What follows belongs to an exercise in optimizing a design on an open flow for small area, a short achievable clock period and few clock cycles per item; a production flow would make more cautious choices.
RTL that was checked went through simulation tests only; none was proved equivalent to the original.
Not every run is shown, and edits may drop behaviour that the tests do not exercise.
Function not checked in runs 11, 13 to 17, 19 and 20: the RTL went through the layout flow alone.

### flow/flow/run.sh
#!/bin/bash
# Standard layout, with two changes: the input and output ports are buffered
# by buf_4 cells instead of the delay buffers buffer_ports picks by default,
# and synthesis leaves the adders to abc instead of mapping them to the
# platform's full/half adder cells (the registers are the standard ones).
set -euo pipefail
bash standard.sh "BUFFER_PORTS_ARGS=-buffer_cell sky130_fd_sc_hd__buf_4" "ADDER_MAP_FILE=" finish > make_finish.log 2>&1
### flow/standard.sh
#!/bin/bash
# synth_recipe.tcl (not shown) runs the flow's synth.tcl, then flattens the netlist and writes it again
# the make line also repeats each setting of config.mk as NAME=value (left out here)
make -C /OpenROAD-flow-scripts/flow DESIGN_CONFIG=/design/flow/config.mk WORK_HOME=/design/flow/orfs CLKGATE_MAP_FILE= SYNTH_SCRIPT=/design/flow/synth_recipe.tcl "${@:-finish}"
### flow/config.mk
export PLATFORM = sky130hd
export DESIGN_NAME = lut_master
export DESIGN_NICKNAME = lut_master
export VERILOG_FILES = /design/flow/design.v
export SDC_FILE = /design/flow/constraint.sdc
export NUM_CORES = 4
export LEC_CHECK = 0
export ABC_AREA = 1
export CAP_MARGIN = 20
export CORE_MARGIN = 2
export CORE_UTILIZATION = 45
export PLACE_DENSITY = 0.6
export SETUP_SLACK_MARGIN = 2.5
export SLEW_MARGIN = 20
export SYNTH_MEMORY_MAX_BITS = 70000
### flow/constraint.sdc
create_clock -name core_clock -period 8.0 [get_ports {clk}]
set_input_delay 1.6000 -clock core_clock [delete_from_list [all_inputs] [get_ports {clk}]]
set_output_delay 1.6000 -clock core_clock [all_outputs]
set_load 0.01 [all_outputs]
### flow/design.v
`default_nettype none
module lut_eval (
		input  wire [22:0] k,
		input  wire [13:0] c1,
		input  wire [5:0]  c2,
		input  wire        is_tanh,
		input  wire [4:0]  xs,
		input  wire [4:0]  xt,
		input  wire        mirror,
		input  wire        neg,
		output wire [15:0] ya,
		output wire [15:0] yb,
		output wire        c7,
		output wire [7:0]  dh,
		output wire        e
	);
	reg [3:0] tp_s, tp_t;
	reg [4:0] qp_s, qp_t;
	reg [3:0] tn_s, tn_t;
	always @(*) begin
		case (xs)
			5'd0: begin tp_s = 4'd0; qp_s = 5'd0; tn_s = 4'd15; end
			5'd1: begin tp_s = 4'd1; qp_s = 5'd7; tn_s = 4'd14; end
			5'd2: begin tp_s = 4'd2; qp_s = 5'd13; tn_s = 4'd13; end
			5'd3: begin tp_s = 4'd3; qp_s = 5'd18; tn_s = 4'd12; end
			5'd4: begin tp_s = 4'd4; qp_s = 5'd22; tn_s = 4'd11; end
			5'd5: begin tp_s = 4'd5; qp_s = 5'd25; tn_s = 4'd10; end
			5'd6: begin tp_s = 4'd6; qp_s = 5'd27; tn_s = 4'd9; end
			5'd7: begin tp_s = 4'd7; qp_s = 5'd28; tn_s = 4'd8; end
			5'd8: begin tp_s = 4'd8; qp_s = 5'd28; tn_s = 4'd7; end
			5'd9: begin tp_s = 4'd9; qp_s = 5'd27; tn_s = 4'd6; end
			5'd10: begin tp_s = 4'd10; qp_s = 5'd25; tn_s = 4'd5; end
			5'd11: begin tp_s = 4'd11; qp_s = 5'd22; tn_s = 4'd4; end
			5'd12: begin tp_s = 4'd12; qp_s = 5'd18; tn_s = 4'd3; end
			5'd13: begin tp_s = 4'd13; qp_s = 5'd13; tn_s = 4'd2; end
			5'd14: begin tp_s = 4'd14; qp_s = 5'd7; tn_s = 4'd1; end
			5'd15: begin tp_s = 4'd15; qp_s = 5'd0; tn_s = 4'd0; end
			5'd16: begin tp_s = 4'd15; qp_s = 5'd0; tn_s = 4'd0; end
			5'd17: begin tp_s = 4'd14; qp_s = 5'd7; tn_s = 4'd1; end
			5'd18: begin tp_s = 4'd13; qp_s = 5'd13; tn_s = 4'd2; end
			5'd19: begin tp_s = 4'd12; qp_s = 5'd18; tn_s = 4'd3; end
			5'd20: begin tp_s = 4'd11; qp_s = 5'd22; tn_s = 4'd4; end
			5'd21: begin tp_s = 4'd10; qp_s = 5'd25; tn_s = 4'd5; end
			5'd22: begin tp_s = 4'd9; qp_s = 5'd27; tn_s = 4'd6; end
			5'd23: begin tp_s = 4'd8; qp_s = 5'd28; tn_s = 4'd7; end
			5'd24: begin tp_s = 4'd7; qp_s = 5'd28; tn_s = 4'd8; end
			5'd25: begin tp_s = 4'd6; qp_s = 5'd27; tn_s = 4'd9; end
			5'd26: begin tp_s = 4'd5; qp_s = 5'd25; tn_s = 4'd10; end
			5'd27: begin tp_s = 4'd4; qp_s = 5'd22; tn_s = 4'd11; end
			5'd28: begin tp_s = 4'd3; qp_s = 5'd18; tn_s = 4'd12; end
			5'd29: begin tp_s = 4'd2; qp_s = 5'd13; tn_s = 4'd13; end
			5'd30: begin tp_s = 4'd1; qp_s = 5'd7; tn_s = 4'd14; end
			5'd31: begin tp_s = 4'd0; qp_s = 5'd0; tn_s = 4'd15; end
			default: begin tp_s = 4'd0; qp_s = 5'd0; tn_s = 4'd0; end
		endcase
		case (xt)
			5'd0: begin tp_t = 4'd0; qp_t = 5'd0; tn_t = 4'd15; end
			5'd1: begin tp_t = 4'd1; qp_t = 5'd7; tn_t = 4'd14; end
			5'd2: begin tp_t = 4'd2; qp_t = 5'd13; tn_t = 4'd13; end
			5'd3: begin tp_t = 4'd3; qp_t = 5'd18; tn_t = 4'd12; end
			5'd4: begin tp_t = 4'd4; qp_t = 5'd22; tn_t = 4'd11; end
			5'd5: begin tp_t = 4'd5; qp_t = 5'd25; tn_t = 4'd10; end
			5'd6: begin tp_t = 4'd6; qp_t = 5'd27; tn_t = 4'd9; end
			5'd7: begin tp_t = 4'd7; qp_t = 5'd28; tn_t = 4'd8; end
			5'd8: begin tp_t = 4'd8; qp_t = 5'd28; tn_t = 4'd7; end
			5'd9: begin tp_t = 4'd9; qp_t = 5'd27; tn_t = 4'd6; end
			5'd10: begin tp_t = 4'd10; qp_t = 5'd25; tn_t = 4'd5; end
			5'd11: begin tp_t = 4'd11; qp_t = 5'd22; tn_t = 4'd4; end
			5'd12: begin tp_t = 4'd12; qp_t = 5'd18; tn_t = 4'd3; end
			5'd13: begin tp_t = 4'd13; qp_t = 5'd13; tn_t = 4'd2; end
			5'd14: begin tp_t = 4'd14; qp_t = 5'd7; tn_t = 4'd1; end
			5'd15: begin tp_t = 4'd15; qp_t = 5'd0; tn_t = 4'd0; end
			5'd16: begin tp_t = 4'd15; qp_t = 5'd0; tn_t = 4'd0; end
			5'd17: begin tp_t = 4'd14; qp_t = 5'd7; tn_t = 4'd1; end
			5'd18: begin tp_t = 4'd13; qp_t = 5'd13; tn_t = 4'd2; end
			5'd19: begin tp_t = 4'd12; qp_t = 5'd18; tn_t = 4'd3; end
			5'd20: begin tp_t = 4'd11; qp_t = 5'd22; tn_t = 4'd4; end
			5'd21: begin tp_t = 4'd10; qp_t = 5'd25; tn_t = 4'd5; end
			5'd22: begin tp_t = 4'd9; qp_t = 5'd27; tn_t = 4'd6; end
			5'd23: begin tp_t = 4'd8; qp_t = 5'd28; tn_t = 4'd7; end
			5'd24: begin tp_t = 4'd7; qp_t = 5'd28; tn_t = 4'd8; end
			5'd25: begin tp_t = 4'd6; qp_t = 5'd27; tn_t = 4'd9; end
			5'd26: begin tp_t = 4'd5; qp_t = 5'd25; tn_t = 4'd10; end
			5'd27: begin tp_t = 4'd4; qp_t = 5'd22; tn_t = 4'd11; end
			5'd28: begin tp_t = 4'd3; qp_t = 5'd18; tn_t = 4'd12; end
			5'd29: begin tp_t = 4'd2; qp_t = 5'd13; tn_t = 4'd13; end
			5'd30: begin tp_t = 4'd1; qp_t = 5'd7; tn_t = 4'd14; end
			5'd31: begin tp_t = 4'd0; qp_t = 5'd0; tn_t = 4'd15; end
			default: begin tp_t = 4'd0; qp_t = 5'd0; tn_t = 4'd0; end
		endcase
	end
	wire [3:0] tp = is_tanh ? tp_t : tp_s;
	wire [4:0] qp = is_tanh ? qp_t : qp_s;
	wire [3:0] tn = is_tanh ? tn_t : tn_s;
	wire [15:0] cc = mirror ? (neg ? 16'hff12 : 16'hff13) : (neg ? 16'hffff : 16'h0000);
	wire nt_0_s = k[0] ^ (c1[0] & tp[0]) ^ (c2[0] & qp[0]);
	wire nt_0_c = (k[0] & (c1[0] & tp[0])) | (k[0] & (c2[0] & qp[0])) | ((c1[0] & tp[0]) & (c2[0] & qp[0]));
	wire nt_1_s = k[1] ^ (c1[1] & tp[0]) ^ (c1[0] & tp[1]);
	wire nt_1_c = (k[1] & (c1[1] & tp[0])) | (k[1] & (c1[0] & tp[1])) | ((c1[1] & tp[0]) & (c1[0] & tp[1]));
	wire nt_2_s = k[2] ^ (c1[2] & tp[0]) ^ (c1[1] & tp[1]);
	wire nt_2_c = (k[2] & (c1[2] & tp[0])) | (k[2] & (c1[1] & tp[1])) | ((c1[2] & tp[0]) & (c1[1] & tp[1]));
	wire nt_3_s = (c1[0] & tp[2]) ^ (c2[2] & qp[0]) ^ (c2[1] & qp[1]);
	wire nt_3_c = ((c1[0] & tp[2]) & (c2[2] & qp[0])) | ((c1[0] & tp[2]) & (c2[1] & qp[1])) | ((c2[2] & qp[0]) & (c2[1] & qp[1]));
	wire nt_4_s = k[3] ^ (c1[3] & tp[0]) ^ (c1[2] & tp[1]);
	wire nt_4_c = (k[3] & (c1[3] & tp[0])) | (k[3] & (c1[2] & tp[1])) | ((c1[3] & tp[0]) & (c1[2] & tp[1]));
	wire nt_5_s = (c1[1] & tp[2]) ^ (c1[0] & tp[3]) ^ (c2[3] & qp[0]);
	wire nt_5_c = ((c1[1] & tp[2]) & (c1[0] & tp[3])) | ((c1[1] & tp[2]) & (c2[3] & qp[0])) | ((c1[0] & tp[3]) & (c2[3] & qp[0]));
	wire nt_6_s = (c2[2] & qp[1]) ^ (c2[1] & qp[2]) ^ (c2[0] & qp[3]);
	wire nt_6_c = ((c2[2] & qp[1]) & (c2[1] & qp[2])) | ((c2[2] & qp[1]) & (c2[0] & qp[3])) | ((c2[1] & qp[2]) & (c2[0] & qp[3]));
	wire nt_7_s = k[4] ^ (c1[4] & tp[0]) ^ (c1[3] & tp[1]);
	wire nt_7_c = (k[4] & (c1[4] & tp[0])) | (k[4] & (c1[3] & tp[1])) | ((c1[4] & tp[0]) & (c1[3] & tp[1]));
	wire nt_8_s = (c1[2] & tp[2]) ^ (c1[1] & tp[3]) ^ (c2[4] & qp[0]);
	wire nt_8_c = ((c1[2] & tp[2]) & (c1[1] & tp[3])) | ((c1[2] & tp[2]) & (c2[4] & qp[0])) | ((c1[1] & tp[3]) & (c2[4] & qp[0]));
	wire nt_9_s = (c2[3] & qp[1]) ^ (c2[2] & qp[2]) ^ (c2[1] & qp[3]);
	wire nt_9_c = ((c2[3] & qp[1]) & (c2[2] & qp[2])) | ((c2[3] & qp[1]) & (c2[1] & qp[3])) | ((c2[2] & qp[2]) & (c2[1] & qp[3]));
	wire nt_10_s = k[5] ^ (c1[5] & tp[0]) ^ (c1[4] & tp[1]);
	wire nt_10_c = (k[5] & (c1[5] & tp[0])) | (k[5] & (c1[4] & tp[1])) | ((c1[5] & tp[0]) & (c1[4] & tp[1]));
	wire nt_11_s = (c1[3] & tp[2]) ^ (c1[2] & tp[3]) ^ (c2[5] & qp[0]);
	wire nt_11_c = ((c1[3] & tp[2]) & (c1[2] & tp[3])) | ((c1[3] & tp[2]) & (c2[5] & qp[0])) | ((c1[2] & tp[3]) & (c2[5] & qp[0]));
	wire nt_12_s = (c2[4] & qp[1]) ^ (c2[3] & qp[2]) ^ (c2[2] & qp[3]);
	wire nt_12_c = ((c2[4] & qp[1]) & (c2[3] & qp[2])) | ((c2[4] & qp[1]) & (c2[2] & qp[3])) | ((c2[3] & qp[2]) & (c2[2] & qp[3]));
	wire nt_13_s = k[6] ^ (c1[6] & tp[0]) ^ (c1[5] & tp[1]);
	wire nt_13_c = (k[6] & (c1[6] & tp[0])) | (k[6] & (c1[5] & tp[1])) | ((c1[6] & tp[0]) & (c1[5] & tp[1]));
	wire nt_14_s = (c1[4] & tp[2]) ^ (c1[3] & tp[3]) ^ (c2[5] & qp[1]);
	wire nt_14_c = ((c1[4] & tp[2]) & (c1[3] & tp[3])) | ((c1[4] & tp[2]) & (c2[5] & qp[1])) | ((c1[3] & tp[3]) & (c2[5] & qp[1]));
	wire nt_15_s = (c2[4] & qp[2]) ^ (c2[3] & qp[3]) ^ (c2[2] & qp[4]);
	wire nt_15_c = ((c2[4] & qp[2]) & (c2[3] & qp[3])) | ((c2[4] & qp[2]) & (c2[2] & qp[4])) | ((c2[3] & qp[3]) & (c2[2] & qp[4]));
	wire nt_16_s = cc[0] ^ k[7] ^ (c1[7] & tp[0]);
	wire nt_16_c = (cc[0] & k[7]) | (cc[0] & (c1[7] & tp[0])) | (k[7] & (c1[7] & tp[0]));
	wire nt_17_s = (c1[6] & tp[1]) ^ (c1[5] & tp[2]) ^ (c1[4] & tp[3]);
	wire nt_17_c = ((c1[6] & tp[1]) & (c1[5] & tp[2])) | ((c1[6] & tp[1]) & (c1[4] & tp[3])) | ((c1[5] & tp[2]) & (c1[4] & tp[3]));
	wire nt_18_s = (c2[5] & qp[2]) ^ (c2[4] & qp[3]) ^ (c2[3] & qp[4]);
	wire nt_18_c = ((c2[5] & qp[2]) & (c2[4] & qp[3])) | ((c2[5] & qp[2]) & (c2[3] & qp[4])) | ((c2[4] & qp[3]) & (c2[3] & qp[4]));
	wire nt_19_s = cc[1] ^ k[8] ^ (c1[8] & tp[0]);
	wire nt_19_c = (cc[1] & k[8]) | (cc[1] & (c1[8] & tp[0])) | (k[8] & (c1[8] & tp[0]));
	wire nt_20_s = (c1[7] & tp[1]) ^ (c1[6] & tp[2]) ^ (c1[5] & tp[3]);
	wire nt_20_c = ((c1[7] & tp[1]) & (c1[6] & tp[2])) | ((c1[7] & tp[1]) & (c1[5] & tp[3])) | ((c1[6] & tp[2]) & (c1[5] & tp[3]));
	wire nt_21_s = cc[2] ^ k[9] ^ (c1[9] & tp[0]);
	wire nt_21_c = (cc[2] & k[9]) | (cc[2] & (c1[9] & tp[0])) | (k[9] & (c1[9] & tp[0]));
	wire nt_22_s = (c1[8] & tp[1]) ^ (c1[7] & tp[2]) ^ (c1[6] & tp[3]);
	wire nt_22_c = ((c1[8] & tp[1]) & (c1[7] & tp[2])) | ((c1[8] & tp[1]) & (c1[6] & tp[3])) | ((c1[7] & tp[2]) & (c1[6] & tp[3]));
	wire nt_23_s = cc[3] ^ k[10] ^ (c1[10] & tp[0]);
	wire nt_23_c = (cc[3] & k[10]) | (cc[3] & (c1[10] & tp[0])) | (k[10] & (c1[10] & tp[0]));
	wire nt_24_s = (c1[9] & tp[1]) ^ (c1[8] & tp[2]) ^ (c1[7] & tp[3]);
	wire nt_24_c = ((c1[9] & tp[1]) & (c1[8] & tp[2])) | ((c1[9] & tp[1]) & (c1[7] & tp[3])) | ((c1[8] & tp[2]) & (c1[7] & tp[3]));
	wire nt_25_s = cc[4] ^ k[11] ^ (c1[11] & tp[0]);
	wire nt_25_c = (cc[4] & k[11]) | (cc[4] & (c1[11] & tp[0])) | (k[11] & (c1[11] & tp[0]));
	wire nt_26_s = (c1[10] & tp[1]) ^ (c1[9] & tp[2]) ^ (c1[8] & tp[3]);
	wire nt_26_c = ((c1[10] & tp[1]) & (c1[9] & tp[2])) | ((c1[10] & tp[1]) & (c1[8] & tp[3])) | ((c1[9] & tp[2]) & (c1[8] & tp[3]));
	wire nt_27_s = cc[5] ^ k[12] ^ (c1[12] & tp[0]);
	wire nt_27_c = (cc[5] & k[12]) | (cc[5] & (c1[12] & tp[0])) | (k[12] & (c1[12] & tp[0]));
	wire nt_28_s = (c1[11] & tp[1]) ^ (c1[10] & tp[2]) ^ (c1[9] & tp[3]);
	wire nt_28_c = ((c1[11] & tp[1]) & (c1[10] & tp[2])) | ((c1[11] & tp[1]) & (c1[9] & tp[3])) | ((c1[10] & tp[2]) & (c1[9] & tp[3]));
	wire nt_29_s = cc[6] ^ k[13] ^ (c1[13] & tp[0]);
	wire nt_29_c = (cc[6] & k[13]) | (cc[6] & (c1[13] & tp[0])) | (k[13] & (c1[13] & tp[0]));
	wire nt_30_s = (c1[12] & tp[1]) ^ (c1[11] & tp[2]) ^ (c1[10] & tp[3]);
	wire nt_30_c = ((c1[12] & tp[1]) & (c1[11] & tp[2])) | ((c1[12] & tp[1]) & (c1[10] & tp[3])) | ((c1[11] & tp[2]) & (c1[10] & tp[3]));
	wire nt_31_s = cc[7] ^ k[14] ^ (c1[13] & tp[1]);
	wire nt_31_c = (cc[7] & k[14]) | (cc[7] & (c1[13] & tp[1])) | (k[14] & (c1[13] & tp[1]));
	wire nt_32_s = cc[8] ^ k[15] ^ (c1[13] & tp[2]);
	wire nt_32_c = (cc[8] & k[15]) | (cc[8] & (c1[13] & tp[2])) | (k[15] & (c1[13] & tp[2]));
	wire nt_33_s = cc[9] ^ k[16] ^ (c1[13] & tp[3]);
	wire nt_33_c = (cc[9] & k[16]) | (cc[9] & (c1[13] & tp[3])) | (k[16] & (c1[13] & tp[3]));
	wire nt_34_s = (c2[1] & qp[0]) ^ (c2[0] & qp[1]) ^ nt_0_c;
	wire nt_34_c = ((c2[1] & qp[0]) & (c2[0] & qp[1])) | ((c2[1] & qp[0]) & nt_0_c) | ((c2[0] & qp[1]) & nt_0_c);
	wire nt_35_s = (c2[0] & qp[2]) ^ nt_1_c ^ nt_2_s;
	wire nt_35_c = ((c2[0] & qp[2]) & nt_1_c) | ((c2[0] & qp[2]) & nt_2_s) | (nt_1_c & nt_2_s);
	wire nt_36_s = nt_2_c ^ nt_3_c ^ nt_4_s;
	wire nt_36_c = (nt_2_c & nt_3_c) | (nt_2_c & nt_4_s) | (nt_3_c & nt_4_s);
	wire nt_37_s = (c2[0] & qp[4]) ^ nt_4_c ^ nt_5_c;
	wire nt_37_c = ((c2[0] & qp[4]) & nt_4_c) | ((c2[0] & qp[4]) & nt_5_c) | (nt_4_c & nt_5_c);
	wire nt_38_s = nt_6_c ^ nt_7_s ^ nt_8_s;
	wire nt_38_c = (nt_6_c & nt_7_s) | (nt_6_c & nt_8_s) | (nt_7_s & nt_8_s);
	wire nt_39_s = (c2[1] & qp[4]) ^ nt_7_c ^ nt_8_c;
	wire nt_39_c = ((c2[1] & qp[4]) & nt_7_c) | ((c2[1] & qp[4]) & nt_8_c) | (nt_7_c & nt_8_c);
	wire nt_40_s = nt_9_c ^ nt_10_s ^ nt_11_s;
	wire nt_40_c = (nt_9_c & nt_10_s) | (nt_9_c & nt_11_s) | (nt_10_s & nt_11_s);
	wire nt_41_s = nt_10_c ^ nt_11_c ^ nt_12_c;
	wire nt_41_c = (nt_10_c & nt_11_c) | (nt_10_c & nt_12_c) | (nt_11_c & nt_12_c);
	wire nt_42_s = nt_13_s ^ nt_14_s ^ nt_15_s;
	wire nt_42_c = (nt_13_s & nt_14_s) | (nt_13_s & nt_15_s) | (nt_14_s & nt_15_s);
	wire nt_43_s = nt_13_c ^ nt_14_c ^ nt_15_c;
	wire nt_43_c = (nt_13_c & nt_14_c) | (nt_13_c & nt_15_c) | (nt_14_c & nt_15_c);
	wire nt_44_s = nt_16_s ^ nt_17_s ^ nt_18_s;
	wire nt_44_c = (nt_16_s & nt_17_s) | (nt_16_s & nt_18_s) | (nt_17_s & nt_18_s);
	wire nt_45_s = (c2[5] & qp[3]) ^ (c2[4] & qp[4]) ^ nt_16_c;
	wire nt_45_c = ((c2[5] & qp[3]) & (c2[4] & qp[4])) | ((c2[5] & qp[3]) & nt_16_c) | ((c2[4] & qp[4]) & nt_16_c);
	wire nt_46_s = nt_17_c ^ nt_18_c ^ nt_19_s;
	wire nt_46_c = (nt_17_c & nt_18_c) | (nt_17_c & nt_19_s) | (nt_18_c & nt_19_s);
	wire nt_47_s = (c2[5] & qp[4]) ^ nt_19_c ^ nt_20_c;
	wire nt_47_c = ((c2[5] & qp[4]) & nt_19_c) | ((c2[5] & qp[4]) & nt_20_c) | (nt_19_c & nt_20_c);
	wire nt_48_s = nt_21_c ^ nt_22_c ^ nt_23_s;
	wire nt_48_c = (nt_21_c & nt_22_c) | (nt_21_c & nt_23_s) | (nt_22_c & nt_23_s);
	wire nt_49_s = nt_23_c ^ nt_24_c ^ nt_25_s;
	wire nt_49_c = (nt_23_c & nt_24_c) | (nt_23_c & nt_25_s) | (nt_24_c & nt_25_s);
	wire nt_50_s = nt_25_c ^ nt_26_c ^ nt_27_s;
	wire nt_50_c = (nt_25_c & nt_26_c) | (nt_25_c & nt_27_s) | (nt_26_c & nt_27_s);
	wire nt_51_s = nt_27_c ^ nt_28_c ^ nt_29_s;
	wire nt_51_c = (nt_27_c & nt_28_c) | (nt_27_c & nt_29_s) | (nt_28_c & nt_29_s);
	wire nt_52_s = (c1[12] & tp[2]) ^ (c1[11] & tp[3]) ^ nt_29_c;
	wire nt_52_c = ((c1[12] & tp[2]) & (c1[11] & tp[3])) | ((c1[12] & tp[2]) & nt_29_c) | ((c1[11] & tp[3]) & nt_29_c);
	wire nt_53_s = (c1[12] & tp[3]) ^ nt_31_c ^ nt_32_s;
	wire nt_53_c = ((c1[12] & tp[3]) & nt_31_c) | ((c1[12] & tp[3]) & nt_32_s) | (nt_31_c & nt_32_s);
	wire nt_54_s = cc[10] ^ k[17] ^ nt_33_c;
	wire nt_54_c = (cc[10] & k[17]) | (cc[10] & nt_33_c) | (k[17] & nt_33_c);
	wire nt_55_s = nt_3_s ^ nt_34_c ^ nt_35_s;
	wire nt_55_c = (nt_3_s & nt_34_c) | (nt_3_s & nt_35_s) | (nt_34_c & nt_35_s);
	wire nt_56_s = nt_5_s ^ nt_6_s ^ nt_35_c;
	wire nt_56_c = (nt_5_s & nt_6_s) | (nt_5_s & nt_35_c) | (nt_6_s & nt_35_c);
	wire nt_57_s = nt_9_s ^ nt_36_c ^ nt_37_s;
	wire nt_57_c = (nt_9_s & nt_36_c) | (nt_9_s & nt_37_s) | (nt_36_c & nt_37_s);
	wire nt_58_s = nt_12_s ^ nt_37_c ^ nt_38_c;
	wire nt_58_c = (nt_12_s & nt_37_c) | (nt_12_s & nt_38_c) | (nt_37_c & nt_38_c);
	wire nt_59_s = nt_39_c ^ nt_40_c ^ nt_41_s;
	wire nt_59_c = (nt_39_c & nt_40_c) | (nt_39_c & nt_41_s) | (nt_40_c & nt_41_s);
	wire nt_60_s = nt_41_c ^ nt_42_c ^ nt_43_s;
	wire nt_60_c = (nt_41_c & nt_42_c) | (nt_41_c & nt_43_s) | (nt_42_c & nt_43_s);
	wire nt_61_s = nt_20_s ^ nt_43_c ^ nt_44_c;
	wire nt_61_c = (nt_20_s & nt_43_c) | (nt_20_s & nt_44_c) | (nt_43_c & nt_44_c);
	wire nt_62_s = nt_21_s ^ nt_22_s ^ nt_45_c;
	wire nt_62_c = (nt_21_s & nt_22_s) | (nt_21_s & nt_45_c) | (nt_22_s & nt_45_c);
	wire nt_63_s = nt_24_s ^ nt_47_c ^ nt_48_s;
	wire nt_63_c = (nt_24_s & nt_47_c) | (nt_24_s & nt_48_s) | (nt_47_c & nt_48_s);
	wire nt_64_s = nt_26_s ^ nt_48_c ^ nt_49_s;
	wire nt_64_c = (nt_26_s & nt_48_c) | (nt_26_s & nt_49_s) | (nt_48_c & nt_49_s);
	wire nt_65_s = nt_28_s ^ nt_49_c ^ nt_50_s;
	wire nt_65_c = (nt_28_s & nt_49_c) | (nt_28_s & nt_50_s) | (nt_49_c & nt_50_s);
	wire nt_66_s = nt_30_s ^ nt_50_c ^ nt_51_s;
	wire nt_66_c = (nt_30_s & nt_50_c) | (nt_30_s & nt_51_s) | (nt_50_c & nt_51_s);
	wire nt_67_s = nt_30_c ^ nt_31_s ^ nt_51_c;
	wire nt_67_c = (nt_30_c & nt_31_s) | (nt_30_c & nt_51_c) | (nt_31_s & nt_51_c);
	wire nt_68_s = nt_32_c ^ nt_33_s ^ nt_53_c;
	wire nt_68_c = (nt_32_c & nt_33_s) | (nt_32_c & nt_53_c) | (nt_33_s & nt_53_c);
	wire nt_69_s = cc[11] ^ k[18] ^ nt_54_c;
	wire nt_69_c = (cc[11] & k[18]) | (cc[11] & nt_54_c) | (k[18] & nt_54_c);
	wire nt_70_s = nt_36_s ^ nt_55_c ^ nt_56_s;
	wire nt_70_c = (nt_36_s & nt_55_c) | (nt_36_s & nt_56_s) | (nt_55_c & nt_56_s);
	wire nt_71_s = nt_38_s ^ nt_56_c ^ nt_57_s;
	wire nt_71_c = (nt_38_s & nt_56_c) | (nt_38_s & nt_57_s) | (nt_56_c & nt_57_s);
	wire nt_72_s = nt_39_s ^ nt_40_s ^ nt_57_c;
	wire nt_72_c = (nt_39_s & nt_40_s) | (nt_39_s & nt_57_c) | (nt_40_s & nt_57_c);
	wire nt_73_s = nt_42_s ^ nt_58_c ^ nt_59_s;
	wire nt_73_c = (nt_42_s & nt_58_c) | (nt_42_s & nt_59_s) | (nt_58_c & nt_59_s);
	wire nt_74_s = nt_44_s ^ nt_59_c ^ nt_60_s;
	wire nt_74_c = (nt_44_s & nt_59_c) | (nt_44_s & nt_60_s) | (nt_59_c & nt_60_s);
	wire nt_75_s = nt_45_s ^ nt_46_s ^ nt_60_c;
	wire nt_75_c = (nt_45_s & nt_46_s) | (nt_45_s & nt_60_c) | (nt_46_s & nt_60_c);
	wire nt_76_s = nt_46_c ^ nt_47_s ^ nt_61_c;
	wire nt_76_c = (nt_46_c & nt_47_s) | (nt_46_c & nt_61_c) | (nt_47_s & nt_61_c);
	wire nt_77_s = nt_52_s ^ nt_66_c ^ nt_67_s;
	wire nt_77_c = (nt_52_s & nt_66_c) | (nt_52_s & nt_67_s) | (nt_66_c & nt_67_s);
	wire nt_78_s = nt_52_c ^ nt_53_s ^ nt_67_c;
	wire nt_78_c = (nt_52_c & nt_53_s) | (nt_52_c & nt_67_c) | (nt_53_s & nt_67_c);
	wire nt_79_s = cc[12] ^ k[19] ^ nt_69_c;
	wire nt_79_c = (cc[12] & k[19]) | (cc[12] & nt_69_c) | (k[19] & nt_69_c);
	wire nt_80_s = nt_58_s ^ nt_71_c ^ nt_72_s;
	wire nt_80_c = (nt_58_s & nt_71_c) | (nt_58_s & nt_72_s) | (nt_71_c & nt_72_s);
	wire nt_81_s = nt_61_s ^ nt_74_c ^ nt_75_s;
	wire nt_81_c = (nt_61_s & nt_74_c) | (nt_61_s & nt_75_s) | (nt_74_c & nt_75_s);
	wire nt_82_s = nt_62_s ^ nt_75_c ^ nt_76_s;
	wire nt_82_c = (nt_62_s & nt_75_c) | (nt_62_s & nt_76_s) | (nt_75_c & nt_76_s);
	wire nt_83_s = nt_62_c ^ nt_63_s ^ nt_76_c;
	wire nt_83_c = (nt_62_c & nt_63_s) | (nt_62_c & nt_76_c) | (nt_63_s & nt_76_c);
	wire nt_84_s = cc[13] ^ k[20] ^ nt_79_c;
	wire nt_84_c = (cc[13] & k[20]) | (cc[13] & nt_79_c) | (k[20] & nt_79_c);
	wire nt_85_s = nt_72_c ^ nt_73_s ^ nt_80_c;
	wire nt_85_c = (nt_72_c & nt_73_s) | (nt_72_c & nt_80_c) | (nt_73_s & nt_80_c);
	wire nt_86_s = nt_63_c ^ nt_64_s ^ nt_83_c;
	wire nt_86_c = (nt_63_c & nt_64_s) | (nt_63_c & nt_83_c) | (nt_64_s & nt_83_c);
	wire nt_87_s = cc[14] ^ k[21] ^ nt_84_c;
	wire nt_87_c = (cc[14] & k[21]) | (cc[14] & nt_84_c) | (k[21] & nt_84_c);
	wire nt_88_s = nt_73_c ^ nt_74_s ^ nt_85_c;
	wire nt_88_c = (nt_73_c & nt_74_s) | (nt_73_c & nt_85_c) | (nt_74_s & nt_85_c);
	wire nt_89_s = nt_64_c ^ nt_65_s ^ nt_86_c;
	wire nt_89_c = (nt_64_c & nt_65_s) | (nt_64_c & nt_86_c) | (nt_65_s & nt_86_c);
	wire nt_90_s = cc[15] ^ k[22] ^ nt_87_c;
	wire nt_90_c = (cc[15] & k[22]) | (cc[15] & nt_87_c) | (k[22] & nt_87_c);
	wire nt_91_s = nt_65_c ^ nt_66_s ^ nt_89_c;
	wire nt_91_c = (nt_65_c & nt_66_s) | (nt_65_c & nt_89_c) | (nt_66_s & nt_89_c);
	wire [22:0] nt_a = {nt_90_s, nt_87_s, nt_84_s, nt_79_s, nt_69_s, nt_54_s, nt_68_s, nt_77_c, nt_91_c, nt_91_s, nt_89_s, nt_86_s, nt_82_c, nt_81_c, nt_81_s, nt_88_s, nt_85_s, nt_80_s, nt_70_c, nt_70_s, nt_55_s, nt_1_s, nt_0_s};
	wire [22:0] nt_b = {1'b0, 1'b0, 1'b0, 1'b0, 1'b0, nt_68_c, nt_78_c, nt_78_s, nt_77_s, 1'b0, 1'b0, 1'b0, nt_83_s, nt_82_s, nt_88_c, 1'b0, 1'b0, 1'b0, nt_71_s, 1'b0, 1'b0, nt_34_s, 1'b0};
	wire [7:0] s2 = {1'b0, nt_a[6:0]} + {1'b0, nt_b[6:0]};
	assign c7 = s2[7];
	assign ya = nt_a[22:7];
	assign yb = nt_b[22:7];
	wire dt_0_s = c1[1] ^ (c2[1] & tn[0]) ^ (c2[0] & tn[1]);
	wire dt_0_c = (c1[1] & (c2[1] & tn[0])) | (c1[1] & (c2[0] & tn[1])) | ((c2[1] & tn[0]) & (c2[0] & tn[1]));
	wire dt_1_s = c1[2] ^ (c2[2] & tn[0]) ^ (c2[1] & tn[1]);
	wire dt_1_c = (c1[2] & (c2[2] & tn[0])) | (c1[2] & (c2[1] & tn[1])) | ((c2[2] & tn[0]) & (c2[1] & tn[1]));
	wire dt_2_s = ~tn[3] ^ c1[3] ^ (c2[3] & tn[0]);
	wire dt_2_c = (~tn[3] & c1[3]) | (~tn[3] & (c2[3] & tn[0])) | (c1[3] & (c2[3] & tn[0]));
	wire dt_3_s = (c2[2] & tn[1]) ^ (c2[1] & tn[2]) ^ (~c2[0] & ~tn[3]);
	wire dt_3_c = ((c2[2] & tn[1]) & (c2[1] & tn[2])) | ((c2[2] & tn[1]) & (~c2[0] & ~tn[3])) | ((c2[1] & tn[2]) & (~c2[0] & ~tn[3]));
	wire dt_4_s = c1[4] ^ (c2[4] & tn[0]) ^ (c2[3] & tn[1]);
	wire dt_4_c = (c1[4] & (c2[4] & tn[0])) | (c1[4] & (c2[3] & tn[1])) | ((c2[4] & tn[0]) & (c2[3] & tn[1]));
	wire dt_5_s = c1[5] ^ (c2[5] & tn[0]) ^ (c2[4] & tn[1]);
	wire dt_5_c = (c1[5] & (c2[5] & tn[0])) | (c1[5] & (c2[4] & tn[1])) | ((c2[5] & tn[0]) & (c2[4] & tn[1]));
	wire dt_6_s = c1[6] ^ (c2[5] & tn[1]) ^ (c2[4] & tn[2]);
	wire dt_6_c = (c1[6] & (c2[5] & tn[1])) | (c1[6] & (c2[4] & tn[2])) | ((c2[5] & tn[1]) & (c2[4] & tn[2]));
	wire dt_7_s = c1[7] ^ (c2[5] & tn[2]) ^ (~c2[4] & ~tn[3]);
	wire dt_7_c = (c1[7] & (c2[5] & tn[2])) | (c1[7] & (~c2[4] & ~tn[3])) | ((c2[5] & tn[2]) & (~c2[4] & ~tn[3]));
	wire dt_8_s = (c2[0] & tn[2]) ^ dt_0_c ^ dt_1_s;
	wire dt_8_c = ((c2[0] & tn[2]) & dt_0_c) | ((c2[0] & tn[2]) & dt_1_s) | (dt_0_c & dt_1_s);
	wire dt_9_s = dt_1_c ^ dt_2_s ^ dt_3_s;
	wire dt_9_c = (dt_1_c & dt_2_s) | (dt_1_c & dt_3_s) | (dt_2_s & dt_3_s);
	wire dt_10_s = (c2[2] & tn[2]) ^ (~c2[1] & ~tn[3]) ^ dt_2_c;
	wire dt_10_c = ((c2[2] & tn[2]) & (~c2[1] & ~tn[3])) | ((c2[2] & tn[2]) & dt_2_c) | ((~c2[1] & ~tn[3]) & dt_2_c);
	wire dt_11_s = (c2[3] & tn[2]) ^ (~c2[2] & ~tn[3]) ^ dt_4_c;
	wire dt_11_c = ((c2[3] & tn[2]) & (~c2[2] & ~tn[3])) | ((c2[3] & tn[2]) & dt_4_c) | ((~c2[2] & ~tn[3]) & dt_4_c);
	wire dt_12_s = (~c2[3] & ~tn[3]) ^ dt_5_c ^ dt_6_s;
	wire dt_12_c = ((~c2[3] & ~tn[3]) & dt_5_c) | ((~c2[3] & ~tn[3]) & dt_6_s) | (dt_5_c & dt_6_s);
	wire dt_13_s = c1[8] ^ (~c2[5] & ~tn[3]) ^ dt_7_c;
	wire dt_13_c = (c1[8] & (~c2[5] & ~tn[3])) | (c1[8] & dt_7_c) | ((~c2[5] & ~tn[3]) & dt_7_c);
	wire dt_14_s = dt_3_c ^ dt_4_s ^ dt_9_c;
	wire dt_14_c = (dt_3_c & dt_4_s) | (dt_3_c & dt_9_c) | (dt_4_s & dt_9_c);
	wire dt_15_s = dt_5_s ^ dt_10_c ^ dt_11_s;
	wire dt_15_c = (dt_5_s & dt_10_c) | (dt_5_s & dt_11_s) | (dt_10_c & dt_11_s);
	wire dt_16_s = dt_6_c ^ dt_7_s ^ dt_12_c;
	wire dt_16_c = (dt_6_c & dt_7_s) | (dt_6_c & dt_12_c) | (dt_7_s & dt_12_c);
	wire dt_17_s = ~tn[3] ^ c1[9] ^ dt_13_c;
	wire dt_17_c = (~tn[3] & c1[9]) | (~tn[3] & dt_13_c) | (c1[9] & dt_13_c);
	wire dt_18_s = dt_11_c ^ dt_12_s ^ dt_15_c;
	wire dt_18_c = (dt_11_c & dt_12_s) | (dt_11_c & dt_15_c) | (dt_12_s & dt_15_c);
	wire dt_19_s = ~tn[3] ^ c1[10] ^ dt_17_c;
	wire dt_19_c = (~tn[3] & c1[10]) | (~tn[3] & dt_17_c) | (c1[10] & dt_17_c);
	wire dt_20_s = ~tn[3] ^ c1[11] ^ dt_19_c;
	wire dt_20_c = (~tn[3] & c1[11]) | (~tn[3] & dt_19_c) | (c1[11] & dt_19_c);
	wire dt_21_s = ~tn[3] ^ c1[12] ^ dt_20_c;
	wire dt_21_c = (~tn[3] & c1[12]) | (~tn[3] & dt_20_c) | (c1[12] & dt_20_c);
	wire dt_22_s = ~tn[3] ^ c1[13] ^ dt_21_c;
	wire dt_22_c = (~tn[3] & c1[13]) | (~tn[3] & dt_21_c) | (c1[13] & dt_21_c);
	wire [14:0] dt_a = {dt_22_c, dt_22_s, dt_21_s, dt_20_s, dt_19_s, dt_17_s, dt_13_s, dt_16_s, dt_18_s, dt_14_c, dt_10_s, dt_8_c, dt_8_s, dt_0_s, c1[0]};
	wire [14:0] dt_b = {~tn[3], 1'b0, 1'b0, 1'b0, 1'b0, 1'b0, dt_16_c, dt_18_c, 1'b0, dt_15_s, dt_14_s, dt_9_s, 1'b0, 1'b0, (c2[0] & tn[0])};
	wire [14:0] delta = dt_a + dt_b;
	wire [8:0] s3 = {2'b0, delta[6:0]} + {2'b0, nt_a[6:0]} + {2'b0, nt_b[6:0]};
	assign dh = delta[14:7];
	assign e  = s3[7] ^ s2[7];
endmodule
module lut_interp (
		input  wire [15:0] ya,
		input  wire [15:0] yb,
		input  wire        c7,
		input  wire [7:0]  dh,
		input  wire        e,
		input  wire [3:0]  frac,
		input  wire        mirror,
		input  wire        neg,
		output wire [15:0] interpolated
	);
	wire dneg = mirror ^ neg;
	wire [7:0] d = dh + {7'd0, e};
	wire ee = dneg & frac[3] & d[0];
	wire gt_0_s = ya[0] ^ yb[0] ^ c7;
	wire gt_0_c = (ya[0] & yb[0]) | (ya[0] & c7) | (yb[0] & c7);
	wire gt_1_s = ((frac[3] & d[1]) ^ mirror) ^ ((frac[2] & d[2]) ^ mirror) ^ ((frac[1] & d[3]) ^ mirror);
	wire gt_1_c = (((frac[3] & d[1]) ^ mirror) & ((frac[2] & d[2]) ^ mirror)) | (((frac[3] & d[1]) ^ mirror) & ((frac[1] & d[3]) ^ mirror)) | (((frac[2] & d[2]) ^ mirror) & ((frac[1] & d[3]) ^ mirror));
	wire gt_2_s = ((frac[0] & d[4]) ^ mirror) ^ (mirror & d[0]) ^ (ee ^ mirror);
	wire gt_2_c = (((frac[0] & d[4]) ^ mirror) & (mirror & d[0])) | (((frac[0] & d[4]) ^ mirror) & (ee ^ mirror)) | ((mirror & d[0]) & (ee ^ mirror));
	wire gt_3_s = ya[1] ^ yb[1] ^ ((frac[3] & d[2]) ^ mirror);
	wire gt_3_c = (ya[1] & yb[1]) | (ya[1] & ((frac[3] & d[2]) ^ mirror)) | (yb[1] & ((frac[3] & d[2]) ^ mirror));
	wire gt_4_s = ((frac[2] & d[3]) ^ mirror) ^ ((frac[1] & d[4]) ^ mirror) ^ ((frac[0] & d[5]) ^ mirror);
	wire gt_4_c = (((frac[2] & d[3]) ^ mirror) & ((frac[1] & d[4]) ^ mirror)) | (((frac[2] & d[3]) ^ mirror) & ((frac[0] & d[5]) ^ mirror)) | (((frac[1] & d[4]) ^ mirror) & ((frac[0] & d[5]) ^ mirror));
	wire gt_5_s = ya[2] ^ yb[2] ^ ((frac[3] & d[3]) ^ mirror);
	wire gt_5_c = (ya[2] & yb[2]) | (ya[2] & ((frac[3] & d[3]) ^ mirror)) | (yb[2] & ((frac[3] & d[3]) ^ mirror));
	wire gt_6_s = ((frac[2] & d[4]) ^ mirror) ^ ((frac[1] & d[5]) ^ mirror) ^ ((frac[0] & d[6]) ^ mirror);
	wire gt_6_c = (((frac[2] & d[4]) ^ mirror) & ((frac[1] & d[5]) ^ mirror)) | (((frac[2] & d[4]) ^ mirror) & ((frac[0] & d[6]) ^ mirror)) | (((frac[1] & d[5]) ^ mirror) & ((frac[0] & d[6]) ^ mirror));
	wire gt_7_s = ya[3] ^ yb[3] ^ ((frac[3] & d[4]) ^ mirror);
	wire gt_7_c = (ya[3] & yb[3]) | (ya[3] & ((frac[3] & d[4]) ^ mirror)) | (yb[3] & ((frac[3] & d[4]) ^ mirror));
	wire gt_8_s = ((frac[2] & d[5]) ^ mirror) ^ ((frac[1] & d[6]) ^ mirror) ^ ((frac[0] & d[7]) ^ mirror);
	wire gt_8_c = (((frac[2] & d[5]) ^ mirror) & ((frac[1] & d[6]) ^ mirror)) | (((frac[2] & d[5]) ^ mirror) & ((frac[0] & d[7]) ^ mirror)) | (((frac[1] & d[6]) ^ mirror) & ((frac[0] & d[7]) ^ mirror));
	wire gt_9_s = ya[4] ^ yb[4] ^ ((frac[3] & d[5]) ^ mirror);
	wire gt_9_c = (ya[4] & yb[4]) | (ya[4] & ((frac[3] & d[5]) ^ mirror)) | (yb[4] & ((frac[3] & d[5]) ^ mirror));
	wire gt_10_s = ((frac[2] & d[6]) ^ mirror) ^ ((frac[1] & d[7]) ^ mirror) ^ (mirror & d[4]);
	wire gt_10_c = (((frac[2] & d[6]) ^ mirror) & ((frac[1] & d[7]) ^ mirror)) | (((frac[2] & d[6]) ^ mirror) & (mirror & d[4])) | (((frac[1] & d[7]) ^ mirror) & (mirror & d[4]));
	wire gt_11_s = ya[5] ^ yb[5] ^ ((frac[3] & d[6]) ^ mirror);
	wire gt_11_c = (ya[5] & yb[5]) | (ya[5] & ((frac[3] & d[6]) ^ mirror)) | (yb[5] & ((frac[3] & d[6]) ^ mirror));
	wire gt_12_s = ya[6] ^ yb[6] ^ ((frac[3] & d[7]) ^ mirror);
	wire gt_12_c = (ya[6] & yb[6]) | (ya[6] & ((frac[3] & d[7]) ^ mirror)) | (yb[6] & ((frac[3] & d[7]) ^ mirror));
	wire gt_13_s = ya[7] ^ yb[7] ^ (mirror & d[7]);
	wire gt_13_c = (ya[7] & yb[7]) | (ya[7] & (mirror & d[7])) | (yb[7] & (mirror & d[7]));
	wire gt_14_s = gt_0_s ^ gt_1_s ^ gt_2_s;
	wire gt_14_c = (gt_0_s & gt_1_s) | (gt_0_s & gt_2_s) | (gt_1_s & gt_2_s);
	wire gt_15_s = gt_0_c ^ (mirror & d[1]) ^ gt_1_c;
	wire gt_15_c = (gt_0_c & (mirror & d[1])) | (gt_0_c & gt_1_c) | ((mirror & d[1]) & gt_1_c);
	wire gt_16_s = gt_3_s ^ gt_4_s ^ gt_2_c;
	wire gt_16_c = (gt_3_s & gt_4_s) | (gt_3_s & gt_2_c) | (gt_4_s & gt_2_c);
	wire gt_17_s = (mirror & d[2]) ^ gt_3_c ^ gt_4_c;
	wire gt_17_c = ((mirror & d[2]) & gt_3_c) | ((mirror & d[2]) & gt_4_c) | (gt_3_c & gt_4_c);
	wire gt_18_s = (mirror & d[3]) ^ gt_5_c ^ gt_6_c;
	wire gt_18_c = ((mirror & d[3]) & gt_5_c) | ((mirror & d[3]) & gt_6_c) | (gt_5_c & gt_6_c);
	wire gt_19_s = gt_7_c ^ gt_8_c ^ gt_9_s;
	wire gt_19_c = (gt_7_c & gt_8_c) | (gt_7_c & gt_9_s) | (gt_8_c & gt_9_s);
	wire gt_20_s = ((frac[2] & d[7]) ^ mirror) ^ (mirror & d[5]) ^ gt_9_c;
	wire gt_20_c = (((frac[2] & d[7]) ^ mirror) & (mirror & d[5])) | (((frac[2] & d[7]) ^ mirror) & gt_9_c) | ((mirror & d[5]) & gt_9_c);
	wire gt_21_s = (mirror & d[6]) ^ gt_11_c ^ gt_12_s;
	wire gt_21_c = ((mirror & d[6]) & gt_11_c) | ((mirror & d[6]) & gt_12_s) | (gt_11_c & gt_12_s);
	wire gt_22_s = ya[8] ^ yb[8] ^ gt_13_c;
	wire gt_22_c = (ya[8] & yb[8]) | (ya[8] & gt_13_c) | (yb[8] & gt_13_c);
	wire gt_23_s = gt_15_s ^ gt_14_c ^ gt_16_s;
	wire gt_23_c = (gt_15_s & gt_14_c) | (gt_15_s & gt_16_s) | (gt_14_c & gt_16_s);
	wire gt_24_s = gt_5_s ^ gt_6_s ^ gt_15_c;
	wire gt_24_c = (gt_5_s & gt_6_s) | (gt_5_s & gt_15_c) | (gt_6_s & gt_15_c);
	wire gt_25_s = gt_7_s ^ gt_8_s ^ gt_17_c;
	wire gt_25_c = (gt_7_s & gt_8_s) | (gt_7_s & gt_17_c) | (gt_8_s & gt_17_c);
	wire gt_26_s = gt_10_s ^ gt_18_c ^ gt_19_s;
	wire gt_26_c = (gt_10_s & gt_18_c) | (gt_10_s & gt_19_s) | (gt_18_c & gt_19_s);
	wire gt_27_s = gt_10_c ^ gt_11_s ^ gt_19_c;
	wire gt_27_c = (gt_10_c & gt_11_s) | (gt_10_c & gt_19_c) | (gt_11_s & gt_19_c);
	wire gt_28_s = gt_12_c ^ gt_13_s ^ gt_21_c;
	wire gt_28_c = (gt_12_c & gt_13_s) | (gt_12_c & gt_21_c) | (gt_13_s & gt_21_c);
	wire gt_29_s = ya[9] ^ yb[9] ^ gt_22_c;
	wire gt_29_c = (ya[9] & yb[9]) | (ya[9] & gt_22_c) | (yb[9] & gt_22_c);
	wire gt_30_s = gt_17_s ^ gt_16_c ^ gt_24_s;
	wire gt_30_c = (gt_17_s & gt_16_c) | (gt_17_s & gt_24_s) | (gt_16_c & gt_24_s);
	wire gt_31_s = gt_18_s ^ gt_24_c ^ gt_25_s;
	wire gt_31_c = (gt_18_s & gt_24_c) | (gt_18_s & gt_25_s) | (gt_24_c & gt_25_s);
	wire gt_32_s = gt_20_s ^ gt_26_c ^ gt_27_s;
	wire gt_32_c = (gt_20_s & gt_26_c) | (gt_20_s & gt_27_s) | (gt_26_c & gt_27_s);
	wire gt_33_s = gt_20_c ^ gt_21_s ^ gt_27_c;
	wire gt_33_c = (gt_20_c & gt_21_s) | (gt_20_c & gt_27_c) | (gt_21_s & gt_27_c);
	wire gt_34_s = ya[10] ^ yb[10] ^ gt_29_c;
	wire gt_34_c = (ya[10] & yb[10]) | (ya[10] & gt_29_c) | (yb[10] & gt_29_c);
	wire gt_35_s = gt_25_c ^ gt_26_s ^ gt_31_c;
	wire gt_35_c = (gt_25_c & gt_26_s) | (gt_25_c & gt_31_c) | (gt_26_s & gt_31_c);
	wire gt_36_s = ya[11] ^ yb[11] ^ gt_34_c;
	wire gt_36_c = (ya[11] & yb[11]) | (ya[11] & gt_34_c) | (yb[11] & gt_34_c);
	wire gt_37_s = ya[12] ^ yb[12] ^ gt_36_c;
	wire gt_37_c = (ya[12] & yb[12]) | (ya[12] & gt_36_c) | (yb[12] & gt_36_c);
	wire gt_38_s = ya[13] ^ yb[13] ^ gt_37_c;
	wire gt_38_c = (ya[13] & yb[13]) | (ya[13] & gt_37_c) | (yb[13] & gt_37_c);
	wire gt_39_s = ya[14] ^ yb[14] ^ gt_38_c;
	wire gt_39_c = (ya[14] & yb[14]) | (ya[14] & gt_38_c) | (yb[14] & gt_38_c);
	wire gt_40_s = ya[15] ^ yb[15] ^ gt_39_c;
	wire gt_40_c = (ya[15] & yb[15]) | (ya[15] & gt_39_c) | (yb[15] & gt_39_c);
	wire [15:0] gt_a = {gt_40_s, gt_39_s, gt_38_s, gt_37_s, gt_36_s, gt_34_s, gt_29_s, gt_22_s, gt_28_s, gt_32_c, gt_32_s, gt_35_s, gt_30_c, gt_23_c, gt_23_s, gt_14_s};
	wire [15:0] gt_b = {1'b0, 1'b0, 1'b0, 1'b0, 1'b0, 1'b0, 1'b0, gt_28_c, gt_33_c, gt_33_s, gt_35_c, 1'b0, gt_31_s, gt_30_s, 1'b0, 1'b0};
	wire [15:0] s = gt_a + gt_b;
	assign interpolated = s ^ {16{neg}};
endmodule
`default_nettype wire
`default_nettype none
module lut_coef_rom (
		input  wire [6:0]  addr,
		output reg  [22:0] k,
		output reg  [13:0] c1,
		output reg  [5:0]  c2
	);
	always @(*) begin
		case (addr)
			7'd0: begin k = 23'h000038; c1 = 14'd12864; c2 = 6'd2; end
			7'd1: begin k = 23'h032440; c1 = 14'd12832; c2 = 6'd2; end
			7'd2: begin k = 23'h064600; c1 = 14'd12772; c2 = 6'd6; end
			7'd3: begin k = 23'h096420; c1 = 14'd12682; c2 = 6'd7; end
			7'd4: begin k = 23'h0c7c80; c1 = 14'd12560; c2 = 6'd8; end
			7'd5: begin k = 23'h0f8d02; c1 = 14'd12408; c2 = 6'd11; end
			7'd6: begin k = 23'h129400; c1 = 14'd12224; c2 = 6'd13; end
			7'd7: begin k = 23'h158f80; c1 = 14'd12012; c2 = 6'd16; end
			7'd8: begin k = 23'h187dc0; c1 = 14'd11773; c2 = 6'd17; end
			7'd9: begin k = 23'h1b5d30; c1 = 14'd11500; c2 = 6'd17; end
			7'd10: begin k = 23'h1e2b60; c1 = 14'd11204; c2 = 6'd20; end
			7'd11: begin k = 23'h20e700; c1 = 14'd10880; c2 = 6'd22; end
			7'd12: begin k = 23'h238e40; c1 = 14'd10530; c2 = 6'd25; end
			7'd13: begin k = 23'h261fc0; c1 = 14'd10153; c2 = 6'd26; end
			7'd14: begin k = 23'h2899c0; c1 = 14'd9757; c2 = 6'd26; end
			7'd15: begin k = 23'h2afac0; c1 = 14'd9335; c2 = 6'd26; end
			7'd16: begin k = 23'h2d4100; c1 = 14'd8888; c2 = 6'd29; end
			7'd17: begin k = 23'h2f6b80; c1 = 14'd8417; c2 = 6'd31; end
			7'd18: begin k = 23'h3178c0; c1 = 14'd7932; c2 = 6'd32; end
			7'd19: begin k = 23'h336780; c1 = 14'd7426; c2 = 6'd33; end
			7'd20: begin k = 23'h353680; c1 = 14'd6898; c2 = 6'd34; end
			7'd21: begin k = 23'h36e4c2; c1 = 14'd6360; c2 = 6'd35; end
			7'd22: begin k = 23'h387100; c1 = 14'd5804; c2 = 6'd37; end
			7'd23: begin k = 23'h39da84; c1 = 14'd5236; c2 = 6'd38; end
			7'd24: begin k = 23'h3b20c0; c1 = 14'd4648; c2 = 6'd36; end
			7'd25: begin k = 23'h3c4200; c1 = 14'd4054; c2 = 6'd38; end
			7'd26: begin k = 23'h3d3e00; c1 = 14'd3454; c2 = 6'd41; end
			7'd27: begin k = 23'h3e1480; c1 = 14'd2842; c2 = 6'd40; end
			7'd28: begin k = 23'h3ec4c0; c1 = 14'd2220; c2 = 6'd40; end
			7'd29: begin k = 23'h3f4e28; c1 = 14'd1600; c2 = 6'd40; end
			7'd30: begin k = 23'h3fb0a8; c1 = 14'd970; c2 = 6'd40; end
			7'd31: begin k = 23'h3fec00; c1 = 14'd335; c2 = 6'd40; end
			7'd32: begin k = 23'h000038; c1 = 14'd12864; c2 = 6'd2; end
			7'd33: begin k = 23'h032440; c1 = 14'd12832; c2 = 6'd2; end
			7'd34: begin k = 23'h064600; c1 = 14'd12772; c2 = 6'd6; end
			7'd35: begin k = 23'h096420; c1 = 14'd12682; c2 = 6'd7; end
			7'd36: begin k = 23'h0c7c80; c1 = 14'd12560; c2 = 6'd8; end
			7'd37: begin k = 23'h0f8d02; c1 = 14'd12408; c2 = 6'd11; end
			7'd38: begin k = 23'h129400; c1 = 14'd12224; c2 = 6'd13; end
			7'd39: begin k = 23'h158f80; c1 = 14'd12012; c2 = 6'd16; end
			7'd40: begin k = 23'h187dc0; c1 = 14'd11773; c2 = 6'd17; end
			7'd41: begin k = 23'h1b5d30; c1 = 14'd11500; c2 = 6'd17; end
			7'd42: begin k = 23'h1e2b60; c1 = 14'd11204; c2 = 6'd20; end
			7'd43: begin k = 23'h20e700; c1 = 14'd10880; c2 = 6'd22; end
			7'd44: begin k = 23'h238e40; c1 = 14'd10530; c2 = 6'd25; end
			7'd45: begin k = 23'h261fc0; c1 = 14'd10153; c2 = 6'd26; end
			7'd46: begin k = 23'h2899c0; c1 = 14'd9757; c2 = 6'd26; end
			7'd47: begin k = 23'h2afac0; c1 = 14'd9335; c2 = 6'd26; end
			7'd48: begin k = 23'h2d4100; c1 = 14'd8888; c2 = 6'd29; end
			7'd49: begin k = 23'h2f6b80; c1 = 14'd8417; c2 = 6'd31; end
			7'd50: begin k = 23'h3178c0; c1 = 14'd7932; c2 = 6'd32; end
			7'd51: begin k = 23'h336780; c1 = 14'd7426; c2 = 6'd33; end
			7'd52: begin k = 23'h353680; c1 = 14'd6898; c2 = 6'd34; end
			7'd53: begin k = 23'h36e4c2; c1 = 14'd6360; c2 = 6'd35; end
			7'd54: begin k = 23'h387100; c1 = 14'd5804; c2 = 6'd37; end
			7'd55: begin k = 23'h39da84; c1 = 14'd5236; c2 = 6'd38; end
			7'd56: begin k = 23'h3b20c0; c1 = 14'd4648; c2 = 6'd36; end
			7'd57: begin k = 23'h3c4200; c1 = 14'd4054; c2 = 6'd38; end
			7'd58: begin k = 23'h3d3e00; c1 = 14'd3454; c2 = 6'd41; end
			7'd59: begin k = 23'h3e1480; c1 = 14'd2842; c2 = 6'd40; end
			7'd60: begin k = 23'h3ec4c0; c1 = 14'd2220; c2 = 6'd40; end
			7'd61: begin k = 23'h3f4e28; c1 = 14'd1600; c2 = 6'd40; end
			7'd62: begin k = 23'h3fb0a8; c1 = 14'd970; c2 = 6'd40; end
			7'd63: begin k = 23'h3fec00; c1 = 14'd335; c2 = 6'd40; end
			7'd64: begin k = 23'h00001c; c1 = 14'd16368; c2 = 6'd4; end
			7'd65: begin k = 23'h03feb0; c1 = 14'd16245; c2 = 6'd13; end
			7'd66: begin k = 23'h07f580; c1 = 14'd15995; c2 = 6'd20; end
			7'd67: begin k = 23'h0bdc80; c1 = 14'd15635; c2 = 6'd27; end
			7'd68: begin k = 23'h0faca0; c1 = 14'd15168; c2 = 6'd34; end
			7'd69: begin k = 23'h135f80; c1 = 14'd14610; c2 = 6'd38; end
			7'd70: begin k = 23'h16ef50; c1 = 14'd13972; c2 = 6'd42; end
			7'd71: begin k = 23'h1a5700; c1 = 14'd13276; c2 = 6'd46; end
			7'd72: begin k = 23'h1d9344; c1 = 14'd12532; c2 = 6'd48; end
			7'd73: begin k = 23'h20a100; c1 = 14'd11762; c2 = 6'd49; end
			7'd74: begin k = 23'h237e84; c1 = 14'd10976; c2 = 6'd49; end
			7'd75: begin k = 23'h262ae0; c1 = 14'd10188; c2 = 6'd50; end
			7'd76: begin k = 23'h28a600; c1 = 14'd9416; c2 = 6'd48; end
			7'd77: begin k = 23'h2af100; c1 = 14'd8656; c2 = 6'd48; end
			7'd78: begin k = 23'h2d0c80; c1 = 14'd7932; c2 = 6'd46; end
			7'd79: begin k = 23'h2efac0; c1 = 14'd7236; c2 = 6'd44; end
			7'd80: begin k = 23'h30bdc0; c1 = 14'd6577; c2 = 6'd42; end
			7'd81: begin k = 23'h3257c0; c1 = 14'd5964; c2 = 6'd38; end
			7'd82: begin k = 23'h33cb50; c1 = 14'd5392; c2 = 6'd36; end
			7'd83: begin k = 23'h351b40; c1 = 14'd4861; c2 = 6'd33; end
			7'd84: begin k = 23'h364a00; c1 = 14'd4372; c2 = 6'd30; end
			7'd85: begin k = 23'h375a68; c1 = 14'd3924; c2 = 6'd28; end
			7'd86: begin k = 23'h384ec0; c1 = 14'd3516; c2 = 6'd26; end
			7'd87: begin k = 23'h3929c0; c1 = 14'd3147; c2 = 6'd23; end
			7'd88: begin k = 23'h39ed80; c1 = 14'd2812; c2 = 6'd22; end
			7'd89: begin k = 23'h3a9c80; c1 = 14'd2506; c2 = 6'd19; end
			7'd90: begin k = 23'h3b3880; c1 = 14'd2232; c2 = 6'd16; end
			7'd91: begin k = 23'h3bc380; c1 = 14'd1988; c2 = 6'd15; end
			7'd92: begin k = 23'h3c3f50; c1 = 14'd1764; c2 = 6'd13; end
			7'd93: begin k = 23'h3cad40; c1 = 14'd1568; c2 = 6'd11; end
			7'd94: begin k = 23'h3d0ee0; c1 = 14'd1392; c2 = 6'd10; end
			7'd95: begin k = 23'h3d6580; c1 = 14'd1233; c2 = 6'd10; end
			7'd96: begin k = 23'h3db250; c1 = 14'd1096; c2 = 6'd8; end
			7'd97: begin k = 23'h3df680; c1 = 14'd970; c2 = 6'd8; end
			7'd98: begin k = 23'h3e3280; c1 = 14'd865; c2 = 6'd8; end
			7'd99: begin k = 23'h3e6860; c1 = 14'd760; c2 = 6'd6; end
			7'd100: begin k = 23'h3e97c0; c1 = 14'd673; c2 = 6'd5; end
			7'd101: begin k = 23'h3ec1a0; c1 = 14'd596; c2 = 6'd5; end
			7'd102: begin k = 23'h3ee6c0; c1 = 14'd525; c2 = 6'd4; end
			7'd103: begin k = 23'h3f075c; c1 = 14'd467; c2 = 6'd4; end
			7'd104: begin k = 23'h3f2450; c1 = 14'd413; c2 = 6'd4; end
			7'd105: begin k = 23'h3f3e00; c1 = 14'd366; c2 = 6'd3; end
			7'd106: begin k = 23'h3f54c0; c1 = 14'd321; c2 = 6'd2; end
			7'd107: begin k = 23'h3f68c0; c1 = 14'd284; c2 = 6'd2; end
			7'd108: begin k = 23'h3f7a00; c1 = 14'd256; c2 = 6'd1; end
			7'd109: begin k = 23'h3f89a0; c1 = 14'd226; c2 = 6'd4; end
			7'd110: begin k = 23'h3f97c0; c1 = 14'd196; c2 = 6'd2; end
			7'd111: begin k = 23'h3fa3c0; c1 = 14'd176; c2 = 6'd3; end
			7'd112: begin k = 23'h3fae80; c1 = 14'd155; c2 = 6'd3; end
			7'd113: begin k = 23'h3fb800; c1 = 14'd144; c2 = 6'd1; end
			7'd114: begin k = 23'h3fc090; c1 = 14'd121; c2 = 6'd1; end
			7'd115: begin k = 23'h3fc800; c1 = 14'd108; c2 = 6'd0; end
			7'd116: begin k = 23'h3fce80; c1 = 14'd92; c2 = 6'd2; end
			7'd117: begin k = 23'h3fd468; c1 = 14'd81; c2 = 6'd0; end
			7'd118: begin k = 23'h3fd968; c1 = 14'd72; c2 = 6'd1; end
			7'd119: begin k = 23'h3fddc0; c1 = 14'd64; c2 = 6'd0; end
			7'd120: begin k = 23'h3fe1d0; c1 = 14'd56; c2 = 6'd1; end
			7'd121: begin k = 23'h3fe560; c1 = 14'd48; c2 = 6'd1; end
			7'd122: begin k = 23'h3fe870; c1 = 14'd44; c2 = 6'd1; end
			7'd123: begin k = 23'h3feb50; c1 = 14'd36; c2 = 6'd0; end
			7'd124: begin k = 23'h3feda0; c1 = 14'd35; c2 = 6'd0; end
			7'd125: begin k = 23'h3fefc8; c1 = 14'd30; c2 = 6'd0; end
			7'd126: begin k = 23'h3ff188; c1 = 14'd30; c2 = 6'd0; end
			7'd127: begin k = 23'h3ff340; c1 = 14'd25; c2 = 6'd0; end
			default: begin k = 23'h0; c1 = 14'd0; c2 = 6'd0; end
		endcase
	end
endmodule
`default_nettype wire
`default_nettype none
module lut_master #(parameter data_width = 16) (
		input wire clk,
		input wire reset,
		input wire req,
		input wire [8 - 1 : 0] lut_handle,
		input wire [data_width - 1 : 0] req_arg,
		output wire [data_width - 1 : 0] data_out,
		output reg valid,
		output reg invalid_request
	);
	wire handle_ok = (lut_handle[8 - 1 : 1] == 0);
	wire is_tanh   = lut_handle[0];
	always @(posedge clk) begin
		if (reset) begin
			invalid_request <= 0;
			valid <= 0;
		end
		else begin
			if (req && !handle_ok)
				invalid_request <= 1;
			valid <= req && handle_ok && !invalid_request;
		end
	end
	wire       mirror = is_tanh ? req_arg[15] : req_arg[13];
	wire       neg    = is_tanh ? req_arg[15] : req_arg[14];
	wire [9:0] pair_a = (is_tanh ? req_arg[14:5] : {1'b0, req_arg[12:4]}) ^ {10{mirror}};
	wire [3:0] frac   = is_tanh ? req_arg[4:1] : req_arg[3:0];
	wire [22:0] k;
	wire [13:0] c1;
	wire [5:0]  c2;
	wire [15:0] ya, yb;
	wire        c7;
	wire [7:0]  dh;
	wire        e;
	lut_coef_rom coef (.addr({is_tanh, pair_a[9:4]}), .k(k), .c1(c1), .c2(c2));
	lut_eval eval (
		.k(k), .c1(c1), .c2(c2),
		.is_tanh(is_tanh),
		.xs({req_arg[13], req_arg[7:4]}),
		.xt({req_arg[15], req_arg[8:5]}),
		.mirror(mirror),
		.neg(neg),
		.ya(ya), .yb(yb), .c7(c7), .dh(dh), .e(e)
	);
	reg [15:0] ya_r, yb_r;
	reg        c7_r;
	reg [7:0]  dh_r;
	reg        e_r;
	reg [3:0]  frac_r;
	reg        mirror_r;
	reg        neg_r;
	always @(posedge clk) begin
		ya_r     <= ya;
		yb_r     <= yb;
		c7_r     <= c7;
		dh_r     <= dh;
		e_r      <= e;
		frac_r   <= frac;
		mirror_r <= mirror;
		neg_r    <= neg;
	end
	lut_interp interp (
		.ya(ya_r), .yb(yb_r), .c7(c7_r), .dh(dh_r), .e(e_r),
		.frac(frac_r),
		.mirror(mirror_r),
		.neg(neg_r),
		.interpolated(data_out)
	);
endmodule
`default_nettype wire
Fig. 1: run 1, track usage over the die
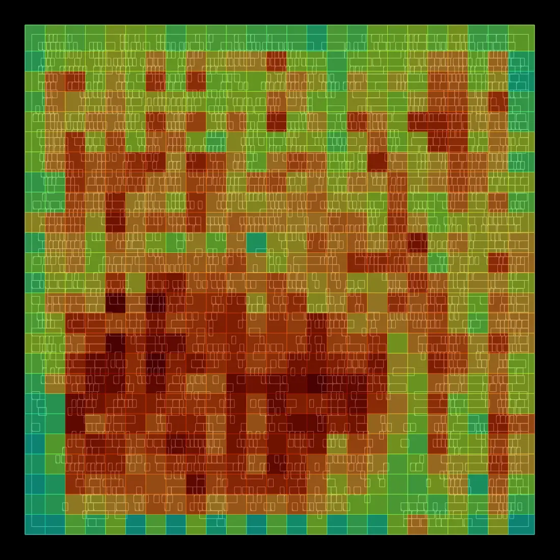
met1 usage: 0.438
wire per inst: 18.7 um
GR Util met2: 0.559
GRT busiest layer: met2
all-layer global routing usage: 0.349

Fig. 2: run 1, I/O nets highlighted
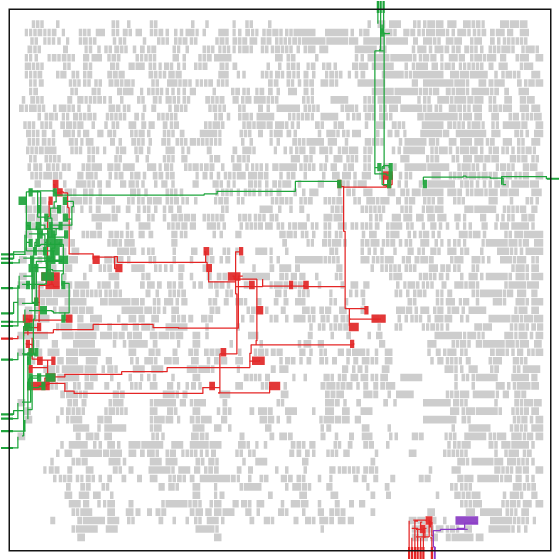
Green stands for `req_arg`, bits 16, direction input, edge 12 west, 3 north, 1 east, end cells 55, buffers 16, wire 789 um. Purple stands for `invalid_request`, bits 1, direction output, edge south, end cells 1, buffers 1, wire 26.1 um. Red stands for `lut_handle`, bits 8, direction input, edge 7 south, 1 west, end cells 47, buffers 9, wire 783 um.
I/O pins: 45
# port buffers: 44

==> metrics.cfg, run 1 <==
[run_status]
status=no timing/DRC/antenna violations

[drt]
drt-pass1-iter-count=6
met2_length_mm=24.4
via_per_inst=5.66
vias=17235
met3WireLength_mm=6.50
wirelength_mm=57.0

[timing]
finalHoldViolations=0
rsz0062_at_grt=yes
clock_skew_ns=0.0000279
setup_ws_ns=2.49

[final_layout]
clock_area_frac=0.0125
diodes=0
final_cell_mix=nand2_1 (964), nand3_1 (290), inv_1 (262), nor2_1 (172), buf_4 (130)
post-route-util=0.540
fin_cells=3045
regMostFlops=ya_r
nNetsFinal=2687

[floorplanning]
core_area_um2=28700
die_h_um=175
initial_core_util=0.456
row_count=62

[worst_setup_path]
path_delay_family=simple AND/OR/NAND/NOR gates
crit_slowest_cell=dfxtp_2
startpoint_type=flop
timing.rr.start=invalid_request
worstPathArrival_ns=3.91

[clock_network]
cts_tree=yes
root_buffer=clkbuf_16
clock_sinks=41
cts_setup_buffers=13
path_clk_slew_ns=0.06

[yosys]
synth-xor-area-share=0.106
synth.distinct_cells=70
ys_ff_latch=41
syn_nets=2590
yosys.area_share.simple=0.590
synth_ff_type=dfxtp_1

[place]
post-place-cells=2956
dp_slack_ns=1.53

[grt]
grt_pass1_wl_mm=83.1

Testbench counts for the RTL of run 1, summed over its fixed seeds: cycles 12,008, items 12,000.
Fig. 3: run 1, placement density heat map
The die is cut into 17 by 17 equal tiles; white is low, dark blue is high, 0 to 100% covered.
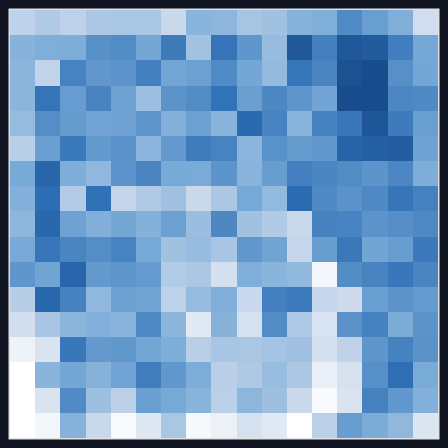
The densest ninth of the die: north-east. The mean over all tiles is 49%. The fullest tile reaches 89%. 6.2% of the tiles are over 75% full.

Fig. 4: run 1, where the registers sit
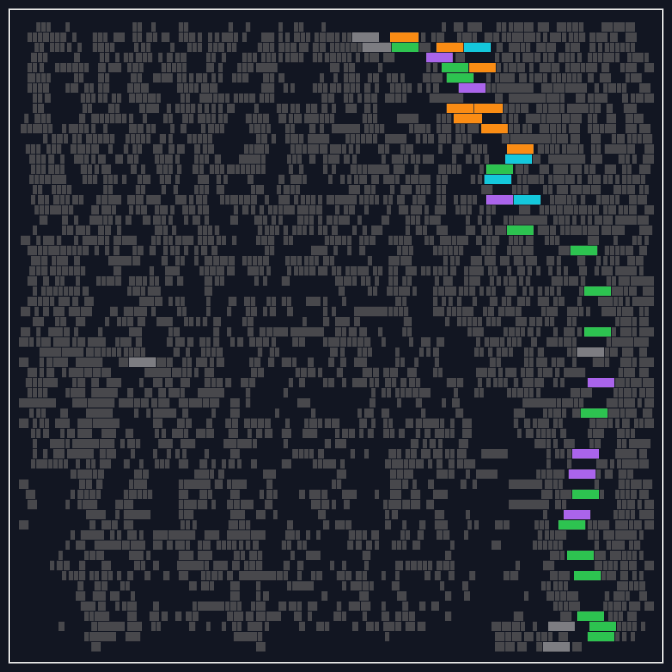
Orange stands for `dh_r`, sequential cells 8. Cyan stands for `frac_r`, sequential cells 4, where north-east. Green stands for `ya_r`, sequential cells 16. Purple stands for `interp.yb`, sequential cells 7.
Another 6 sequential cells are not colored.
sequential share of cell area: 0.0532
Reg area: 826 um2

## run 1: Yosys cell counts (all sizes together) (2+ instances only)
| library cell | count | area (um2) |
|---|---|---|
| a21o | 6 | 45.0 |
| buf | 49 | 423 |
| xnor2 | 51 | 462 |
| nor4 | 4 | 25.0 |
| and2 | 2 | 12.5 |
| o31ai | 4 | 35.0 |
| clkinv | 4 | 15.0 |
| o21ai | 108 | 567 |
| a21boi | 7 | 52.6 |
| nand3b | 9 | 67.6 |
| dfxtp | 41 | 821 |
| a221oi | 2 | 17.5 |
| xor2 | 103 | 932 |
| a21oi | 77 | 423 |
| o21bai | 3 | 22.5 |
| nor2 | 222 | 957 |
| nand2b | 2 | 12.5 |
| o22ai | 5 | 31.3 |
| a32oi | 4 | 42.6 |
| inv | 299 | 1120 |
| o211ai | 13 | 103 |
| nor3 | 10 | 50.1 |
| or2 | 38 | 238 |
| nand4 | 32 | 206 |
| nand2 | 1111 | 4450 |
| nand3 | 320 | 1710 |
| a31oi | 6 | 58.8 |
| clkbuf | 15 | 56.3 |
| o32ai | 2 | 17.5 |
| o2111ai | 2 | 17.5 |
## Run 2: what changed since run 1
--- a/flow/config.mk
+++ b/flow/config.mk
@@ -12,3 +12,3 @@
 export PLACE_DENSITY = 0.6
-export SETUP_SLACK_MARGIN = 2.5
+export SETUP_SLACK_MARGIN = 2.0
 export SLEW_MARGIN = 20
Fig. 5: run 2, placement density heat map
The die is cut into 17 by 17 equal tiles; white is low, dark blue is high, 0 to 100% covered.
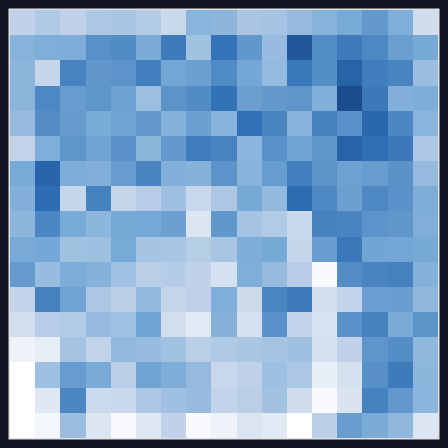
Initial Utilization: 0.456
final design utilization: 0.494
total core area: 28700 um2

Fig. 6: run 2, track usage over the die
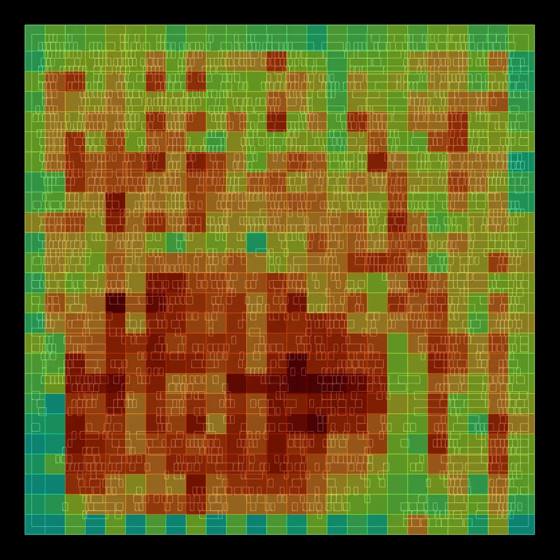
met3 track demand over resource: 0.0840
GR Util met2: 0.552
all-layer global routing usage: 0.346
met1 usage: 0.435

Fig. 7: run 2, I/O nets highlighted
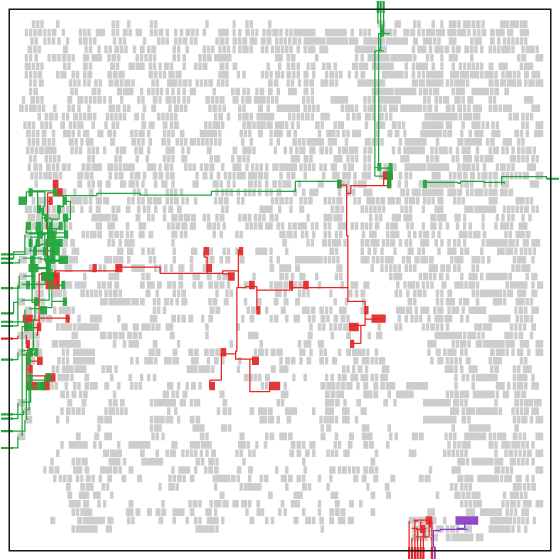
Green stands for `req_arg`, bits 16, direction input, edge 12 west, 3 north, 1 east, end cells 55, buffers 16, wire 777 um. Purple stands for `invalid_request`, bits 1, direction output, edge south, end cells 1, buffers 1, wire 26.1 um. Red stands for `lut_handle`, bits 8, direction input, edge 7 south, 1 west, end cells 47, buffers 8, wire 498 um.

Fig. 8: run 2, where the registers sit
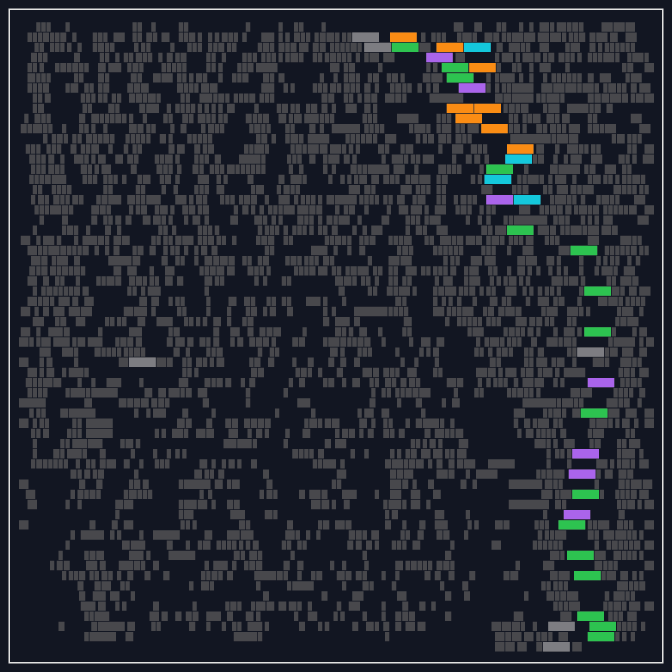
Orange stands for `dh_r`, sequential cells 8. Purple stands for `interp.yb`, sequential cells 7. Green stands for `ya_r`, sequential cells 16. Cyan stands for `frac_r`, sequential cells 4, where north-east.
Another 6 sequential cells are not colored.
Reg area: 821 um2
sequential share of cell area: 0.0579

==> run 2 against run 1 <==
  * Via count down 4.0%
  * Global-route usage down 0.22 points
  * Critical path depth unchanged
  * Largest cell class unchanged
  * Clock skew about the same
  * Non-clock buffer count down 64
  * Count of clock-buffer cells in the layout unchanged
  * Area after synthesis unchanged
  * Register-to-register slack about the same
  * Die area unchanged
  * Still clean
  * Final area down 8.6%
==> metrics.cfg, run 2 <==
[floorplanning]
die_h_um=175
die_area_um2=30500
pin_count=45
row_count=62

[drt]
met3WireLength_mm=5.46
wirelength_mm=54.0
via_per_inst=5.56
drt-pass1-iter-count=6
vias=16547
met2_length_mm=23.3
routedWlPerCell_um=18.2

[worst_setup_path]
startpoint_type=input pin
crit_slowest_cell=o2111ai_1
path_delay_family=simple AND/OR/NAND/NOR gates
worstSetupEndpointType=flop
worstPathArrival_ns=5.87
critPathMostFrequentCell=nand2_1

[yosys]
synth_area_leaders=nand2_1 (30%), nand3_1 (12%), inv_1 (7.7%)
ys_ff_latch=41
synth_most_common_cell=nand2_1
synth_largest_area_cell=nand2_1
synth_ff_type=dfxtp_1
syn_nets=2590
ys_top_cells_by_count=nand2_1 (1030), nand3_1 (302), inv_1 (270)
syn_inst=2563
synth_top_area_share=0.295
synth.distinct_cells=70

[final_layout]
clock_area_frac=0.0137
dominant-cell-class=multi-input gates
diodes=0
regMostFlops=ya_r
n_all_buffers=82
syn2layout_area_growth_pct=8.31
clkbuf_count=5
final_cell_mix=nand2_1 (1021), nand3_1 (301), inv_1 (269), nor2_1 (189), xor2_1 (95)
nNetsFinal=2616

[grt]
grt_pass1_wl_mm=82.5
top_usage_layer=met2

[clock_network]
root_buffer=clkbuf_16
cts_tree=yes
clock_sinks=41
path_clk_slew_ns=0.06

[place]
io_buffers=44
dp_slack_ns=1.53

[run_status]
status=no timing/DRC/antenna violations

[timing]
setup_ws_ns=2.33
slew_headroom=0.418
rsz0062_at_grt=yes
finalHoldViolations=0
clock_skew_ns=0.0000279

-- run 2: cell counts after synthesis --
No cell type changed its count.
-- run 2: timing repair --
item / 4_1_cts / 5_1_grt
gates resized for setup: 8 / 45
pin swaps: 0 / 3
endpoints found under the setup margin: 11 / 27
setup buffers: 0 / 9
hold buffers: 0 / 0
gates cloned: 1 / 0
-- run 2: final timing paths --
kind,from,end,slack (ns),depth (start not counted)
min,invalid_request,invalid_request,0.47,2
min reg2reg,invalid_request,invalid_request,0.47,2
max,lut_handle[0],ya_r[6],2.33,25
max reg2reg,invalid_request,valid,7.37,3
-- run 2: stage by stage --
step | hold WS [ns] | instances
3_3_place_gp | 0.456 | 2956
4_1_cts | 0.472 | 2965
6_report | 0.473 | 2974
3_5_place_dp | 0.463 | 2956
2_1_floorplan | 0.488 | 2563
5_1_grt | 0.543 | 2974
-- run 2: cell families after synthesis --
group,Yosys count,share of synthesized area
buffers and inverters,367,0.123
adders and majority gates,1,0.000765
AOI/OAI and AO/OA,249,0.116
and+or+nand+nor,1751,0.590
xor gates and xnor gates,154,0.106
DFF,41,0.0627
-- run 2: tightest hold or removal path: stages (launching register included) --
cell	delay, ns
dfxtp_1	0.31
inv_1	0.06
a21oi_1	0.06
## Run 3: what changed since run 2
--- a/flow/config.mk
+++ b/flow/config.mk
@@ -15 +15,2 @@
 export SYNTH_MEMORY_MAX_BITS = 70000
+export TNS_END_PERCENT = 20
Fig. 9: run 3, I/O nets highlighted
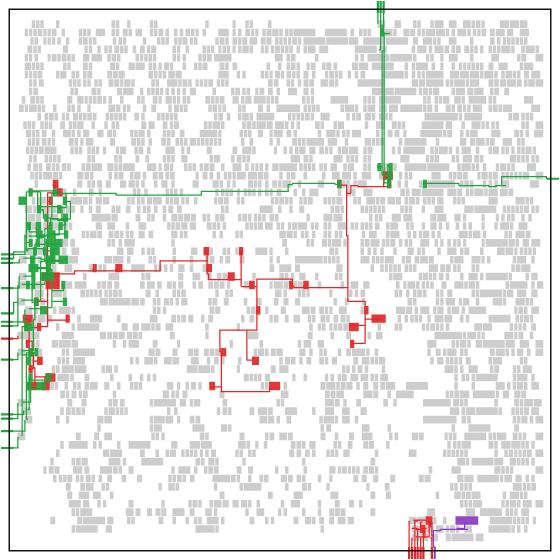

Fig. 10: run 3, track usage over the die
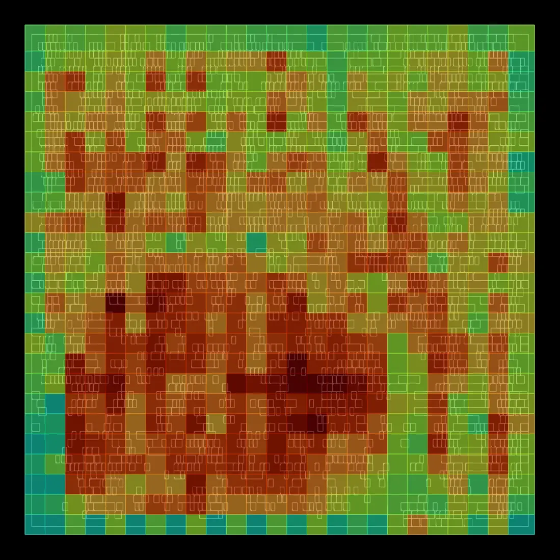
GR Util met2: 0.552
wire per inst: 18.2 um
final design utilization: 0.493
all-layer global routing usage: 0.346

Fig. 11: run 3, placement by cell class
Bar = 50 um. Fill, decap, tap and diode cells in gray.
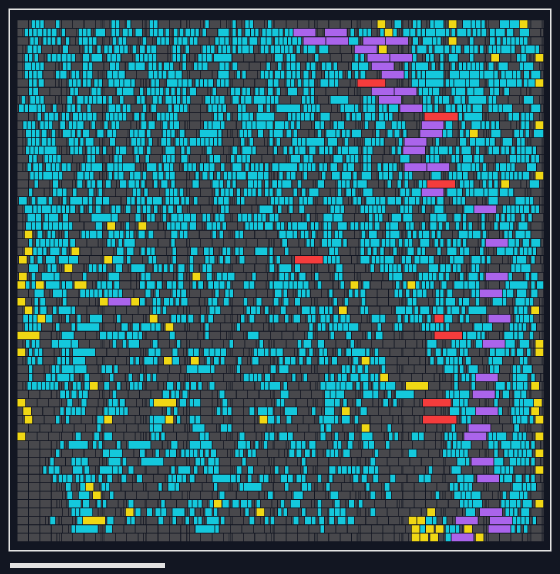
Red stands for clock drivers and dummy loads, cells 8. Yellow stands for remaining buffers and delay cells, cells 82. Purple stands for sequential cells, cells 41. Cyan stands for remaining logic cells, cells 2459.

Fig. 12: run 3, placement density heat map
The die is cut into 17 by 17 equal tiles; white is low, dark blue is high, 0 to 100% covered.
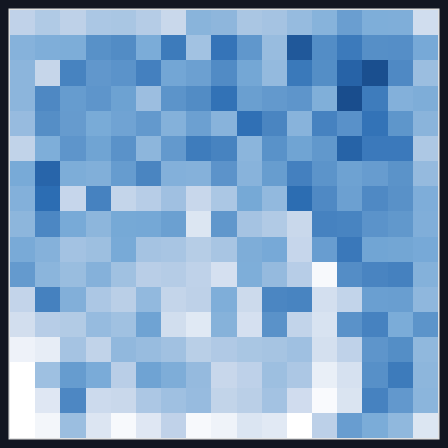
2.8% of the tiles are over 75% full. The densest ninth of the die: north-east. The mean over all tiles is 45%. The fullest tile reaches 88%. 1.4% of the tiles are nearly empty.

==> run 3 against run 2 <==
  * Register-to-register slack hardly changed
  * Clock skew hardly changed
  * Highest routed layer unchanged
  * Non-clock buffer count stayed put
  * Area after synthesis stayed put
  * Cell count stayed put
  * Final area is 0.15% lower
  * Hold slack hardly changed
  * First-iteration DRC count is 9.2% lower
==> metrics.cfg, run 3 <==
[yosys]
synth_largest_area_cell=nand2_1
syn_nets=2590
synth_most_common_cell=nand2_1
syn_inst=2563
synth_top_area_share=0.295

[timing]
timing.hold.ws_ns=0.473
finalHoldViolations=0
slew_headroom=0.387

[clock_network]
root_buffer=clkbuf_16
cts_tree=yes

[floorplanning]
die_area_um2=30500
pin_count=45
initial_core_util=0.456
row_count=62

[grt]
grt_pass1_wl_mm=82.5
grt_use_met1=0.435
top_usage_layer=met2

[worst_setup_path]
critPathMostFrequentCell=nand2_1
worstPathArrival_ns=5.88
timing.rr.start=invalid_request
cp.depth=25
crit_end=ya_r[6]
worstReg2RegEnd=valid
worstSetupEndpointType=flop

[final_layout]
clock_area_frac=0.0137
clkbuf_count=5
dominant-cell-class=multi-input gates
diodes=0
sh_seq_area=0.0580

[drt]
met3WireLength_mm=5.59
vias=16609

[run_status]
status=no timing/DRC/antenna violations

==> run 3: cell counts after synthesis <==
No cell type changed its count.
==> run 3: repair_timing <==
action,4_1_cts,5_1_grt
buffers inserted,0,9
hold buffers,0,0
gates resized for setup,1,49
setup endpoints to repair,11,33
pin swaps,0,3
cloned,0,1
==> run 3: worst min path at each step <==
stage                     slack [ns]               to  cells past startpoint             from
after floorplan                 0.49  invalid_request                      2  invalid_request
after global placement          0.46  invalid_request                      2  invalid_request
after detailed placement        0.46  invalid_request                      2  invalid_request
after CTS                       0.47  invalid_request                      2  invalid_request
after global routing            0.54  invalid_request                      2  invalid_request
final                           0.47  invalid_request                      2  invalid_request
==> run 3: cells by family (layout without fill, tap and decap cells) <==
family          Yosys count  after routing  synth area share
xor+xnor                154            154             0.106
simple gates           1751           1751             0.590
compound gates          249            249             0.116
flops                    41             41            0.0627
fa+ha+maj                 1              1          0.000765
buf+inv                 367            394             0.123
## Run 4: what changed since run 3
--- a/flow/config.mk
+++ b/flow/config.mk
@@ -11,2 +11,3 @@
 export CORE_UTILIZATION = 45
+export GPL_TIMING_DRIVEN = 0
 export PLACE_DENSITY = 0.6
@@ -15,2 +16 @@
 export SYNTH_MEMORY_MAX_BITS = 70000
-export TNS_END_PERCENT = 20
Fig. 13: run 4, placement by cell class
Bar = 50 um. Fill, decap, tap and diode cells in gray.
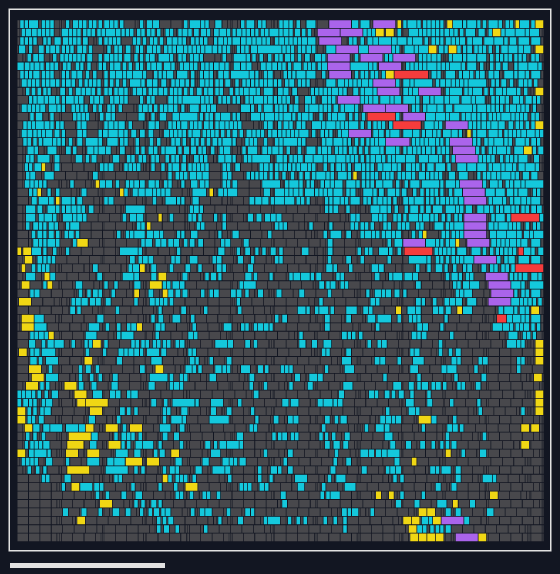
Purple stands for sequential cells, cells 41. Yellow stands for remaining buffers and delay cells, cells 108. Red stands for clock drivers and dummy loads, cells 8. Cyan stands for remaining logic cells, cells 2458.
final design utilization: 0.497
num rows: 62
sequential share of cell area: 0.0577
cell area after layout: 14300 um2

Fig. 14: run 4, placement density heat map
The die is cut into 17 by 17 equal tiles; white is low, dark blue is high, 0 to 100% covered.
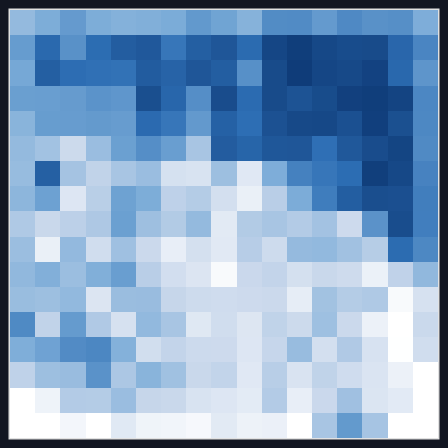
3.8% of the tiles are nearly empty. The fullest tile reaches 95%. 20% of the tiles are over 75% full. The mean over all tiles is 45%. The densest ninth of the die: north-east.

Fig. 15: run 4, I/O nets highlighted
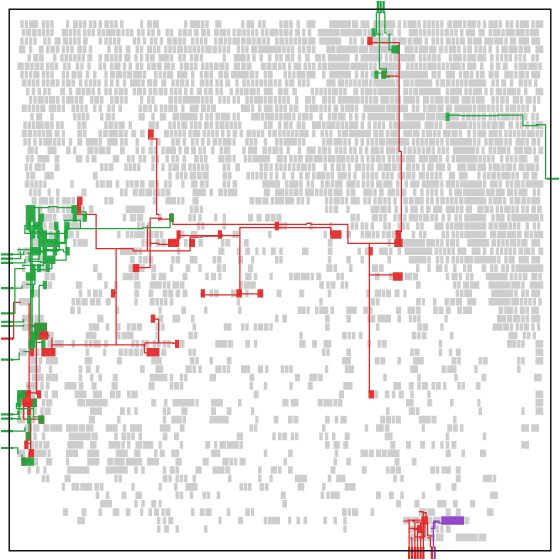
Green stands for `req_arg`, bits 16, direction input, edge 12 west, 3 north, 1 east, end cells 55, buffers 16, wire 586 um. Purple stands for `invalid_request`, bits 1, direction output, edge south, end cells 1, buffers 1, wire 24.4 um. Red stands for `lut_handle`, bits 8, direction input, edge 7 south, 1 west, end cells 47, buffers 12, wire 773 um.
# port buffers: 39

Fig. 16: run 4, where the registers sit
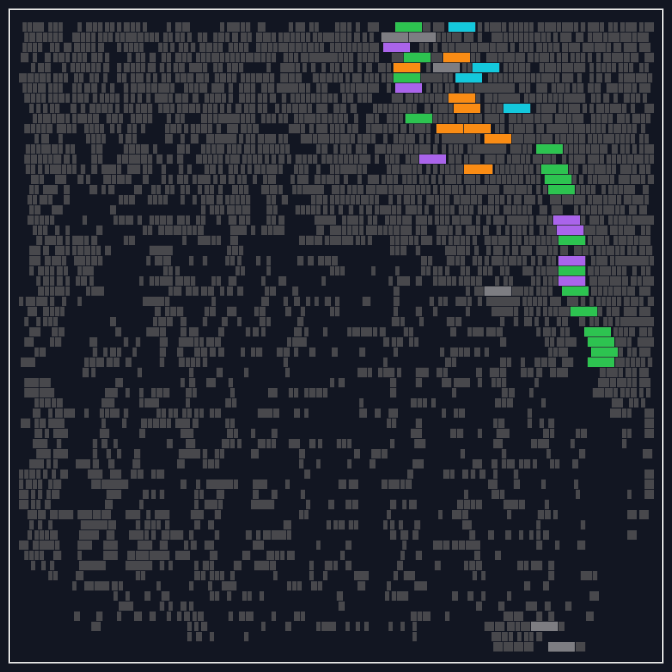
Purple stands for `interp.yb`, sequential cells 7. Green stands for `ya_r`, sequential cells 16. Cyan stands for `frac_r`, sequential cells 4, where north-east. Orange stands for `dh_r`, sequential cells 8.
Another 6 sequential cells are not colored.

==> run 4 against run 3 <==
  * Final area is 0.67% higher
  * Critical path depth is 5 lower
  * Register-to-register slack worse by 0.05 ns
  * Count of clock-buffer cells in the layout unchanged
  * Critical endpoint is now data_out[8]
==> metrics.cfg, run 4 <==
[yosys]
ys_top_cells_by_count=nand2_1 (1030), nand3_1 (302), inv_1 (270)
synth_ff_type=dfxtp_1
synth_most_common_cell=nand2_1
synth.distinct_cells=70
synth_top_area_share=0.295
syn_nets=2590
syn_inst=2563
synth_area_leaders=nand2_1 (30%), nand3_1 (12%), inv_1 (7.7%)

[grt]
grt_pass1_wl_mm=92.0
grt_max_degree=15
overflow=0

[worst_setup_path]
worstSetupEndpointType=output pin
path_delay_family=simple AND/OR/NAND/NOR gates
crit_slowest_cell=maj3_1
cp_max_fo=5
critPathMostFrequentCell=nand2_1
startpoint_type=flop

[final_layout]
nNetsFinal=2641
diodes=1
syn2layout_area_growth_pct=8.87
fin_cells=3000
n_all_buffers=108
clock_area_frac=0.0119
clkbuf_count=5
regMostFlops=ya_r
dominant-cell-class=multi-input gates
largest_register_ffs=16
regArea_um2=822

[place]
post-place-cells=2986
dp_slack_ns=1.92

[timing]
setup_ws_ns=2.07
timing.hold.ws_ns=0.481
rsz0062_at_grt=yes

[drt]
via_per_inst=5.86
drt-pass1-iter-count=6
vias=17587
routedWlPerCell_um=20.6
wirelength_mm=61.9

[floorplanning]
pin_count=45
initial_core_util=0.456
die_h_um=175

[min_path]
hold_path.class=reg -> reg

[run_status]
status=no timing/DRC/antenna violations

[clock_network]
clock_sinks=41
cts_tree=yes
path_clk_slew_ns=0.06

[run 4: final timing paths]
check / start / end / slack, ns / cells after the start
setup / recovery: dh_r[0] / data_out[8] / 2.07 / 20
hold / removal: invalid_request / invalid_request / 0.48 / 2
setup reg to reg: invalid_request / valid / 7.32 / 3
hold reg to reg: invalid_request / invalid_request / 0.48 / 2
[run 4: per-layer routing]
layer  GRT usage  routed length (um)  up-vias
met3      0.0630                5640      215
met1       0.507               25600     8124
met2       0.642               27300     1010
met4       0.178                3320        2
li1            -                   -     8236
met5           0                  13        -
[run 4: cell families after synthesis]
| family | share of synthesized area |
|---|---|
| xor gates and xnor gates | 0.106 |
| AOI/OAI and AO/OA | 0.116 |
| and+or+nand+nor | 0.590 |
| DFF | 0.0627 |
| adders and majority gates | 0.000765 |
| buffers and inverters | 0.123 |
[run 4: timing repair]
| item | in CTS | in global routing |
|---|---|---|
| resized for setup | 4 | 51 |
| endpoints found under the setup margin | 9 | 19 |
| hold buffers | 0 | 0 |
| pin swaps | 0 | 11 |
| setup buffers | 0 | 5 |
## Run 5: what changed since run 4
--- a/flow/config.mk
+++ b/flow/config.mk
@@ -11,5 +11,4 @@
 export CORE_UTILIZATION = 45
-export GPL_TIMING_DRIVEN = 0
 export PLACE_DENSITY = 0.6
-export SETUP_SLACK_MARGIN = 2.0
+export SETUP_SLACK_MARGIN = 2.25
 export SLEW_MARGIN = 20
Fig. 17: run 5, track usage over the die
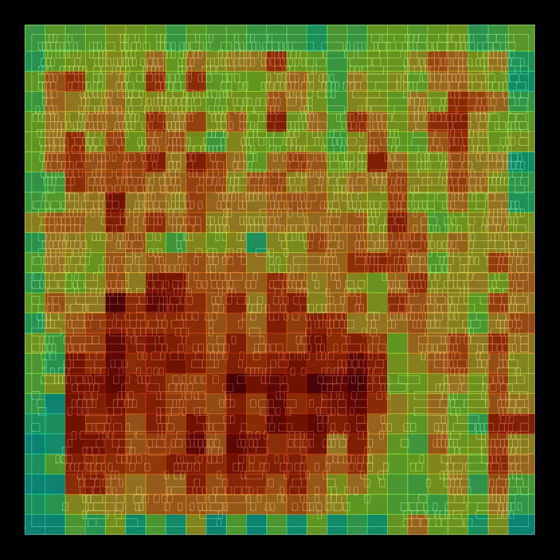
met1 usage: 0.439
final design utilization: 0.518
met3 track demand over resource: 0.0776
all-layer global routing usage: 0.347

Fig. 18: run 5, where the registers sit
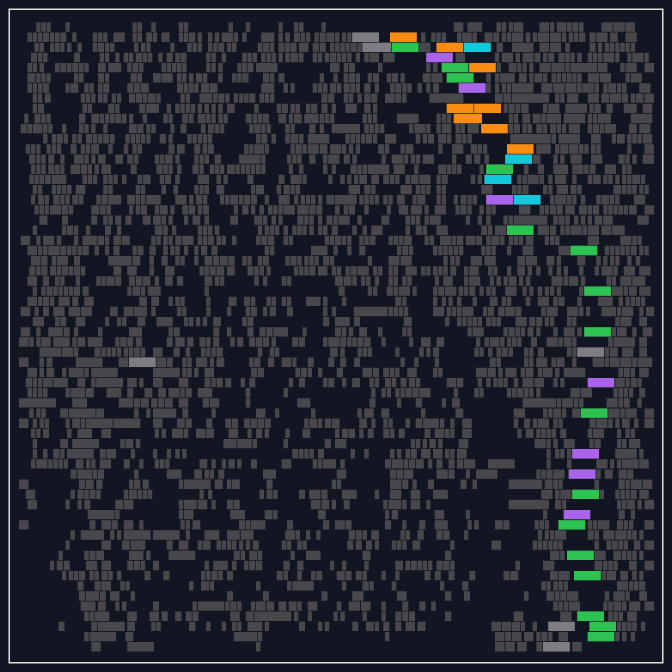
Cyan stands for `frac_r`, sequential cells 4, where north-east. Orange stands for `dh_r`, sequential cells 8. Green stands for `ya_r`, sequential cells 16. Purple stands for `interp.yb`, sequential cells 7.

Fig. 19: run 5, placement by cell class
Bar = 50 um. Fill, decap, tap and diode cells in gray.
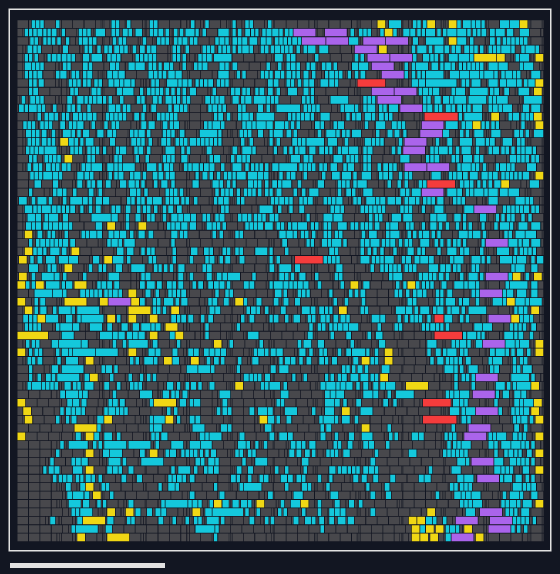
cell area after layout: 14900 um2
sequential share of cell area: 0.0553

Fig. 20: run 5, placement density heat map
The die is cut into 17 by 17 equal tiles; white is low, dark blue is high, 0 to 100% covered.
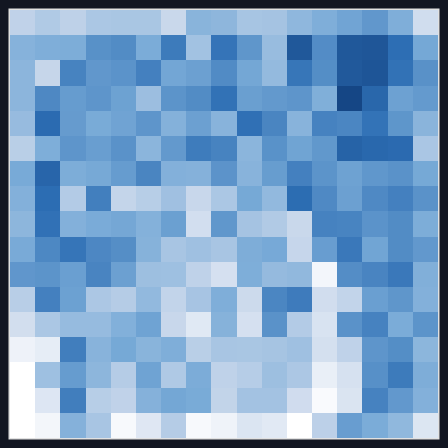
1.4% of the tiles are nearly empty. 5.2% of the tiles are over 75% full. The fullest tile reaches 91%. The densest ninth of the die: north-east.

==> run 5 against run 4 <==
  * Still clean on timing, DRC and antenna
  * Critical path depth up 6
  * Non-clock buffer count up 9
  * Hold slack worse by 0.0085 ns
  * Register-to-register slack better by 0.05 ns
  * Worst setup slack better by 0.35 ns
  * Largest cell class unchanged
==> metrics.cfg, run 5 <==
[clock_network]
root_buffer=clkbuf_16
path_clk_slew_ns=0.06
cts_tree=yes
clock_sinks=41

[yosys]
synth_largest_area_cell=nand2_1
ys_top_cells_by_count=nand2_1 (1030), nand3_1 (302), inv_1 (270)
ys_ff_latch=41
synth.distinct_cells=70
synth-xor-area-share=0.106

[drt]
routedWlPerCell_um=18.4
via_per_inst=5.63
met2_length_mm=23.9
met3WireLength_mm=5.93
vias=16961
top_layer_used=met4

[min_path]
hold_path.class=reg -> reg

[floorplanning]
core_area_um2=28700
pin_count=45

[grt]
grt_pass1_wl_mm=82.6

[worst_setup_path]
rrSetupSlack_ns=7.37
path_delay_family=simple AND/OR/NAND/NOR gates
worstSetupEndpointType=flop

[final_layout]
n_all_buffers=117
diodes=0
nNetsFinal=2654
final_cell_mix=nand2_1 (998), nand3_1 (297), inv_1 (266), nor2_1 (181), buf_4 (106)
clock_area_frac=0.0130
dominant-cell-class=multi-input gates
largest_register_ffs=16

[run_status]
status=no timing/DRC/antenna violations

[place]
dp_slack_ns=1.53
io_buffers=44

[timing]
rsz0062_at_grt=yes
setup_ws_ns=2.42

[run 5: cell count changes in the layout (fill, tap and decap cells not counted), sizes merged]
cell	before	now
inv	300	299
clkinv	4	3
clkinvlp	1	3
clkbuf	22	5
clkdlybuf4s15	1	0
bufinv	1	2
buf	90	117
nand2	1111	1114
diode	1	0
[run 5: path summary, 6_finish.rpt]
| kind | from | end | cells past startpoint |
|---|---|---|---|
| min reg2reg | invalid_request | invalid_request | 2 |
| max | lut_handle[0] | ya_r[6] | 26 |
| max reg2reg | invalid_request | valid | 3 |
| min | invalid_request | invalid_request | 2 |
[run 5: what timing repair did]
item | in CTS | in global routing
resized for setup | 17 | 123
buffers inserted | 2 | 42
hold endpoints to repair | 0 | 0
hold buffers | 0 | 0
pin swaps | 1 | 35
endpoints found under the setup margin | 31 | 32
gates cloned | 1 | 3
## Run 6: what changed since run 5
--- a/flow/config.mk
+++ b/flow/config.mk
@@ -12,3 +12,3 @@
 export PLACE_DENSITY = 0.6
-export SETUP_SLACK_MARGIN = 2.25
+export SETUP_SLACK_MARGIN = 1.75
 export SLEW_MARGIN = 20
Fig. 21: run 6, track usage over the die
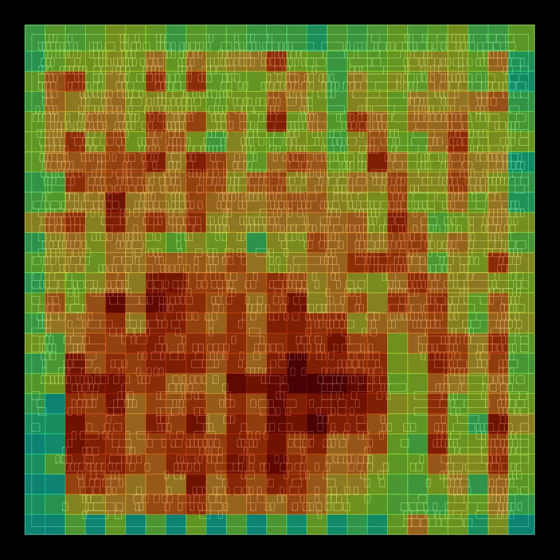
met3 track demand over resource: 0.0849
wire per inst: 18.1 um
GR Util met2: 0.552

Fig. 22: run 6, placement density heat map
The die is cut into 17 by 17 equal tiles; white is low, dark blue is high, 0 to 100% covered.
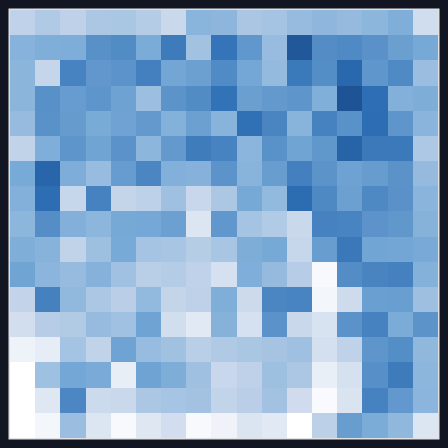
1.4% of the tiles are nearly empty. 3.1% of the tiles are over 75% full. The fullest tile reaches 85%. The mean over all tiles is 44%.

Fig. 23: run 6, placement by cell class
Bar = 50 um. Fill, decap, tap and diode cells in gray.
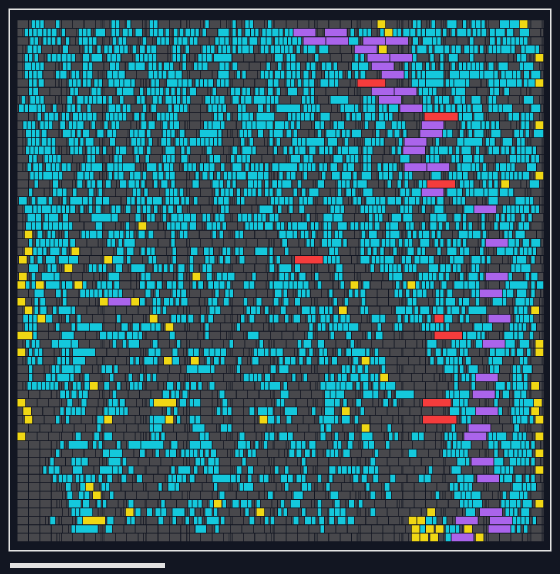
Cyan stands for remaining logic cells, cells 2458. Yellow stands for remaining buffers and delay cells, cells 76. Purple stands for sequential cells, cells 41. Red stands for clock drivers and dummy loads, cells 8.
sequential share of cell area: 0.0587
cell area after layout: 14000 um2
final design utilization: 0.487

Fig. 24: run 6, where the registers sit
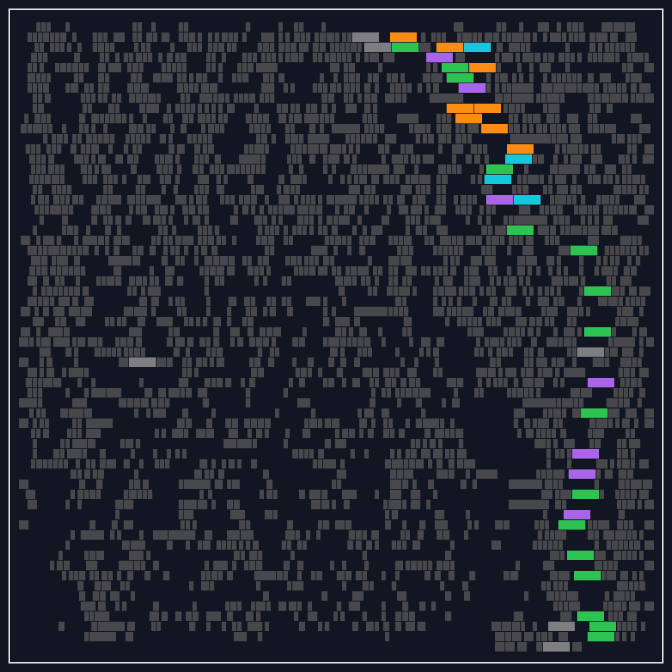

==> run 6 against run 5 <==
  * Still clean
  * Global-route usage barely moved
  * Area after synthesis did not move
  * Register-to-register slack barely moved
  * Fmax fell by 6.9%
  * Final area fell by 6.0%
  * Utilization fell by 3.1 points
  * Non-clock buffer count fell by 41
==> metrics.cfg, run 6 <==
[run_status]
status=no timing/DRC/antenna violations

[min_path]
hold_path.class=reg -> reg

[yosys]
synth_area_leaders=nand2_1 (30%), nand3_1 (12%), inv_1 (7.7%)
synth_most_common_cell=nand2_1
synth_ff_type=dfxtp_1
synth_top_area_share=0.295
ys_top_cells_by_count=nand2_1 (1030), nand3_1 (302), inv_1 (270)
syn_inst=2563
synth.distinct_cells=70
syn_nets=2590

[drt]
drt-pass1-iter-count=6
via_per_inst=5.57
wirelength_mm=53.8

[clock_network]
cts_setup_buffers=0
ctsResizeCount=0
root_buffer=clkbuf_16
clock_sinks=41
ctsHoldBuffers=0

[worst_setup_path]
crit_slowest_cell=a21oi_1
cp_max_fo=45
critPathMostFrequentCell=nand2_1
startpoint_type=input pin
worstSetupEndpointType=flop
path_delay_family=simple AND/OR/NAND/NOR gates
rrSetupSlack_ns=7.37

[final_layout]
nNetsFinal=2609
regMostFlops=ya_r
regArea_um2=821
fin_cells=2967
largest_register_ffs=16
final_cell_mix=nand2_1 (1027), nand3_1 (302), inv_1 (270), nor2_1 (191), xor2_1 (96)
diodes=0

[place]
io_buffers=44
post-place-cells=2956
dp_slack_ns=1.53

[grt]
overflow=0
track_usage=0.346
grt_pass1_wl_mm=82.5
grt_max_degree=51

[floorplanning]
core_area_um2=28700
die_h_um=175
pin_count=45
die_area_um2=30500
initial_core_util=0.456

[timing]
setup_viol=0
timing.hold.ws_ns=0.473
slew_headroom=0.182
setup_ws_ns=2.00

==> run 6: changes by cell type in the layout (fill, tap and decap cells not counted), sizes merged <==
cell	change
inv	+1
clkbuf	+1
buf	-42
clkinvlp	-3
clkinv	+1
nand2	-3
==> run 6: cell type report <==
class | instances | share of cell area
timing repair buffer | 76 | 0.0430
clock buffer | 5 | 0.00895
multi-input combinational | 2155 | 0.769
clock inverter | 3 | 0.00492
sequential | 41 | 0.0587
tap | 384 | 0.0344
inverter | 303 | 0.0813
==> run 6: per-layer routing <==
layer  global-route usage  up-vias  part of all wire
li1                     -     8158                 -
met1                0.435     7337              0.41
met2                0.552      836              0.43
met3               0.0849      204              0.10
met4                0.173        0             0.057
met5                    0        -                 0
==> run 6: final timing paths <==
path	from	end	cells past startpoint
setup / recovery	lut_handle[0]	e_r	31
hold / removal	invalid_request	invalid_request	2
setup reg to reg	invalid_request	valid	3
hold reg to reg	invalid_request	invalid_request	2
==> run 6: cell families after synthesis <==
kind of cell | Yosys count | share of synthesized area
fa+ha+maj | 1 | 0.000765
compound gates | 249 | 0.116
simple gates | 1751 | 0.590
flops | 41 | 0.0627
xor+xnor | 154 | 0.106
buf+inv | 367 | 0.123
## Run 7: what changed since run 6
--- a/flow/config.mk
+++ b/flow/config.mk
@@ -8,3 +8,3 @@
 export ABC_AREA = 1
-export CAP_MARGIN = 20
+export CAP_MARGIN = 10
 export CORE_MARGIN = 2
@@ -12,4 +12,4 @@
 export PLACE_DENSITY = 0.6
-export SETUP_SLACK_MARGIN = 1.75
-export SLEW_MARGIN = 20
+export SETUP_SLACK_MARGIN = 2.0
+export SLEW_MARGIN = 10
 export SYNTH_MEMORY_MAX_BITS = 70000
Fig. 25: run 7, placement by cell class
Bar = 50 um. Fill, decap, tap and diode cells in gray.
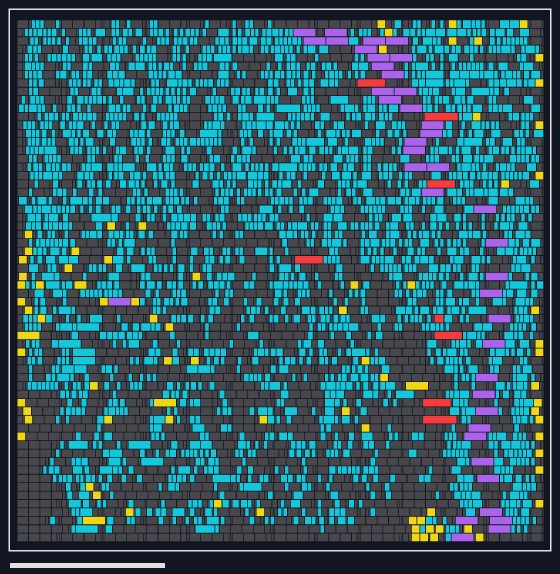
Cyan stands for remaining logic cells, cells 2459. Purple stands for sequential cells, cells 41. Red stands for clock drivers and dummy loads, cells 8. Yellow stands for remaining buffers and delay cells, cells 82.
cell area after layout: 14200 um2
sequential share of cell area: 0.0579
final design utilization: 0.494

==> run 7 against run 6 <==
  * Still clean on timing, DRC and antenna
  * Count of clock-buffer cells in the layout is the same
  * Cell count grew 0.24%
  * Hold slack is essentially flat
  * Critical path depth shrank 6
  * First-iteration DRC count grew 4.7%
  * Worst setup slack gained 0.32 ns
==> metrics.cfg, run 7 <==
[final_layout]
regMostFlops=ya_r
fin_cells=2974
final_cell_mix=nand2_1 (1021), nand3_1 (301), inv_1 (269), nor2_1 (189), xor2_1 (95)

[clock_network]
root_buffer=clkbuf_16

[grt]
top_usage_layer=met2
grt_pass1_wl_mm=82.5
gr-usage-met2=0.552

[floorplanning]
die_area_um2=30500

[worst_setup_path]
cp-startpoint=lut_handle[0]
crit_end=ya_r[6]

[timing]
rsz0062_at_grt=yes

[drt]
met2_length_mm=23.3
routedWlPerCell_um=18.2
wirelength_mm=54.0

[yosys]
yosys.area_share.simple=0.590
synth_top_family_by_area=simple AND/OR/NAND/NOR gates
synth_most_common_cell=nand2_1
synthAdderAreaFrac=0.000765
synth_compound_area_frac=0.116

[run_status]
status=no timing/DRC/antenna violations

[min_path]
hold_path.class=reg -> reg

run 7: cell counts after synthesis:
No cell type changed its count.
run 7: worst min-delay path by stage:
stage | start | end | cells past startpoint | slack, ns
finish | invalid_request | invalid_request | 2 | 0.47
global route | invalid_request | invalid_request | 2 | 0.54
CTS | invalid_request | invalid_request | 2 | 0.47
detailed placement | invalid_request | invalid_request | 2 | 0.46
global placement | invalid_request | invalid_request | 2 | 0.46
floorplan | invalid_request | invalid_request | 2 | 0.49
run 7: area by class of cell:
| cell class | count | area [um2] | area share |
|---|---|---|---|
| Timing Repair Buffer | 82 | 669 | 0.0472 |
| Inverter | 303 | 1140 | 0.0807 |
| Multi-Input combinational cell | 2155 | 10900 | 0.766 |
| Timing Repair inverter | 1 | 5.00 | 0.000353 |
| Tap cell | 384 | 480 | 0.0339 |
| Sequential cell | 41 | 821 | 0.0579 |
| Clock inverter | 3 | 68.8 | 0.00485 |
| Clock buffer | 5 | 125 | 0.00882 |
run 7: through the flow:
stage,worst slack (ns),util
final,2.33,0.494
after global routing,1.93,0.494
after CTS,2.01,0.485
after detailed placement,1.53,0.476
after global placement,1.49,0.476
after floorplan,3.05,-
## Run 8: what changed since run 7
--- a/flow/config.mk
+++ b/flow/config.mk
@@ -8,8 +8,8 @@
 export ABC_AREA = 1
-export CAP_MARGIN = 10
+export CAP_MARGIN = 20
 export CORE_MARGIN = 2
-export CORE_UTILIZATION = 45
-export PLACE_DENSITY = 0.6
+export CORE_UTILIZATION = 55
+export PLACE_DENSITY = 0.65
 export SETUP_SLACK_MARGIN = 2.0
-export SLEW_MARGIN = 10
+export SLEW_MARGIN = 20
 export SYNTH_MEMORY_MAX_BITS = 70000
Fig. 26: run 8, track usage over the die
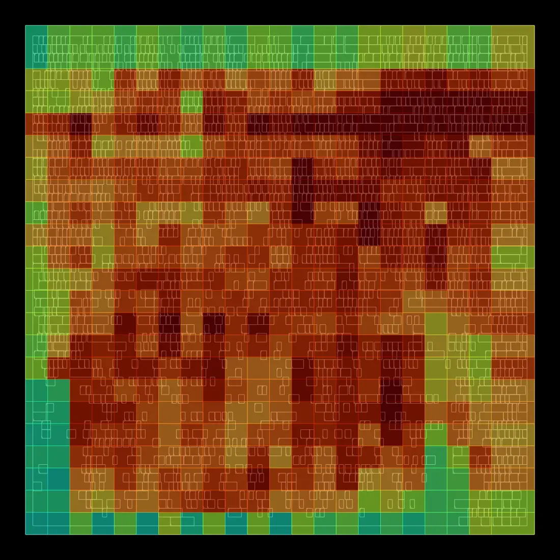
final design utilization: 0.609
all-layer global routing usage: 0.436
met1 usage: 0.521

Fig. 27: run 8, where the registers sit
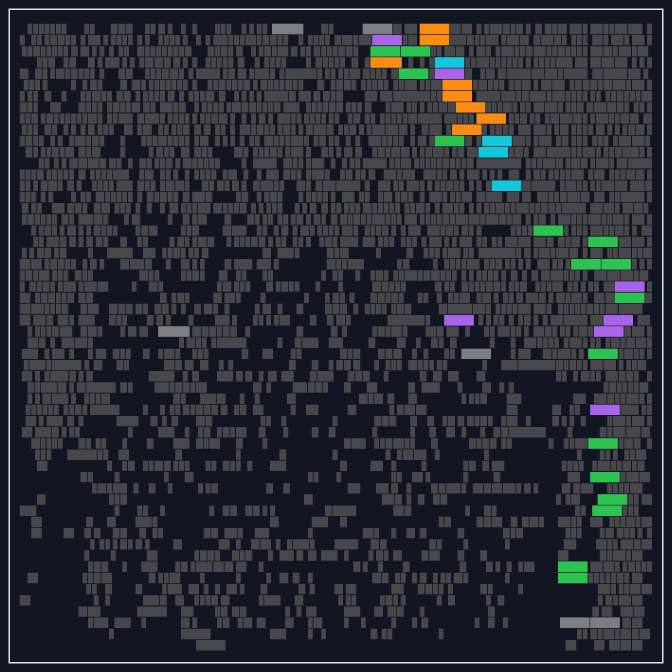
Reg area: 825 um2
sequential share of cell area: 0.0578

Fig. 28: run 8, placement by cell class
Bar = 50 um. Fill, decap, tap and diode cells in gray.
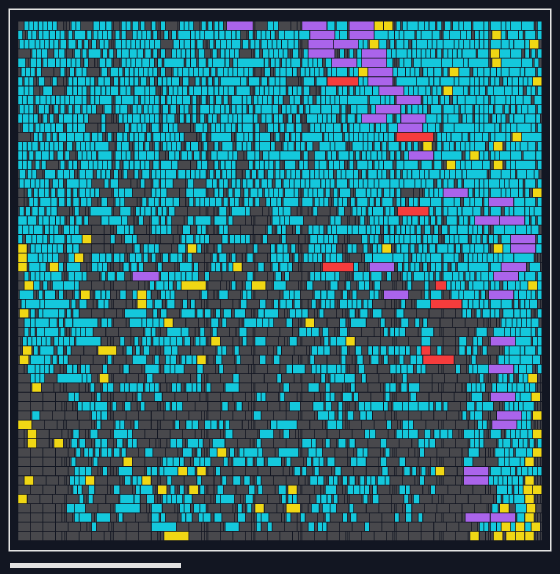
Red stands for clock drivers and dummy loads, cells 8. Cyan stands for remaining logic cells, cells 2461. Purple stands for sequential cells, cells 41. Yellow stands for remaining buffers and delay cells, cells 86.

Fig. 29: run 8, I/O nets highlighted
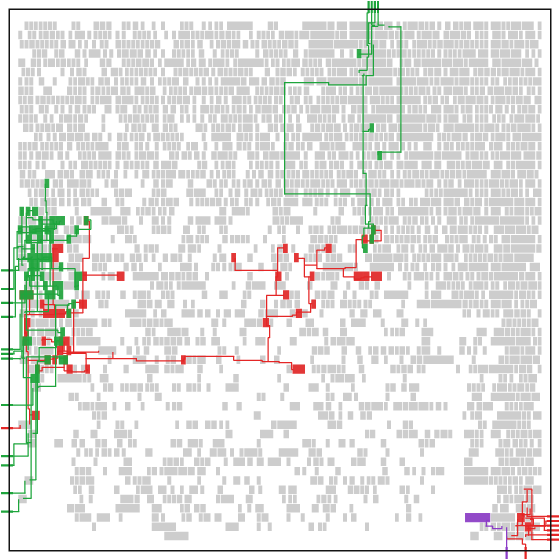
# port buffers: 44

==> run 8 against run 7 <==
  * Wire length rose by 16%
  * Global-route usage rose by 9.0 points
  * Fmax fell by 17%
  * Register-to-register slack barely moved
  * Sequential share of layout area barely moved
  * Synthesized cell count did not move
  * Critical endpoint is now data_out[11]
==> metrics.cfg, run 8 <==
[clock_network]
ctsHoldBuffers=0
path_clk_slew_ns=0.06
ctsResizeCount=11

[grt]
top_usage_layer=met2
overflow=0
grt_max_degree=35
grt_pass1_wl_mm=83.7

[final_layout]
syn2layout_area_growth_pct=8.93
nNetsFinal=2622
largest_register_ffs=16

[yosys]
synth_most_common_cell=nand2_1
synthAdderAreaFrac=0.000765
syn_inst=2563
synth_top_family_by_area=simple AND/OR/NAND/NOR gates
synth_compound_area_frac=0.116
synth_area_leaders=nand2_1 (30%), nand3_1 (12%), inv_1 (7.7%)
synth-xor-area-share=0.106
yosys.area_share.simple=0.590
synthMuxAreaShare=0

[run_status]
status=no timing/DRC/antenna violations

[timing]
rsz0062_at_grt=yes
slew_headroom=0.174
setup_viol=0

[drt]
met3WireLength_mm=9.16
top_layer_used=met5
met2_length_mm=25.9

[place]
dp_slack_ns=1.62

[worst_setup_path]
cp_max_fo=5
critPathMostFrequentCell=nand2_1
worstPathArrival_ns=5.24

[floorplanning]
die_area_um2=25100
core_area_um2=23400
pin_count=45

## run 8: cell counts after synthesis
Identical to the previous run, type by type.
## run 8: cell families after synthesis
| group | count (synthesis) |
|---|---|
| buffers and inverters | 367 |
| adders and majority gates | 1 |
| AOI/OAI and AO/OA | 249 |
| DFF | 41 |
| xor gates and xnor gates | 154 |
| and+or+nand+nor | 1751 |
## run 8: stage by stage
stage                util  cells  area (um2)  hold WS (ns)
floorplan               -   2563       13100         0.488
global placement    0.579   2888       13600         0.454
detailed placement  0.579   2888       13600         0.477
CTS                 0.589   2897       13800         0.487
global route        0.609   2915       14300         0.524
finish              0.609   2916       14300         0.486
## run 8: final timing paths
kind	startpoint	slack (ns)	depth (start not counted)	to
setup / recovery	e_r	1.16	27	data_out[11]
hold / removal	invalid_request	0.49	2	invalid_request
setup reg to reg	invalid_request	7.36	3	valid
hold reg to reg	invalid_request	0.49	2	invalid_request
## run 8: layout make-up
type                    count  area, um2  share of cell area
flip-flops and latches     41        825              0.0578
diodes                      1       2.50            0.000175
repair inverters            1       5.00            0.000351
well taps                 319        399              0.0280
multi-input cells        2157      11000               0.773
clock buffers               5        125             0.00877
clock inverters             3       46.3             0.00325
repair buffers             86        689              0.0483
inverters                 303       1150              0.0805
## Run 9: what changed since run 8
--- a/flow/config.mk
+++ b/flow/config.mk
@@ -10,4 +10,4 @@
 export CORE_MARGIN = 2
-export CORE_UTILIZATION = 55
-export PLACE_DENSITY = 0.65
+export CORE_UTILIZATION = 35
+export PLACE_DENSITY = 0.45
 export SETUP_SLACK_MARGIN = 2.0
Fig. 30: run 9, placement by cell class
Bar = 50 um. Fill, decap, tap and diode cells in gray.
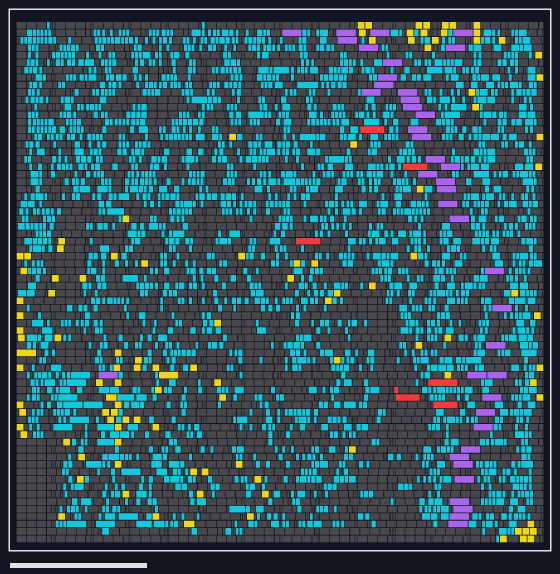
Cyan stands for remaining logic cells, cells 2459. Yellow stands for remaining buffers and delay cells, cells 112. Red stands for clock drivers and dummy loads, cells 7. Purple stands for sequential cells, cells 41.

Fig. 31: run 9, placement density heat map
The die is cut into 20 by 20 equal tiles; white is low, dark blue is high, 0 to 100% covered.
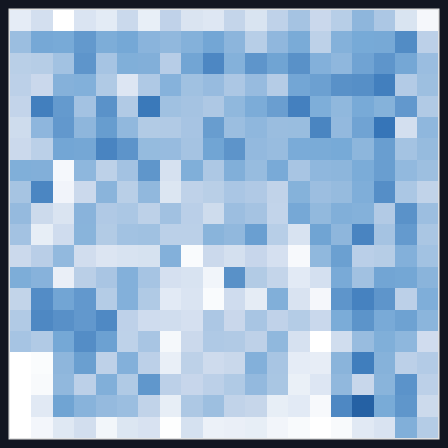
2.0% of the tiles are nearly empty. 0.30% of the tiles are over 75% full. The mean over all tiles is 36%. The fullest tile reaches 80%. The emptiest ninth of the die: south.

Fig. 32: run 9, where the registers sit
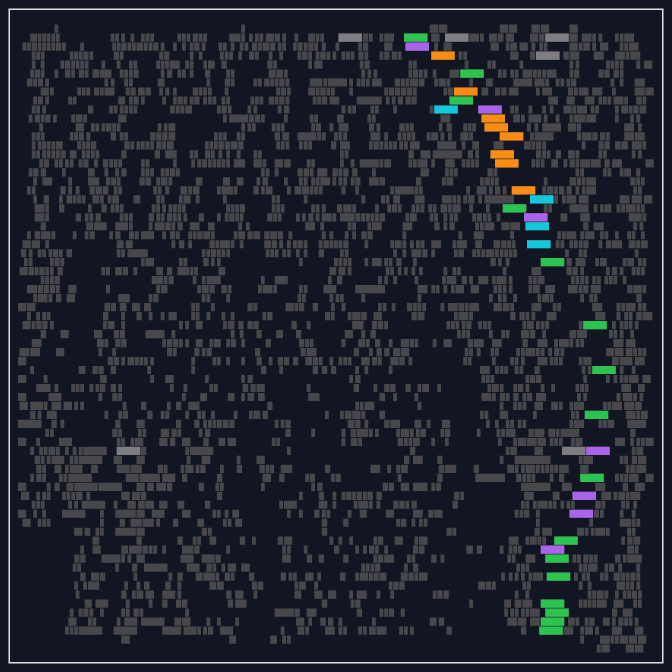
Green stands for `ya_r`, sequential cells 16. Cyan stands for `frac_r`, sequential cells 4. Orange stands for `dh_r`, sequential cells 8, where north-east. Purple stands for `interp.yb`, sequential cells 7.

Fig. 33: run 9, I/O nets highlighted
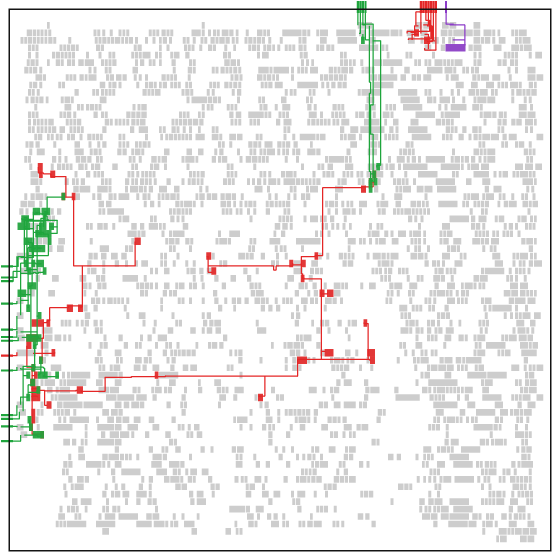
Green stands for `req_arg`, bits 16, direction input, edge 12 west, 4 north, end cells 55, buffers 16, wire 693 um. Purple stands for `invalid_request`, bits 1, direction output, edge north, end cells 1, buffers 1, wire 25.0 um. Red stands for `lut_handle`, bits 8, direction input, edge 7 north, 1 west, end cells 47, buffers 8, wire 629 um.

==> run 9 against run 8 <==
  * Fmax rose by 22%
  * Critical path depth rose by 2
  * Hold slack got worse by 0.0046 ns
  * Wire length fell by 4.6%
  * Clock skew rose by 0.0061 ns
  * Count of clock-buffer cells in the layout did not move
  * Critical endpoint unchanged
==> metrics.cfg, run 9 <==
[drt]
routedWlPerCell_um=19.4
vias=16641
met2_length_mm=26.6
via_per_inst=5.39

[yosys]
synth_largest_area_cell=nand2_1
synth_top_area_share=0.295
synth.distinct_cells=70
synth_ff_type=dfxtp_1
synth_top_family_by_area=simple AND/OR/NAND/NOR gates
synthMuxAreaShare=0
syn_inst=2563
synth_area_leaders=nand2_1 (30%), nand3_1 (12%), inv_1 (7.7%)
synth-xor-area-share=0.106
yosys.area_share.simple=0.590
ys_top_cells_by_count=nand2_1 (1030), nand3_1 (302), inv_1 (270)
synth_compound_area_frac=0.116

[floorplanning]
die_h_um=197
row_count=70
die_area_um2=39000
initial_core_util=0.357

[clock_network]
root_buffer=clkbuf_16
ctsHoldBuffers=0
path_clk_slew_ns=0.06
clock_sinks=41
cts_setup_buffers=0

[min_path]
hold_path.class=reg -> reg

[final_layout]
final_cell_mix=nand2_1 (1017), nand3_1 (298), inv_1 (269), nor2_1 (188), buf_4 (108)
nNetsFinal=2646
diodes=0
largest_register_ffs=16
syn2layout_area_growth_pct=11.3
final_area_um2=14600
fin_cells=3087

[place]
io_buffers=44
dp_slack_ns=1.33

[timing]
clock_skew_ns=0.00611
slew_headroom=0.235
rsz0062_at_grt=no
setup_ws_ns=2.39

[grt]
use_met3=0.0362
overflow=0
gr-usage-met2=0.509

[worst_setup_path]
startpoint_type=flop
worstPathArrival_ns=4.01
path_delay_family=simple AND/OR/NAND/NOR gates
timing.rr.start=invalid_request
critPathMostFrequentCell=nand2_1

[run_status]
status=no timing/DRC/antenna violations

==> run 9: cell count changes in the layout (fill, tap and decap cells not counted), sizes merged <==
cell      before   now
clkinv         4     5
diode          1     0
buf           86   112
nand2       1113  1111
clkinvlp       4     2
==> run 9: cell families (layout without fill, tap and decap cells) <==
family	after synthesis	count (layout)
compound gates	249	249
xor+xnor	154	154
fa+ha+maj	1	1
buf+inv	367	423
flops	41	41
simple gates	1751	1751
==> run 9: cell type report <==
cell class                 count  area, um2
timing repair buffer         112        873
tap                          468        586
sequential                    41        821
timing repair inverter         1       5.00
fill                        4171      22100
clock inverter                 2       35.0
clock buffer                   5        125
inverter                     303       1140
multi-input combinational   2155      11000
==> run 9: path summary, 6_finish.rpt <==
| path | depth (start not counted) | slack [ns] | end |
|---|---|---|---|
| worst max-delay path | 29 | 2.39 | data_out[11] |
| worst min-delay path | 2 | 0.48 | invalid_request |
| worst max register to register | 3 | 7.32 | valid |
| worst min register to register | 2 | 0.48 | invalid_request |
## Run 10: what changed since run 9
--- a/flow/config.mk
+++ b/flow/config.mk
@@ -10,4 +10,4 @@
 export CORE_MARGIN = 2
-export CORE_UTILIZATION = 35
-export PLACE_DENSITY = 0.45
+export CORE_UTILIZATION = 40
+export PLACE_DENSITY = 0.55
 export SETUP_SLACK_MARGIN = 2.0
Fig. 34: run 10, placement density heat map
The die is cut into 18 by 18 equal tiles; white is low, dark blue is high, 0 to 100% covered.
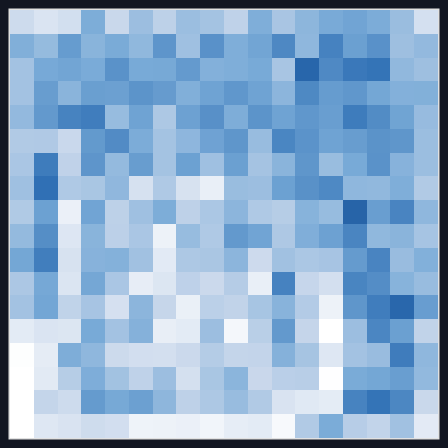
final design utilization: 0.443
Initial Utilization: 0.404
total core area: 32400 um2

Fig. 35: run 10, placement by cell class
Bar = 50 um. Fill, decap, tap and diode cells in gray.
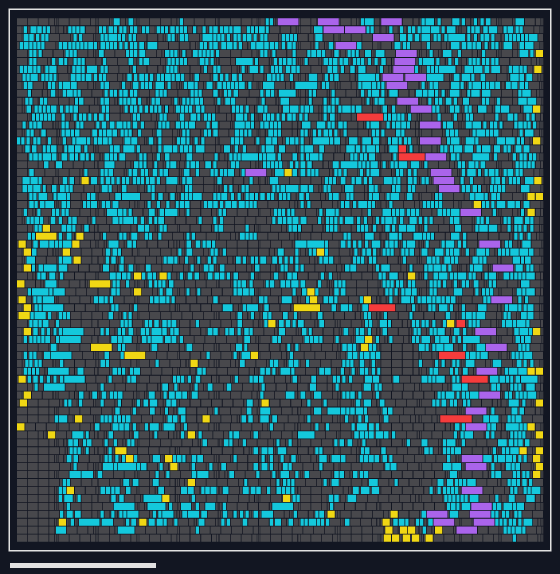
Cyan stands for remaining logic cells, cells 2459. Purple stands for sequential cells, cells 41. Yellow stands for remaining buffers and delay cells, cells 85. Red stands for clock drivers and dummy loads, cells 8.
sequential share of cell area: 0.0573
cell area after layout: 14300 um2
num rows: 66

Fig. 36: run 10, track usage over the die
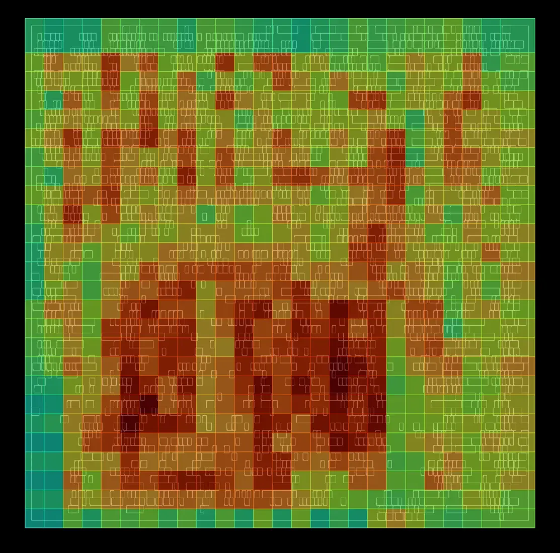
met3 track demand over resource: 0.0594
GR Util met2: 0.537
wire per inst: 18.8 um

Fig. 37: run 10, I/O nets highlighted
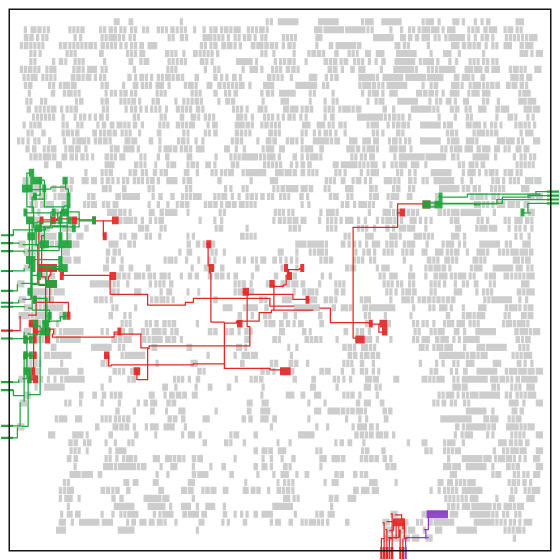
Green stands for `req_arg`, bits 16, direction input, edge 12 west, 4 east, end cells 55, buffers 16, wire 712 um. Purple stands for `invalid_request`, bits 1, direction output, edge south, end cells 1, buffers 1, wire 28.9 um. Red stands for `lut_handle`, bits 8, direction input, edge 7 south, 1 west, end cells 47, buffers 10, wire 789 um.

==> run 10 against run 9 <==
  * Global-route usage up 2.1 points
  * Cell count down 1.7%
  * Utilization up 4.5 points
  * Register-to-register slack better by 0.03 ns
  * Still clean on timing, DRC and antenna
  * Highest routed layer unchanged
  * Via count down 0.78%
  * Critical endpoint is now e_r
  * Count of clock-buffer cells in the layout unchanged
  * Die area down 12%
  * Hold slack about the same
==> metrics.cfg, run 10 <==
[floorplanning]
tapCellCount=442
pin_count=45
die_h_um=185

[clock_network]
clock_sinks=41
cts_setup_buffers=0
root_buffer=clkbuf_16

[final_layout]
nNetsFinal=2619
final_cell_mix=nand2_1 (1019), nand3_1 (300), inv_1 (269), nor2_1 (188), xor2_1 (95)
multiInputGateArea_um2=10900
n_all_buffers=85
diodes=1

[drt]
met2_length_mm=25.2

[worst_setup_path]
worstPathArrival_ns=5.92
worstSetupEndpointType=flop

[yosys]
synth_compound_area_frac=0.116
synth-xor-area-share=0.106
synth_ff_type=dfxtp_1
syn_nets=2590
ys_ff_latch=41
yosys.area_share.simple=0.590

[timing]
finalHoldViolations=0

[run_status]
status=no timing/DRC/antenna violations

[grt]
overflow=0

[run 10: logic make-up (layout without fill, tap and decap cells)]
kind of cell    count (synthesis)  in the layout
simple gates                 1751           1751
xor+xnor                      154            154
buf+inv                       367            397
other cells                     0              1
flops                          41             41
fa+ha+maj                       1              1
compound gates                249            249
[run 10: critical path: cells and delay by family]
family                 cells  cell delay (ns)
AOI/OAI and AO/OA          2             0.53
buffers and inverters      4             0.44
and+or+nand+nor           25             3.32
[run 10: stage by stage]
step	hold WS (ns)	instance area (um2)	util	instances
finish	0.481	14300	0.443	3036
global route	0.501	14300	0.443	3035
CTS	0.482	14000	0.432	3027
detailed placement	0.470	13800	0.426	3019
global placement	0.453	13800	0.426	3019
floorplan	0.488	13100	-	2563
[run 10: path summary, 6_finish.rpt]
kind	from	end	slack, ns	depth (start not counted)
max	lut_handle[0]	e_r	2.28	31
min	invalid_request	invalid_request	0.48	2
max reg2reg	invalid_request	valid	7.35	3
min reg2reg	invalid_request	invalid_request	0.48	2
## Run 11: what changed since run 10
--- a/flow/design.v
+++ b/flow/design.v
@@ -283,4 +283,5 @@
 	assign c7 = s2[7];
-	assign ya = nt_a[22:7];
-	assign yb = nt_b[22:7];
+	wire [7:0] yu = nt_a[22:15] + nt_b[22:15];
+	assign ya = {yu, nt_a[14:7]};
+	assign yb = {8'd0, nt_b[14:7]};
 	wire dt_0_s = c1[1] ^ (c2[1] & tn[0]) ^ (c2[0] & tn[1]);
--- a/flow/config.mk
+++ b/flow/config.mk
@@ -10,4 +10,4 @@
 export CORE_MARGIN = 2
-export CORE_UTILIZATION = 40
-export PLACE_DENSITY = 0.55
+export CORE_UTILIZATION = 45
+export PLACE_DENSITY = 0.6
 export SETUP_SLACK_MARGIN = 2.0
Fig. 38: run 11, placement density heat map
The die is cut into 17 by 17 equal tiles; white is low, dark blue is high, 0 to 100% covered.
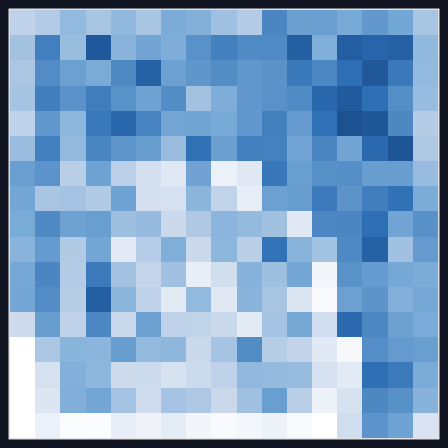
2.1% of the tiles are nearly empty. 5.9% of the tiles are over 75% full. The mean over all tiles is 45%. The fullest tile reaches 87%.
final design utilization: 0.493
total core area: 28500 um2
Initial Utilization: 0.454

Fig. 39: run 11, I/O nets highlighted
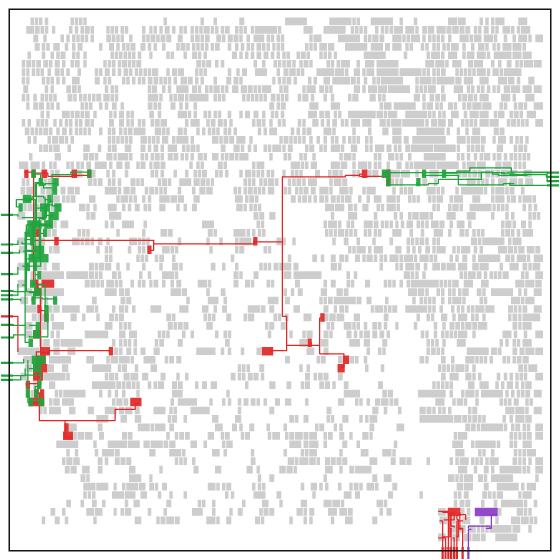
Red stands for `lut_handle`, bits 8, direction input, edge 7 south, 1 west, end cells 41, buffers 8, wire 536 um. Green stands for `req_arg`, bits 16, direction input, edge 12 west, 4 east, end cells 50, buffers 16, wire 641 um. Purple stands for `invalid_request`, bits 1, direction output, edge south, end cells 1, buffers 1, wire 23.3 um.

Fig. 40: run 11, track usage over the die
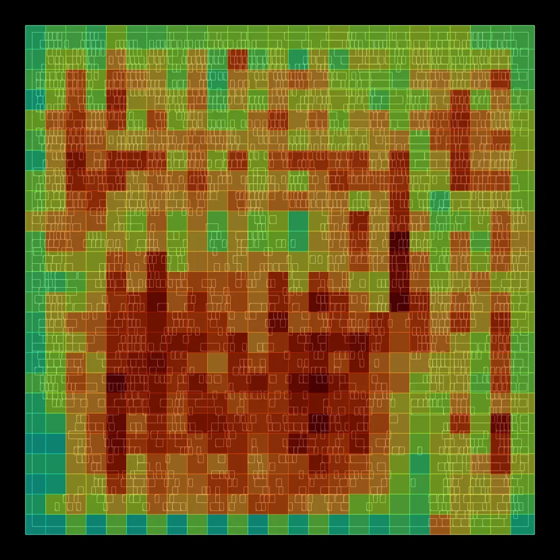
wire per inst: 18.4 um
met3 track demand over resource: 0.0800

Fig. 41: run 11, placement by cell class
Bar = 50 um. Fill, decap, tap and diode cells in gray.
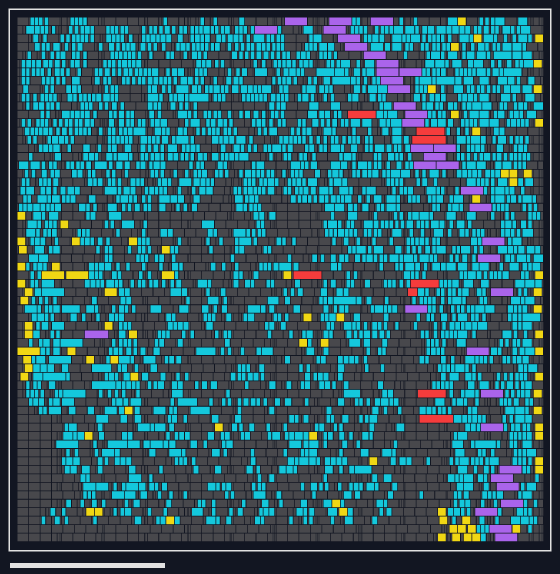
Cyan stands for remaining logic cells, cells 2433. Yellow stands for remaining buffers and delay cells, cells 81. Purple stands for sequential cells, cells 38. Red stands for clock drivers and dummy loads, cells 8.

==> run 11 against run 10 <==
  * Synthesized cell count decreased by 1.3%
  * Still clean
  * Non-clock buffer count decreased by 4
  * Highest routed layer unchanged
  * Via count increased by 0.11%
  * Sequential cell count decreased by 3
  * Cell count decreased by 3.0%
  * Critical path depth decreased by 6
==> metrics.cfg, run 11 <==
[final_layout]
inverters=285
multiInputGateArea_um2=10900
buf_share=0.0464
final_cell_mix=nand2_1 (993), nand3_1 (270), inv_1 (248), nor2_1 (218), xor2_1 (113)
sh_seq_area=0.0542
largest_register_ffs=16
regMostFlops=ya_r
n_sequential_cell=38

[clock_network]
path_clk_slew_ns=0.08
cts_tree=yes

[yosys]
synth_area_leaders=nand2_1 (29%), nand3_1 (11%), xor2_1 (7.8%)
ys_top_cells_by_count=nand2_1 (1008), nand3_1 (274), inv_1 (252)
syn_nets=2557
synth_ff_type=dfxtp_1
synth_largest_area_cell=nand2_1
synth_top_area_share=0.292
syn_inst=2530

[worst_setup_path]
path_delay_family=simple AND/OR/NAND/NOR gates
worstReg2RegEnd=valid
worstSetupEndpointType=output pin
cp-startpoint=mirror_r
timing.rr.start=invalid_request
startpoint_type=flop
cp_max_fo=12
cp.depth=25
critPathMostFrequentCell=nand2_1

[drt]
via_per_inst=5.61
wirelength_mm=54.2
met2_length_mm=23.4

[run_status]
status=no timing/DRC/antenna violations

[floorplanning]
die_h_um=174
die_area_um2=30200
pin_count=45

[grt]
grt_max_degree=42

[place]
io_buffers=44

[min_path]
worstHoldPathCells=2

[run 11: changes by cell type in the layout (fill, tap and decap cells not counted), moves of 7 or more]
cell / previous run / this run
nand3_1: 300 / 270
nor2_1: 188 / 218
nand2_1: 1019 / 993
inv_1: 269 / 248
xor2_1: 95 / 113
nand2_4: 12 / 26
a21oi_1: 67 / 55
xnor2_1: 49 / 37
nor2_2: 24 / 35
o21ai_1: 34 / 26
nor3_1: 9 / 16
o22ai_1: 4 / 11
[run 11: logic make-up (layout without fill, tap and decap cells)]
| family | Yosys count | after routing | share of synthesized area |
|---|---|---|---|
| AO/OA/AOI/OAI | 250 | 250 | 0.120 |
| XOR/XNOR | 154 | 154 | 0.105 |
| adder cells (fa/ha/maj) | 1 | 1 | 0.000773 |
| buffers and inverters | 344 | 374 | 0.116 |
| flip-flops | 38 | 38 | 0.0587 |
| AND/OR/NAND/NOR | 1743 | 1743 | 0.600 |
[run 11: what timing repair did]
item | in CTS | in global routing
gates resized for setup | 5 | 61
gates cloned | 1 | 0
setup endpoints to repair | 27 | 36
pin swaps | 0 | 6
setup buffers | 0 | 10
## Run 12: what changed since run 11
--- a/flow/design.v
+++ b/flow/design.v
@@ -283,5 +283,4 @@
 	assign c7 = s2[7];
-	wire [7:0] yu = nt_a[22:15] + nt_b[22:15];
-	assign ya = {yu, nt_a[14:7]};
-	assign yb = {8'd0, nt_b[14:7]};
+	assign ya = nt_a[22:7];
+	assign yb = nt_b[22:7];
 	wire dt_0_s = c1[1] ^ (c2[1] & tn[0]) ^ (c2[0] & tn[1]);
--- a/flow/flow/run.sh
+++ b/flow/flow/run.sh
@@ -6,2 +6,2 @@
 set -euo pipefail
-bash standard.sh "BUFFER_PORTS_ARGS=-buffer_cell sky130_fd_sc_hd__buf_4" "ADDER_MAP_FILE=" finish > make_finish.log 2>&1
+bash standard.sh "BUFFER_PORTS_ARGS=-buffer_cell sky130_fd_sc_hd__buf_2" "ADDER_MAP_FILE=" finish > make_finish.log 2>&1
Fig. 42: run 12, placement density heat map
The die is cut into 17 by 17 equal tiles; white is low, dark blue is high, 0 to 100% covered.
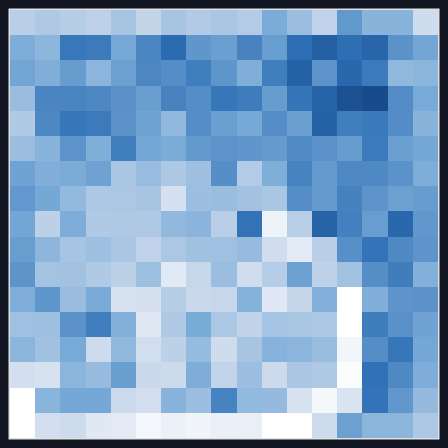
2.4% of the tiles are nearly empty. The mean over all tiles is 45%. 4.2% of the tiles are over 75% full. The densest ninth of the die: north-east.
final design utilization: 0.496
Initial Utilization: 0.456

Fig. 43: run 12, placement by cell class
Bar = 50 um. Fill, decap, tap and diode cells in gray.
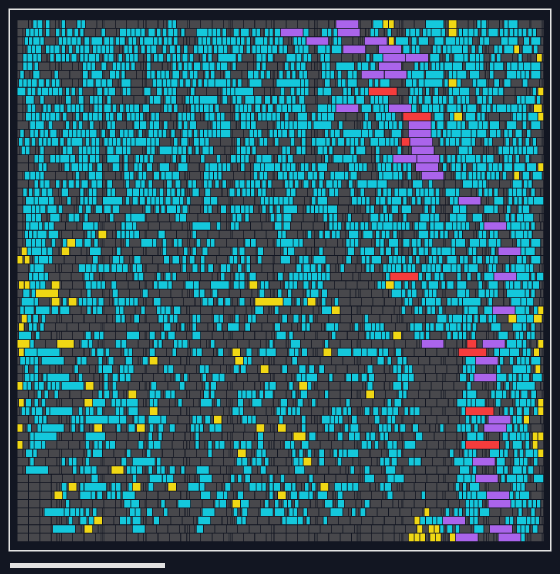
Yellow stands for remaining buffers and delay cells, cells 94. Purple stands for sequential cells, cells 41. Red stands for clock drivers and dummy loads, cells 8. Cyan stands for remaining logic cells, cells 2459.

Fig. 44: run 12, I/O nets highlighted
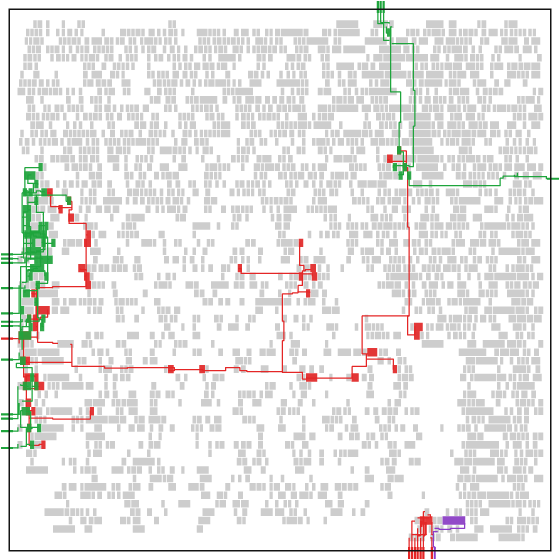
Green stands for `req_arg`, bits 16, direction input, edge 12 west, 3 north, 1 east, end cells 55, buffers 16, wire 627 um. Red stands for `lut_handle`, bits 8, direction input, edge 7 south, 1 west, end cells 47, buffers 9, wire 599 um. Purple stands for `invalid_request`, bits 1, direction output, edge south, end cells 1, buffers 1, wire 19.5 um.

Fig. 45: run 12, track usage over the die
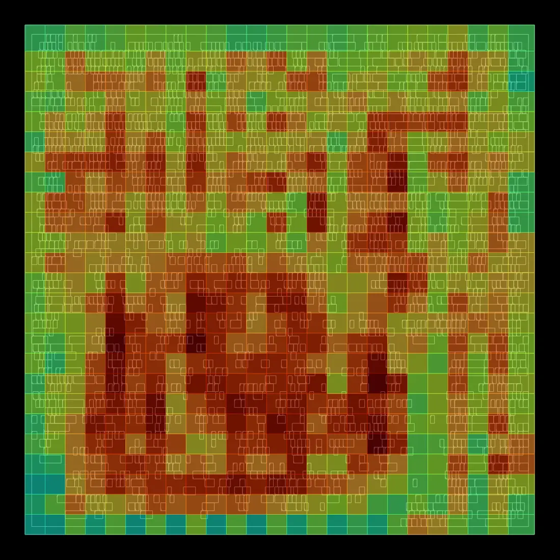
all-layer global routing usage: 0.351
met3 track demand over resource: 0.0671
GR Util met2: 0.573
met1 usage: 0.442
wire per inst: 18.3 um

==> run 12 against run 11 <==
  * Clock skew hardly changed
  * Fmax shrank 0.33%
  * Area after synthesis increased by 1.0%
  * Hold slack better by 0.0024 ns
  * Largest cell class unchanged
==> metrics.cfg, run 12 <==
[drt]
met3WireLength_mm=5.32
met1_length_mm=22.5

[final_layout]
clock_area_frac=0.0120
largest_register_ffs=16
fill_cells=3147
syn2layout_area_growth_pct=8.78
final_cell_mix=nand2_1 (1017), nand3_1 (300), inv_1 (267), nor2_1 (188), xor2_1 (97)
inverters=304
multi_input_area_share=0.770

[timing]
setup_viol=0

[worst_setup_path]
worstSetupEndpointType=flop
worstPathArrival_ns=5.92
startpoint_type=input pin

[yosys]
synth_largest_area_cell=nand2_1
synth_compound_area_frac=0.116
synth-xor-area-share=0.106
synth_area_leaders=nand2_1 (30%), nand3_1 (12%), inv_1 (7.7%)

[floorplanning]
core_area_um2=28700
die_h_um=175
die_area_um2=30500

[clock_network]
clock_sinks=41

[run_status]
status=no timing/DRC/antenna violations

Testbench counts for the RTL of run 12, summed over its fixed seeds: cycles 12,008, items 12,000.
## run 12: changes by cell type after synthesis, sizes merged, moves of 7 or more
cell	previous run	this run
nor2	264	222
inv	279	299
buf	41	49
nor3	17	10
a21oi	62	77
nand2	1092	1111
nand3	292	320
xnor2	38	51
xor2	116	103
## run 12: path summary, 6_finish.rpt
path / end / depth (start not counted) / start
worst max-delay path: e_r / 33 / lut_handle[0]
worst min-delay path: invalid_request / 2 / invalid_request
worst max register to register: valid / 3 / invalid_request
worst min register to register: invalid_request / 2 / invalid_request
## run 12: stage by stage
step	setup slack, ns	util	hold WS, ns	instances
final	2.28	0.496	0.480	2988
after global routing	1.99	0.496	0.522	2986
after detailed placement	1.46	0.471	0.470	2956
after global placement	1.50	0.471	0.451	2956
after floorplan	3.05	-	0.488	2563
after CTS	2.03	0.479	0.480	2965
## run 12: worst register-to-register path: stages (launching register included)
cell and delay [ns]:
dfxtp_1 0.31, inv_1 0.07, nand2_1 0.05, nor3_1 0.15
## run 12: repair_timing
action	CTS	global route
buffers inserted	0	20
pin swaps	0	9
gates cloned	1	1
endpoints found under the hold margin	0	0
endpoints found under the setup margin	27	33
gates resized for setup	9	74
## Run 13: what changed since run 12
--- a/flow/design.v
+++ b/flow/design.v
@@ -13,4 +13,3 @@
 		output wire        c7,
-		output wire [7:0]  dh,
-		output wire        e
+		output wire [7:0]  d
 	);
@@ -335,4 +334,3 @@
 	wire [8:0] s3 = {2'b0, delta[6:0]} + {2'b0, nt_a[6:0]} + {2'b0, nt_b[6:0]};
-	assign dh = delta[14:7];
-	assign e  = s3[7] ^ s2[7];
+	assign d = delta[14:7] + {7'd0, s3[7] ^ s2[7]};
 endmodule
@@ -342,4 +340,3 @@
 		input  wire        c7,
-		input  wire [7:0]  dh,
-		input  wire        e,
+		input  wire [7:0]  d,
 		input  wire [3:0]  frac,
@@ -350,3 +347,2 @@
 	wire dneg = mirror ^ neg;
-	wire [7:0] d = dh + {7'd0, e};
 	wire ee = dneg & frac[3] & d[0];
@@ -615,4 +611,3 @@
 	wire        c7;
-	wire [7:0]  dh;
-	wire        e;
+	wire [7:0]  d;
 	lut_coef_rom coef (.addr({is_tanh, pair_a[9:4]}), .k(k), .c1(c1), .c2(c2));
@@ -625,3 +620,3 @@
 		.neg(neg),
-		.ya(ya), .yb(yb), .c7(c7), .dh(dh), .e(e)
+		.ya(ya), .yb(yb), .c7(c7), .d(d)
 	);
@@ -629,4 +624,3 @@
 	reg        c7_r;
-	reg [7:0]  dh_r;
-	reg        e_r;
+	reg [7:0]  d_r;
 	reg [3:0]  frac_r;
@@ -638,4 +632,3 @@
 		c7_r     <= c7;
-		dh_r     <= dh;
-		e_r      <= e;
+		d_r      <= d;
 		frac_r   <= frac;
@@ -645,3 +638,3 @@
 	lut_interp interp (
-		.ya(ya_r), .yb(yb_r), .c7(c7_r), .dh(dh_r), .e(e_r),
+		.ya(ya_r), .yb(yb_r), .c7(c7_r), .d(d_r),
 		.frac(frac_r),
--- a/flow/flow/run.sh
+++ b/flow/flow/run.sh
@@ -6,2 +6,2 @@
 set -euo pipefail
-bash standard.sh "BUFFER_PORTS_ARGS=-buffer_cell sky130_fd_sc_hd__buf_2" "ADDER_MAP_FILE=" finish > make_finish.log 2>&1
+bash standard.sh "BUFFER_PORTS_ARGS=-buffer_cell sky130_fd_sc_hd__buf_4" "ADDER_MAP_FILE=" finish > make_finish.log 2>&1
Fig. 46: run 13, placement density heat map
The die is cut into 17 by 17 equal tiles; white is low, dark blue is high, 0 to 100% covered.
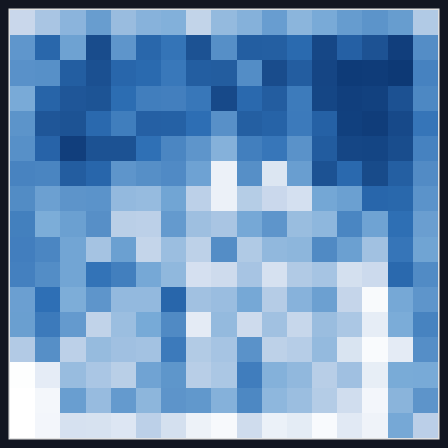
1.0% of the tiles are nearly empty. The mean over all tiles is 53%. The densest ninth of the die: north-east. The fullest tile reaches 96%. 22% of the tiles are over 75% full.

Fig. 47: run 13, placement by cell class
Bar = 50 um. Fill, decap, tap and diode cells in gray.
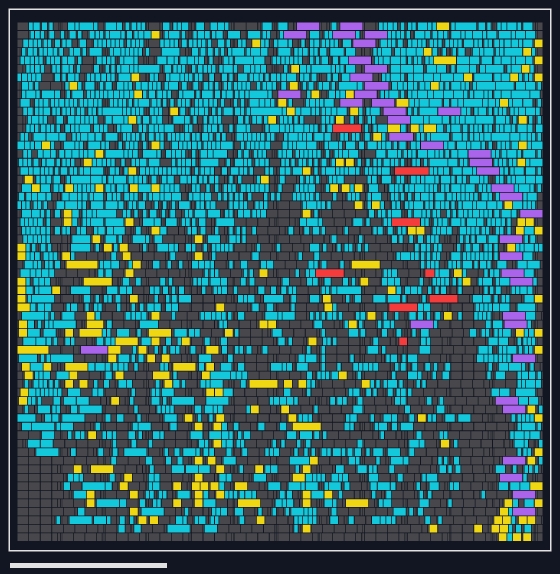
sequential share of cell area: 0.0496
cell area after layout: 16300 um2
final design utilization: 0.584
num rows: 61

Fig. 48: run 13, track usage over the die
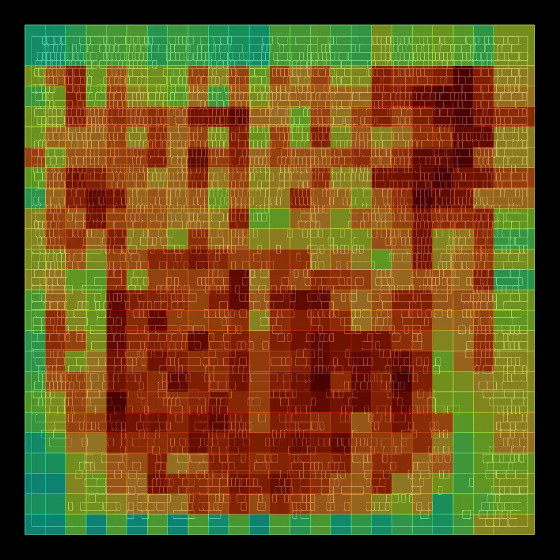
all-layer global routing usage: 0.396
met1 usage: 0.506
GR Util met2: 0.613
met3 track demand over resource: 0.107
wire per inst: 21.4 um

Fig. 49: run 13, I/O nets highlighted
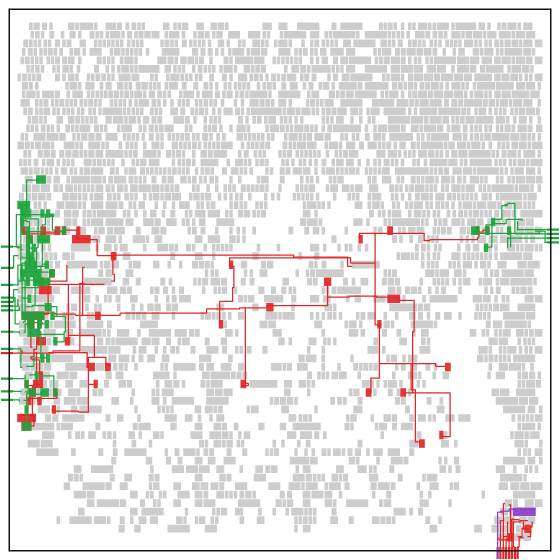
Purple stands for `invalid_request`, bits 1, direction output, edge south, end cells 1, buffers 1, wire 25.5 um. Red stands for `lut_handle`, bits 8, direction input, edge 7 south, 1 west, end cells 49, buffers 11, wire 985 um. Green stands for `req_arg`, bits 16, direction input, edge 12 west, 4 east, end cells 55, buffers 16, wire 590 um.

==> run 13 against run 12 <==
  * Still clean on timing, DRC and antenna
  * Count of clock-buffer cells in the layout did not move
  * First-iteration DRC count rose by 48%
  * Utilization rose by 8.7 points
  * Critical path type is now reg -> out
  * Critical endpoint is now data_out[15]
==> metrics.cfg, run 13 <==
[place]
post-place-cells=2955

[yosys]
syn_nets=2539
synth_largest_area_cell=nand2_1
synth_area_leaders=nand2_1 (30%), nand3_1 (11%), inv_1 (7.7%)
synth_most_common_cell=nand2_1

[clock_network]
clock_sinks=40
ctsHoldBuffers=0
root_buffer=clkbuf_16

[floorplanning]
die_area_um2=29700
die_h_um=172
initial_core_util=0.458

[grt]
overflow=0
top_usage_layer=met2

[worst_setup_path]
reg2reg_depth=3
crit_end=data_out[15]
timing.rr.start=invalid_request
path_delay_family=simple AND/OR/NAND/NOR gates
cp_max_fo=6
worstReg2RegEnd=valid
cp-startpoint=mirror_r
startpoint_type=flop

[drt]
top_layer_used=met5
via_per_inst=5.96
met2_length_mm=27.2
vias=18223
wirelength_mm=65.6

[run_status]
status=no timing/DRC/antenna violations

[timing]
finalHoldViolations=0
slew_headroom=0.274

[min_path]
hold_path.class=reg -> reg
min_to=invalid_request

[final_layout]
syn2layout_area_growth_pct=27.3
final_cell_mix=nand2_1 (901), inv_1 (251), nand3_1 (245), buf_4 (187), nor2_1 (180)

[run 13: layout make-up]
type / instances / area, um2
multi-input cells: 2113 / 11700
fillers: 2722 / 11600
repair buffers: 214 / 1880
inverters: 303 / 1180
flip-flops and latches: 40 / 807
well taps: 378 / 473
clock buffers: 5 / 125
clock inverters: 3 / 46.3
repair inverters: 2 / 17.5
diodes: 1 / 2.50
[run 13: timing repair]
item,4_1_cts,5_1_grt
resized for setup,42,349
setup endpoints to repair,23,22
pin swaps,6,85
buffers inserted,15,68
cloned,2,10
[run 13: cells by family after synthesis]
logic type,Yosys count,synth area share
AOI/OAI and AO/OA,281,0.134
xor gates and xnor gates,144,0.0999
adders and majority gates,1,0.000784
buffers and inverters,365,0.119
DFF,40,0.0627
and+or+nand+nor,1681,0.583
[run 13: worst register-to-register path, delay by kind of cell (launching register included)]
kind | cells | cell delay (ns)
buf+inv | 1 | 0.07
flops | 1 | 0.32
simple gates | 2 | 0.22
## Run 14: what changed since run 13
--- a/flow/design.v
+++ b/flow/design.v
@@ -13,82 +13,81 @@
 		output wire        c7,
-		output wire [7:0]  d
+		output wire [7:0]  dh,
+		output wire        e
 	);
-	reg [3:0] tp_s, tp_t;
 	reg [4:0] qp_s, qp_t;
-	reg [3:0] tn_s, tn_t;
 	always @(*) begin
 		case (xs)
-			5'd0: begin tp_s = 4'd0; qp_s = 5'd0; tn_s = 4'd15; end
-			5'd1: begin tp_s = 4'd1; qp_s = 5'd7; tn_s = 4'd14; end
-			5'd2: begin tp_s = 4'd2; qp_s = 5'd13; tn_s = 4'd13; end
-			5'd3: begin tp_s = 4'd3; qp_s = 5'd18; tn_s = 4'd12; end
-			5'd4: begin tp_s = 4'd4; qp_s = 5'd22; tn_s = 4'd11; end
-			5'd5: begin tp_s = 4'd5; qp_s = 5'd25; tn_s = 4'd10; end
-			5'd6: begin tp_s = 4'd6; qp_s = 5'd27; tn_s = 4'd9; end
-			5'd7: begin tp_s = 4'd7; qp_s = 5'd28; tn_s = 4'd8; end
-			5'd8: begin tp_s = 4'd8; qp_s = 5'd28; tn_s = 4'd7; end
-			5'd9: begin tp_s = 4'd9; qp_s = 5'd27; tn_s = 4'd6; end
-			5'd10: begin tp_s = 4'd10; qp_s = 5'd25; tn_s = 4'd5; end
-			5'd11: begin tp_s = 4'd11; qp_s = 5'd22; tn_s = 4'd4; end
-			5'd12: begin tp_s = 4'd12; qp_s = 5'd18; tn_s = 4'd3; end
-			5'd13: begin tp_s = 4'd13; qp_s = 5'd13; tn_s = 4'd2; end
-			5'd14: begin tp_s = 4'd14; qp_s = 5'd7; tn_s = 4'd1; end
-			5'd15: begin tp_s = 4'd15; qp_s = 5'd0; tn_s = 4'd0; end
-			5'd16: begin tp_s = 4'd15; qp_s = 5'd0; tn_s = 4'd0; end
-			5'd17: begin tp_s = 4'd14; qp_s = 5'd7; tn_s = 4'd1; end
-			5'd18: begin tp_s = 4'd13; qp_s = 5'd13; tn_s = 4'd2; end
-			5'd19: begin tp_s = 4'd12; qp_s = 5'd18; tn_s = 4'd3; end
-			5'd20: begin tp_s = 4'd11; qp_s = 5'd22; tn_s = 4'd4; end
-			5'd21: begin tp_s = 4'd10; qp_s = 5'd25; tn_s = 4'd5; end
-			5'd22: begin tp_s = 4'd9; qp_s = 5'd27; tn_s = 4'd6; end
-			5'd23: begin tp_s = 4'd8; qp_s = 5'd28; tn_s = 4'd7; end
-			5'd24: begin tp_s = 4'd7; qp_s = 5'd28; tn_s = 4'd8; end
-			5'd25: begin tp_s = 4'd6; qp_s = 5'd27; tn_s = 4'd9; end
-			5'd26: begin tp_s = 4'd5; qp_s = 5'd25; tn_s = 4'd10; end
-			5'd27: begin tp_s = 4'd4; qp_s = 5'd22; tn_s = 4'd11; end
-			5'd28: begin tp_s = 4'd3; qp_s = 5'd18; tn_s = 4'd12; end
-			5'd29: begin tp_s = 4'd2; qp_s = 5'd13; tn_s = 4'd13; end
-			5'd30: begin tp_s = 4'd1; qp_s = 5'd7; tn_s = 4'd14; end
-			5'd31: begin tp_s = 4'd0; qp_s = 5'd0; tn_s = 4'd15; end
-			default: begin tp_s = 4'd0; qp_s = 5'd0; tn_s = 4'd0; end
+			5'd0: qp_s = 5'd0;
+			5'd1: qp_s = 5'd7;
+			5'd2: qp_s = 5'd13;
+			5'd3: qp_s = 5'd18;
+			5'd4: qp_s = 5'd22;
+			5'd5: qp_s = 5'd25;
+			5'd6: qp_s = 5'd27;
+			5'd7: qp_s = 5'd28;
+			5'd8: qp_s = 5'd28;
+			5'd9: qp_s = 5'd27;
+			5'd10: qp_s = 5'd25;
+			5'd11: qp_s = 5'd22;
+			5'd12: qp_s = 5'd18;
+			5'd13: qp_s = 5'd13;
+			5'd14: qp_s = 5'd7;
+			5'd15: qp_s = 5'd0;
+			5'd16: qp_s = 5'd0;
+			5'd17: qp_s = 5'd7;
+			5'd18: qp_s = 5'd13;
+			5'd19: qp_s = 5'd18;
+			5'd20: qp_s = 5'd22;
+			5'd21: qp_s = 5'd25;
+			5'd22: qp_s = 5'd27;
+			5'd23: qp_s = 5'd28;
+			5'd24: qp_s = 5'd28;
+			5'd25: qp_s = 5'd27;
+			5'd26: qp_s = 5'd25;
+			5'd27: qp_s = 5'd22;
+			5'd28: qp_s = 5'd18;
+			5'd29: qp_s = 5'd13;
+			5'd30: qp_s = 5'd7;
+			5'd31: qp_s = 5'd0;
+			default: qp_s = 5'd0;
 		endcase
 		case (xt)
-			5'd0: begin tp_t = 4'd0; qp_t = 5'd0; tn_t = 4'd15; end
-			5'd1: begin tp_t = 4'd1; qp_t = 5'd7; tn_t = 4'd14; end
-			5'd2: begin tp_t = 4'd2; qp_t = 5'd13; tn_t = 4'd13; end
-			5'd3: begin tp_t = 4'd3; qp_t = 5'd18; tn_t = 4'd12; end
-			5'd4: begin tp_t = 4'd4; qp_t = 5'd22; tn_t = 4'd11; end
-			5'd5: begin tp_t = 4'd5; qp_t = 5'd25; tn_t = 4'd10; end
-			5'd6: begin tp_t = 4'd6; qp_t = 5'd27; tn_t = 4'd9; end
-			5'd7: begin tp_t = 4'd7; qp_t = 5'd28; tn_t = 4'd8; end
-			5'd8: begin tp_t = 4'd8; qp_t = 5'd28; tn_t = 4'd7; end
-			5'd9: begin tp_t = 4'd9; qp_t = 5'd27; tn_t = 4'd6; end
-			5'd10: begin tp_t = 4'd10; qp_t = 5'd25; tn_t = 4'd5; end
-			5'd11: begin tp_t = 4'd11; qp_t = 5'd22; tn_t = 4'd4; end
-			5'd12: begin tp_t = 4'd12; qp_t = 5'd18; tn_t = 4'd3; end
-			5'd13: begin tp_t = 4'd13; qp_t = 5'd13; tn_t = 4'd2; end
-			5'd14: begin tp_t = 4'd14; qp_t = 5'd7; tn_t = 4'd1; end
-			5'd15: begin tp_t = 4'd15; qp_t = 5'd0; tn_t = 4'd0; end
-			5'd16: begin tp_t = 4'd15; qp_t = 5'd0; tn_t = 4'd0; end
-			5'd17: begin tp_t = 4'd14; qp_t = 5'd7; tn_t = 4'd1; end
-			5'd18: begin tp_t = 4'd13; qp_t = 5'd13; tn_t = 4'd2; end
-			5'd19: begin tp_t = 4'd12; qp_t = 5'd18; tn_t = 4'd3; end
-			5'd20: begin tp_t = 4'd11; qp_t = 5'd22; tn_t = 4'd4; end
-			5'd21: begin tp_t = 4'd10; qp_t = 5'd25; tn_t = 4'd5; end
-			5'd22: begin tp_t = 4'd9; qp_t = 5'd27; tn_t = 4'd6; end
-			5'd23: begin tp_t = 4'd8; qp_t = 5'd28; tn_t = 4'd7; end
-			5'd24: begin tp_t = 4'd7; qp_t = 5'd28; tn_t = 4'd8; end
-			5'd25: begin tp_t = 4'd6; qp_t = 5'd27; tn_t = 4'd9; end
-			5'd26: begin tp_t = 4'd5; qp_t = 5'd25; tn_t = 4'd10; end
-			5'd27: begin tp_t = 4'd4; qp_t = 5'd22; tn_t = 4'd11; end
-			5'd28: begin tp_t = 4'd3; qp_t = 5'd18; tn_t = 4'd12; end
-			5'd29: begin tp_t = 4'd2; qp_t = 5'd13; tn_t = 4'd13; end
-			5'd30: begin tp_t = 4'd1; qp_t = 5'd7; tn_t = 4'd14; end
-			5'd31: begin tp_t = 4'd0; qp_t = 5'd0; tn_t = 4'd15; end
-			default: begin tp_t = 4'd0; qp_t = 5'd0; tn_t = 4'd0; end
+			5'd0: qp_t = 5'd0;
+			5'd1: qp_t = 5'd7;
+			5'd2: qp_t = 5'd13;
+			5'd3: qp_t = 5'd18;
+			5'd4: qp_t = 5'd22;
+			5'd5: qp_t = 5'd25;
+			5'd6: qp_t = 5'd27;
+			5'd7: qp_t = 5'd28;
+			5'd8: qp_t = 5'd28;
+			5'd9: qp_t = 5'd27;
+			5'd10: qp_t = 5'd25;
+			5'd11: qp_t = 5'd22;
+			5'd12: qp_t = 5'd18;
+			5'd13: qp_t = 5'd13;
+			5'd14: qp_t = 5'd7;
+			5'd15: qp_t = 5'd0;
+			5'd16: qp_t = 5'd0;
+			5'd17: qp_t = 5'd7;
+			5'd18: qp_t = 5'd13;
+			5'd19: qp_t = 5'd18;
+			5'd20: qp_t = 5'd22;
+			5'd21: qp_t = 5'd25;
+			5'd22: qp_t = 5'd27;
+			5'd23: qp_t = 5'd28;
+			5'd24: qp_t = 5'd28;
+			5'd25: qp_t = 5'd27;
+			5'd26: qp_t = 5'd25;
+			5'd27: qp_t = 5'd22;
+			5'd28: qp_t = 5'd18;
+			5'd29: qp_t = 5'd13;
+			5'd30: qp_t = 5'd7;
+			5'd31: qp_t = 5'd0;
+			default: qp_t = 5'd0;
 		endcase
 	end
-	wire [3:0] tp = is_tanh ? tp_t : tp_s;
+	wire [3:0] tp = is_tanh ? xt[3:0] ^ {4{xt[4]}} : xs[3:0] ^ {4{xs[4]}};
 	wire [4:0] qp = is_tanh ? qp_t : qp_s;
-	wire [3:0] tn = is_tanh ? tn_t : tn_s;
+	wire [3:0] tn = ~tp;
 	wire [15:0] cc = mirror ? (neg ? 16'hff12 : 16'hff13) : (neg ? 16'hffff : 16'h0000);
@@ -334,3 +333,4 @@
 	wire [8:0] s3 = {2'b0, delta[6:0]} + {2'b0, nt_a[6:0]} + {2'b0, nt_b[6:0]};
-	assign d = delta[14:7] + {7'd0, s3[7] ^ s2[7]};
+	assign dh = delta[14:7];
+	assign e  = s3[7] ^ s2[7];
 endmodule
@@ -340,3 +340,4 @@
 		input  wire        c7,
-		input  wire [7:0]  d,
+		input  wire [7:0]  dh,
+		input  wire        e,
 		input  wire [3:0]  frac,
@@ -347,2 +348,3 @@
 	wire dneg = mirror ^ neg;
+	wire [7:0] d = dh + {7'd0, e};
 	wire ee = dneg & frac[3] & d[0];
@@ -611,3 +613,4 @@
 	wire        c7;
-	wire [7:0]  d;
+	wire [7:0]  dh;
+	wire        e;
 	lut_coef_rom coef (.addr({is_tanh, pair_a[9:4]}), .k(k), .c1(c1), .c2(c2));
@@ -620,3 +623,3 @@
 		.neg(neg),
-		.ya(ya), .yb(yb), .c7(c7), .d(d)
+		.ya(ya), .yb(yb), .c7(c7), .dh(dh), .e(e)
 	);
@@ -624,3 +627,4 @@
 	reg        c7_r;
-	reg [7:0]  d_r;
+	reg [7:0]  dh_r;
+	reg        e_r;
 	reg [3:0]  frac_r;
@@ -632,3 +636,4 @@
 		c7_r     <= c7;
-		d_r      <= d;
+		dh_r     <= dh;
+		e_r      <= e;
 		frac_r   <= frac;
@@ -638,3 +643,3 @@
 	lut_interp interp (
-		.ya(ya_r), .yb(yb_r), .c7(c7_r), .d(d_r),
+		.ya(ya_r), .yb(yb_r), .c7(c7_r), .dh(dh_r), .e(e_r),
 		.frac(frac_r),
Fig. 50: run 14, track usage over the die
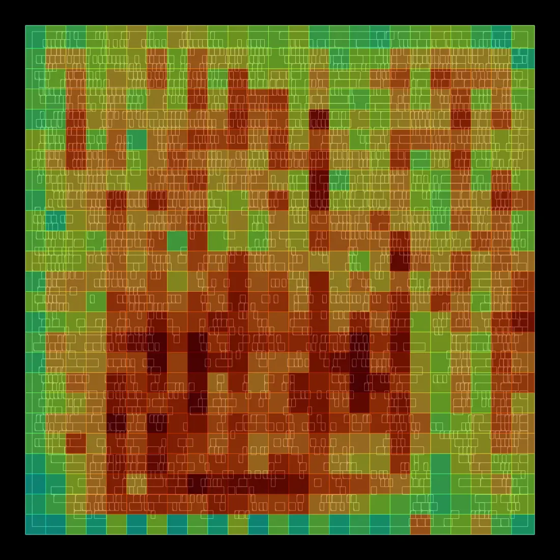
GR Util met2: 0.586
met1 usage: 0.454
wire per inst: 19.6 um

Fig. 51: run 14, placement by cell class
Bar = 50 um. Fill, decap, tap and diode cells in gray.
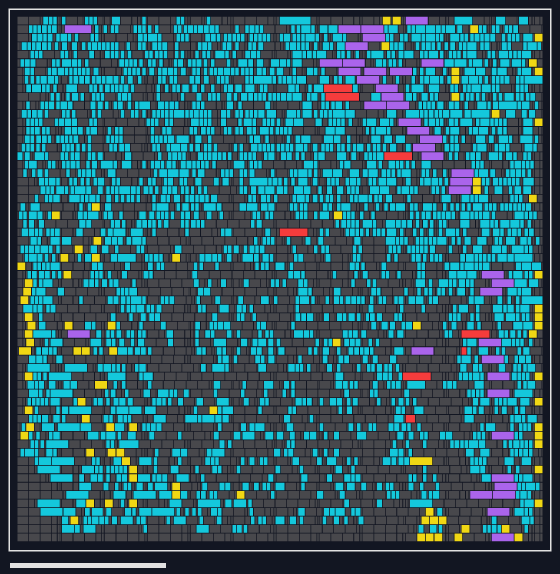
Cyan stands for remaining logic cells, cells 2380. Purple stands for sequential cells, cells 41. Yellow stands for remaining buffers and delay cells, cells 87. Red stands for clock drivers and dummy loads, cells 8.

Fig. 52: run 14, I/O nets highlighted
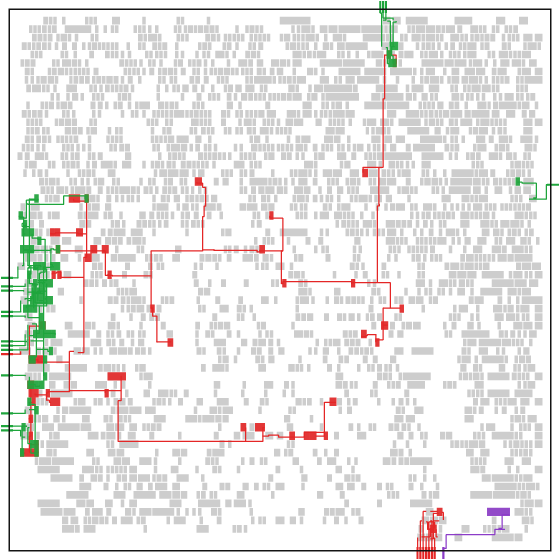
Red stands for `lut_handle`, bits 8, direction input, edge 7 south, 1 west, end cells 51, buffers 9, wire 729 um. Green stands for `req_arg`, bits 16, direction input, edge 12 west, 3 north, 1 east, end cells 51, buffers 16, wire 514 um. Purple stands for `invalid_request`, bits 1, direction output, edge south, end cells 1, buffers 1, wire 33.8 um.

Fig. 53: run 14, placement density heat map
The die is cut into 17 by 17 equal tiles; white is low, dark blue is high, 0 to 100% covered.
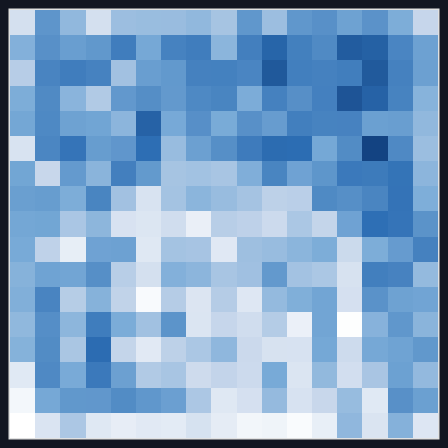
The mean over all tiles is 46%. 4.5% of the tiles are over 75% full. The emptiest ninth of the die: south. The fullest tile reaches 92%.

==> run 14 against run 13 <==
  * Worst setup slack improved by 0.54 ns
  * Critical path depth fell by 3
  * Count of clock-buffer cells in the layout did not move
  * Still clean on timing, DRC and antenna
  * Cell count fell by 5.2%
  * Register-to-register slack improved by 0.02 ns
  * Final area fell by 12%
  * Utilization fell by 8.4 points
  * Non-clock buffer count fell by 127
  * First-iteration DRC count fell by 27%
==> metrics.cfg, run 14 <==
[drt]
vias=16489
wirelength_mm=56.8
met1_length_mm=23.1

[yosys]
synth_top_area_share=0.282
ys_top_cells_by_count=nand2_1 (971), nand3_1 (264), inv_1 (232)
synth_compound_area_frac=0.125
synth_largest_area_cell=nand2_1

[clock_network]
ctsResizeCount=9
path_clk_slew_ns=0.08
clock_sinks=41
root_buffer=clkbuf_16
cts_tree=yes

[timing]
setup_ws_ns=2.29
slew_headroom=0.364

[final_layout]
fin_cells=2900

[worst_setup_path]
startpoint_type=input pin
crit_slowest_cell=nand2_2
cp_max_fo=24
path_delay_family=simple AND/OR/NAND/NOR gates
critPathMostFrequentCell=nand2_1

[place]
dp_slack_ns=1.48
io_buffers=44

[min_path]
min_from=invalid_request

[grt]
overflow=0
top_usage_layer=met2
track_usage=0.360
grt_pass1_wl_mm=84.3

[floorplanning]
row_count=62

[run_status]
status=no timing/DRC/antenna violations

run 14: layout make-up:
| type | count | area, um2 | share of cell area |
|---|---|---|---|
| clock buffer | 5 | 125 | 0.00879 |
| timing repair buffer | 87 | 673 | 0.0473 |
| clock inverter | 3 | 43.8 | 0.00308 |
| timing repair inverter | 1 | 5.00 | 0.000352 |
| tap | 384 | 480 | 0.0338 |
| inverter | 276 | 1050 | 0.0737 |
| sequential | 41 | 825 | 0.0579 |
| multi-input combinational | 2103 | 11000 | 0.775 |
run 14: worst paths after layout:
check                                        to  depth (start not counted)  slack (ns)
worst max register to register            valid                          3        7.34
worst min register to register  invalid_request                          2        0.47
worst min-delay path            invalid_request                          2        0.47
worst max-delay path                    dh_r[5]                         29        2.29
run 14: through the flow:
| step | area [um2] | hold slack [ns] |
|---|---|---|
| finish | 14200 | 0.475 |
| global route | 14200 | 0.509 |
| CTS | 13700 | 0.478 |
| detailed placement | 13400 | 0.466 |
| global placement | 13400 | 0.452 |
| floorplan | 12900 | 0.488 |
run 14: worst register-to-register path, cell delays in order (launching register included):
cell	delay, ns
dfxtp_1	0.32
inv_1	0.06
nand2_1	0.05
nor3_1	0.14
## Run 15: large edit since run 14, in outline
flow/design.v: 651 -> 649 lines; modules unchanged: 2
  lut_eval: edited, 335 -> 337 lines
  lut_interp: edited, 101 -> 97 lines
==> module lut_interp as of run 15 <==
module lut_interp (
		input  wire [15:0] ya,
		input  wire [15:0] yb,
		input  wire        c7,
		input  wire [7:0]  dh,
		input  wire        e,
		input  wire [3:0]  frac,
		input  wire        mirror,
		input  wire        neg,
		output wire [15:0] interpolated
	);
	wire dneg = mirror ^ neg;
	wire [7:0] d = dh + {7'd0, e};
	wire ee = dneg & frac[3] & d[0];
	wire gt_0_s = ya[0] ^ yb[0] ^ ((frac[3] & d[1]) ^ mirror);
	wire gt_0_c = (ya[0] & yb[0]) | (ya[0] & ((frac[3] & d[1]) ^ mirror)) | (yb[0] & ((frac[3] & d[1]) ^ mirror));
	wire gt_1_s = ((frac[2] & d[2]) ^ mirror) ^ ((frac[1] & d[3]) ^ mirror) ^ ((frac[0] & d[4]) ^ mirror);
	wire gt_1_c = (((frac[2] & d[2]) ^ mirror) & ((frac[1] & d[3]) ^ mirror)) | (((frac[2] & d[2]) ^ mirror) & ((frac[0] & d[4]) ^ mirror)) | (((frac[1] & d[3]) ^ mirror) & ((frac[0] & d[4]) ^ mirror));
	wire gt_2_s = ya[1] ^ yb[1] ^ ((frac[3] & d[2]) ^ mirror);
	wire gt_2_c = (ya[1] & yb[1]) | (ya[1] & ((frac[3] & d[2]) ^ mirror)) | (yb[1] & ((frac[3] & d[2]) ^ mirror));
	wire gt_3_s = ((frac[2] & d[3]) ^ mirror) ^ ((frac[1] & d[4]) ^ mirror) ^ ((frac[0] & d[5]) ^ mirror);
	wire gt_3_c = (((frac[2] & d[3]) ^ mirror) & ((frac[1] & d[4]) ^ mirror)) | (((frac[2] & d[3]) ^ mirror) & ((frac[0] & d[5]) ^ mirror)) | (((frac[1] & d[4]) ^ mirror) & ((frac[0] & d[5]) ^ mirror));
	wire gt_4_s = ya[2] ^ yb[2] ^ ((frac[3] & d[3]) ^ mirror);
	wire gt_4_c = (ya[2] & yb[2]) | (ya[2] & ((frac[3] & d[3]) ^ mirror)) | (yb[2] & ((frac[3] & d[3]) ^ mirror));
	wire gt_5_s = ((frac[2] & d[4]) ^ mirror) ^ ((frac[1] & d[5]) ^ mirror) ^ ((frac[0] & d[6]) ^ mirror);
	wire gt_5_c = (((frac[2] & d[4]) ^ mirror) & ((frac[1] & d[5]) ^ mirror)) | (((frac[2] & d[4]) ^ mirror) & ((frac[0] & d[6]) ^ mirror)) | (((frac[1] & d[5]) ^ mirror) & ((frac[0] & d[6]) ^ mirror));
	wire gt_6_s = ya[3] ^ yb[3] ^ ((frac[3] & d[4]) ^ mirror);
	wire gt_6_c = (ya[3] & yb[3]) | (ya[3] & ((frac[3] & d[4]) ^ mirror)) | (yb[3] & ((frac[3] & d[4]) ^ mirror));
	wire gt_7_s = ((frac[2] & d[5]) ^ mirror) ^ ((frac[1] & d[6]) ^ mirror) ^ ((frac[0] & d[7]) ^ mirror);
	wire gt_7_c = (((frac[2] & d[5]) ^ mirror) & ((frac[1] & d[6]) ^ mirror)) | (((frac[2] & d[5]) ^ mirror) & ((frac[0] & d[7]) ^ mirror)) | (((frac[1] & d[6]) ^ mirror) & ((frac[0] & d[7]) ^ mirror));
	wire gt_8_s = ya[4] ^ yb[4] ^ ((frac[3] & d[5]) ^ mirror);
	wire gt_8_c = (ya[4] & yb[4]) | (ya[4] & ((frac[3] & d[5]) ^ mirror)) | (yb[4] & ((frac[3] & d[5]) ^ mirror));
	wire gt_9_s = ((frac[2] & d[6]) ^ mirror) ^ ((frac[1] & d[7]) ^ mirror) ^ (mirror & d[4]);
	wire gt_9_c = (((frac[2] & d[6]) ^ mirror) & ((frac[1] & d[7]) ^ mirror)) | (((frac[2] & d[6]) ^ mirror) & (mirror & d[4])) | (((frac[1] & d[7]) ^ mirror) & (mirror & d[4]));
	wire gt_10_s = ya[5] ^ yb[5] ^ ((frac[3] & d[6]) ^ mirror);
	wire gt_10_c = (ya[5] & yb[5]) | (ya[5] & ((frac[3] & d[6]) ^ mirror)) | (yb[5] & ((frac[3] & d[6]) ^ mirror));
	wire gt_11_s = ya[6] ^ yb[6] ^ ((frac[3] & d[7]) ^ mirror);
	wire gt_11_c = (ya[6] & yb[6]) | (ya[6] & ((frac[3] & d[7]) ^ mirror)) | (yb[6] & ((frac[3] & d[7]) ^ mirror));
	wire gt_12_s = ya[7] ^ yb[7] ^ (mirror & d[7]);
	wire gt_12_c = (ya[7] & yb[7]) | (ya[7] & (mirror & d[7])) | (yb[7] & (mirror & d[7]));
	wire gt_13_s = (mirror & d[0]) ^ (ee ^ mirror) ^ gt_0_s;
	wire gt_13_c = ((mirror & d[0]) & (ee ^ mirror)) | ((mirror & d[0]) & gt_0_s) | ((ee ^ mirror) & gt_0_s);
	wire gt_14_s = (mirror & d[1]) ^ gt_0_c ^ gt_1_c;
	wire gt_14_c = ((mirror & d[1]) & gt_0_c) | ((mirror & d[1]) & gt_1_c) | (gt_0_c & gt_1_c);
	wire gt_15_s = (mirror & d[2]) ^ gt_2_c ^ gt_3_c;
	wire gt_15_c = ((mirror & d[2]) & gt_2_c) | ((mirror & d[2]) & gt_3_c) | (gt_2_c & gt_3_c);
	wire gt_16_s = (mirror & d[3]) ^ gt_4_c ^ gt_5_c;
	wire gt_16_c = ((mirror & d[3]) & gt_4_c) | ((mirror & d[3]) & gt_5_c) | (gt_4_c & gt_5_c);
	wire gt_17_s = gt_6_c ^ gt_7_c ^ gt_8_s;
	wire gt_17_c = (gt_6_c & gt_7_c) | (gt_6_c & gt_8_s) | (gt_7_c & gt_8_s);
	wire gt_18_s = ((frac[2] & d[7]) ^ mirror) ^ (mirror & d[5]) ^ gt_8_c;
	wire gt_18_c = (((frac[2] & d[7]) ^ mirror) & (mirror & d[5])) | (((frac[2] & d[7]) ^ mirror) & gt_8_c) | ((mirror & d[5]) & gt_8_c);
	wire gt_19_s = (mirror & d[6]) ^ gt_10_c ^ gt_11_s;
	wire gt_19_c = ((mirror & d[6]) & gt_10_c) | ((mirror & d[6]) & gt_11_s) | (gt_10_c & gt_11_s);
	wire gt_20_s = ya[8] ^ yb[8] ^ gt_12_c;
	wire gt_20_c = (ya[8] & yb[8]) | (ya[8] & gt_12_c) | (yb[8] & gt_12_c);
	wire gt_21_s = gt_2_s ^ gt_3_s ^ gt_13_c;
	wire gt_21_c = (gt_2_s & gt_3_s) | (gt_2_s & gt_13_c) | (gt_3_s & gt_13_c);
	wire gt_22_s = gt_4_s ^ gt_5_s ^ gt_14_c;
	wire gt_22_c = (gt_4_s & gt_5_s) | (gt_4_s & gt_14_c) | (gt_5_s & gt_14_c);
	wire gt_23_s = gt_6_s ^ gt_7_s ^ gt_15_c;
	wire gt_23_c = (gt_6_s & gt_7_s) | (gt_6_s & gt_15_c) | (gt_7_s & gt_15_c);
	wire gt_24_s = gt_9_s ^ gt_16_c ^ gt_17_s;
	wire gt_24_c = (gt_9_s & gt_16_c) | (gt_9_s & gt_17_s) | (gt_16_c & gt_17_s);
	wire gt_25_s = gt_9_c ^ gt_10_s ^ gt_17_c;
	wire gt_25_c = (gt_9_c & gt_10_s) | (gt_9_c & gt_17_c) | (gt_10_s & gt_17_c);
	wire gt_26_s = gt_11_c ^ gt_12_s ^ gt_19_c;
	wire gt_26_c = (gt_11_c & gt_12_s) | (gt_11_c & gt_19_c) | (gt_12_s & gt_19_c);
	wire gt_27_s = ya[9] ^ yb[9] ^ gt_20_c;
	wire gt_27_c = (ya[9] & yb[9]) | (ya[9] & gt_20_c) | (yb[9] & gt_20_c);
	wire gt_28_s = gt_15_s ^ gt_21_c ^ gt_22_s;
	wire gt_28_c = (gt_15_s & gt_21_c) | (gt_15_s & gt_22_s) | (gt_21_c & gt_22_s);
	wire gt_29_s = gt_16_s ^ gt_22_c ^ gt_23_s;
	wire gt_29_c = (gt_16_s & gt_22_c) | (gt_16_s & gt_23_s) | (gt_22_c & gt_23_s);
	wire gt_30_s = gt_18_s ^ gt_24_c ^ gt_25_s;
	wire gt_30_c = (gt_18_s & gt_24_c) | (gt_18_s & gt_25_s) | (gt_24_c & gt_25_s);
	wire gt_31_s = gt_18_c ^ gt_19_s ^ gt_25_c;
	wire gt_31_c = (gt_18_c & gt_19_s) | (gt_18_c & gt_25_c) | (gt_19_s & gt_25_c);
	wire gt_32_s = ya[10] ^ yb[10] ^ gt_27_c;
	wire gt_32_c = (ya[10] & yb[10]) | (ya[10] & gt_27_c) | (yb[10] & gt_27_c);
	wire gt_33_s = gt_23_c ^ gt_24_s ^ gt_29_c;
	wire gt_33_c = (gt_23_c & gt_24_s) | (gt_23_c & gt_29_c) | (gt_24_s & gt_29_c);
	wire gt_34_s = ya[11] ^ yb[11] ^ gt_32_c;
	wire gt_34_c = (ya[11] & yb[11]) | (ya[11] & gt_32_c) | (yb[11] & gt_32_c);
	wire gt_35_s = ya[12] ^ yb[12] ^ gt_34_c;
	wire gt_35_c = (ya[12] & yb[12]) | (ya[12] & gt_34_c) | (yb[12] & gt_34_c);
	wire gt_36_s = ya[13] ^ yb[13] ^ gt_35_c;
	wire gt_36_c = (ya[13] & yb[13]) | (ya[13] & gt_35_c) | (yb[13] & gt_35_c);
	wire gt_37_s = ya[14] ^ yb[14] ^ gt_36_c;
	wire gt_37_c = (ya[14] & yb[14]) | (ya[14] & gt_36_c) | (yb[14] & gt_36_c);
	wire gt_38_s = ya[15] ^ yb[15] ^ gt_37_c;
	wire gt_38_c = (ya[15] & yb[15]) | (ya[15] & gt_37_c) | (yb[15] & gt_37_c);
	wire [15:0] gt_a = {gt_38_s, gt_37_s, gt_36_s, gt_35_s, gt_34_s, gt_32_s, gt_27_s, gt_20_s, gt_26_s, gt_30_c, gt_30_s, gt_33_s, gt_28_c, gt_28_s, gt_14_s, gt_1_s};
	wire [15:0] gt_b = {1'b0, 1'b0, 1'b0, 1'b0, 1'b0, 1'b0, 1'b0, gt_26_c, gt_31_c, gt_31_s, gt_33_c, 1'b0, gt_29_s, 1'b0, gt_21_s, gt_13_s};
	wire [15:0] s = gt_a + gt_b;
	assign interpolated = s ^ {16{neg}};
endmodule
Fig. 54: run 15, I/O nets highlighted
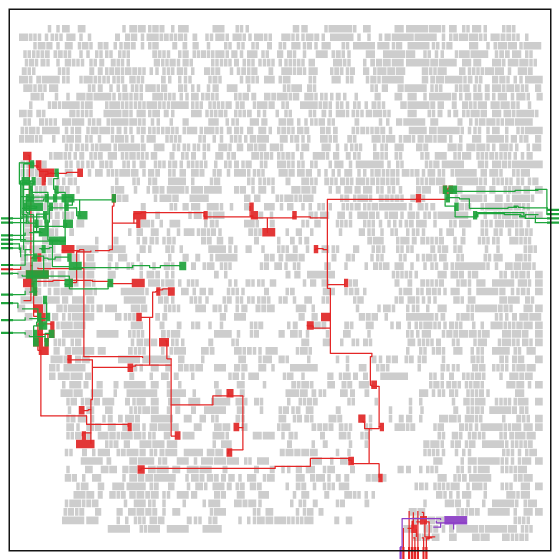
Purple stands for `invalid_request`, bits 1, direction output, edge south, end cells 1, buffers 1, wire 39.0 um. Green stands for `req_arg`, bits 16, direction input, edge 12 west, 4 east, end cells 52, buffers 16, wire 706 um. Red stands for `lut_handle`, bits 8, direction input, edge 7 south, 1 west, end cells 61, buffers 11, wire 935 um.

Fig. 55: run 15, placement by cell class
Bar = 50 um. Fill, decap, tap and diode cells in gray.
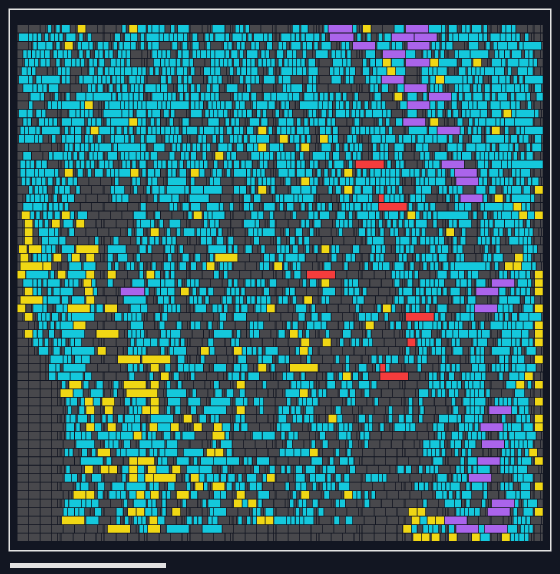
Purple stands for sequential cells, cells 33. Yellow stands for remaining buffers and delay cells, cells 191. Cyan stands for remaining logic cells, cells 2481. Red stands for clock drivers and dummy loads, cells 8.

Fig. 56: run 15, track usage over the die
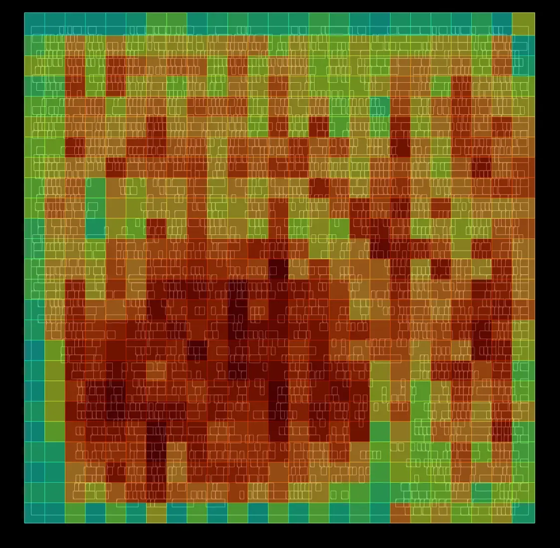
GR Util met2: 0.606
met1 usage: 0.440
all-layer global routing usage: 0.367
final design utilization: 0.570
met3 track demand over resource: 0.0844

Fig. 57: run 15, where the registers sit
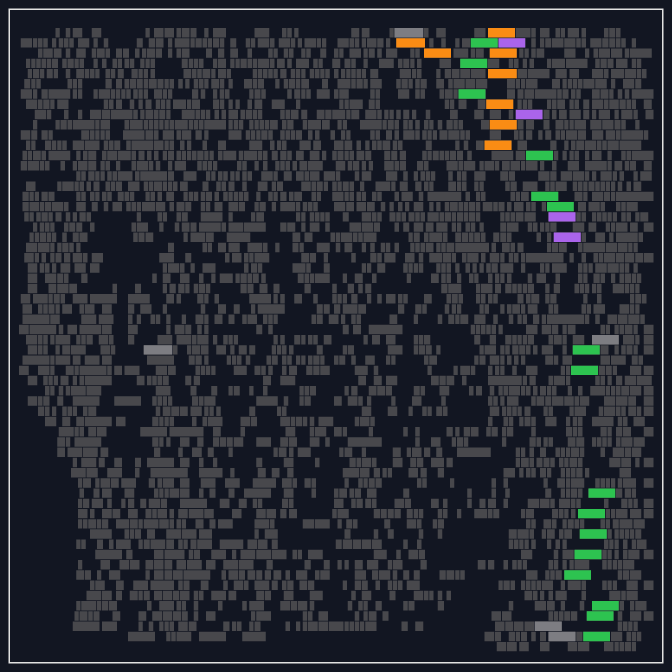
Purple stands for `frac_r`, sequential cells 4, where north-east. Green stands for `ya_r`, sequential cells 16. Orange stands for `dh_r`, sequential cells 8, where north-east.
Reg area: 666 um2
sequential share of cell area: 0.0417

==> run 15 against run 14 <==
  * Critical path depth shrank 2
  * Critical path type unchanged
  * Wire length rose by 5.3%
  * Sequential share of layout area is 1.6 points lower
  * Area after synthesis down 0.14%
  * Largest cell class unchanged
  * Via count rose by 7.0%
==> metrics.cfg, run 15 <==
[clock_network]
root_buffer=clkbuf_16
ctsHoldBuffers=0
path_clk_slew_ns=0.08
cts_tree=yes

[floorplanning]
initial_core_util=0.460
die_area_um2=30000
pin_count=45

[worst_setup_path]
cp_max_fo=14
path_delay_family=simple AND/OR/NAND/NOR gates
critPathMostFrequentCell=nand2_1
startpoint_type=input pin
cp_num_buf_inv=4

[timing]
slew_headroom=0.293
timing.hold.ws_ns=0.444
setup_viol=0
clock_skew_ns=0.0126
setup_ws_ns=2.09
finalHoldViolations=0

[drt]
met2_length_mm=26.3
wirelength_mm=59.8
vias=17636

[yosys]
synth_largest_area_cell=nand2_1
synth_most_common_cell=nand2_1
synth_area_leaders=nand2_1 (31%), nand3_1 (10%), inv_1 (7.6%)
ys_top_cells_by_count=nand2_1 (1051), nand3_1 (263), inv_1 (262)
ys_ff_latch=33
syn_inst=2567
synth_top_area_share=0.306
synth.distinct_cells=67

[final_layout]
regMostFlops=ya_r
syn2layout_area_growth_pct=23.8
nNetsFinal=2739
largest_register_ffs=16
final_area_um2=16000

[grt]
grt_max_degree=35
overflow=0
top_usage_layer=met2

[place]
io_buffers=44
post-place-cells=2987
dp_slack_ns=1.26

[min_path]
worstHoldPathCells=1

[run_status]
status=no timing/DRC/antenna violations

run 15: logic make-up (layout without fill, tap and decap cells):
family,count (synthesis),after routing,synth area share
and+or+nand+nor,1761,1766,0.602
buffers and inverters,363,504,0.122
xor gates and xnor gates,160,160,0.111
adders and majority gates,3,3,0.00233
other,0,1,0
AOI/OAI and AO/OA,247,247,0.111
DFF,33,33,0.0512
run 15: layout make-up:
| cell class | count | area [um2] | share of cell area |
|---|---|---|---|
| sequential | 33 | 666 | 0.0417 |
| timing repair buffer | 191 | 1680 | 0.105 |
| inverter | 305 | 1190 | 0.0744 |
| clock buffer | 5 | 125 | 0.00783 |
| antenna | 1 | 2.50 | 0.000157 |
| clock inverter | 3 | 17.5 | 0.00110 |
| tap | 378 | 473 | 0.0296 |
| multi-input combinational | 2176 | 11800 | 0.740 |
run 15: what timing repair did:
item | 4_1_cts | 5_1_grt
gates resized for setup | 44 | 286
gates cloned | 0 | 7
buffers inserted | 13 | 76
setup endpoints to repair | 33 | 33
pin swaps | 8 | 68
run 15: path summary, 6_finish.rpt:
| check | start | endpoint |
|---|---|---|
| max reg2reg | invalid_request | invalid_request |
| min reg2reg | invalid_request | valid |
| max | lut_handle[0] | ya_r[14] |
| min | invalid_request | valid |
--- run 16: outline of the changes from run 15 ---
flow/design.v: 649 -> 660 lines; modules unchanged: 1
  lut_eval: edited, 337 -> 339 lines
  lut_interp: edited, 97 -> 106 lines
  lut_master: edited, 69 -> 69 lines
==> module lut_interp as of run 16 <==
module lut_interp (
		input  wire [15:0] ya,
		input  wire [15:0] yb,
		input  wire        c7,
		input  wire [6:0]  lo,
		input  wire [14:0] delta,
		input  wire [3:0]  frac,
		input  wire        mirror,
		input  wire        neg,
		output wire [15:0] interpolated
	);
	wire dneg = mirror ^ neg;
	wire [14:0] dsum = delta + {8'd0, lo};
	wire [7:0] d = dsum[14:7];
	wire ee = dneg & frac[3] & d[0];
	wire gt_0_s = ya[0] ^ yb[0] ^ c7;
	wire gt_0_c = (ya[0] & yb[0]) | (ya[0] & c7) | (yb[0] & c7);
	wire gt_1_s = ((frac[3] & d[1]) ^ mirror) ^ ((frac[2] & d[2]) ^ mirror) ^ ((frac[1] & d[3]) ^ mirror);
	wire gt_1_c = (((frac[3] & d[1]) ^ mirror) & ((frac[2] & d[2]) ^ mirror)) | (((frac[3] & d[1]) ^ mirror) & ((frac[1] & d[3]) ^ mirror)) | (((frac[2] & d[2]) ^ mirror) & ((frac[1] & d[3]) ^ mirror));
	wire gt_2_s = ((frac[0] & d[4]) ^ mirror) ^ (mirror & d[0]) ^ (ee ^ mirror);
	wire gt_2_c = (((frac[0] & d[4]) ^ mirror) & (mirror & d[0])) | (((frac[0] & d[4]) ^ mirror) & (ee ^ mirror)) | ((mirror & d[0]) & (ee ^ mirror));
	wire gt_3_s = ya[1] ^ yb[1] ^ ((frac[3] & d[2]) ^ mirror);
	wire gt_3_c = (ya[1] & yb[1]) | (ya[1] & ((frac[3] & d[2]) ^ mirror)) | (yb[1] & ((frac[3] & d[2]) ^ mirror));
	wire gt_4_s = ((frac[2] & d[3]) ^ mirror) ^ ((frac[1] & d[4]) ^ mirror) ^ ((frac[0] & d[5]) ^ mirror);
	wire gt_4_c = (((frac[2] & d[3]) ^ mirror) & ((frac[1] & d[4]) ^ mirror)) | (((frac[2] & d[3]) ^ mirror) & ((frac[0] & d[5]) ^ mirror)) | (((frac[1] & d[4]) ^ mirror) & ((frac[0] & d[5]) ^ mirror));
	wire gt_5_s = ya[2] ^ yb[2] ^ ((frac[3] & d[3]) ^ mirror);
	wire gt_5_c = (ya[2] & yb[2]) | (ya[2] & ((frac[3] & d[3]) ^ mirror)) | (yb[2] & ((frac[3] & d[3]) ^ mirror));
	wire gt_6_s = ((frac[2] & d[4]) ^ mirror) ^ ((frac[1] & d[5]) ^ mirror) ^ ((frac[0] & d[6]) ^ mirror);
	wire gt_6_c = (((frac[2] & d[4]) ^ mirror) & ((frac[1] & d[5]) ^ mirror)) | (((frac[2] & d[4]) ^ mirror) & ((frac[0] & d[6]) ^ mirror)) | (((frac[1] & d[5]) ^ mirror) & ((frac[0] & d[6]) ^ mirror));
	wire gt_7_s = ya[3] ^ yb[3] ^ ((frac[3] & d[4]) ^ mirror);
	wire gt_7_c = (ya[3] & yb[3]) | (ya[3] & ((frac[3] & d[4]) ^ mirror)) | (yb[3] & ((frac[3] & d[4]) ^ mirror));
	wire gt_8_s = ((frac[2] & d[5]) ^ mirror) ^ ((frac[1] & d[6]) ^ mirror) ^ ((frac[0] & d[7]) ^ mirror);
	wire gt_8_c = (((frac[2] & d[5]) ^ mirror) & ((frac[1] & d[6]) ^ mirror)) | (((frac[2] & d[5]) ^ mirror) & ((frac[0] & d[7]) ^ mirror)) | (((frac[1] & d[6]) ^ mirror) & ((frac[0] & d[7]) ^ mirror));
	wire gt_9_s = ya[4] ^ yb[4] ^ ((frac[3] & d[5]) ^ mirror);
	wire gt_9_c = (ya[4] & yb[4]) | (ya[4] & ((frac[3] & d[5]) ^ mirror)) | (yb[4] & ((frac[3] & d[5]) ^ mirror));
	wire gt_10_s = ((frac[2] & d[6]) ^ mirror) ^ ((frac[1] & d[7]) ^ mirror) ^ (mirror & d[4]);
	wire gt_10_c = (((frac[2] & d[6]) ^ mirror) & ((frac[1] & d[7]) ^ mirror)) | (((frac[2] & d[6]) ^ mirror) & (mirror & d[4])) | (((frac[1] & d[7]) ^ mirror) & (mirror & d[4]));
	wire gt_11_s = ya[5] ^ yb[5] ^ ((frac[3] & d[6]) ^ mirror);
	wire gt_11_c = (ya[5] & yb[5]) | (ya[5] & ((frac[3] & d[6]) ^ mirror)) | (yb[5] & ((frac[3] & d[6]) ^ mirror));
	wire gt_12_s = ya[6] ^ yb[6] ^ ((frac[3] & d[7]) ^ mirror);
	wire gt_12_c = (ya[6] & yb[6]) | (ya[6] & ((frac[3] & d[7]) ^ mirror)) | (yb[6] & ((frac[3] & d[7]) ^ mirror));
	wire gt_13_s = ya[7] ^ yb[7] ^ (mirror & d[7]);
	wire gt_13_c = (ya[7] & yb[7]) | (ya[7] & (mirror & d[7])) | (yb[7] & (mirror & d[7]));
	wire gt_14_s = gt_0_s ^ gt_1_s ^ gt_2_s;
	wire gt_14_c = (gt_0_s & gt_1_s) | (gt_0_s & gt_2_s) | (gt_1_s & gt_2_s);
	wire gt_15_s = gt_0_c ^ (mirror & d[1]) ^ gt_1_c;
	wire gt_15_c = (gt_0_c & (mirror & d[1])) | (gt_0_c & gt_1_c) | ((mirror & d[1]) & gt_1_c);
	wire gt_16_s = gt_3_s ^ gt_4_s ^ gt_2_c;
	wire gt_16_c = (gt_3_s & gt_4_s) | (gt_3_s & gt_2_c) | (gt_4_s & gt_2_c);
	wire gt_17_s = (mirror & d[2]) ^ gt_3_c ^ gt_4_c;
	wire gt_17_c = ((mirror & d[2]) & gt_3_c) | ((mirror & d[2]) & gt_4_c) | (gt_3_c & gt_4_c);
	wire gt_18_s = gt_5_s ^ gt_6_s;
	wire gt_18_c = gt_5_s & gt_6_s;
	wire gt_19_s = (mirror & d[3]) ^ gt_5_c ^ gt_6_c;
	wire gt_19_c = ((mirror & d[3]) & gt_5_c) | ((mirror & d[3]) & gt_6_c) | (gt_5_c & gt_6_c);
	wire gt_20_s = gt_7_s ^ gt_8_s;
	wire gt_20_c = gt_7_s & gt_8_s;
	wire gt_21_s = gt_7_c ^ gt_8_c ^ gt_9_s;
	wire gt_21_c = (gt_7_c & gt_8_c) | (gt_7_c & gt_9_s) | (gt_8_c & gt_9_s);
	wire gt_22_s = ((frac[2] & d[7]) ^ mirror) ^ (mirror & d[5]) ^ gt_9_c;
	wire gt_22_c = (((frac[2] & d[7]) ^ mirror) & (mirror & d[5])) | (((frac[2] & d[7]) ^ mirror) & gt_9_c) | ((mirror & d[5]) & gt_9_c);
	wire gt_23_s = (mirror & d[6]) ^ gt_11_c ^ gt_12_s;
	wire gt_23_c = ((mirror & d[6]) & gt_11_c) | ((mirror & d[6]) & gt_12_s) | (gt_11_c & gt_12_s);
	wire gt_24_s = ya[8] ^ yb[8] ^ gt_13_c;
	wire gt_24_c = (ya[8] & yb[8]) | (ya[8] & gt_13_c) | (yb[8] & gt_13_c);
	wire gt_25_s = gt_15_s ^ gt_14_c ^ gt_16_s;
	wire gt_25_c = (gt_15_s & gt_14_c) | (gt_15_s & gt_16_s) | (gt_14_c & gt_16_s);
	wire gt_26_s = gt_18_s ^ gt_15_c ^ gt_17_s;
	wire gt_26_c = (gt_18_s & gt_15_c) | (gt_18_s & gt_17_s) | (gt_15_c & gt_17_s);
	wire gt_27_s = gt_18_c ^ gt_20_s ^ gt_17_c;
	wire gt_27_c = (gt_18_c & gt_20_s) | (gt_18_c & gt_17_c) | (gt_20_s & gt_17_c);
	wire gt_28_s = gt_10_s ^ gt_20_c ^ gt_19_c;
	wire gt_28_c = (gt_10_s & gt_20_c) | (gt_10_s & gt_19_c) | (gt_20_c & gt_19_c);
	wire gt_29_s = gt_10_c ^ gt_11_s ^ gt_21_c;
	wire gt_29_c = (gt_10_c & gt_11_s) | (gt_10_c & gt_21_c) | (gt_11_s & gt_21_c);
	wire gt_30_s = gt_12_c ^ gt_13_s ^ gt_23_c;
	wire gt_30_c = (gt_12_c & gt_13_s) | (gt_12_c & gt_23_c) | (gt_13_s & gt_23_c);
	wire gt_31_s = ya[9] ^ yb[9] ^ gt_24_c;
	wire gt_31_c = (ya[9] & yb[9]) | (ya[9] & gt_24_c) | (yb[9] & gt_24_c);
	wire gt_32_s = gt_16_c ^ gt_26_s ^ gt_25_c;
	wire gt_32_c = (gt_16_c & gt_26_s) | (gt_16_c & gt_25_c) | (gt_26_s & gt_25_c);
	wire gt_33_s = gt_19_s ^ gt_26_c ^ gt_27_s;
	wire gt_33_c = (gt_19_s & gt_26_c) | (gt_19_s & gt_27_s) | (gt_26_c & gt_27_s);
	wire gt_34_s = gt_21_s ^ gt_27_c ^ gt_28_s;
	wire gt_34_c = (gt_21_s & gt_27_c) | (gt_21_s & gt_28_s) | (gt_27_c & gt_28_s);
	wire gt_35_s = gt_22_s ^ gt_28_c ^ gt_29_s;
	wire gt_35_c = (gt_22_s & gt_28_c) | (gt_22_s & gt_29_s) | (gt_28_c & gt_29_s);
	wire gt_36_s = gt_22_c ^ gt_23_s ^ gt_29_c;
	wire gt_36_c = (gt_22_c & gt_23_s) | (gt_22_c & gt_29_c) | (gt_23_s & gt_29_c);
	wire gt_37_s = ya[10] ^ yb[10] ^ gt_31_c;
	wire gt_37_c = (ya[10] & yb[10]) | (ya[10] & gt_31_c) | (yb[10] & gt_31_c);
	wire gt_38_s = ya[11] ^ yb[11];
	wire gt_38_c = ya[11] & yb[11];
	wire gt_39_s = ya[12] ^ yb[12];
	wire gt_39_c = ya[12] & yb[12];
	wire gt_40_s = ya[13] ^ yb[13];
	wire gt_40_c = ya[13] & yb[13];
	wire gt_41_s = ya[14] ^ yb[14];
	wire gt_41_c = ya[14] & yb[14];
	wire gt_42_s = ya[15] ^ yb[15];
	wire gt_42_c = ya[15] & yb[15];
	wire [15:0] gt_a = {gt_41_c, gt_40_c, gt_39_c, gt_38_c, gt_37_c, gt_37_s, gt_31_s, gt_24_s, gt_36_c, gt_35_c, gt_34_c, gt_33_c, gt_32_c, gt_32_s, gt_25_s, gt_14_s};
	wire [15:0] gt_b = {gt_42_s, gt_41_s, gt_40_s, gt_39_s, gt_38_s, 1'b0, 1'b0, gt_30_c, gt_30_s, gt_36_s, gt_35_s, gt_34_s, gt_33_s, 1'b0, 1'b0, 1'b0};
	wire [15:0] s = gt_a + gt_b;
	assign interpolated = s ^ {16{neg}};
endmodule
==> module lut_master as of run 16 <==
module lut_master #(parameter data_width = 16) (
		input wire clk,
		input wire reset,
		input wire req,
		input wire [8 - 1 : 0] lut_handle,
		input wire [data_width - 1 : 0] req_arg,
		output wire [data_width - 1 : 0] data_out,
		output reg valid,
		output reg invalid_request
	);
	wire handle_ok = (lut_handle[8 - 1 : 1] == 0);
	wire is_tanh   = lut_handle[0];
	always @(posedge clk) begin
		if (reset) begin
			invalid_request <= 0;
			valid <= 0;
		end
		else begin
			if (req && !handle_ok)
				invalid_request <= 1;
			valid <= req && handle_ok && !invalid_request;
		end
	end
	wire       mirror = is_tanh ? req_arg[15] : req_arg[13];
	wire       neg    = is_tanh ? req_arg[15] : req_arg[14];
	wire [9:0] pair_a = (is_tanh ? req_arg[14:5] : {1'b0, req_arg[12:4]}) ^ {10{mirror}};
	wire [3:0] frac   = is_tanh ? req_arg[4:1] : req_arg[3:0];
	wire [22:0] k;
	wire [13:0] c1;
	wire [5:0]  c2;
	wire [15:0] ya, yb;
	wire        c7;
	wire [6:0]  lo;
	wire [14:0] delta;
	lut_coef_rom coef (.addr({is_tanh, pair_a[9:4]}), .k(k), .c1(c1), .c2(c2));
	lut_eval eval (
		.k(k), .c1(c1), .c2(c2),
		.is_tanh(is_tanh),
		.xs({req_arg[13], req_arg[7:4]}),
		.xt({req_arg[15], req_arg[8:5]}),
		.mirror(mirror),
		.neg(neg),
		.ya(ya), .yb(yb), .c7(c7), .lo(lo), .delta(delta)
	);
	reg [15:0] ya_r, yb_r;
	reg        c7_r;
	reg [6:0]  lo_r;
	reg [14:0] delta_r;
	reg [3:0]  frac_r;
	reg        mirror_r;
	reg        neg_r;
	always @(posedge clk) begin
		ya_r     <= ya;
		yb_r     <= yb;
		c7_r     <= c7;
		lo_r     <= lo;
		delta_r  <= delta;
		frac_r   <= frac;
		mirror_r <= mirror;
		neg_r    <= neg;
	end
	lut_interp interp (
		.ya(ya_r), .yb(yb_r), .c7(c7_r), .lo(lo_r), .delta(delta_r),
		.frac(frac_r),
		.mirror(mirror_r),
		.neg(neg_r),
		.interpolated(data_out)
	);
endmodule
==> flow/flow/run.sh (replaced) <==
#!/bin/bash
# Standard layout, with the input and output ports buffered by buf_4 cells
# instead of the delay buffers buffer_ports picks by default.
set -euo pipefail
bash standard.sh "BUFFER_PORTS_ARGS=-buffer_cell sky130_fd_sc_hd__buf_4" finish > make_finish.log 2>&1
--- a/flow/config.mk
+++ b/flow/config.mk
@@ -11,5 +11,4 @@
 export CORE_UTILIZATION = 45
 export PLACE_DENSITY = 0.6
-export SETUP_SLACK_MARGIN = 2.0
 export SLEW_MARGIN = 20
 export SYNTH_MEMORY_MAX_BITS = 70000
Fig. 58: run 16, track usage over the die
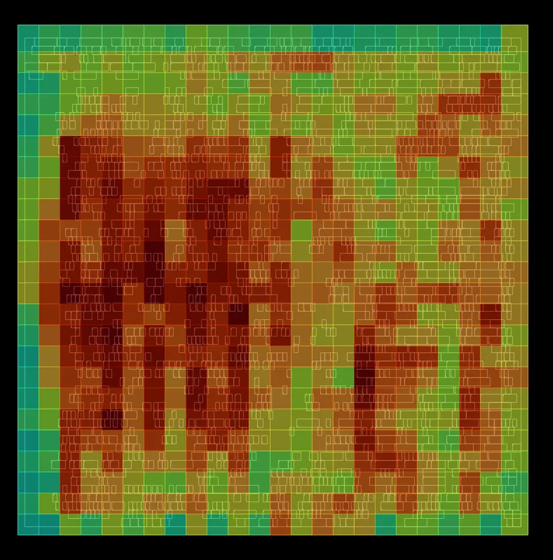
met1 usage: 0.455
wire per inst: 23.8 um
all-layer global routing usage: 0.371
final design utilization: 0.503

Fig. 59: run 16, placement density heat map
The die is cut into 17 by 17 equal tiles; white is low, dark blue is high, 0 to 100% covered.
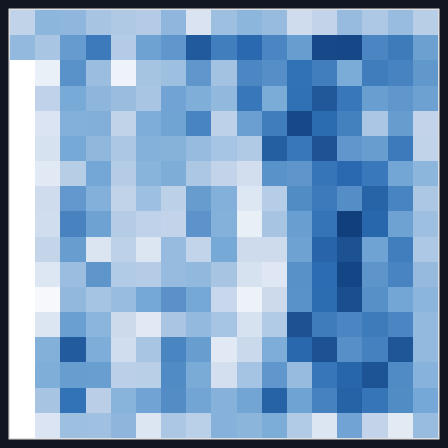
5.2% of the tiles are nearly empty. 9.7% of the tiles are over 75% full. The mean over all tiles is 45%. The fullest tile reaches 94%.
Initial Utilization: 0.460
total core area: 26100 um2

Fig. 60: run 16, I/O nets highlighted
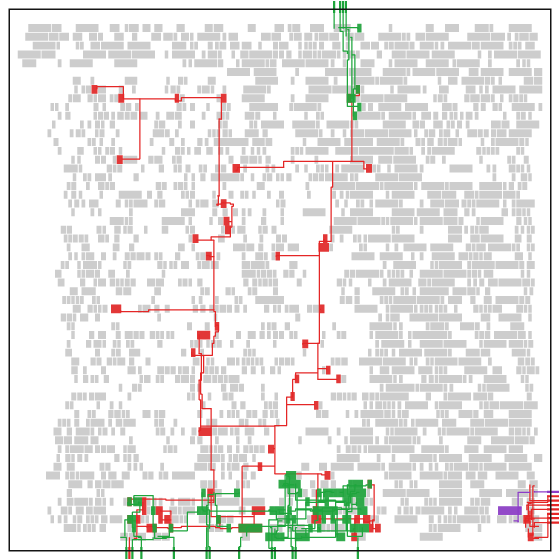

Fig. 61: run 16, where the registers sit
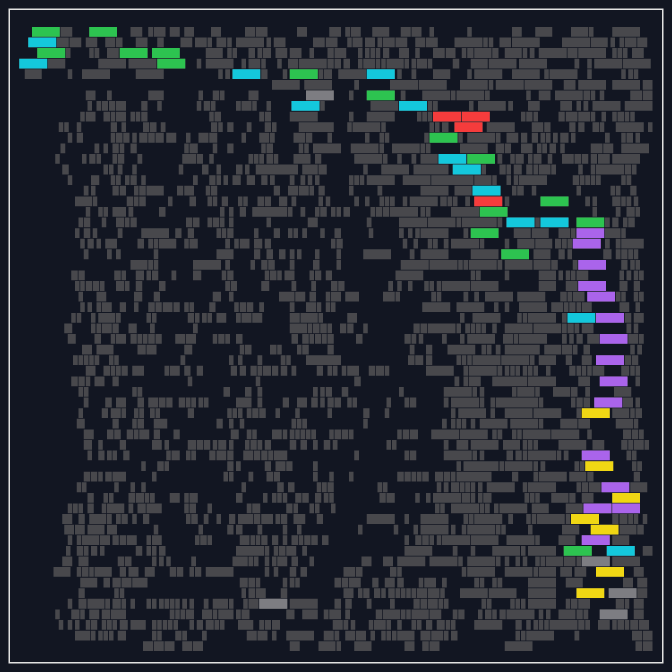
Purple stands for `delta_r`, sequential cells 15, where east. Red stands for `frac_r`, sequential cells 4. Yellow stands for `lo_r`, sequential cells 7, where south-east. Cyan stands for `yb_r`, sequential cells 13. Green stands for `ya_r`, sequential cells 16.
Another 5 sequential cells are not colored.

==> run 16 against run 15 <==
  * Cell count fell by 30%
  * Via count fell by 29%
  * Clock skew decreased by 0.010 ns
  * Final area down 18%
  * Global-route usage up 0.41 points
  * Highest routed layer is now met4
==> metrics.cfg, run 16 <==
[timing]
timing.hold.ws_ns=0.451
setup_ws_ns=0.442

[clock_network]
ctsHoldBuffers=0
path_clk_slew_ns=0.06

[floorplanning]
pin_count=45

[yosys]
synth_top_family_by_area=simple AND/OR/NAND/NOR gates
synthMuxAreaShare=0
syn_nets=2007
synth_top_area_share=0.236
synth_area_leaders=fa_1 (24%), nand2_1 (15%), dfxtp_1 (10%)
synth-xor-area-share=0.0459
synthAdderAreaFrac=0.306

[grt]
use_met3=0.0662
gr-usage-met2=0.611
grt_max_degree=44
overflow=0

[worst_setup_path]
startpoint_type=flop
crit_slowest_cell=fa_1
worstReg2RegEnd=valid
rrSetupSlack_ns=7.35
reg2reg_depth=1

[drt]
drt-pass1-iter-count=20
wirelength_mm=51.3

[place]
post-place-cells=2139

[min_path]
worstHoldPathCells=1

[final_layout]
diodes=0
final_cell_mix=nand2_1 (475), inv_1 (273), nand3_1 (185), fa_1 (142), nor2_1 (114)

[run_status]
status=no timing/DRC/antenna violations

run 16: cell types whose count changed in the layout (fill, tap and decap cells not counted), moves of 28 or more:
cell	before	now
nand2_4	41	9
nand3_1	238	185
nand3_2	41	4
buf_4	163	93
ha_1	0	67
nand2_2	116	25
inv_1	245	273
xor2_1	97	44
nand2_1	972	475
fa_1	0	142
nor2_1	181	114
dfxtp_1	29	60
run 16: layer usage:
layer | vias to the layer above | part of all wire
li1 | 5667 | -
met5 | - | 0
met3 | 242 | 0.095
met2 | 778 | 0.45
met4 | 0 | 0.075
met1 | 5869 | 0.38
run 16: cells by family (layout without fill, tap and decap cells):
family,count (synthesis),in the layout
AOI/OAI and AO/OA,217,217
xor gates and xnor gates,63,63
adders and majority gates,209,209
buffers and inverters,355,404
DFF,60,60
and+or+nand+nor,867,867
run 16: layout make-up:
cell class / instances / area (um2)
Clock buffer: 9 / 225
Clock inverter: 7 / 124
Fill cell: 2651 / 13000
Inverter: 293 / 1100
Multi-Input combinational cell: 1356 / 9330
Sequential cell: 60 / 1200
Tap cell: 335 / 419
Timing Repair Buffer: 95 / 738
==> run 17: too many edits to list; what changed since run 16 <==
flow/design.v: 660 -> 632 lines; modules unchanged: 0
  lut_eval: edited, 339 -> 337 lines
  lut_interp: edited, 106 -> 101 lines
  lut_coef_rom: edited, 140 -> 119 lines
  lut_master: edited, 69 -> 69 lines
==> module lut_master as of run 17 <==
module lut_master #(parameter data_width = 16) (
		input wire clk,
		input wire reset,
		input wire req,
		input wire [8 - 1 : 0] lut_handle,
		input wire [data_width - 1 : 0] req_arg,
		output wire [data_width - 1 : 0] data_out,
		output reg valid,
		output reg invalid_request
	);
	wire handle_ok = (lut_handle[8 - 1 : 1] == 0);
	wire is_tanh   = lut_handle[0];
	always @(posedge clk) begin
		if (reset) begin
			invalid_request <= 0;
			valid <= 0;
		end
		else begin
			if (req && !handle_ok)
				invalid_request <= 1;
			valid <= req && handle_ok && !invalid_request;
		end
	end
	wire       mirror = is_tanh ? req_arg[15] : req_arg[13];
	wire       neg    = is_tanh ? req_arg[15] : req_arg[14];
	wire [9:0] pair_a = (is_tanh ? req_arg[14:5] : {1'b0, req_arg[12:4]}) ^ {10{mirror}};
	wire [3:0] frac   = is_tanh ? req_arg[4:1] : req_arg[3:0];
	wire [22:0] k;
	wire [13:0] c1;
	wire [5:0]  c2;
	wire [15:0] ya, yb;
	wire        c7;
	wire [7:0]  dh;
	wire        e;
	lut_coef_rom coef (.is_tanh(is_tanh), .sa(req_arg[12:8] ^ {5{req_arg[13]}}), .ta(req_arg[14:9] ^ {6{req_arg[15]}}), .k(k), .c1(c1), .c2(c2));
	lut_eval eval (
		.k(k), .c1(c1), .c2(c2),
		.is_tanh(is_tanh),
		.xs({req_arg[13], req_arg[7:4]}),
		.xt({req_arg[15], req_arg[8:5]}),
		.mirror(mirror),
		.neg(neg),
		.ya(ya), .yb(yb), .c7(c7), .dh(dh), .e(e)
	);
	reg [15:0] ya_r, yb_r;
	reg        c7_r;
	reg [7:0]  dh_r;
	reg        e_r;
	reg [3:0]  frac_r;
	reg        mirror_r;
	reg        neg_r;
	always @(posedge clk) begin
		ya_r     <= ya;
		yb_r     <= yb;
		c7_r     <= c7;
		dh_r     <= dh;
		e_r      <= e;
		frac_r   <= frac;
		mirror_r <= mirror;
		neg_r    <= neg;
	end
	lut_interp interp (
		.ya(ya_r), .yb(yb_r), .c7(c7_r), .dh(dh_r), .e(e_r),
		.frac(frac_r),
		.mirror(mirror_r),
		.neg(neg_r),
		.interpolated(data_out)
	);
endmodule
==> module lut_coef_rom as of run 17 <==
module lut_coef_rom (
		input  wire        is_tanh,
		input  wire [4:0]  sa,
		input  wire [5:0]  ta,
		output wire [22:0] k,
		output wire [13:0] c1,
		output wire [5:0]  c2
	);
	reg [22:0] ks, kt;
	reg [13:0] c1s, c1t;
	reg [5:0]  c2s, c2t;
	always @(*) begin
		case (sa)
			5'd0: begin ks = 23'h000038; c1s = 14'd12864; c2s = 6'd2; end
			5'd1: begin ks = 23'h032440; c1s = 14'd12832; c2s = 6'd2; end
			5'd2: begin ks = 23'h064600; c1s = 14'd12772; c2s = 6'd6; end
			5'd3: begin ks = 23'h096420; c1s = 14'd12682; c2s = 6'd7; end
			5'd4: begin ks = 23'h0c7c80; c1s = 14'd12560; c2s = 6'd8; end
			5'd5: begin ks = 23'h0f8d02; c1s = 14'd12408; c2s = 6'd11; end
			5'd6: begin ks = 23'h129400; c1s = 14'd12224; c2s = 6'd13; end
			5'd7: begin ks = 23'h158f80; c1s = 14'd12012; c2s = 6'd16; end
			5'd8: begin ks = 23'h187dc0; c1s = 14'd11773; c2s = 6'd17; end
			5'd9: begin ks = 23'h1b5d30; c1s = 14'd11500; c2s = 6'd17; end
			5'd10: begin ks = 23'h1e2b60; c1s = 14'd11204; c2s = 6'd20; end
			5'd11: begin ks = 23'h20e700; c1s = 14'd10880; c2s = 6'd22; end
			5'd12: begin ks = 23'h238e40; c1s = 14'd10530; c2s = 6'd25; end
			5'd13: begin ks = 23'h261fc0; c1s = 14'd10153; c2s = 6'd26; end
			5'd14: begin ks = 23'h2899c0; c1s = 14'd9757; c2s = 6'd26; end
			5'd15: begin ks = 23'h2afac0; c1s = 14'd9335; c2s = 6'd26; end
			5'd16: begin ks = 23'h2d4100; c1s = 14'd8888; c2s = 6'd29; end
			5'd17: begin ks = 23'h2f6b80; c1s = 14'd8417; c2s = 6'd31; end
			5'd18: begin ks = 23'h3178c0; c1s = 14'd7932; c2s = 6'd32; end
			5'd19: begin ks = 23'h336780; c1s = 14'd7426; c2s = 6'd33; end
			5'd20: begin ks = 23'h353680; c1s = 14'd6898; c2s = 6'd34; end
			5'd21: begin ks = 23'h36e4c2; c1s = 14'd6360; c2s = 6'd35; end
			5'd22: begin ks = 23'h387100; c1s = 14'd5804; c2s = 6'd37; end
			5'd23: begin ks = 23'h39da84; c1s = 14'd5236; c2s = 6'd38; end
			5'd24: begin ks = 23'h3b20c0; c1s = 14'd4648; c2s = 6'd36; end
			5'd25: begin ks = 23'h3c4200; c1s = 14'd4054; c2s = 6'd38; end
			5'd26: begin ks = 23'h3d3e00; c1s = 14'd3454; c2s = 6'd41; end
			5'd27: begin ks = 23'h3e1480; c1s = 14'd2842; c2s = 6'd40; end
			5'd28: begin ks = 23'h3ec4c0; c1s = 14'd2220; c2s = 6'd40; end
			5'd29: begin ks = 23'h3f4e28; c1s = 14'd1600; c2s = 6'd40; end
			5'd30: begin ks = 23'h3fb0a8; c1s = 14'd970; c2s = 6'd40; end
			5'd31: begin ks = 23'h3fec00; c1s = 14'd335; c2s = 6'd40; end
			default: begin ks = 23'h0; c1s = 14'd0; c2s = 6'd0; end
		endcase
		case (ta)
			6'd0: begin kt = 23'h00001c; c1t = 14'd16368; c2t = 6'd4; end
			6'd1: begin kt = 23'h03feb0; c1t = 14'd16245; c2t = 6'd13; end
			6'd2: begin kt = 23'h07f580; c1t = 14'd15995; c2t = 6'd20; end
			6'd3: begin kt = 23'h0bdc80; c1t = 14'd15635; c2t = 6'd27; end
			6'd4: begin kt = 23'h0faca0; c1t = 14'd15168; c2t = 6'd34; end
			6'd5: begin kt = 23'h135f80; c1t = 14'd14610; c2t = 6'd38; end
			6'd6: begin kt = 23'h16ef50; c1t = 14'd13972; c2t = 6'd42; end
			6'd7: begin kt = 23'h1a5700; c1t = 14'd13276; c2t = 6'd46; end
			6'd8: begin kt = 23'h1d9344; c1t = 14'd12532; c2t = 6'd48; end
			6'd9: begin kt = 23'h20a100; c1t = 14'd11762; c2t = 6'd49; end
			6'd10: begin kt = 23'h237e84; c1t = 14'd10976; c2t = 6'd49; end
			6'd11: begin kt = 23'h262ae0; c1t = 14'd10188; c2t = 6'd50; end
			6'd12: begin kt = 23'h28a600; c1t = 14'd9416; c2t = 6'd48; end
			6'd13: begin kt = 23'h2af100; c1t = 14'd8656; c2t = 6'd48; end
			6'd14: begin kt = 23'h2d0c80; c1t = 14'd7932; c2t = 6'd46; end
			6'd15: begin kt = 23'h2efac0; c1t = 14'd7236; c2t = 6'd44; end
			6'd16: begin kt = 23'h30bdc0; c1t = 14'd6577; c2t = 6'd42; end
			6'd17: begin kt = 23'h3257c0; c1t = 14'd5964; c2t = 6'd38; end
			6'd18: begin kt = 23'h33cb50; c1t = 14'd5392; c2t = 6'd36; end
			6'd19: begin kt = 23'h351b40; c1t = 14'd4861; c2t = 6'd33; end
			6'd20: begin kt = 23'h364a00; c1t = 14'd4372; c2t = 6'd30; end
			6'd21: begin kt = 23'h375a68; c1t = 14'd3924; c2t = 6'd28; end
			6'd22: begin kt = 23'h384ec0; c1t = 14'd3516; c2t = 6'd26; end
			6'd23: begin kt = 23'h3929c0; c1t = 14'd3147; c2t = 6'd23; end
			6'd24: begin kt = 23'h39ed80; c1t = 14'd2812; c2t = 6'd22; end
			6'd25: begin kt = 23'h3a9c80; c1t = 14'd2506; c2t = 6'd19; end
			6'd26: begin kt = 23'h3b3880; c1t = 14'd2232; c2t = 6'd16; end
			6'd27: begin kt = 23'h3bc380; c1t = 14'd1988; c2t = 6'd15; end
			6'd28: begin kt = 23'h3c3f50; c1t = 14'd1764; c2t = 6'd13; end
			6'd29: begin kt = 23'h3cad40; c1t = 14'd1568; c2t = 6'd11; end
			6'd30: begin kt = 23'h3d0ee0; c1t = 14'd1392; c2t = 6'd10; end
			6'd31: begin kt = 23'h3d6580; c1t = 14'd1233; c2t = 6'd10; end
			6'd32: begin kt = 23'h3db250; c1t = 14'd1096; c2t = 6'd8; end
			6'd33: begin kt = 23'h3df680; c1t = 14'd970; c2t = 6'd8; end
			6'd34: begin kt = 23'h3e3280; c1t = 14'd865; c2t = 6'd8; end
			6'd35: begin kt = 23'h3e6860; c1t = 14'd760; c2t = 6'd6; end
			6'd36: begin kt = 23'h3e97c0; c1t = 14'd673; c2t = 6'd5; end
			6'd37: begin kt = 23'h3ec1a0; c1t = 14'd596; c2t = 6'd5; end
			6'd38: begin kt = 23'h3ee6c0; c1t = 14'd525; c2t = 6'd4; end
			6'd39: begin kt = 23'h3f075c; c1t = 14'd467; c2t = 6'd4; end
			6'd40: begin kt = 23'h3f2450; c1t = 14'd413; c2t = 6'd4; end
			6'd41: begin kt = 23'h3f3e00; c1t = 14'd366; c2t = 6'd3; end
			6'd42: begin kt = 23'h3f54c0; c1t = 14'd321; c2t = 6'd2; end
			6'd43: begin kt = 23'h3f68c0; c1t = 14'd284; c2t = 6'd2; end
			6'd44: begin kt = 23'h3f7a00; c1t = 14'd256; c2t = 6'd1; end
			6'd45: begin kt = 23'h3f89a0; c1t = 14'd226; c2t = 6'd4; end
			6'd46: begin kt = 23'h3f97c0; c1t = 14'd196; c2t = 6'd2; end
			6'd47: begin kt = 23'h3fa3c0; c1t = 14'd176; c2t = 6'd3; end
			6'd48: begin kt = 23'h3fae80; c1t = 14'd155; c2t = 6'd3; end
			6'd49: begin kt = 23'h3fb800; c1t = 14'd144; c2t = 6'd1; end
			6'd50: begin kt = 23'h3fc090; c1t = 14'd121; c2t = 6'd1; end
			6'd51: begin kt = 23'h3fc800; c1t = 14'd108; c2t = 6'd0; end
			6'd52: begin kt = 23'h3fce80; c1t = 14'd92; c2t = 6'd2; end
			6'd53: begin kt = 23'h3fd468; c1t = 14'd81; c2t = 6'd0; end
			6'd54: begin kt = 23'h3fd968; c1t = 14'd72; c2t = 6'd1; end
			6'd55: begin kt = 23'h3fddc0; c1t = 14'd64; c2t = 6'd0; end
			6'd56: begin kt = 23'h3fe1d0; c1t = 14'd56; c2t = 6'd1; end
			6'd57: begin kt = 23'h3fe560; c1t = 14'd48; c2t = 6'd1; end
			6'd58: begin kt = 23'h3fe870; c1t = 14'd44; c2t = 6'd1; end
			6'd59: begin kt = 23'h3feb50; c1t = 14'd36; c2t = 6'd0; end
			6'd60: begin kt = 23'h3feda0; c1t = 14'd35; c2t = 6'd0; end
			6'd61: begin kt = 23'h3fefc8; c1t = 14'd30; c2t = 6'd0; end
			6'd62: begin kt = 23'h3ff188; c1t = 14'd30; c2t = 6'd0; end
			6'd63: begin kt = 23'h3ff340; c1t = 14'd25; c2t = 6'd0; end
			default: begin kt = 23'h0; c1t = 14'd0; c2t = 6'd0; end
		endcase
	end
	assign k  = is_tanh ? kt : ks;
	assign c1 = is_tanh ? c1t : c1s;
	assign c2 = is_tanh ? c2t : c2s;
endmodule
==> flow/flow/run.sh (replaced) <==
#!/bin/bash
# Standard layout, with two changes: the input and output ports are buffered
# by buf_4 cells instead of the delay buffers buffer_ports picks by default,
# and synthesis leaves the adders to abc instead of mapping them to the
# platform's full/half adder cells (the registers are the standard ones).
set -euo pipefail
bash standard.sh "BUFFER_PORTS_ARGS=-buffer_cell sky130_fd_sc_hd__buf_4" "ADDER_MAP_FILE=" finish > make_finish.log 2>&1
--- a/flow/config.mk
+++ b/flow/config.mk
@@ -11,4 +11,5 @@
 export CORE_UTILIZATION = 45
 export PLACE_DENSITY = 0.6
+export SETUP_SLACK_MARGIN = 2.0
 export SLEW_MARGIN = 20
 export SYNTH_MEMORY_MAX_BITS = 70000
Fig. 62: run 17, track usage over the die
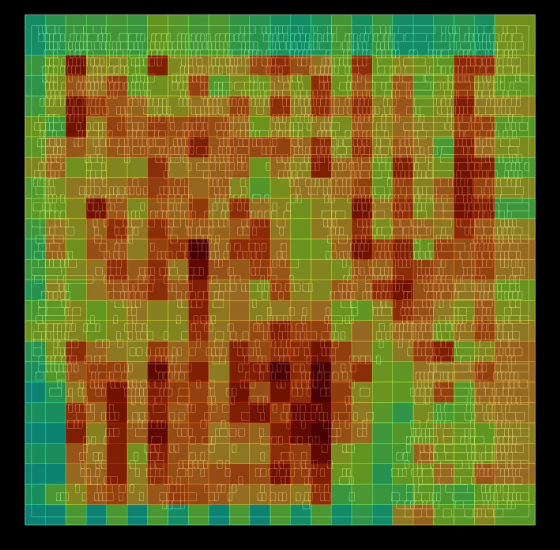
wire per inst: 17.7 um
met3 track demand over resource: 0.0572
all-layer global routing usage: 0.344
GR Util met2: 0.544
final design utilization: 0.489

Fig. 63: run 17, placement by cell class
Bar = 50 um. Fill, decap, tap and diode cells in gray.
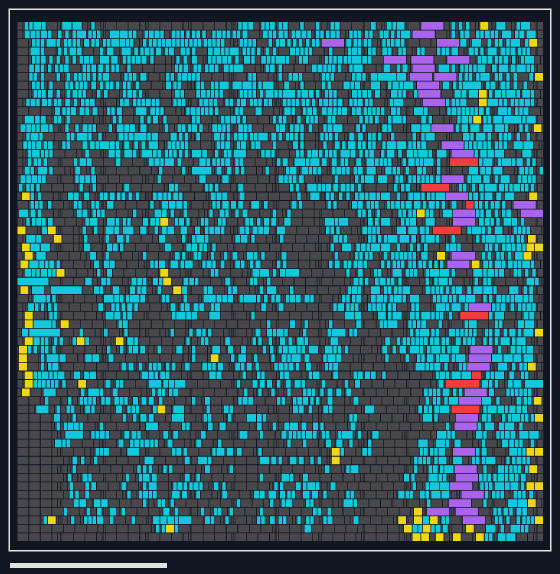
cell area after layout: 13600 um2
total core area: 27900 um2
sequential share of cell area: 0.0603

Fig. 64: run 17, I/O nets highlighted
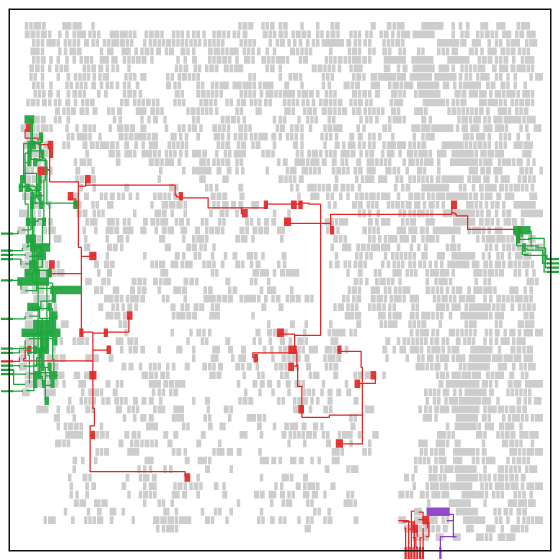
Red stands for `lut_handle`, bits 8, direction input, edge 7 south, 1 west, end cells 39, buffers 8, wire 684 um. Green stands for `req_arg`, bits 16, direction input, edge 12 west, 4 east, end cells 65, buffers 16, wire 777 um. Purple stands for `invalid_request`, bits 1, direction output, edge south, end cells 1, buffers 1, wire 19.9 um.

Fig. 65: run 17, placement density heat map
The die is cut into 17 by 17 equal tiles; white is low, dark blue is high, 0 to 100% covered.
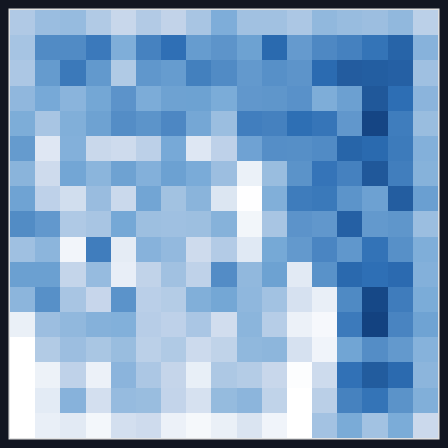
2.8% of the tiles are nearly empty. 6.6% of the tiles are over 75% full. The mean over all tiles is 44%. The fullest tile reaches 93%.
Initial Utilization: 0.458

==> run 17 against run 16 <==
  * Largest cell class unchanged
  * Count of clock-buffer cells in the layout fell by 4
  * Fmax grew 32%
  * Worst setup slack better by 1.8 ns
  * Sequential share of layout area fell by 3.1 points
  * Cell count grew 37%
==> metrics.cfg, run 17 <==
[yosys]
synth_top_area_share=0.314
syn_nets=2583
ys_top_cells_by_count=nand2_1 (1066), nand3_1 (281), inv_1 (237)
synth_largest_area_cell=nand2_1
synth_area_leaders=nand2_1 (31%), nand3_1 (11%), inv_1 (7.0%)
synthAdderAreaFrac=0.00157
yosys.area_share.simple=0.581

[timing]
rsz0062_at_grt=no
timing.hold.ws_ns=0.474
clock_skew_ns=0.0000208
slew_headroom=0.224
setup_viol=0

[drt]
drt-pass1-iter-count=6
vias=16674

[floorplanning]
tapCellCount=378

[place]
post-place-cells=2932
io_buffers=44

[min_path]
min_from=invalid_request

[worst_setup_path]
startpoint_type=input pin
crit_slowest_cell=nor2_1
worstReg2RegEnd=valid
worstPathArrival_ns=5.91
timing.rr.start=invalid_request
cp_max_fo=16
critPathMostFrequentCell=nand2_1

[final_layout]
inverters=260
num-multi-input-gates=2188
diodes=0
multi_input_area_share=0.782
largest_register_ffs=16
dominant-cell-class=multi-input gates
n_sequential_cell=41

[clock_network]
clock_sinks=41

[run_status]
status=no timing/DRC/antenna violations

## run 17: worst max path at each step
stage,cells after the start,start,slack (ns),end
floorplan,28,e_r,3.24,data_out[11]
global placement,31,req_arg[15],1.83,dh_r[4]
detailed placement,29,req_arg[15],1.79,dh_r[4]
CTS,27,e_r,2.05,data_out[11]
global route,29,req_arg[15],1.99,dh_r[4]
finish,29,req_arg[15],2.25,dh_r[4]
## run 17: what timing repair did
action	CTS	global route
pin swaps	0	3
buffers inserted	4	0
resized for setup	1	31
cloned	1	0
endpoints found under the setup margin	9	25
## run 17: layer usage
| metal | vias up | part of all wire | track usage |
|---|---|---|---|
| met4 | 0 | 0.043 | 0.147 |
| met3 | 132 | 0.10 | 0.0572 |
| li1 | 8175 | - | - |
| met2 | 818 | 0.43 | 0.544 |
| met5 | - | 0 | 0 |
| met1 | 7549 | 0.43 | 0.462 |
## run 17: tightest hold or removal path, delay by kind of cell, from the launching register on
family                 cells  cell delay, ns
AO/OA/AOI/OAI              1            0.06
buffers and inverters      1            0.06
flip-flops                 1            0.31
## Run 18: what changed since run 17
--- a/flow/design.v
+++ b/flow/design.v
@@ -587,3 +587,2 @@
 	wire       neg    = is_tanh ? req_arg[15] : req_arg[14];
-	wire [9:0] pair_a = (is_tanh ? req_arg[14:5] : {1'b0, req_arg[12:4]}) ^ {10{mirror}};
 	wire [3:0] frac   = is_tanh ? req_arg[4:1] : req_arg[3:0];
@@ -596,3 +595,8 @@
 	wire        e;
-	lut_coef_rom coef (.is_tanh(is_tanh), .sa(req_arg[12:8] ^ {5{req_arg[13]}}), .ta(req_arg[14:9] ^ {6{req_arg[15]}}), .k(k), .c1(c1), .c2(c2));
+	lut_coef_rom coef (
+		.is_tanh(is_tanh),
+		.sa(req_arg[12:8] ^ {5{req_arg[13]}}),
+		.ta(req_arg[14:9] ^ {6{req_arg[15]}}),
+		.k(k), .c1(c1), .c2(c2)
+	);
 	lut_eval eval (
Fig. 66: run 18, I/O nets highlighted
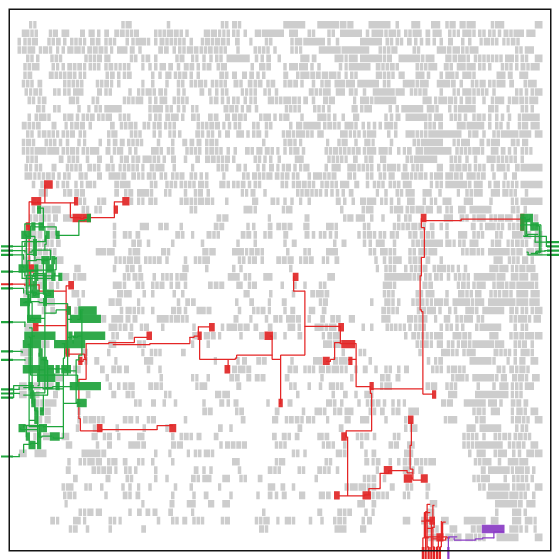
Green stands for `req_arg`, bits 16, direction input, edge 12 west, 4 east, end cells 65, buffers 16, wire 807 um. Red stands for `lut_handle`, bits 8, direction input, edge 7 south, 1 west, end cells 43, buffers 9, wire 744 um. Purple stands for `invalid_request`, bits 1, direction output, edge south, end cells 1, buffers 1, wire 26.2 um.

Fig. 67: run 18, where the registers sit
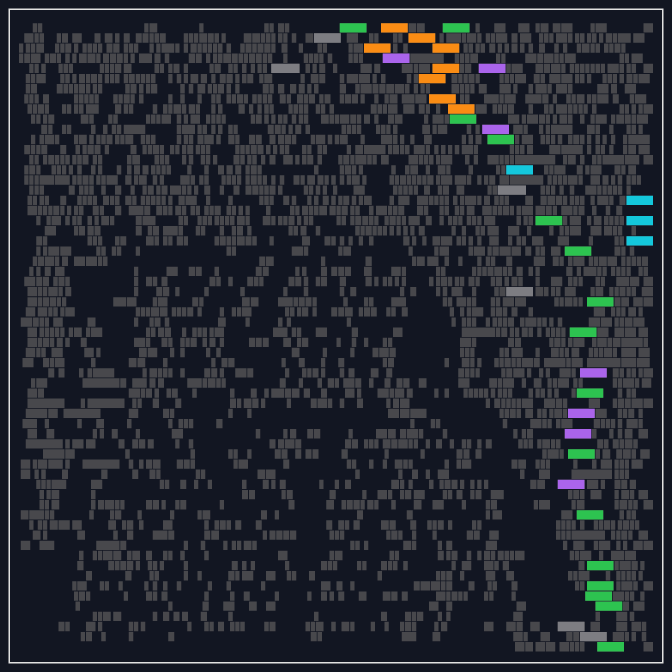
sequential share of cell area: 0.0587
final design utilization: 0.489

Fig. 68: run 18, track usage over the die
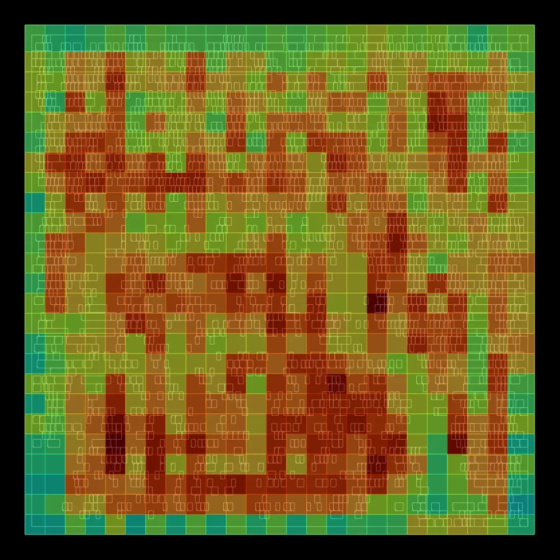
met3 track demand over resource: 0.0812
wire per inst: 17.8 um

Fig. 69: run 18, placement density heat map
The die is cut into 17 by 17 equal tiles; white is low, dark blue is high, 0 to 100% covered.
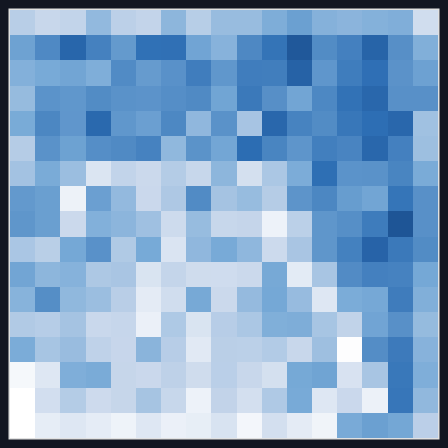
1.0% of the tiles are nearly empty. The fullest tile reaches 85%. 4.5% of the tiles are over 75% full. The mean over all tiles is 44%.

==> run 18 against run 17 <==
  * Via count up 1.4%
  * Die area rose by 2.9%
  * Final area up 2.9%
  * First-iteration DRC count shrank 0.38%
  * Hold slack improved by 0.0065 ns
  * Fmax increased by 1.3%
  * Register-to-register slack about the same
==> metrics.cfg, run 18 <==
[worst_setup_path]
cp_max_fo=28
startpoint_type=input pin
timing.rr.start=invalid_request
reg2reg_depth=3
worstPathArrival_ns=5.92
crit_end=dh_r[7]

[yosys]
ys_top_cells_by_count=nand2_1 (1078), nand3_1 (294), inv_1 (242)
synth.distinct_cells=66
synth_most_common_cell=nand2_1
synth-xor-area-share=0.113

[min_path]
worstHoldPathCells=2
min_from=invalid_request

[drt]
wirelength_mm=53.6
met3WireLength_mm=5.43
top_layer_used=met4
met2_length_mm=23.1

[final_layout]
nNetsFinal=2647
num-multi-input-gates=2216
n_sequential_cell=41
regArea_um2=823
clkbuf_count=5
inverters=288
fill_cells=3199

[place]
io_buffers=44
post-place-cells=2992

[timing]
timing.hold.ws_ns=0.481
setup_viol=0
clock_skew_ns=0.0000441

[run_status]
status=no timing/DRC/antenna violations

[grt]
grt_max_degree=58

[clock_network]
root_buffer=clkbuf_16

[floorplanning]
row_count=62

Testbench counts for the RTL of run 18, summed over its fixed seeds: cycles 12,008, items 12,000.
==> run 18: critical path: stages <==
cell and delay [ns]:
buf_4 0.26, inv_2 0.13, nand2_1 0.08, nand2_1 0.08, clkinv_2 0.36, buf_4 0.31, nand3_1 0.24, a32oi_1 0.39
a21oi_1 0.16, nand2_1 0.27, inv_2 0.06, o21ai_1 0.10, nand2_1 0.07, nand2_1 0.10, nand2_1 0.06, nand2_1 0.10
nand2_1 0.06, nand2_1 0.09, nand2_1 0.06, nand2_1 0.08, nand2_1 0.05, nand2_1 0.11, xor2_1 0.17, nor3b_1 0.37
nand3_1 0.23, nand2_1 0.15, nand2_1 0.06, nor2_1 0.09
==> run 18: repair_timing <==
item                                    4_1_cts  5_1_grt
buffers inserted                              0        5
pin swaps                                     0        6
endpoints found under the setup margin       11       23
resized for setup                             2       41
==> run 18: layer usage <==
metal / up-vias / track usage
li1: 8341 / -
met1: 7683 / 0.450
met2: 755 / 0.546
met3: 134 / 0.0812
met4: 0 / 0.131
met5: - / 0
==> run 19: too many edits to list; what changed since run 18 <==
flow/design.v: 636 -> 712 lines; modules unchanged: 1
  lut_eval: edited, 337 -> 396 lines
  lut_coef_rom: edited, 119 -> 140 lines
  lut_master: edited, 73 -> 69 lines
==> module lut_master as of run 19 <==
module lut_master #(parameter data_width = 16) (
		input wire clk,
		input wire reset,
		input wire req,
		input wire [8 - 1 : 0] lut_handle,
		input wire [data_width - 1 : 0] req_arg,
		output wire [data_width - 1 : 0] data_out,
		output reg valid,
		output reg invalid_request
	);
	wire handle_ok = (lut_handle[8 - 1 : 1] == 0);
	wire is_tanh   = lut_handle[0];
	always @(posedge clk) begin
		if (reset) begin
			invalid_request <= 0;
			valid <= 0;
		end
		else begin
			if (req && !handle_ok)
				invalid_request <= 1;
			valid <= req && handle_ok && !invalid_request;
		end
	end
	wire       mirror = is_tanh ? req_arg[15] : req_arg[13];
	wire       neg    = is_tanh ? req_arg[15] : req_arg[14];
	wire [9:0] pair_a = (is_tanh ? req_arg[14:5] : {1'b0, req_arg[12:4]}) ^ {10{mirror}};
	wire [3:0] frac   = is_tanh ? req_arg[4:1] : req_arg[3:0];
	wire [22:0] k;
	wire [13:0] c1;
	wire [5:0]  c2;
	wire [15:0] ya, yb;
	wire        c7;
	wire [7:0]  dh;
	wire        e;
	lut_coef_rom coef (.addr({is_tanh, pair_a[9:4]}), .k(k), .c1(c1), .c2(c2));
	lut_eval eval (
		.k(k), .c1(c1), .c2(c2),
		.is_tanh(is_tanh),
		.xs({req_arg[14], req_arg[13], req_arg[7:4]}),
		.xt({req_arg[15], req_arg[8:5]}),
		.mirror(mirror),
		.neg(neg),
		.ya(ya), .yb(yb), .c7(c7), .dh(dh), .e(e)
	);
	reg [15:0] ya_r, yb_r;
	reg        c7_r;
	reg [7:0]  dh_r;
	reg        e_r;
	reg [3:0]  frac_r;
	reg        mirror_r;
	reg        neg_r;
	always @(posedge clk) begin
		ya_r     <= ya;
		yb_r     <= yb;
		c7_r     <= c7;
		dh_r     <= dh;
		e_r      <= e;
		frac_r   <= frac;
		mirror_r <= mirror;
		neg_r    <= neg;
	end
	lut_interp interp (
		.ya(ya_r), .yb(yb_r), .c7(c7_r), .dh(dh_r), .e(e_r),
		.frac(frac_r),
		.mirror(mirror_r),
		.neg(neg_r),
		.interpolated(data_out)
	);
endmodule
==> flow/flow/run.sh (replaced) <==
#!/bin/bash
# Standard layout, with the input and output ports buffered by buf_4 cells
# instead of the delay buffers buffer_ports picks by default.
set -euo pipefail
bash standard.sh "BUFFER_PORTS_ARGS=-buffer_cell sky130_fd_sc_hd__buf_4" finish > make_finish.log 2>&1
--- a/flow/config.mk
+++ b/flow/config.mk
@@ -11,5 +11,4 @@
 export CORE_UTILIZATION = 45
 export PLACE_DENSITY = 0.6
-export SETUP_SLACK_MARGIN = 2.0
 export SLEW_MARGIN = 20
 export SYNTH_MEMORY_MAX_BITS = 70000
Fig. 70: run 19, placement density heat map
The die is cut into 17 by 17 equal tiles; white is low, dark blue is high, 0 to 100% covered.
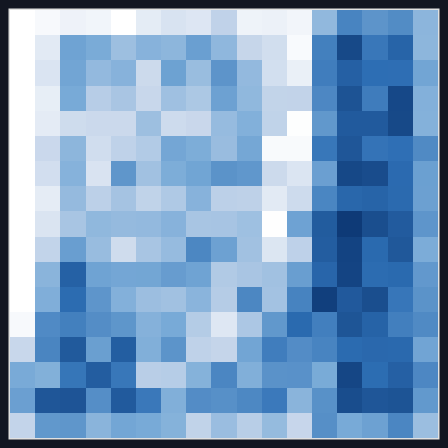
The emptiest ninth of the die: north-west. The fullest tile reaches 96%. 5.2% of the tiles are nearly empty. 17% of the tiles are over 75% full.

Fig. 71: run 19, placement by cell class
Bar = 50 um. Fill, decap, tap and diode cells in gray.
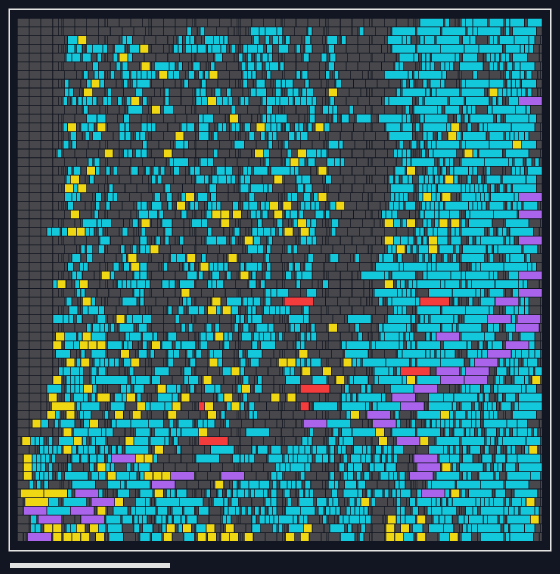
Red stands for clock drivers and dummy loads, cells 7. Yellow stands for remaining buffers and delay cells, cells 196. Purple stands for sequential cells, cells 40. Cyan stands for remaining logic cells, cells 1678.

Fig. 72: run 19, I/O nets highlighted
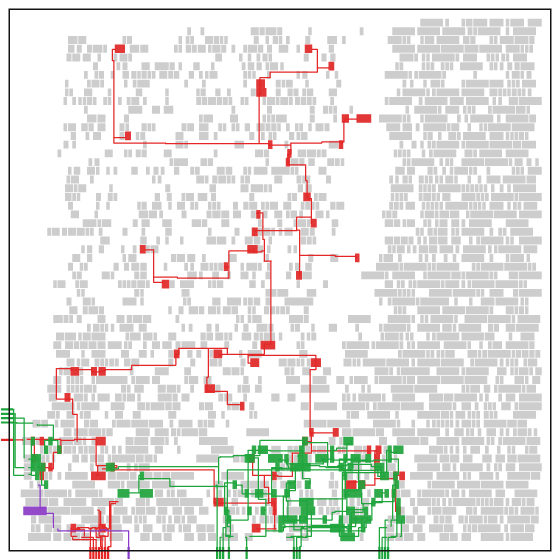

Fig. 73: run 19, track usage over the die
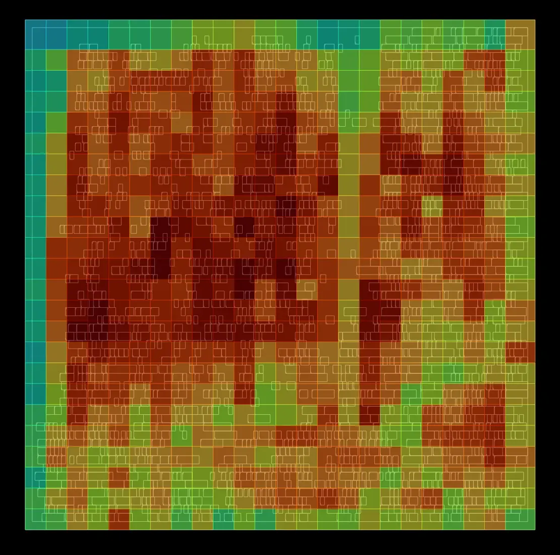
final design utilization: 0.523
wire per inst: 25.8 um
all-layer global routing usage: 0.414
met1 usage: 0.505
GR Util met2: 0.654

==> run 19 against run 18 <==
  * Cell count fell by 25%
  * Die area fell by 7.1%
  * Non-clock buffer count rose by 128
  * Register-to-register slack barely moved
  * Area after synthesis fell by 7.2%
  * Clock skew barely moved
  * Synthesized cell count fell by 32%
  * Critical path depth rose by 7
  * Critical path type unchanged
  * Critical endpoint is now e_r
==> metrics.cfg, run 19 <==
[clock_network]
path_clk_slew_ns=0.06
cts_tree=yes
ctsResizeCount=0
root_buffer=clkbuf_16

[final_layout]
regMostFlops=ya_r
largest_register_ffs=16
final_area_um2=14000

[worst_setup_path]
worstReg2RegEnd=valid
critPathMostFrequentCell=nand2_1
cp.depth=35
crit_slowest_cell=nor3_1

[yosys]
synth_largest_area_cell=fa_1
syn_nets=2047
synth.distinct_cells=62

[grt]
grt_pass1_wl_mm=86.8
overflow=0

[run_status]
status=no timing/DRC/antenna violations

[min_path]
worstHoldPathCells=2
min_to=invalid_request

[timing]
slew_headroom=0.378

[place]
post-place-cells=2254

[drt]
drt-pass1-iter-count=7

[floorplanning]
row_count=60

==> run 19: cell count changes after synthesis, moves of 56 or more <==
| cell | change |
|---|---|
| nand3_1 | -225 |
| inv_1 | +56 |
| nand2_1 | -688 |
| ha_1 | +94 |
| nor2_1 | -66 |
| fa_1 | +144 |
==> run 19: worst max-delay path by stage <==
stage                  start  endpoint
2_1_floorplan  lut_handle[0]       e_r
3_3_place_gp   lut_handle[0]       e_r
3_5_place_dp   lut_handle[0]       e_r
4_1_cts        lut_handle[0]       e_r
5_1_grt           req_arg[8]       e_r
6_report       lut_handle[0]       e_r
==> run 19: layer usage <==
layer / track usage / routed length (um)
met1: 0.505 / 21900
met2: 0.654 / 25400
met3: 0.102 / 6050
met4: 0.273 / 4980
met5: 0 / 11
==> run 19: layout make-up <==
type | count | area (um2)
fill | 2612 | 12700
inverter | 334 | 1260
antenna | 2 | 5.00
multi-input combinational | 1344 | 9830
tap | 341 | 427
sequential | 40 | 801
timing repair buffer | 196 | 1530
clock inverter | 2 | 12.5
clock buffer | 5 | 125
--- run 20: outline of the changes from run 19 ---
flow/design.v: 712 -> 667 lines; modules unchanged: 0
  lut_eval: edited, 396 -> 343 lines
  lut_interp: edited, 101 -> 109 lines
  lut_coef_rom: edited, 140 -> 140 lines
  lut_master: edited, 69 -> 69 lines
==> module lut_master as of run 20 <==
module lut_master #(parameter data_width = 16) (
		input wire clk,
		input wire reset,
		input wire req,
		input wire [8 - 1 : 0] lut_handle,
		input wire [data_width - 1 : 0] req_arg,
		output wire [data_width - 1 : 0] data_out,
		output reg valid,
		output reg invalid_request
	);
	wire handle_ok = (lut_handle[8 - 1 : 1] == 0);
	wire is_tanh   = lut_handle[0];
	always @(posedge clk) begin
		if (reset) begin
			invalid_request <= 0;
			valid <= 0;
		end
		else begin
			if (req && !handle_ok)
				invalid_request <= 1;
			valid <= req && handle_ok && !invalid_request;
		end
	end
	wire       mirror = is_tanh ? req_arg[15] : req_arg[13];
	wire       neg    = is_tanh ? req_arg[15] : req_arg[14];
	wire [9:0] pair_a = (is_tanh ? req_arg[14:5] : {1'b0, req_arg[12:4]}) ^ {10{mirror}};
	wire [3:0] frac   = is_tanh ? req_arg[4:1] : req_arg[3:0];
	wire [22:0] k;
	wire [13:0] c1;
	wire [5:0]  c2;
	wire [15:0] ya, yb;
	wire        c7;
	wire [7:0]  dh;
	wire        e;
	lut_coef_rom coef (.addr({is_tanh, pair_a[9:4]}), .k(k), .c1(c1), .c2(c2));
	lut_eval eval (
		.k(k), .c1(c1), .c2(c2),
		.is_tanh(is_tanh),
		.xs({req_arg[13], req_arg[7:4]}),
		.xt({req_arg[15], req_arg[8:5]}),
		.mirror(mirror),
		.neg(neg),
		.ya(ya), .yb(yb), .c7(c7), .dh(dh), .e(e)
	);
	reg [15:0] ya_r, yb_r;
	reg        c7_r;
	reg [7:0]  dh_r;
	reg        e_r;
	reg [3:0]  frac_r;
	reg        mirror_r;
	reg        neg_r;
	always @(posedge clk) begin
		ya_r     <= ya;
		yb_r     <= yb;
		c7_r     <= c7;
		dh_r     <= dh;
		e_r      <= e;
		frac_r   <= frac;
		mirror_r <= mirror;
		neg_r    <= neg;
	end
	lut_interp interp (
		.ya(ya_r), .yb(yb_r), .c7(c7_r), .dh(dh_r), .e(e_r),
		.frac(frac_r),
		.mirror(mirror_r),
		.neg(neg_r),
		.interpolated(data_out)
	);
endmodule
Fig. 74: run 20, where the registers sit
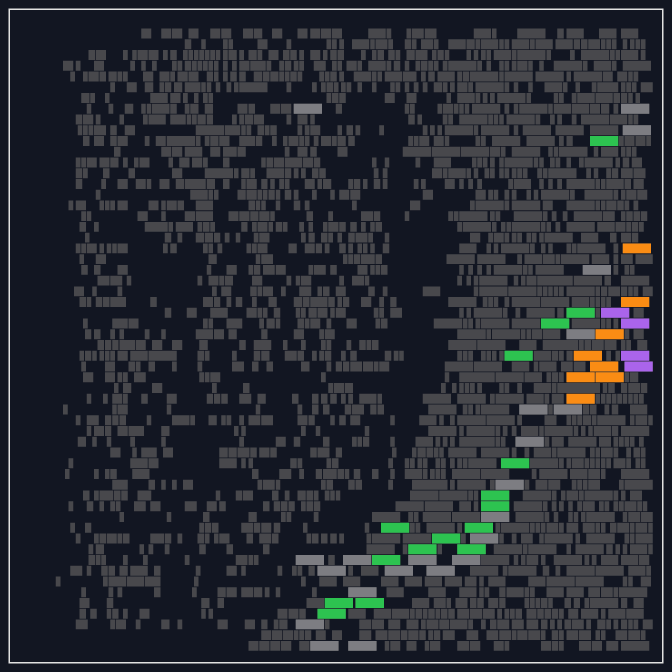
final design utilization: 0.531
sequential share of cell area: 0.0744
Reg area: 1000 um2

Fig. 75: run 20, placement density heat map
The die is cut into 17 by 17 equal tiles; white is low, dark blue is high, 0 to 100% covered.
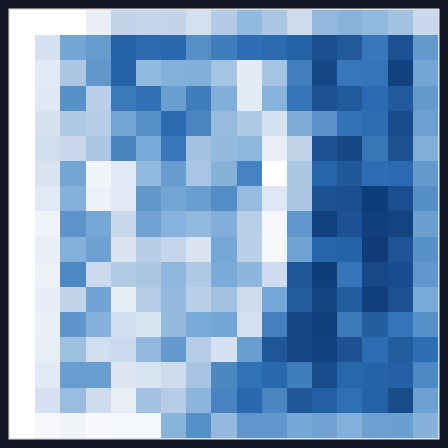
23% of the tiles are over 75% full. The emptiest ninth of the die: south-west. The fullest tile reaches 95%.
Initial Utilization: 0.461
total core area: 25300 um2

Fig. 76: run 20, track usage over the die
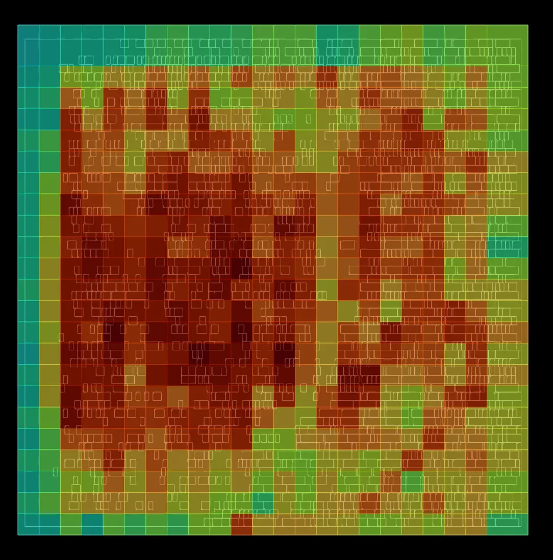
met1 usage: 0.455
met3 track demand over resource: 0.0667
wire per inst: 24.1 um
GR Util met2: 0.648

Fig. 77: run 20, I/O nets highlighted
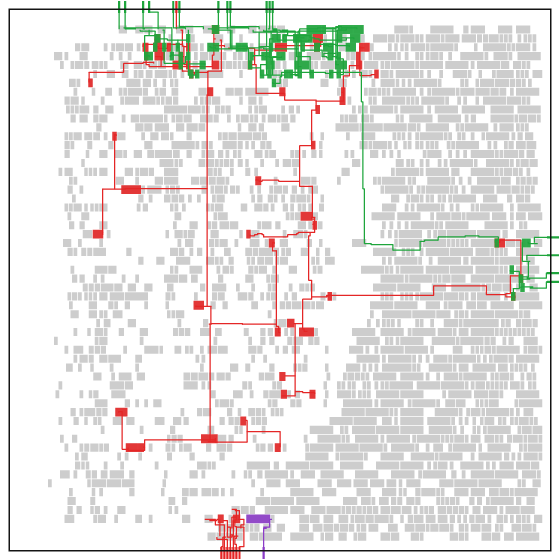
Purple stands for `invalid_request`, bits 1, direction output, edge south, end cells 1, buffers 1, wire 12.1 um. Green stands for `req_arg`, bits 16, direction input, edge 12 north, 4 east, end cells 65, buffers 16, wire 789 um. Red stands for `lut_handle`, bits 8, direction input, edge 7 south, 1 north, end cells 62, buffers 11, wire 925 um.

==> run 20 against run 19 <==
  * Die area shrank 4.0%
  * Worst setup slack gained 0.011 ns
  * Sequential cell count grew 10
  * Critical path depth shrank 2
  * Wire length shrank 9.9%
  * Via count shrank 6.9%
  * Critical path type unchanged
==> metrics.cfg, run 20 <==
[drt]
met1_length_mm=19.4
vias=12804
met3WireLength_mm=4.55

[place]
place_area_um2=13200

[timing]
setup_viol=0
rsz0062_at_grt=no

[final_layout]
fill_cells=2447
syn2layout_area_growth_pct=15.2
final_cell_mix=nand2_1 (390), inv_1 (316), buf_4 (178), nor2_1 (161), fa_1 (131)
final_area_um2=13500

[worst_setup_path]
cp_slowest_stage_delay_ns=0.53
cp_max_fo=17
startpoint_type=input pin
worstPathArrival_ns=7.90
path_delay_family=adder cells

[grt]
grt_max_degree=30
track_usage=0.388

[run_status]
status=no timing/DRC/antenna violations

[yosys]
synth_ff_type=dfxtp_1
synth_top_area_share=0.225
synth_most_common_cell=nand2_1

[clock_network]
ctsHoldBuffers=0

[min_path]
worstHoldPathCells=2

[run 20: changes by cell type after synthesis, moves of 7 or more]
cell	previous run	this run
o21ai_1	23	13
o211ai_1	24	10
a31oi_1	19	4
inv_1	298	316
o221ai_1	16	6
ha_1	94	104
a21oi_1	65	82
fa_1	144	131
dfxtp_1	40	50
buf_2	21	9
xor2_1	70	58
a221oi_1	10	3
inv_2	31	17
[run 20: worst min-delay path by stage]
stage	slack [ns]	end
after floorplan	0.49	invalid_request
after global placement	0.45	invalid_request
after detailed placement	0.46	invalid_request
after CTS	0.48	invalid_request
after global routing	0.51	invalid_request
final	0.47	invalid_request
[run 20: final cells by class]
class	count	area, um2	share of cell area
Multi-Input combinational cell	1282	9200	0.684
Timing Repair Buffer	182	1420	0.105
Inverter	333	1250	0.0929
Sequential cell	50	1000	0.0744
Tap cell	330	413	0.0307
Clock buffer	5	125	0.00930
Clock inverter	3	47.5	0.00353
[run 20: cell families after synthesis]
family          Yosys count  synth area share
compound gates          285             0.146
xor+xnor                 73            0.0548
fa+ha+maj               235             0.336
buf+inv                 381             0.129
flops                    50            0.0857
simple gates            689             0.248

==> notes/layouts.md <==
Pictures saved along the way, in no particular order.

Where the registers sit.
(a)
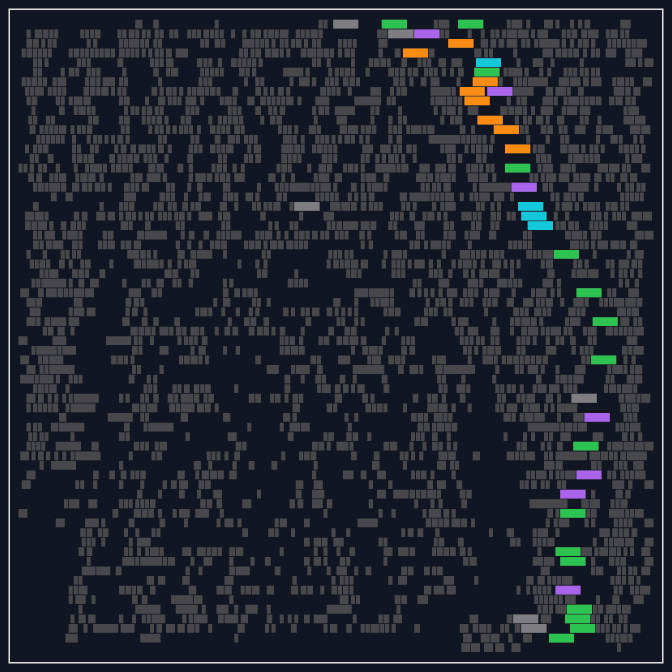
(b)
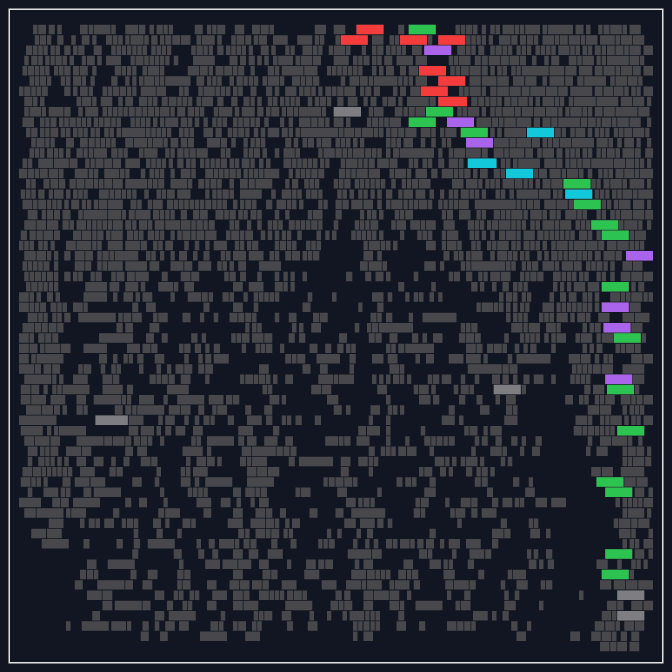
(c)
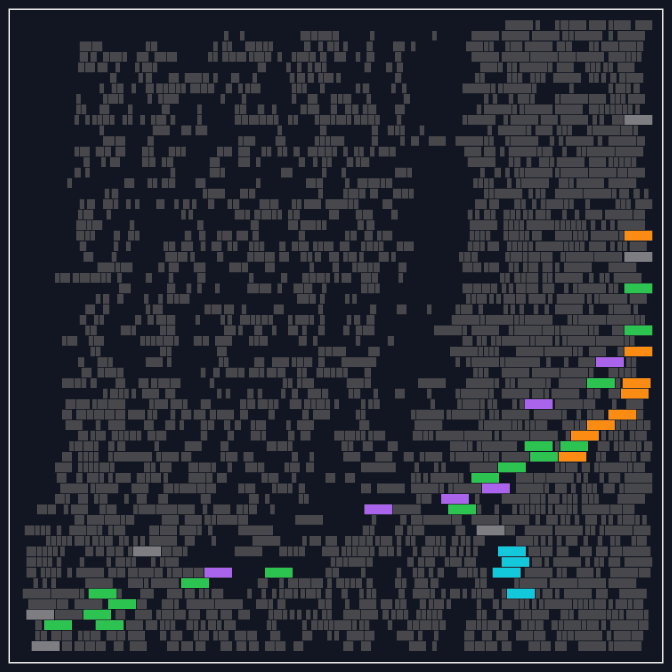
The one with the fewest cells is (c).
run 10: (a)
run 19: (c)
run 13: (b)

Key to (b):
Cyan stands for `frac_r`, sequential cells 4, where north-east. Red stands for `d_r`, sequential cells 8. Green stands for `ya_r`, sequential cells 16. Purple stands for `interp.yb`, sequential cells 7.


==> screenshots <==
Placement by cell class.
Bar = 50 um. Fill, decap, tap and diode cells in gray.
picture 1
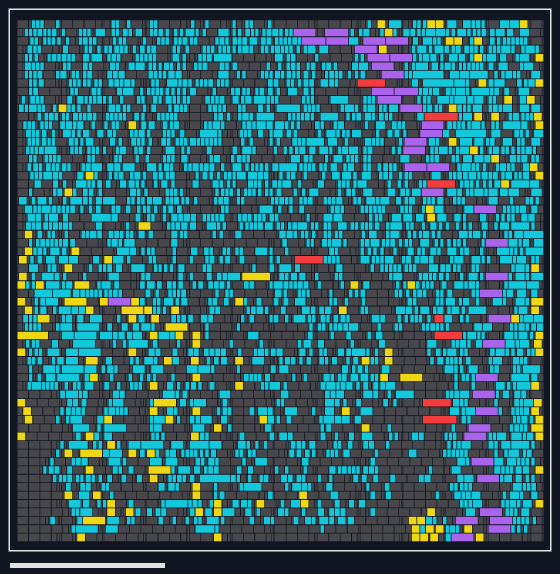
picture 2
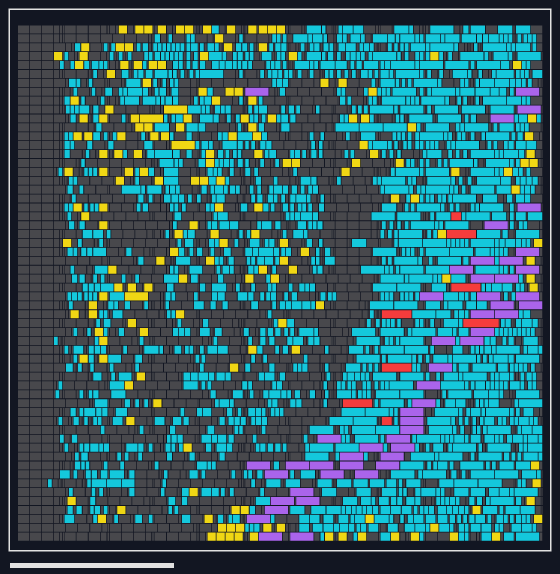
picture 3
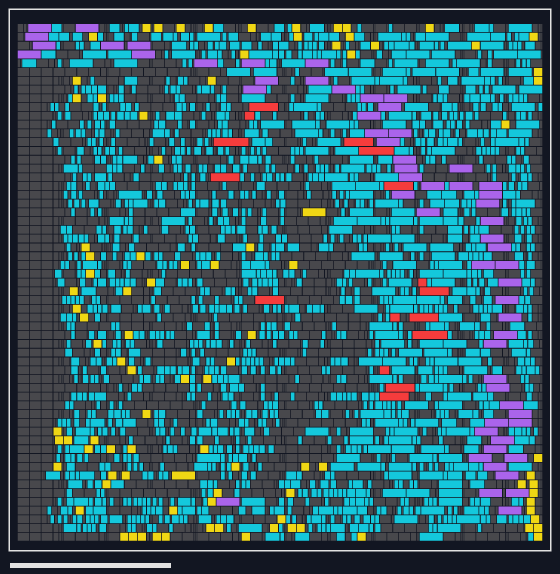
Of these, most cells: picture 1
For run 20, see picture 2.
For run 1, see picture 1.
For run 16, see picture 3.

## separate check: timing with driven ports
Ports are ideal in the flow. The routed layouts listed here were re-timed in OpenROAD.
Step 1: set_driving_cell puts a clkbuf_16 on clk and a buf_2 on each other input, an assumption about the parent block.
Step 2, shift: input delay + t, output delay - t, t = (earliest + latest rising clock arrival at the registers) / 2. This alone moves slack from input paths to output paths.
Three values: no drivers, after step 1, after step 2; two values: the first two.
| run | t, ns | slack for setup (ns) | worst setup path at the end | worst slew at a driven data input, ns |
|---|---|---|---|---|
| run 1 | 0.358 | 2.490 / 2.437 / 2.129 | input to register | 0.21 |
| run 2 | 0.357 | 2.326 / 2.309 / 1.963 | input to register | 0.06 |
| run 3 | 0.356 | 2.315 / 2.289 / 1.951 | input to register | 0.06 |
| run 4 | 0.338 | 2.070 / 2.027 / 1.915 | input to register | 0.04 |
| run 5 | 0.352 | 2.421 / 2.386 / 2.034 | input to register | 0.08 |
| run 6 | 0.356 | 2.004 / 2.025 / 1.668 | input to register | 0.04 |
| run 7 | 0.357 | 2.326 / 2.309 / 1.963 | input to register | 0.06 |
| run 8 | 0.351 | 1.162 / 1.112 / 1.463 | register to output | 0.04 |
| run 9 | 0.355 | 2.391 / 2.338 / 2.066 | input to register | 0.06 |
| run 10 | 0.335 | 2.279 / 2.258 / 1.958 | input to register | 0.04 |
| run 11 | 0.354 | 2.298 / 2.245 / 1.946 | input to register | 0.06 |
| run 12 | 0.334 | 2.279 / 2.286 / 1.953 | input to register | 0.04 |
| run 13 | 0.348 | 1.746 / 1.698 / 1.797 | input to register | 0.15 |
| run 14 | 0.358 | 2.289 / 2.270 / 1.944 | input to register | 0.04 |
| run 15 | 0.345 | 2.093 / 2.099 / 1.754 | input to register | 0.06 |
| run 16 | 0.398 | 0.442 / 0.394 / 0.560 | input to register | 0.04 |
| run 17 | 0.327 | 2.254 / 2.274 / 1.947 | input to register | 0.04 |
| run 18 | 0.350 | 2.327 / 2.311 / 2.001 | input to register | 0.04 |
| run 19 | 0.341 | 0.297 / 0.320 / -0.021 | input to register | 0.05 |
| run 20 | 0.341 | 0.308 / 0.331 / -0.010 | input to register | 0.04 |
With both steps, setup timing fails in run 19 and run 20, where it was met with ideal ports. The setup slack of run 5, which loses most, moves by -0.035 ns with the drivers and by -0.387 ns with both steps.
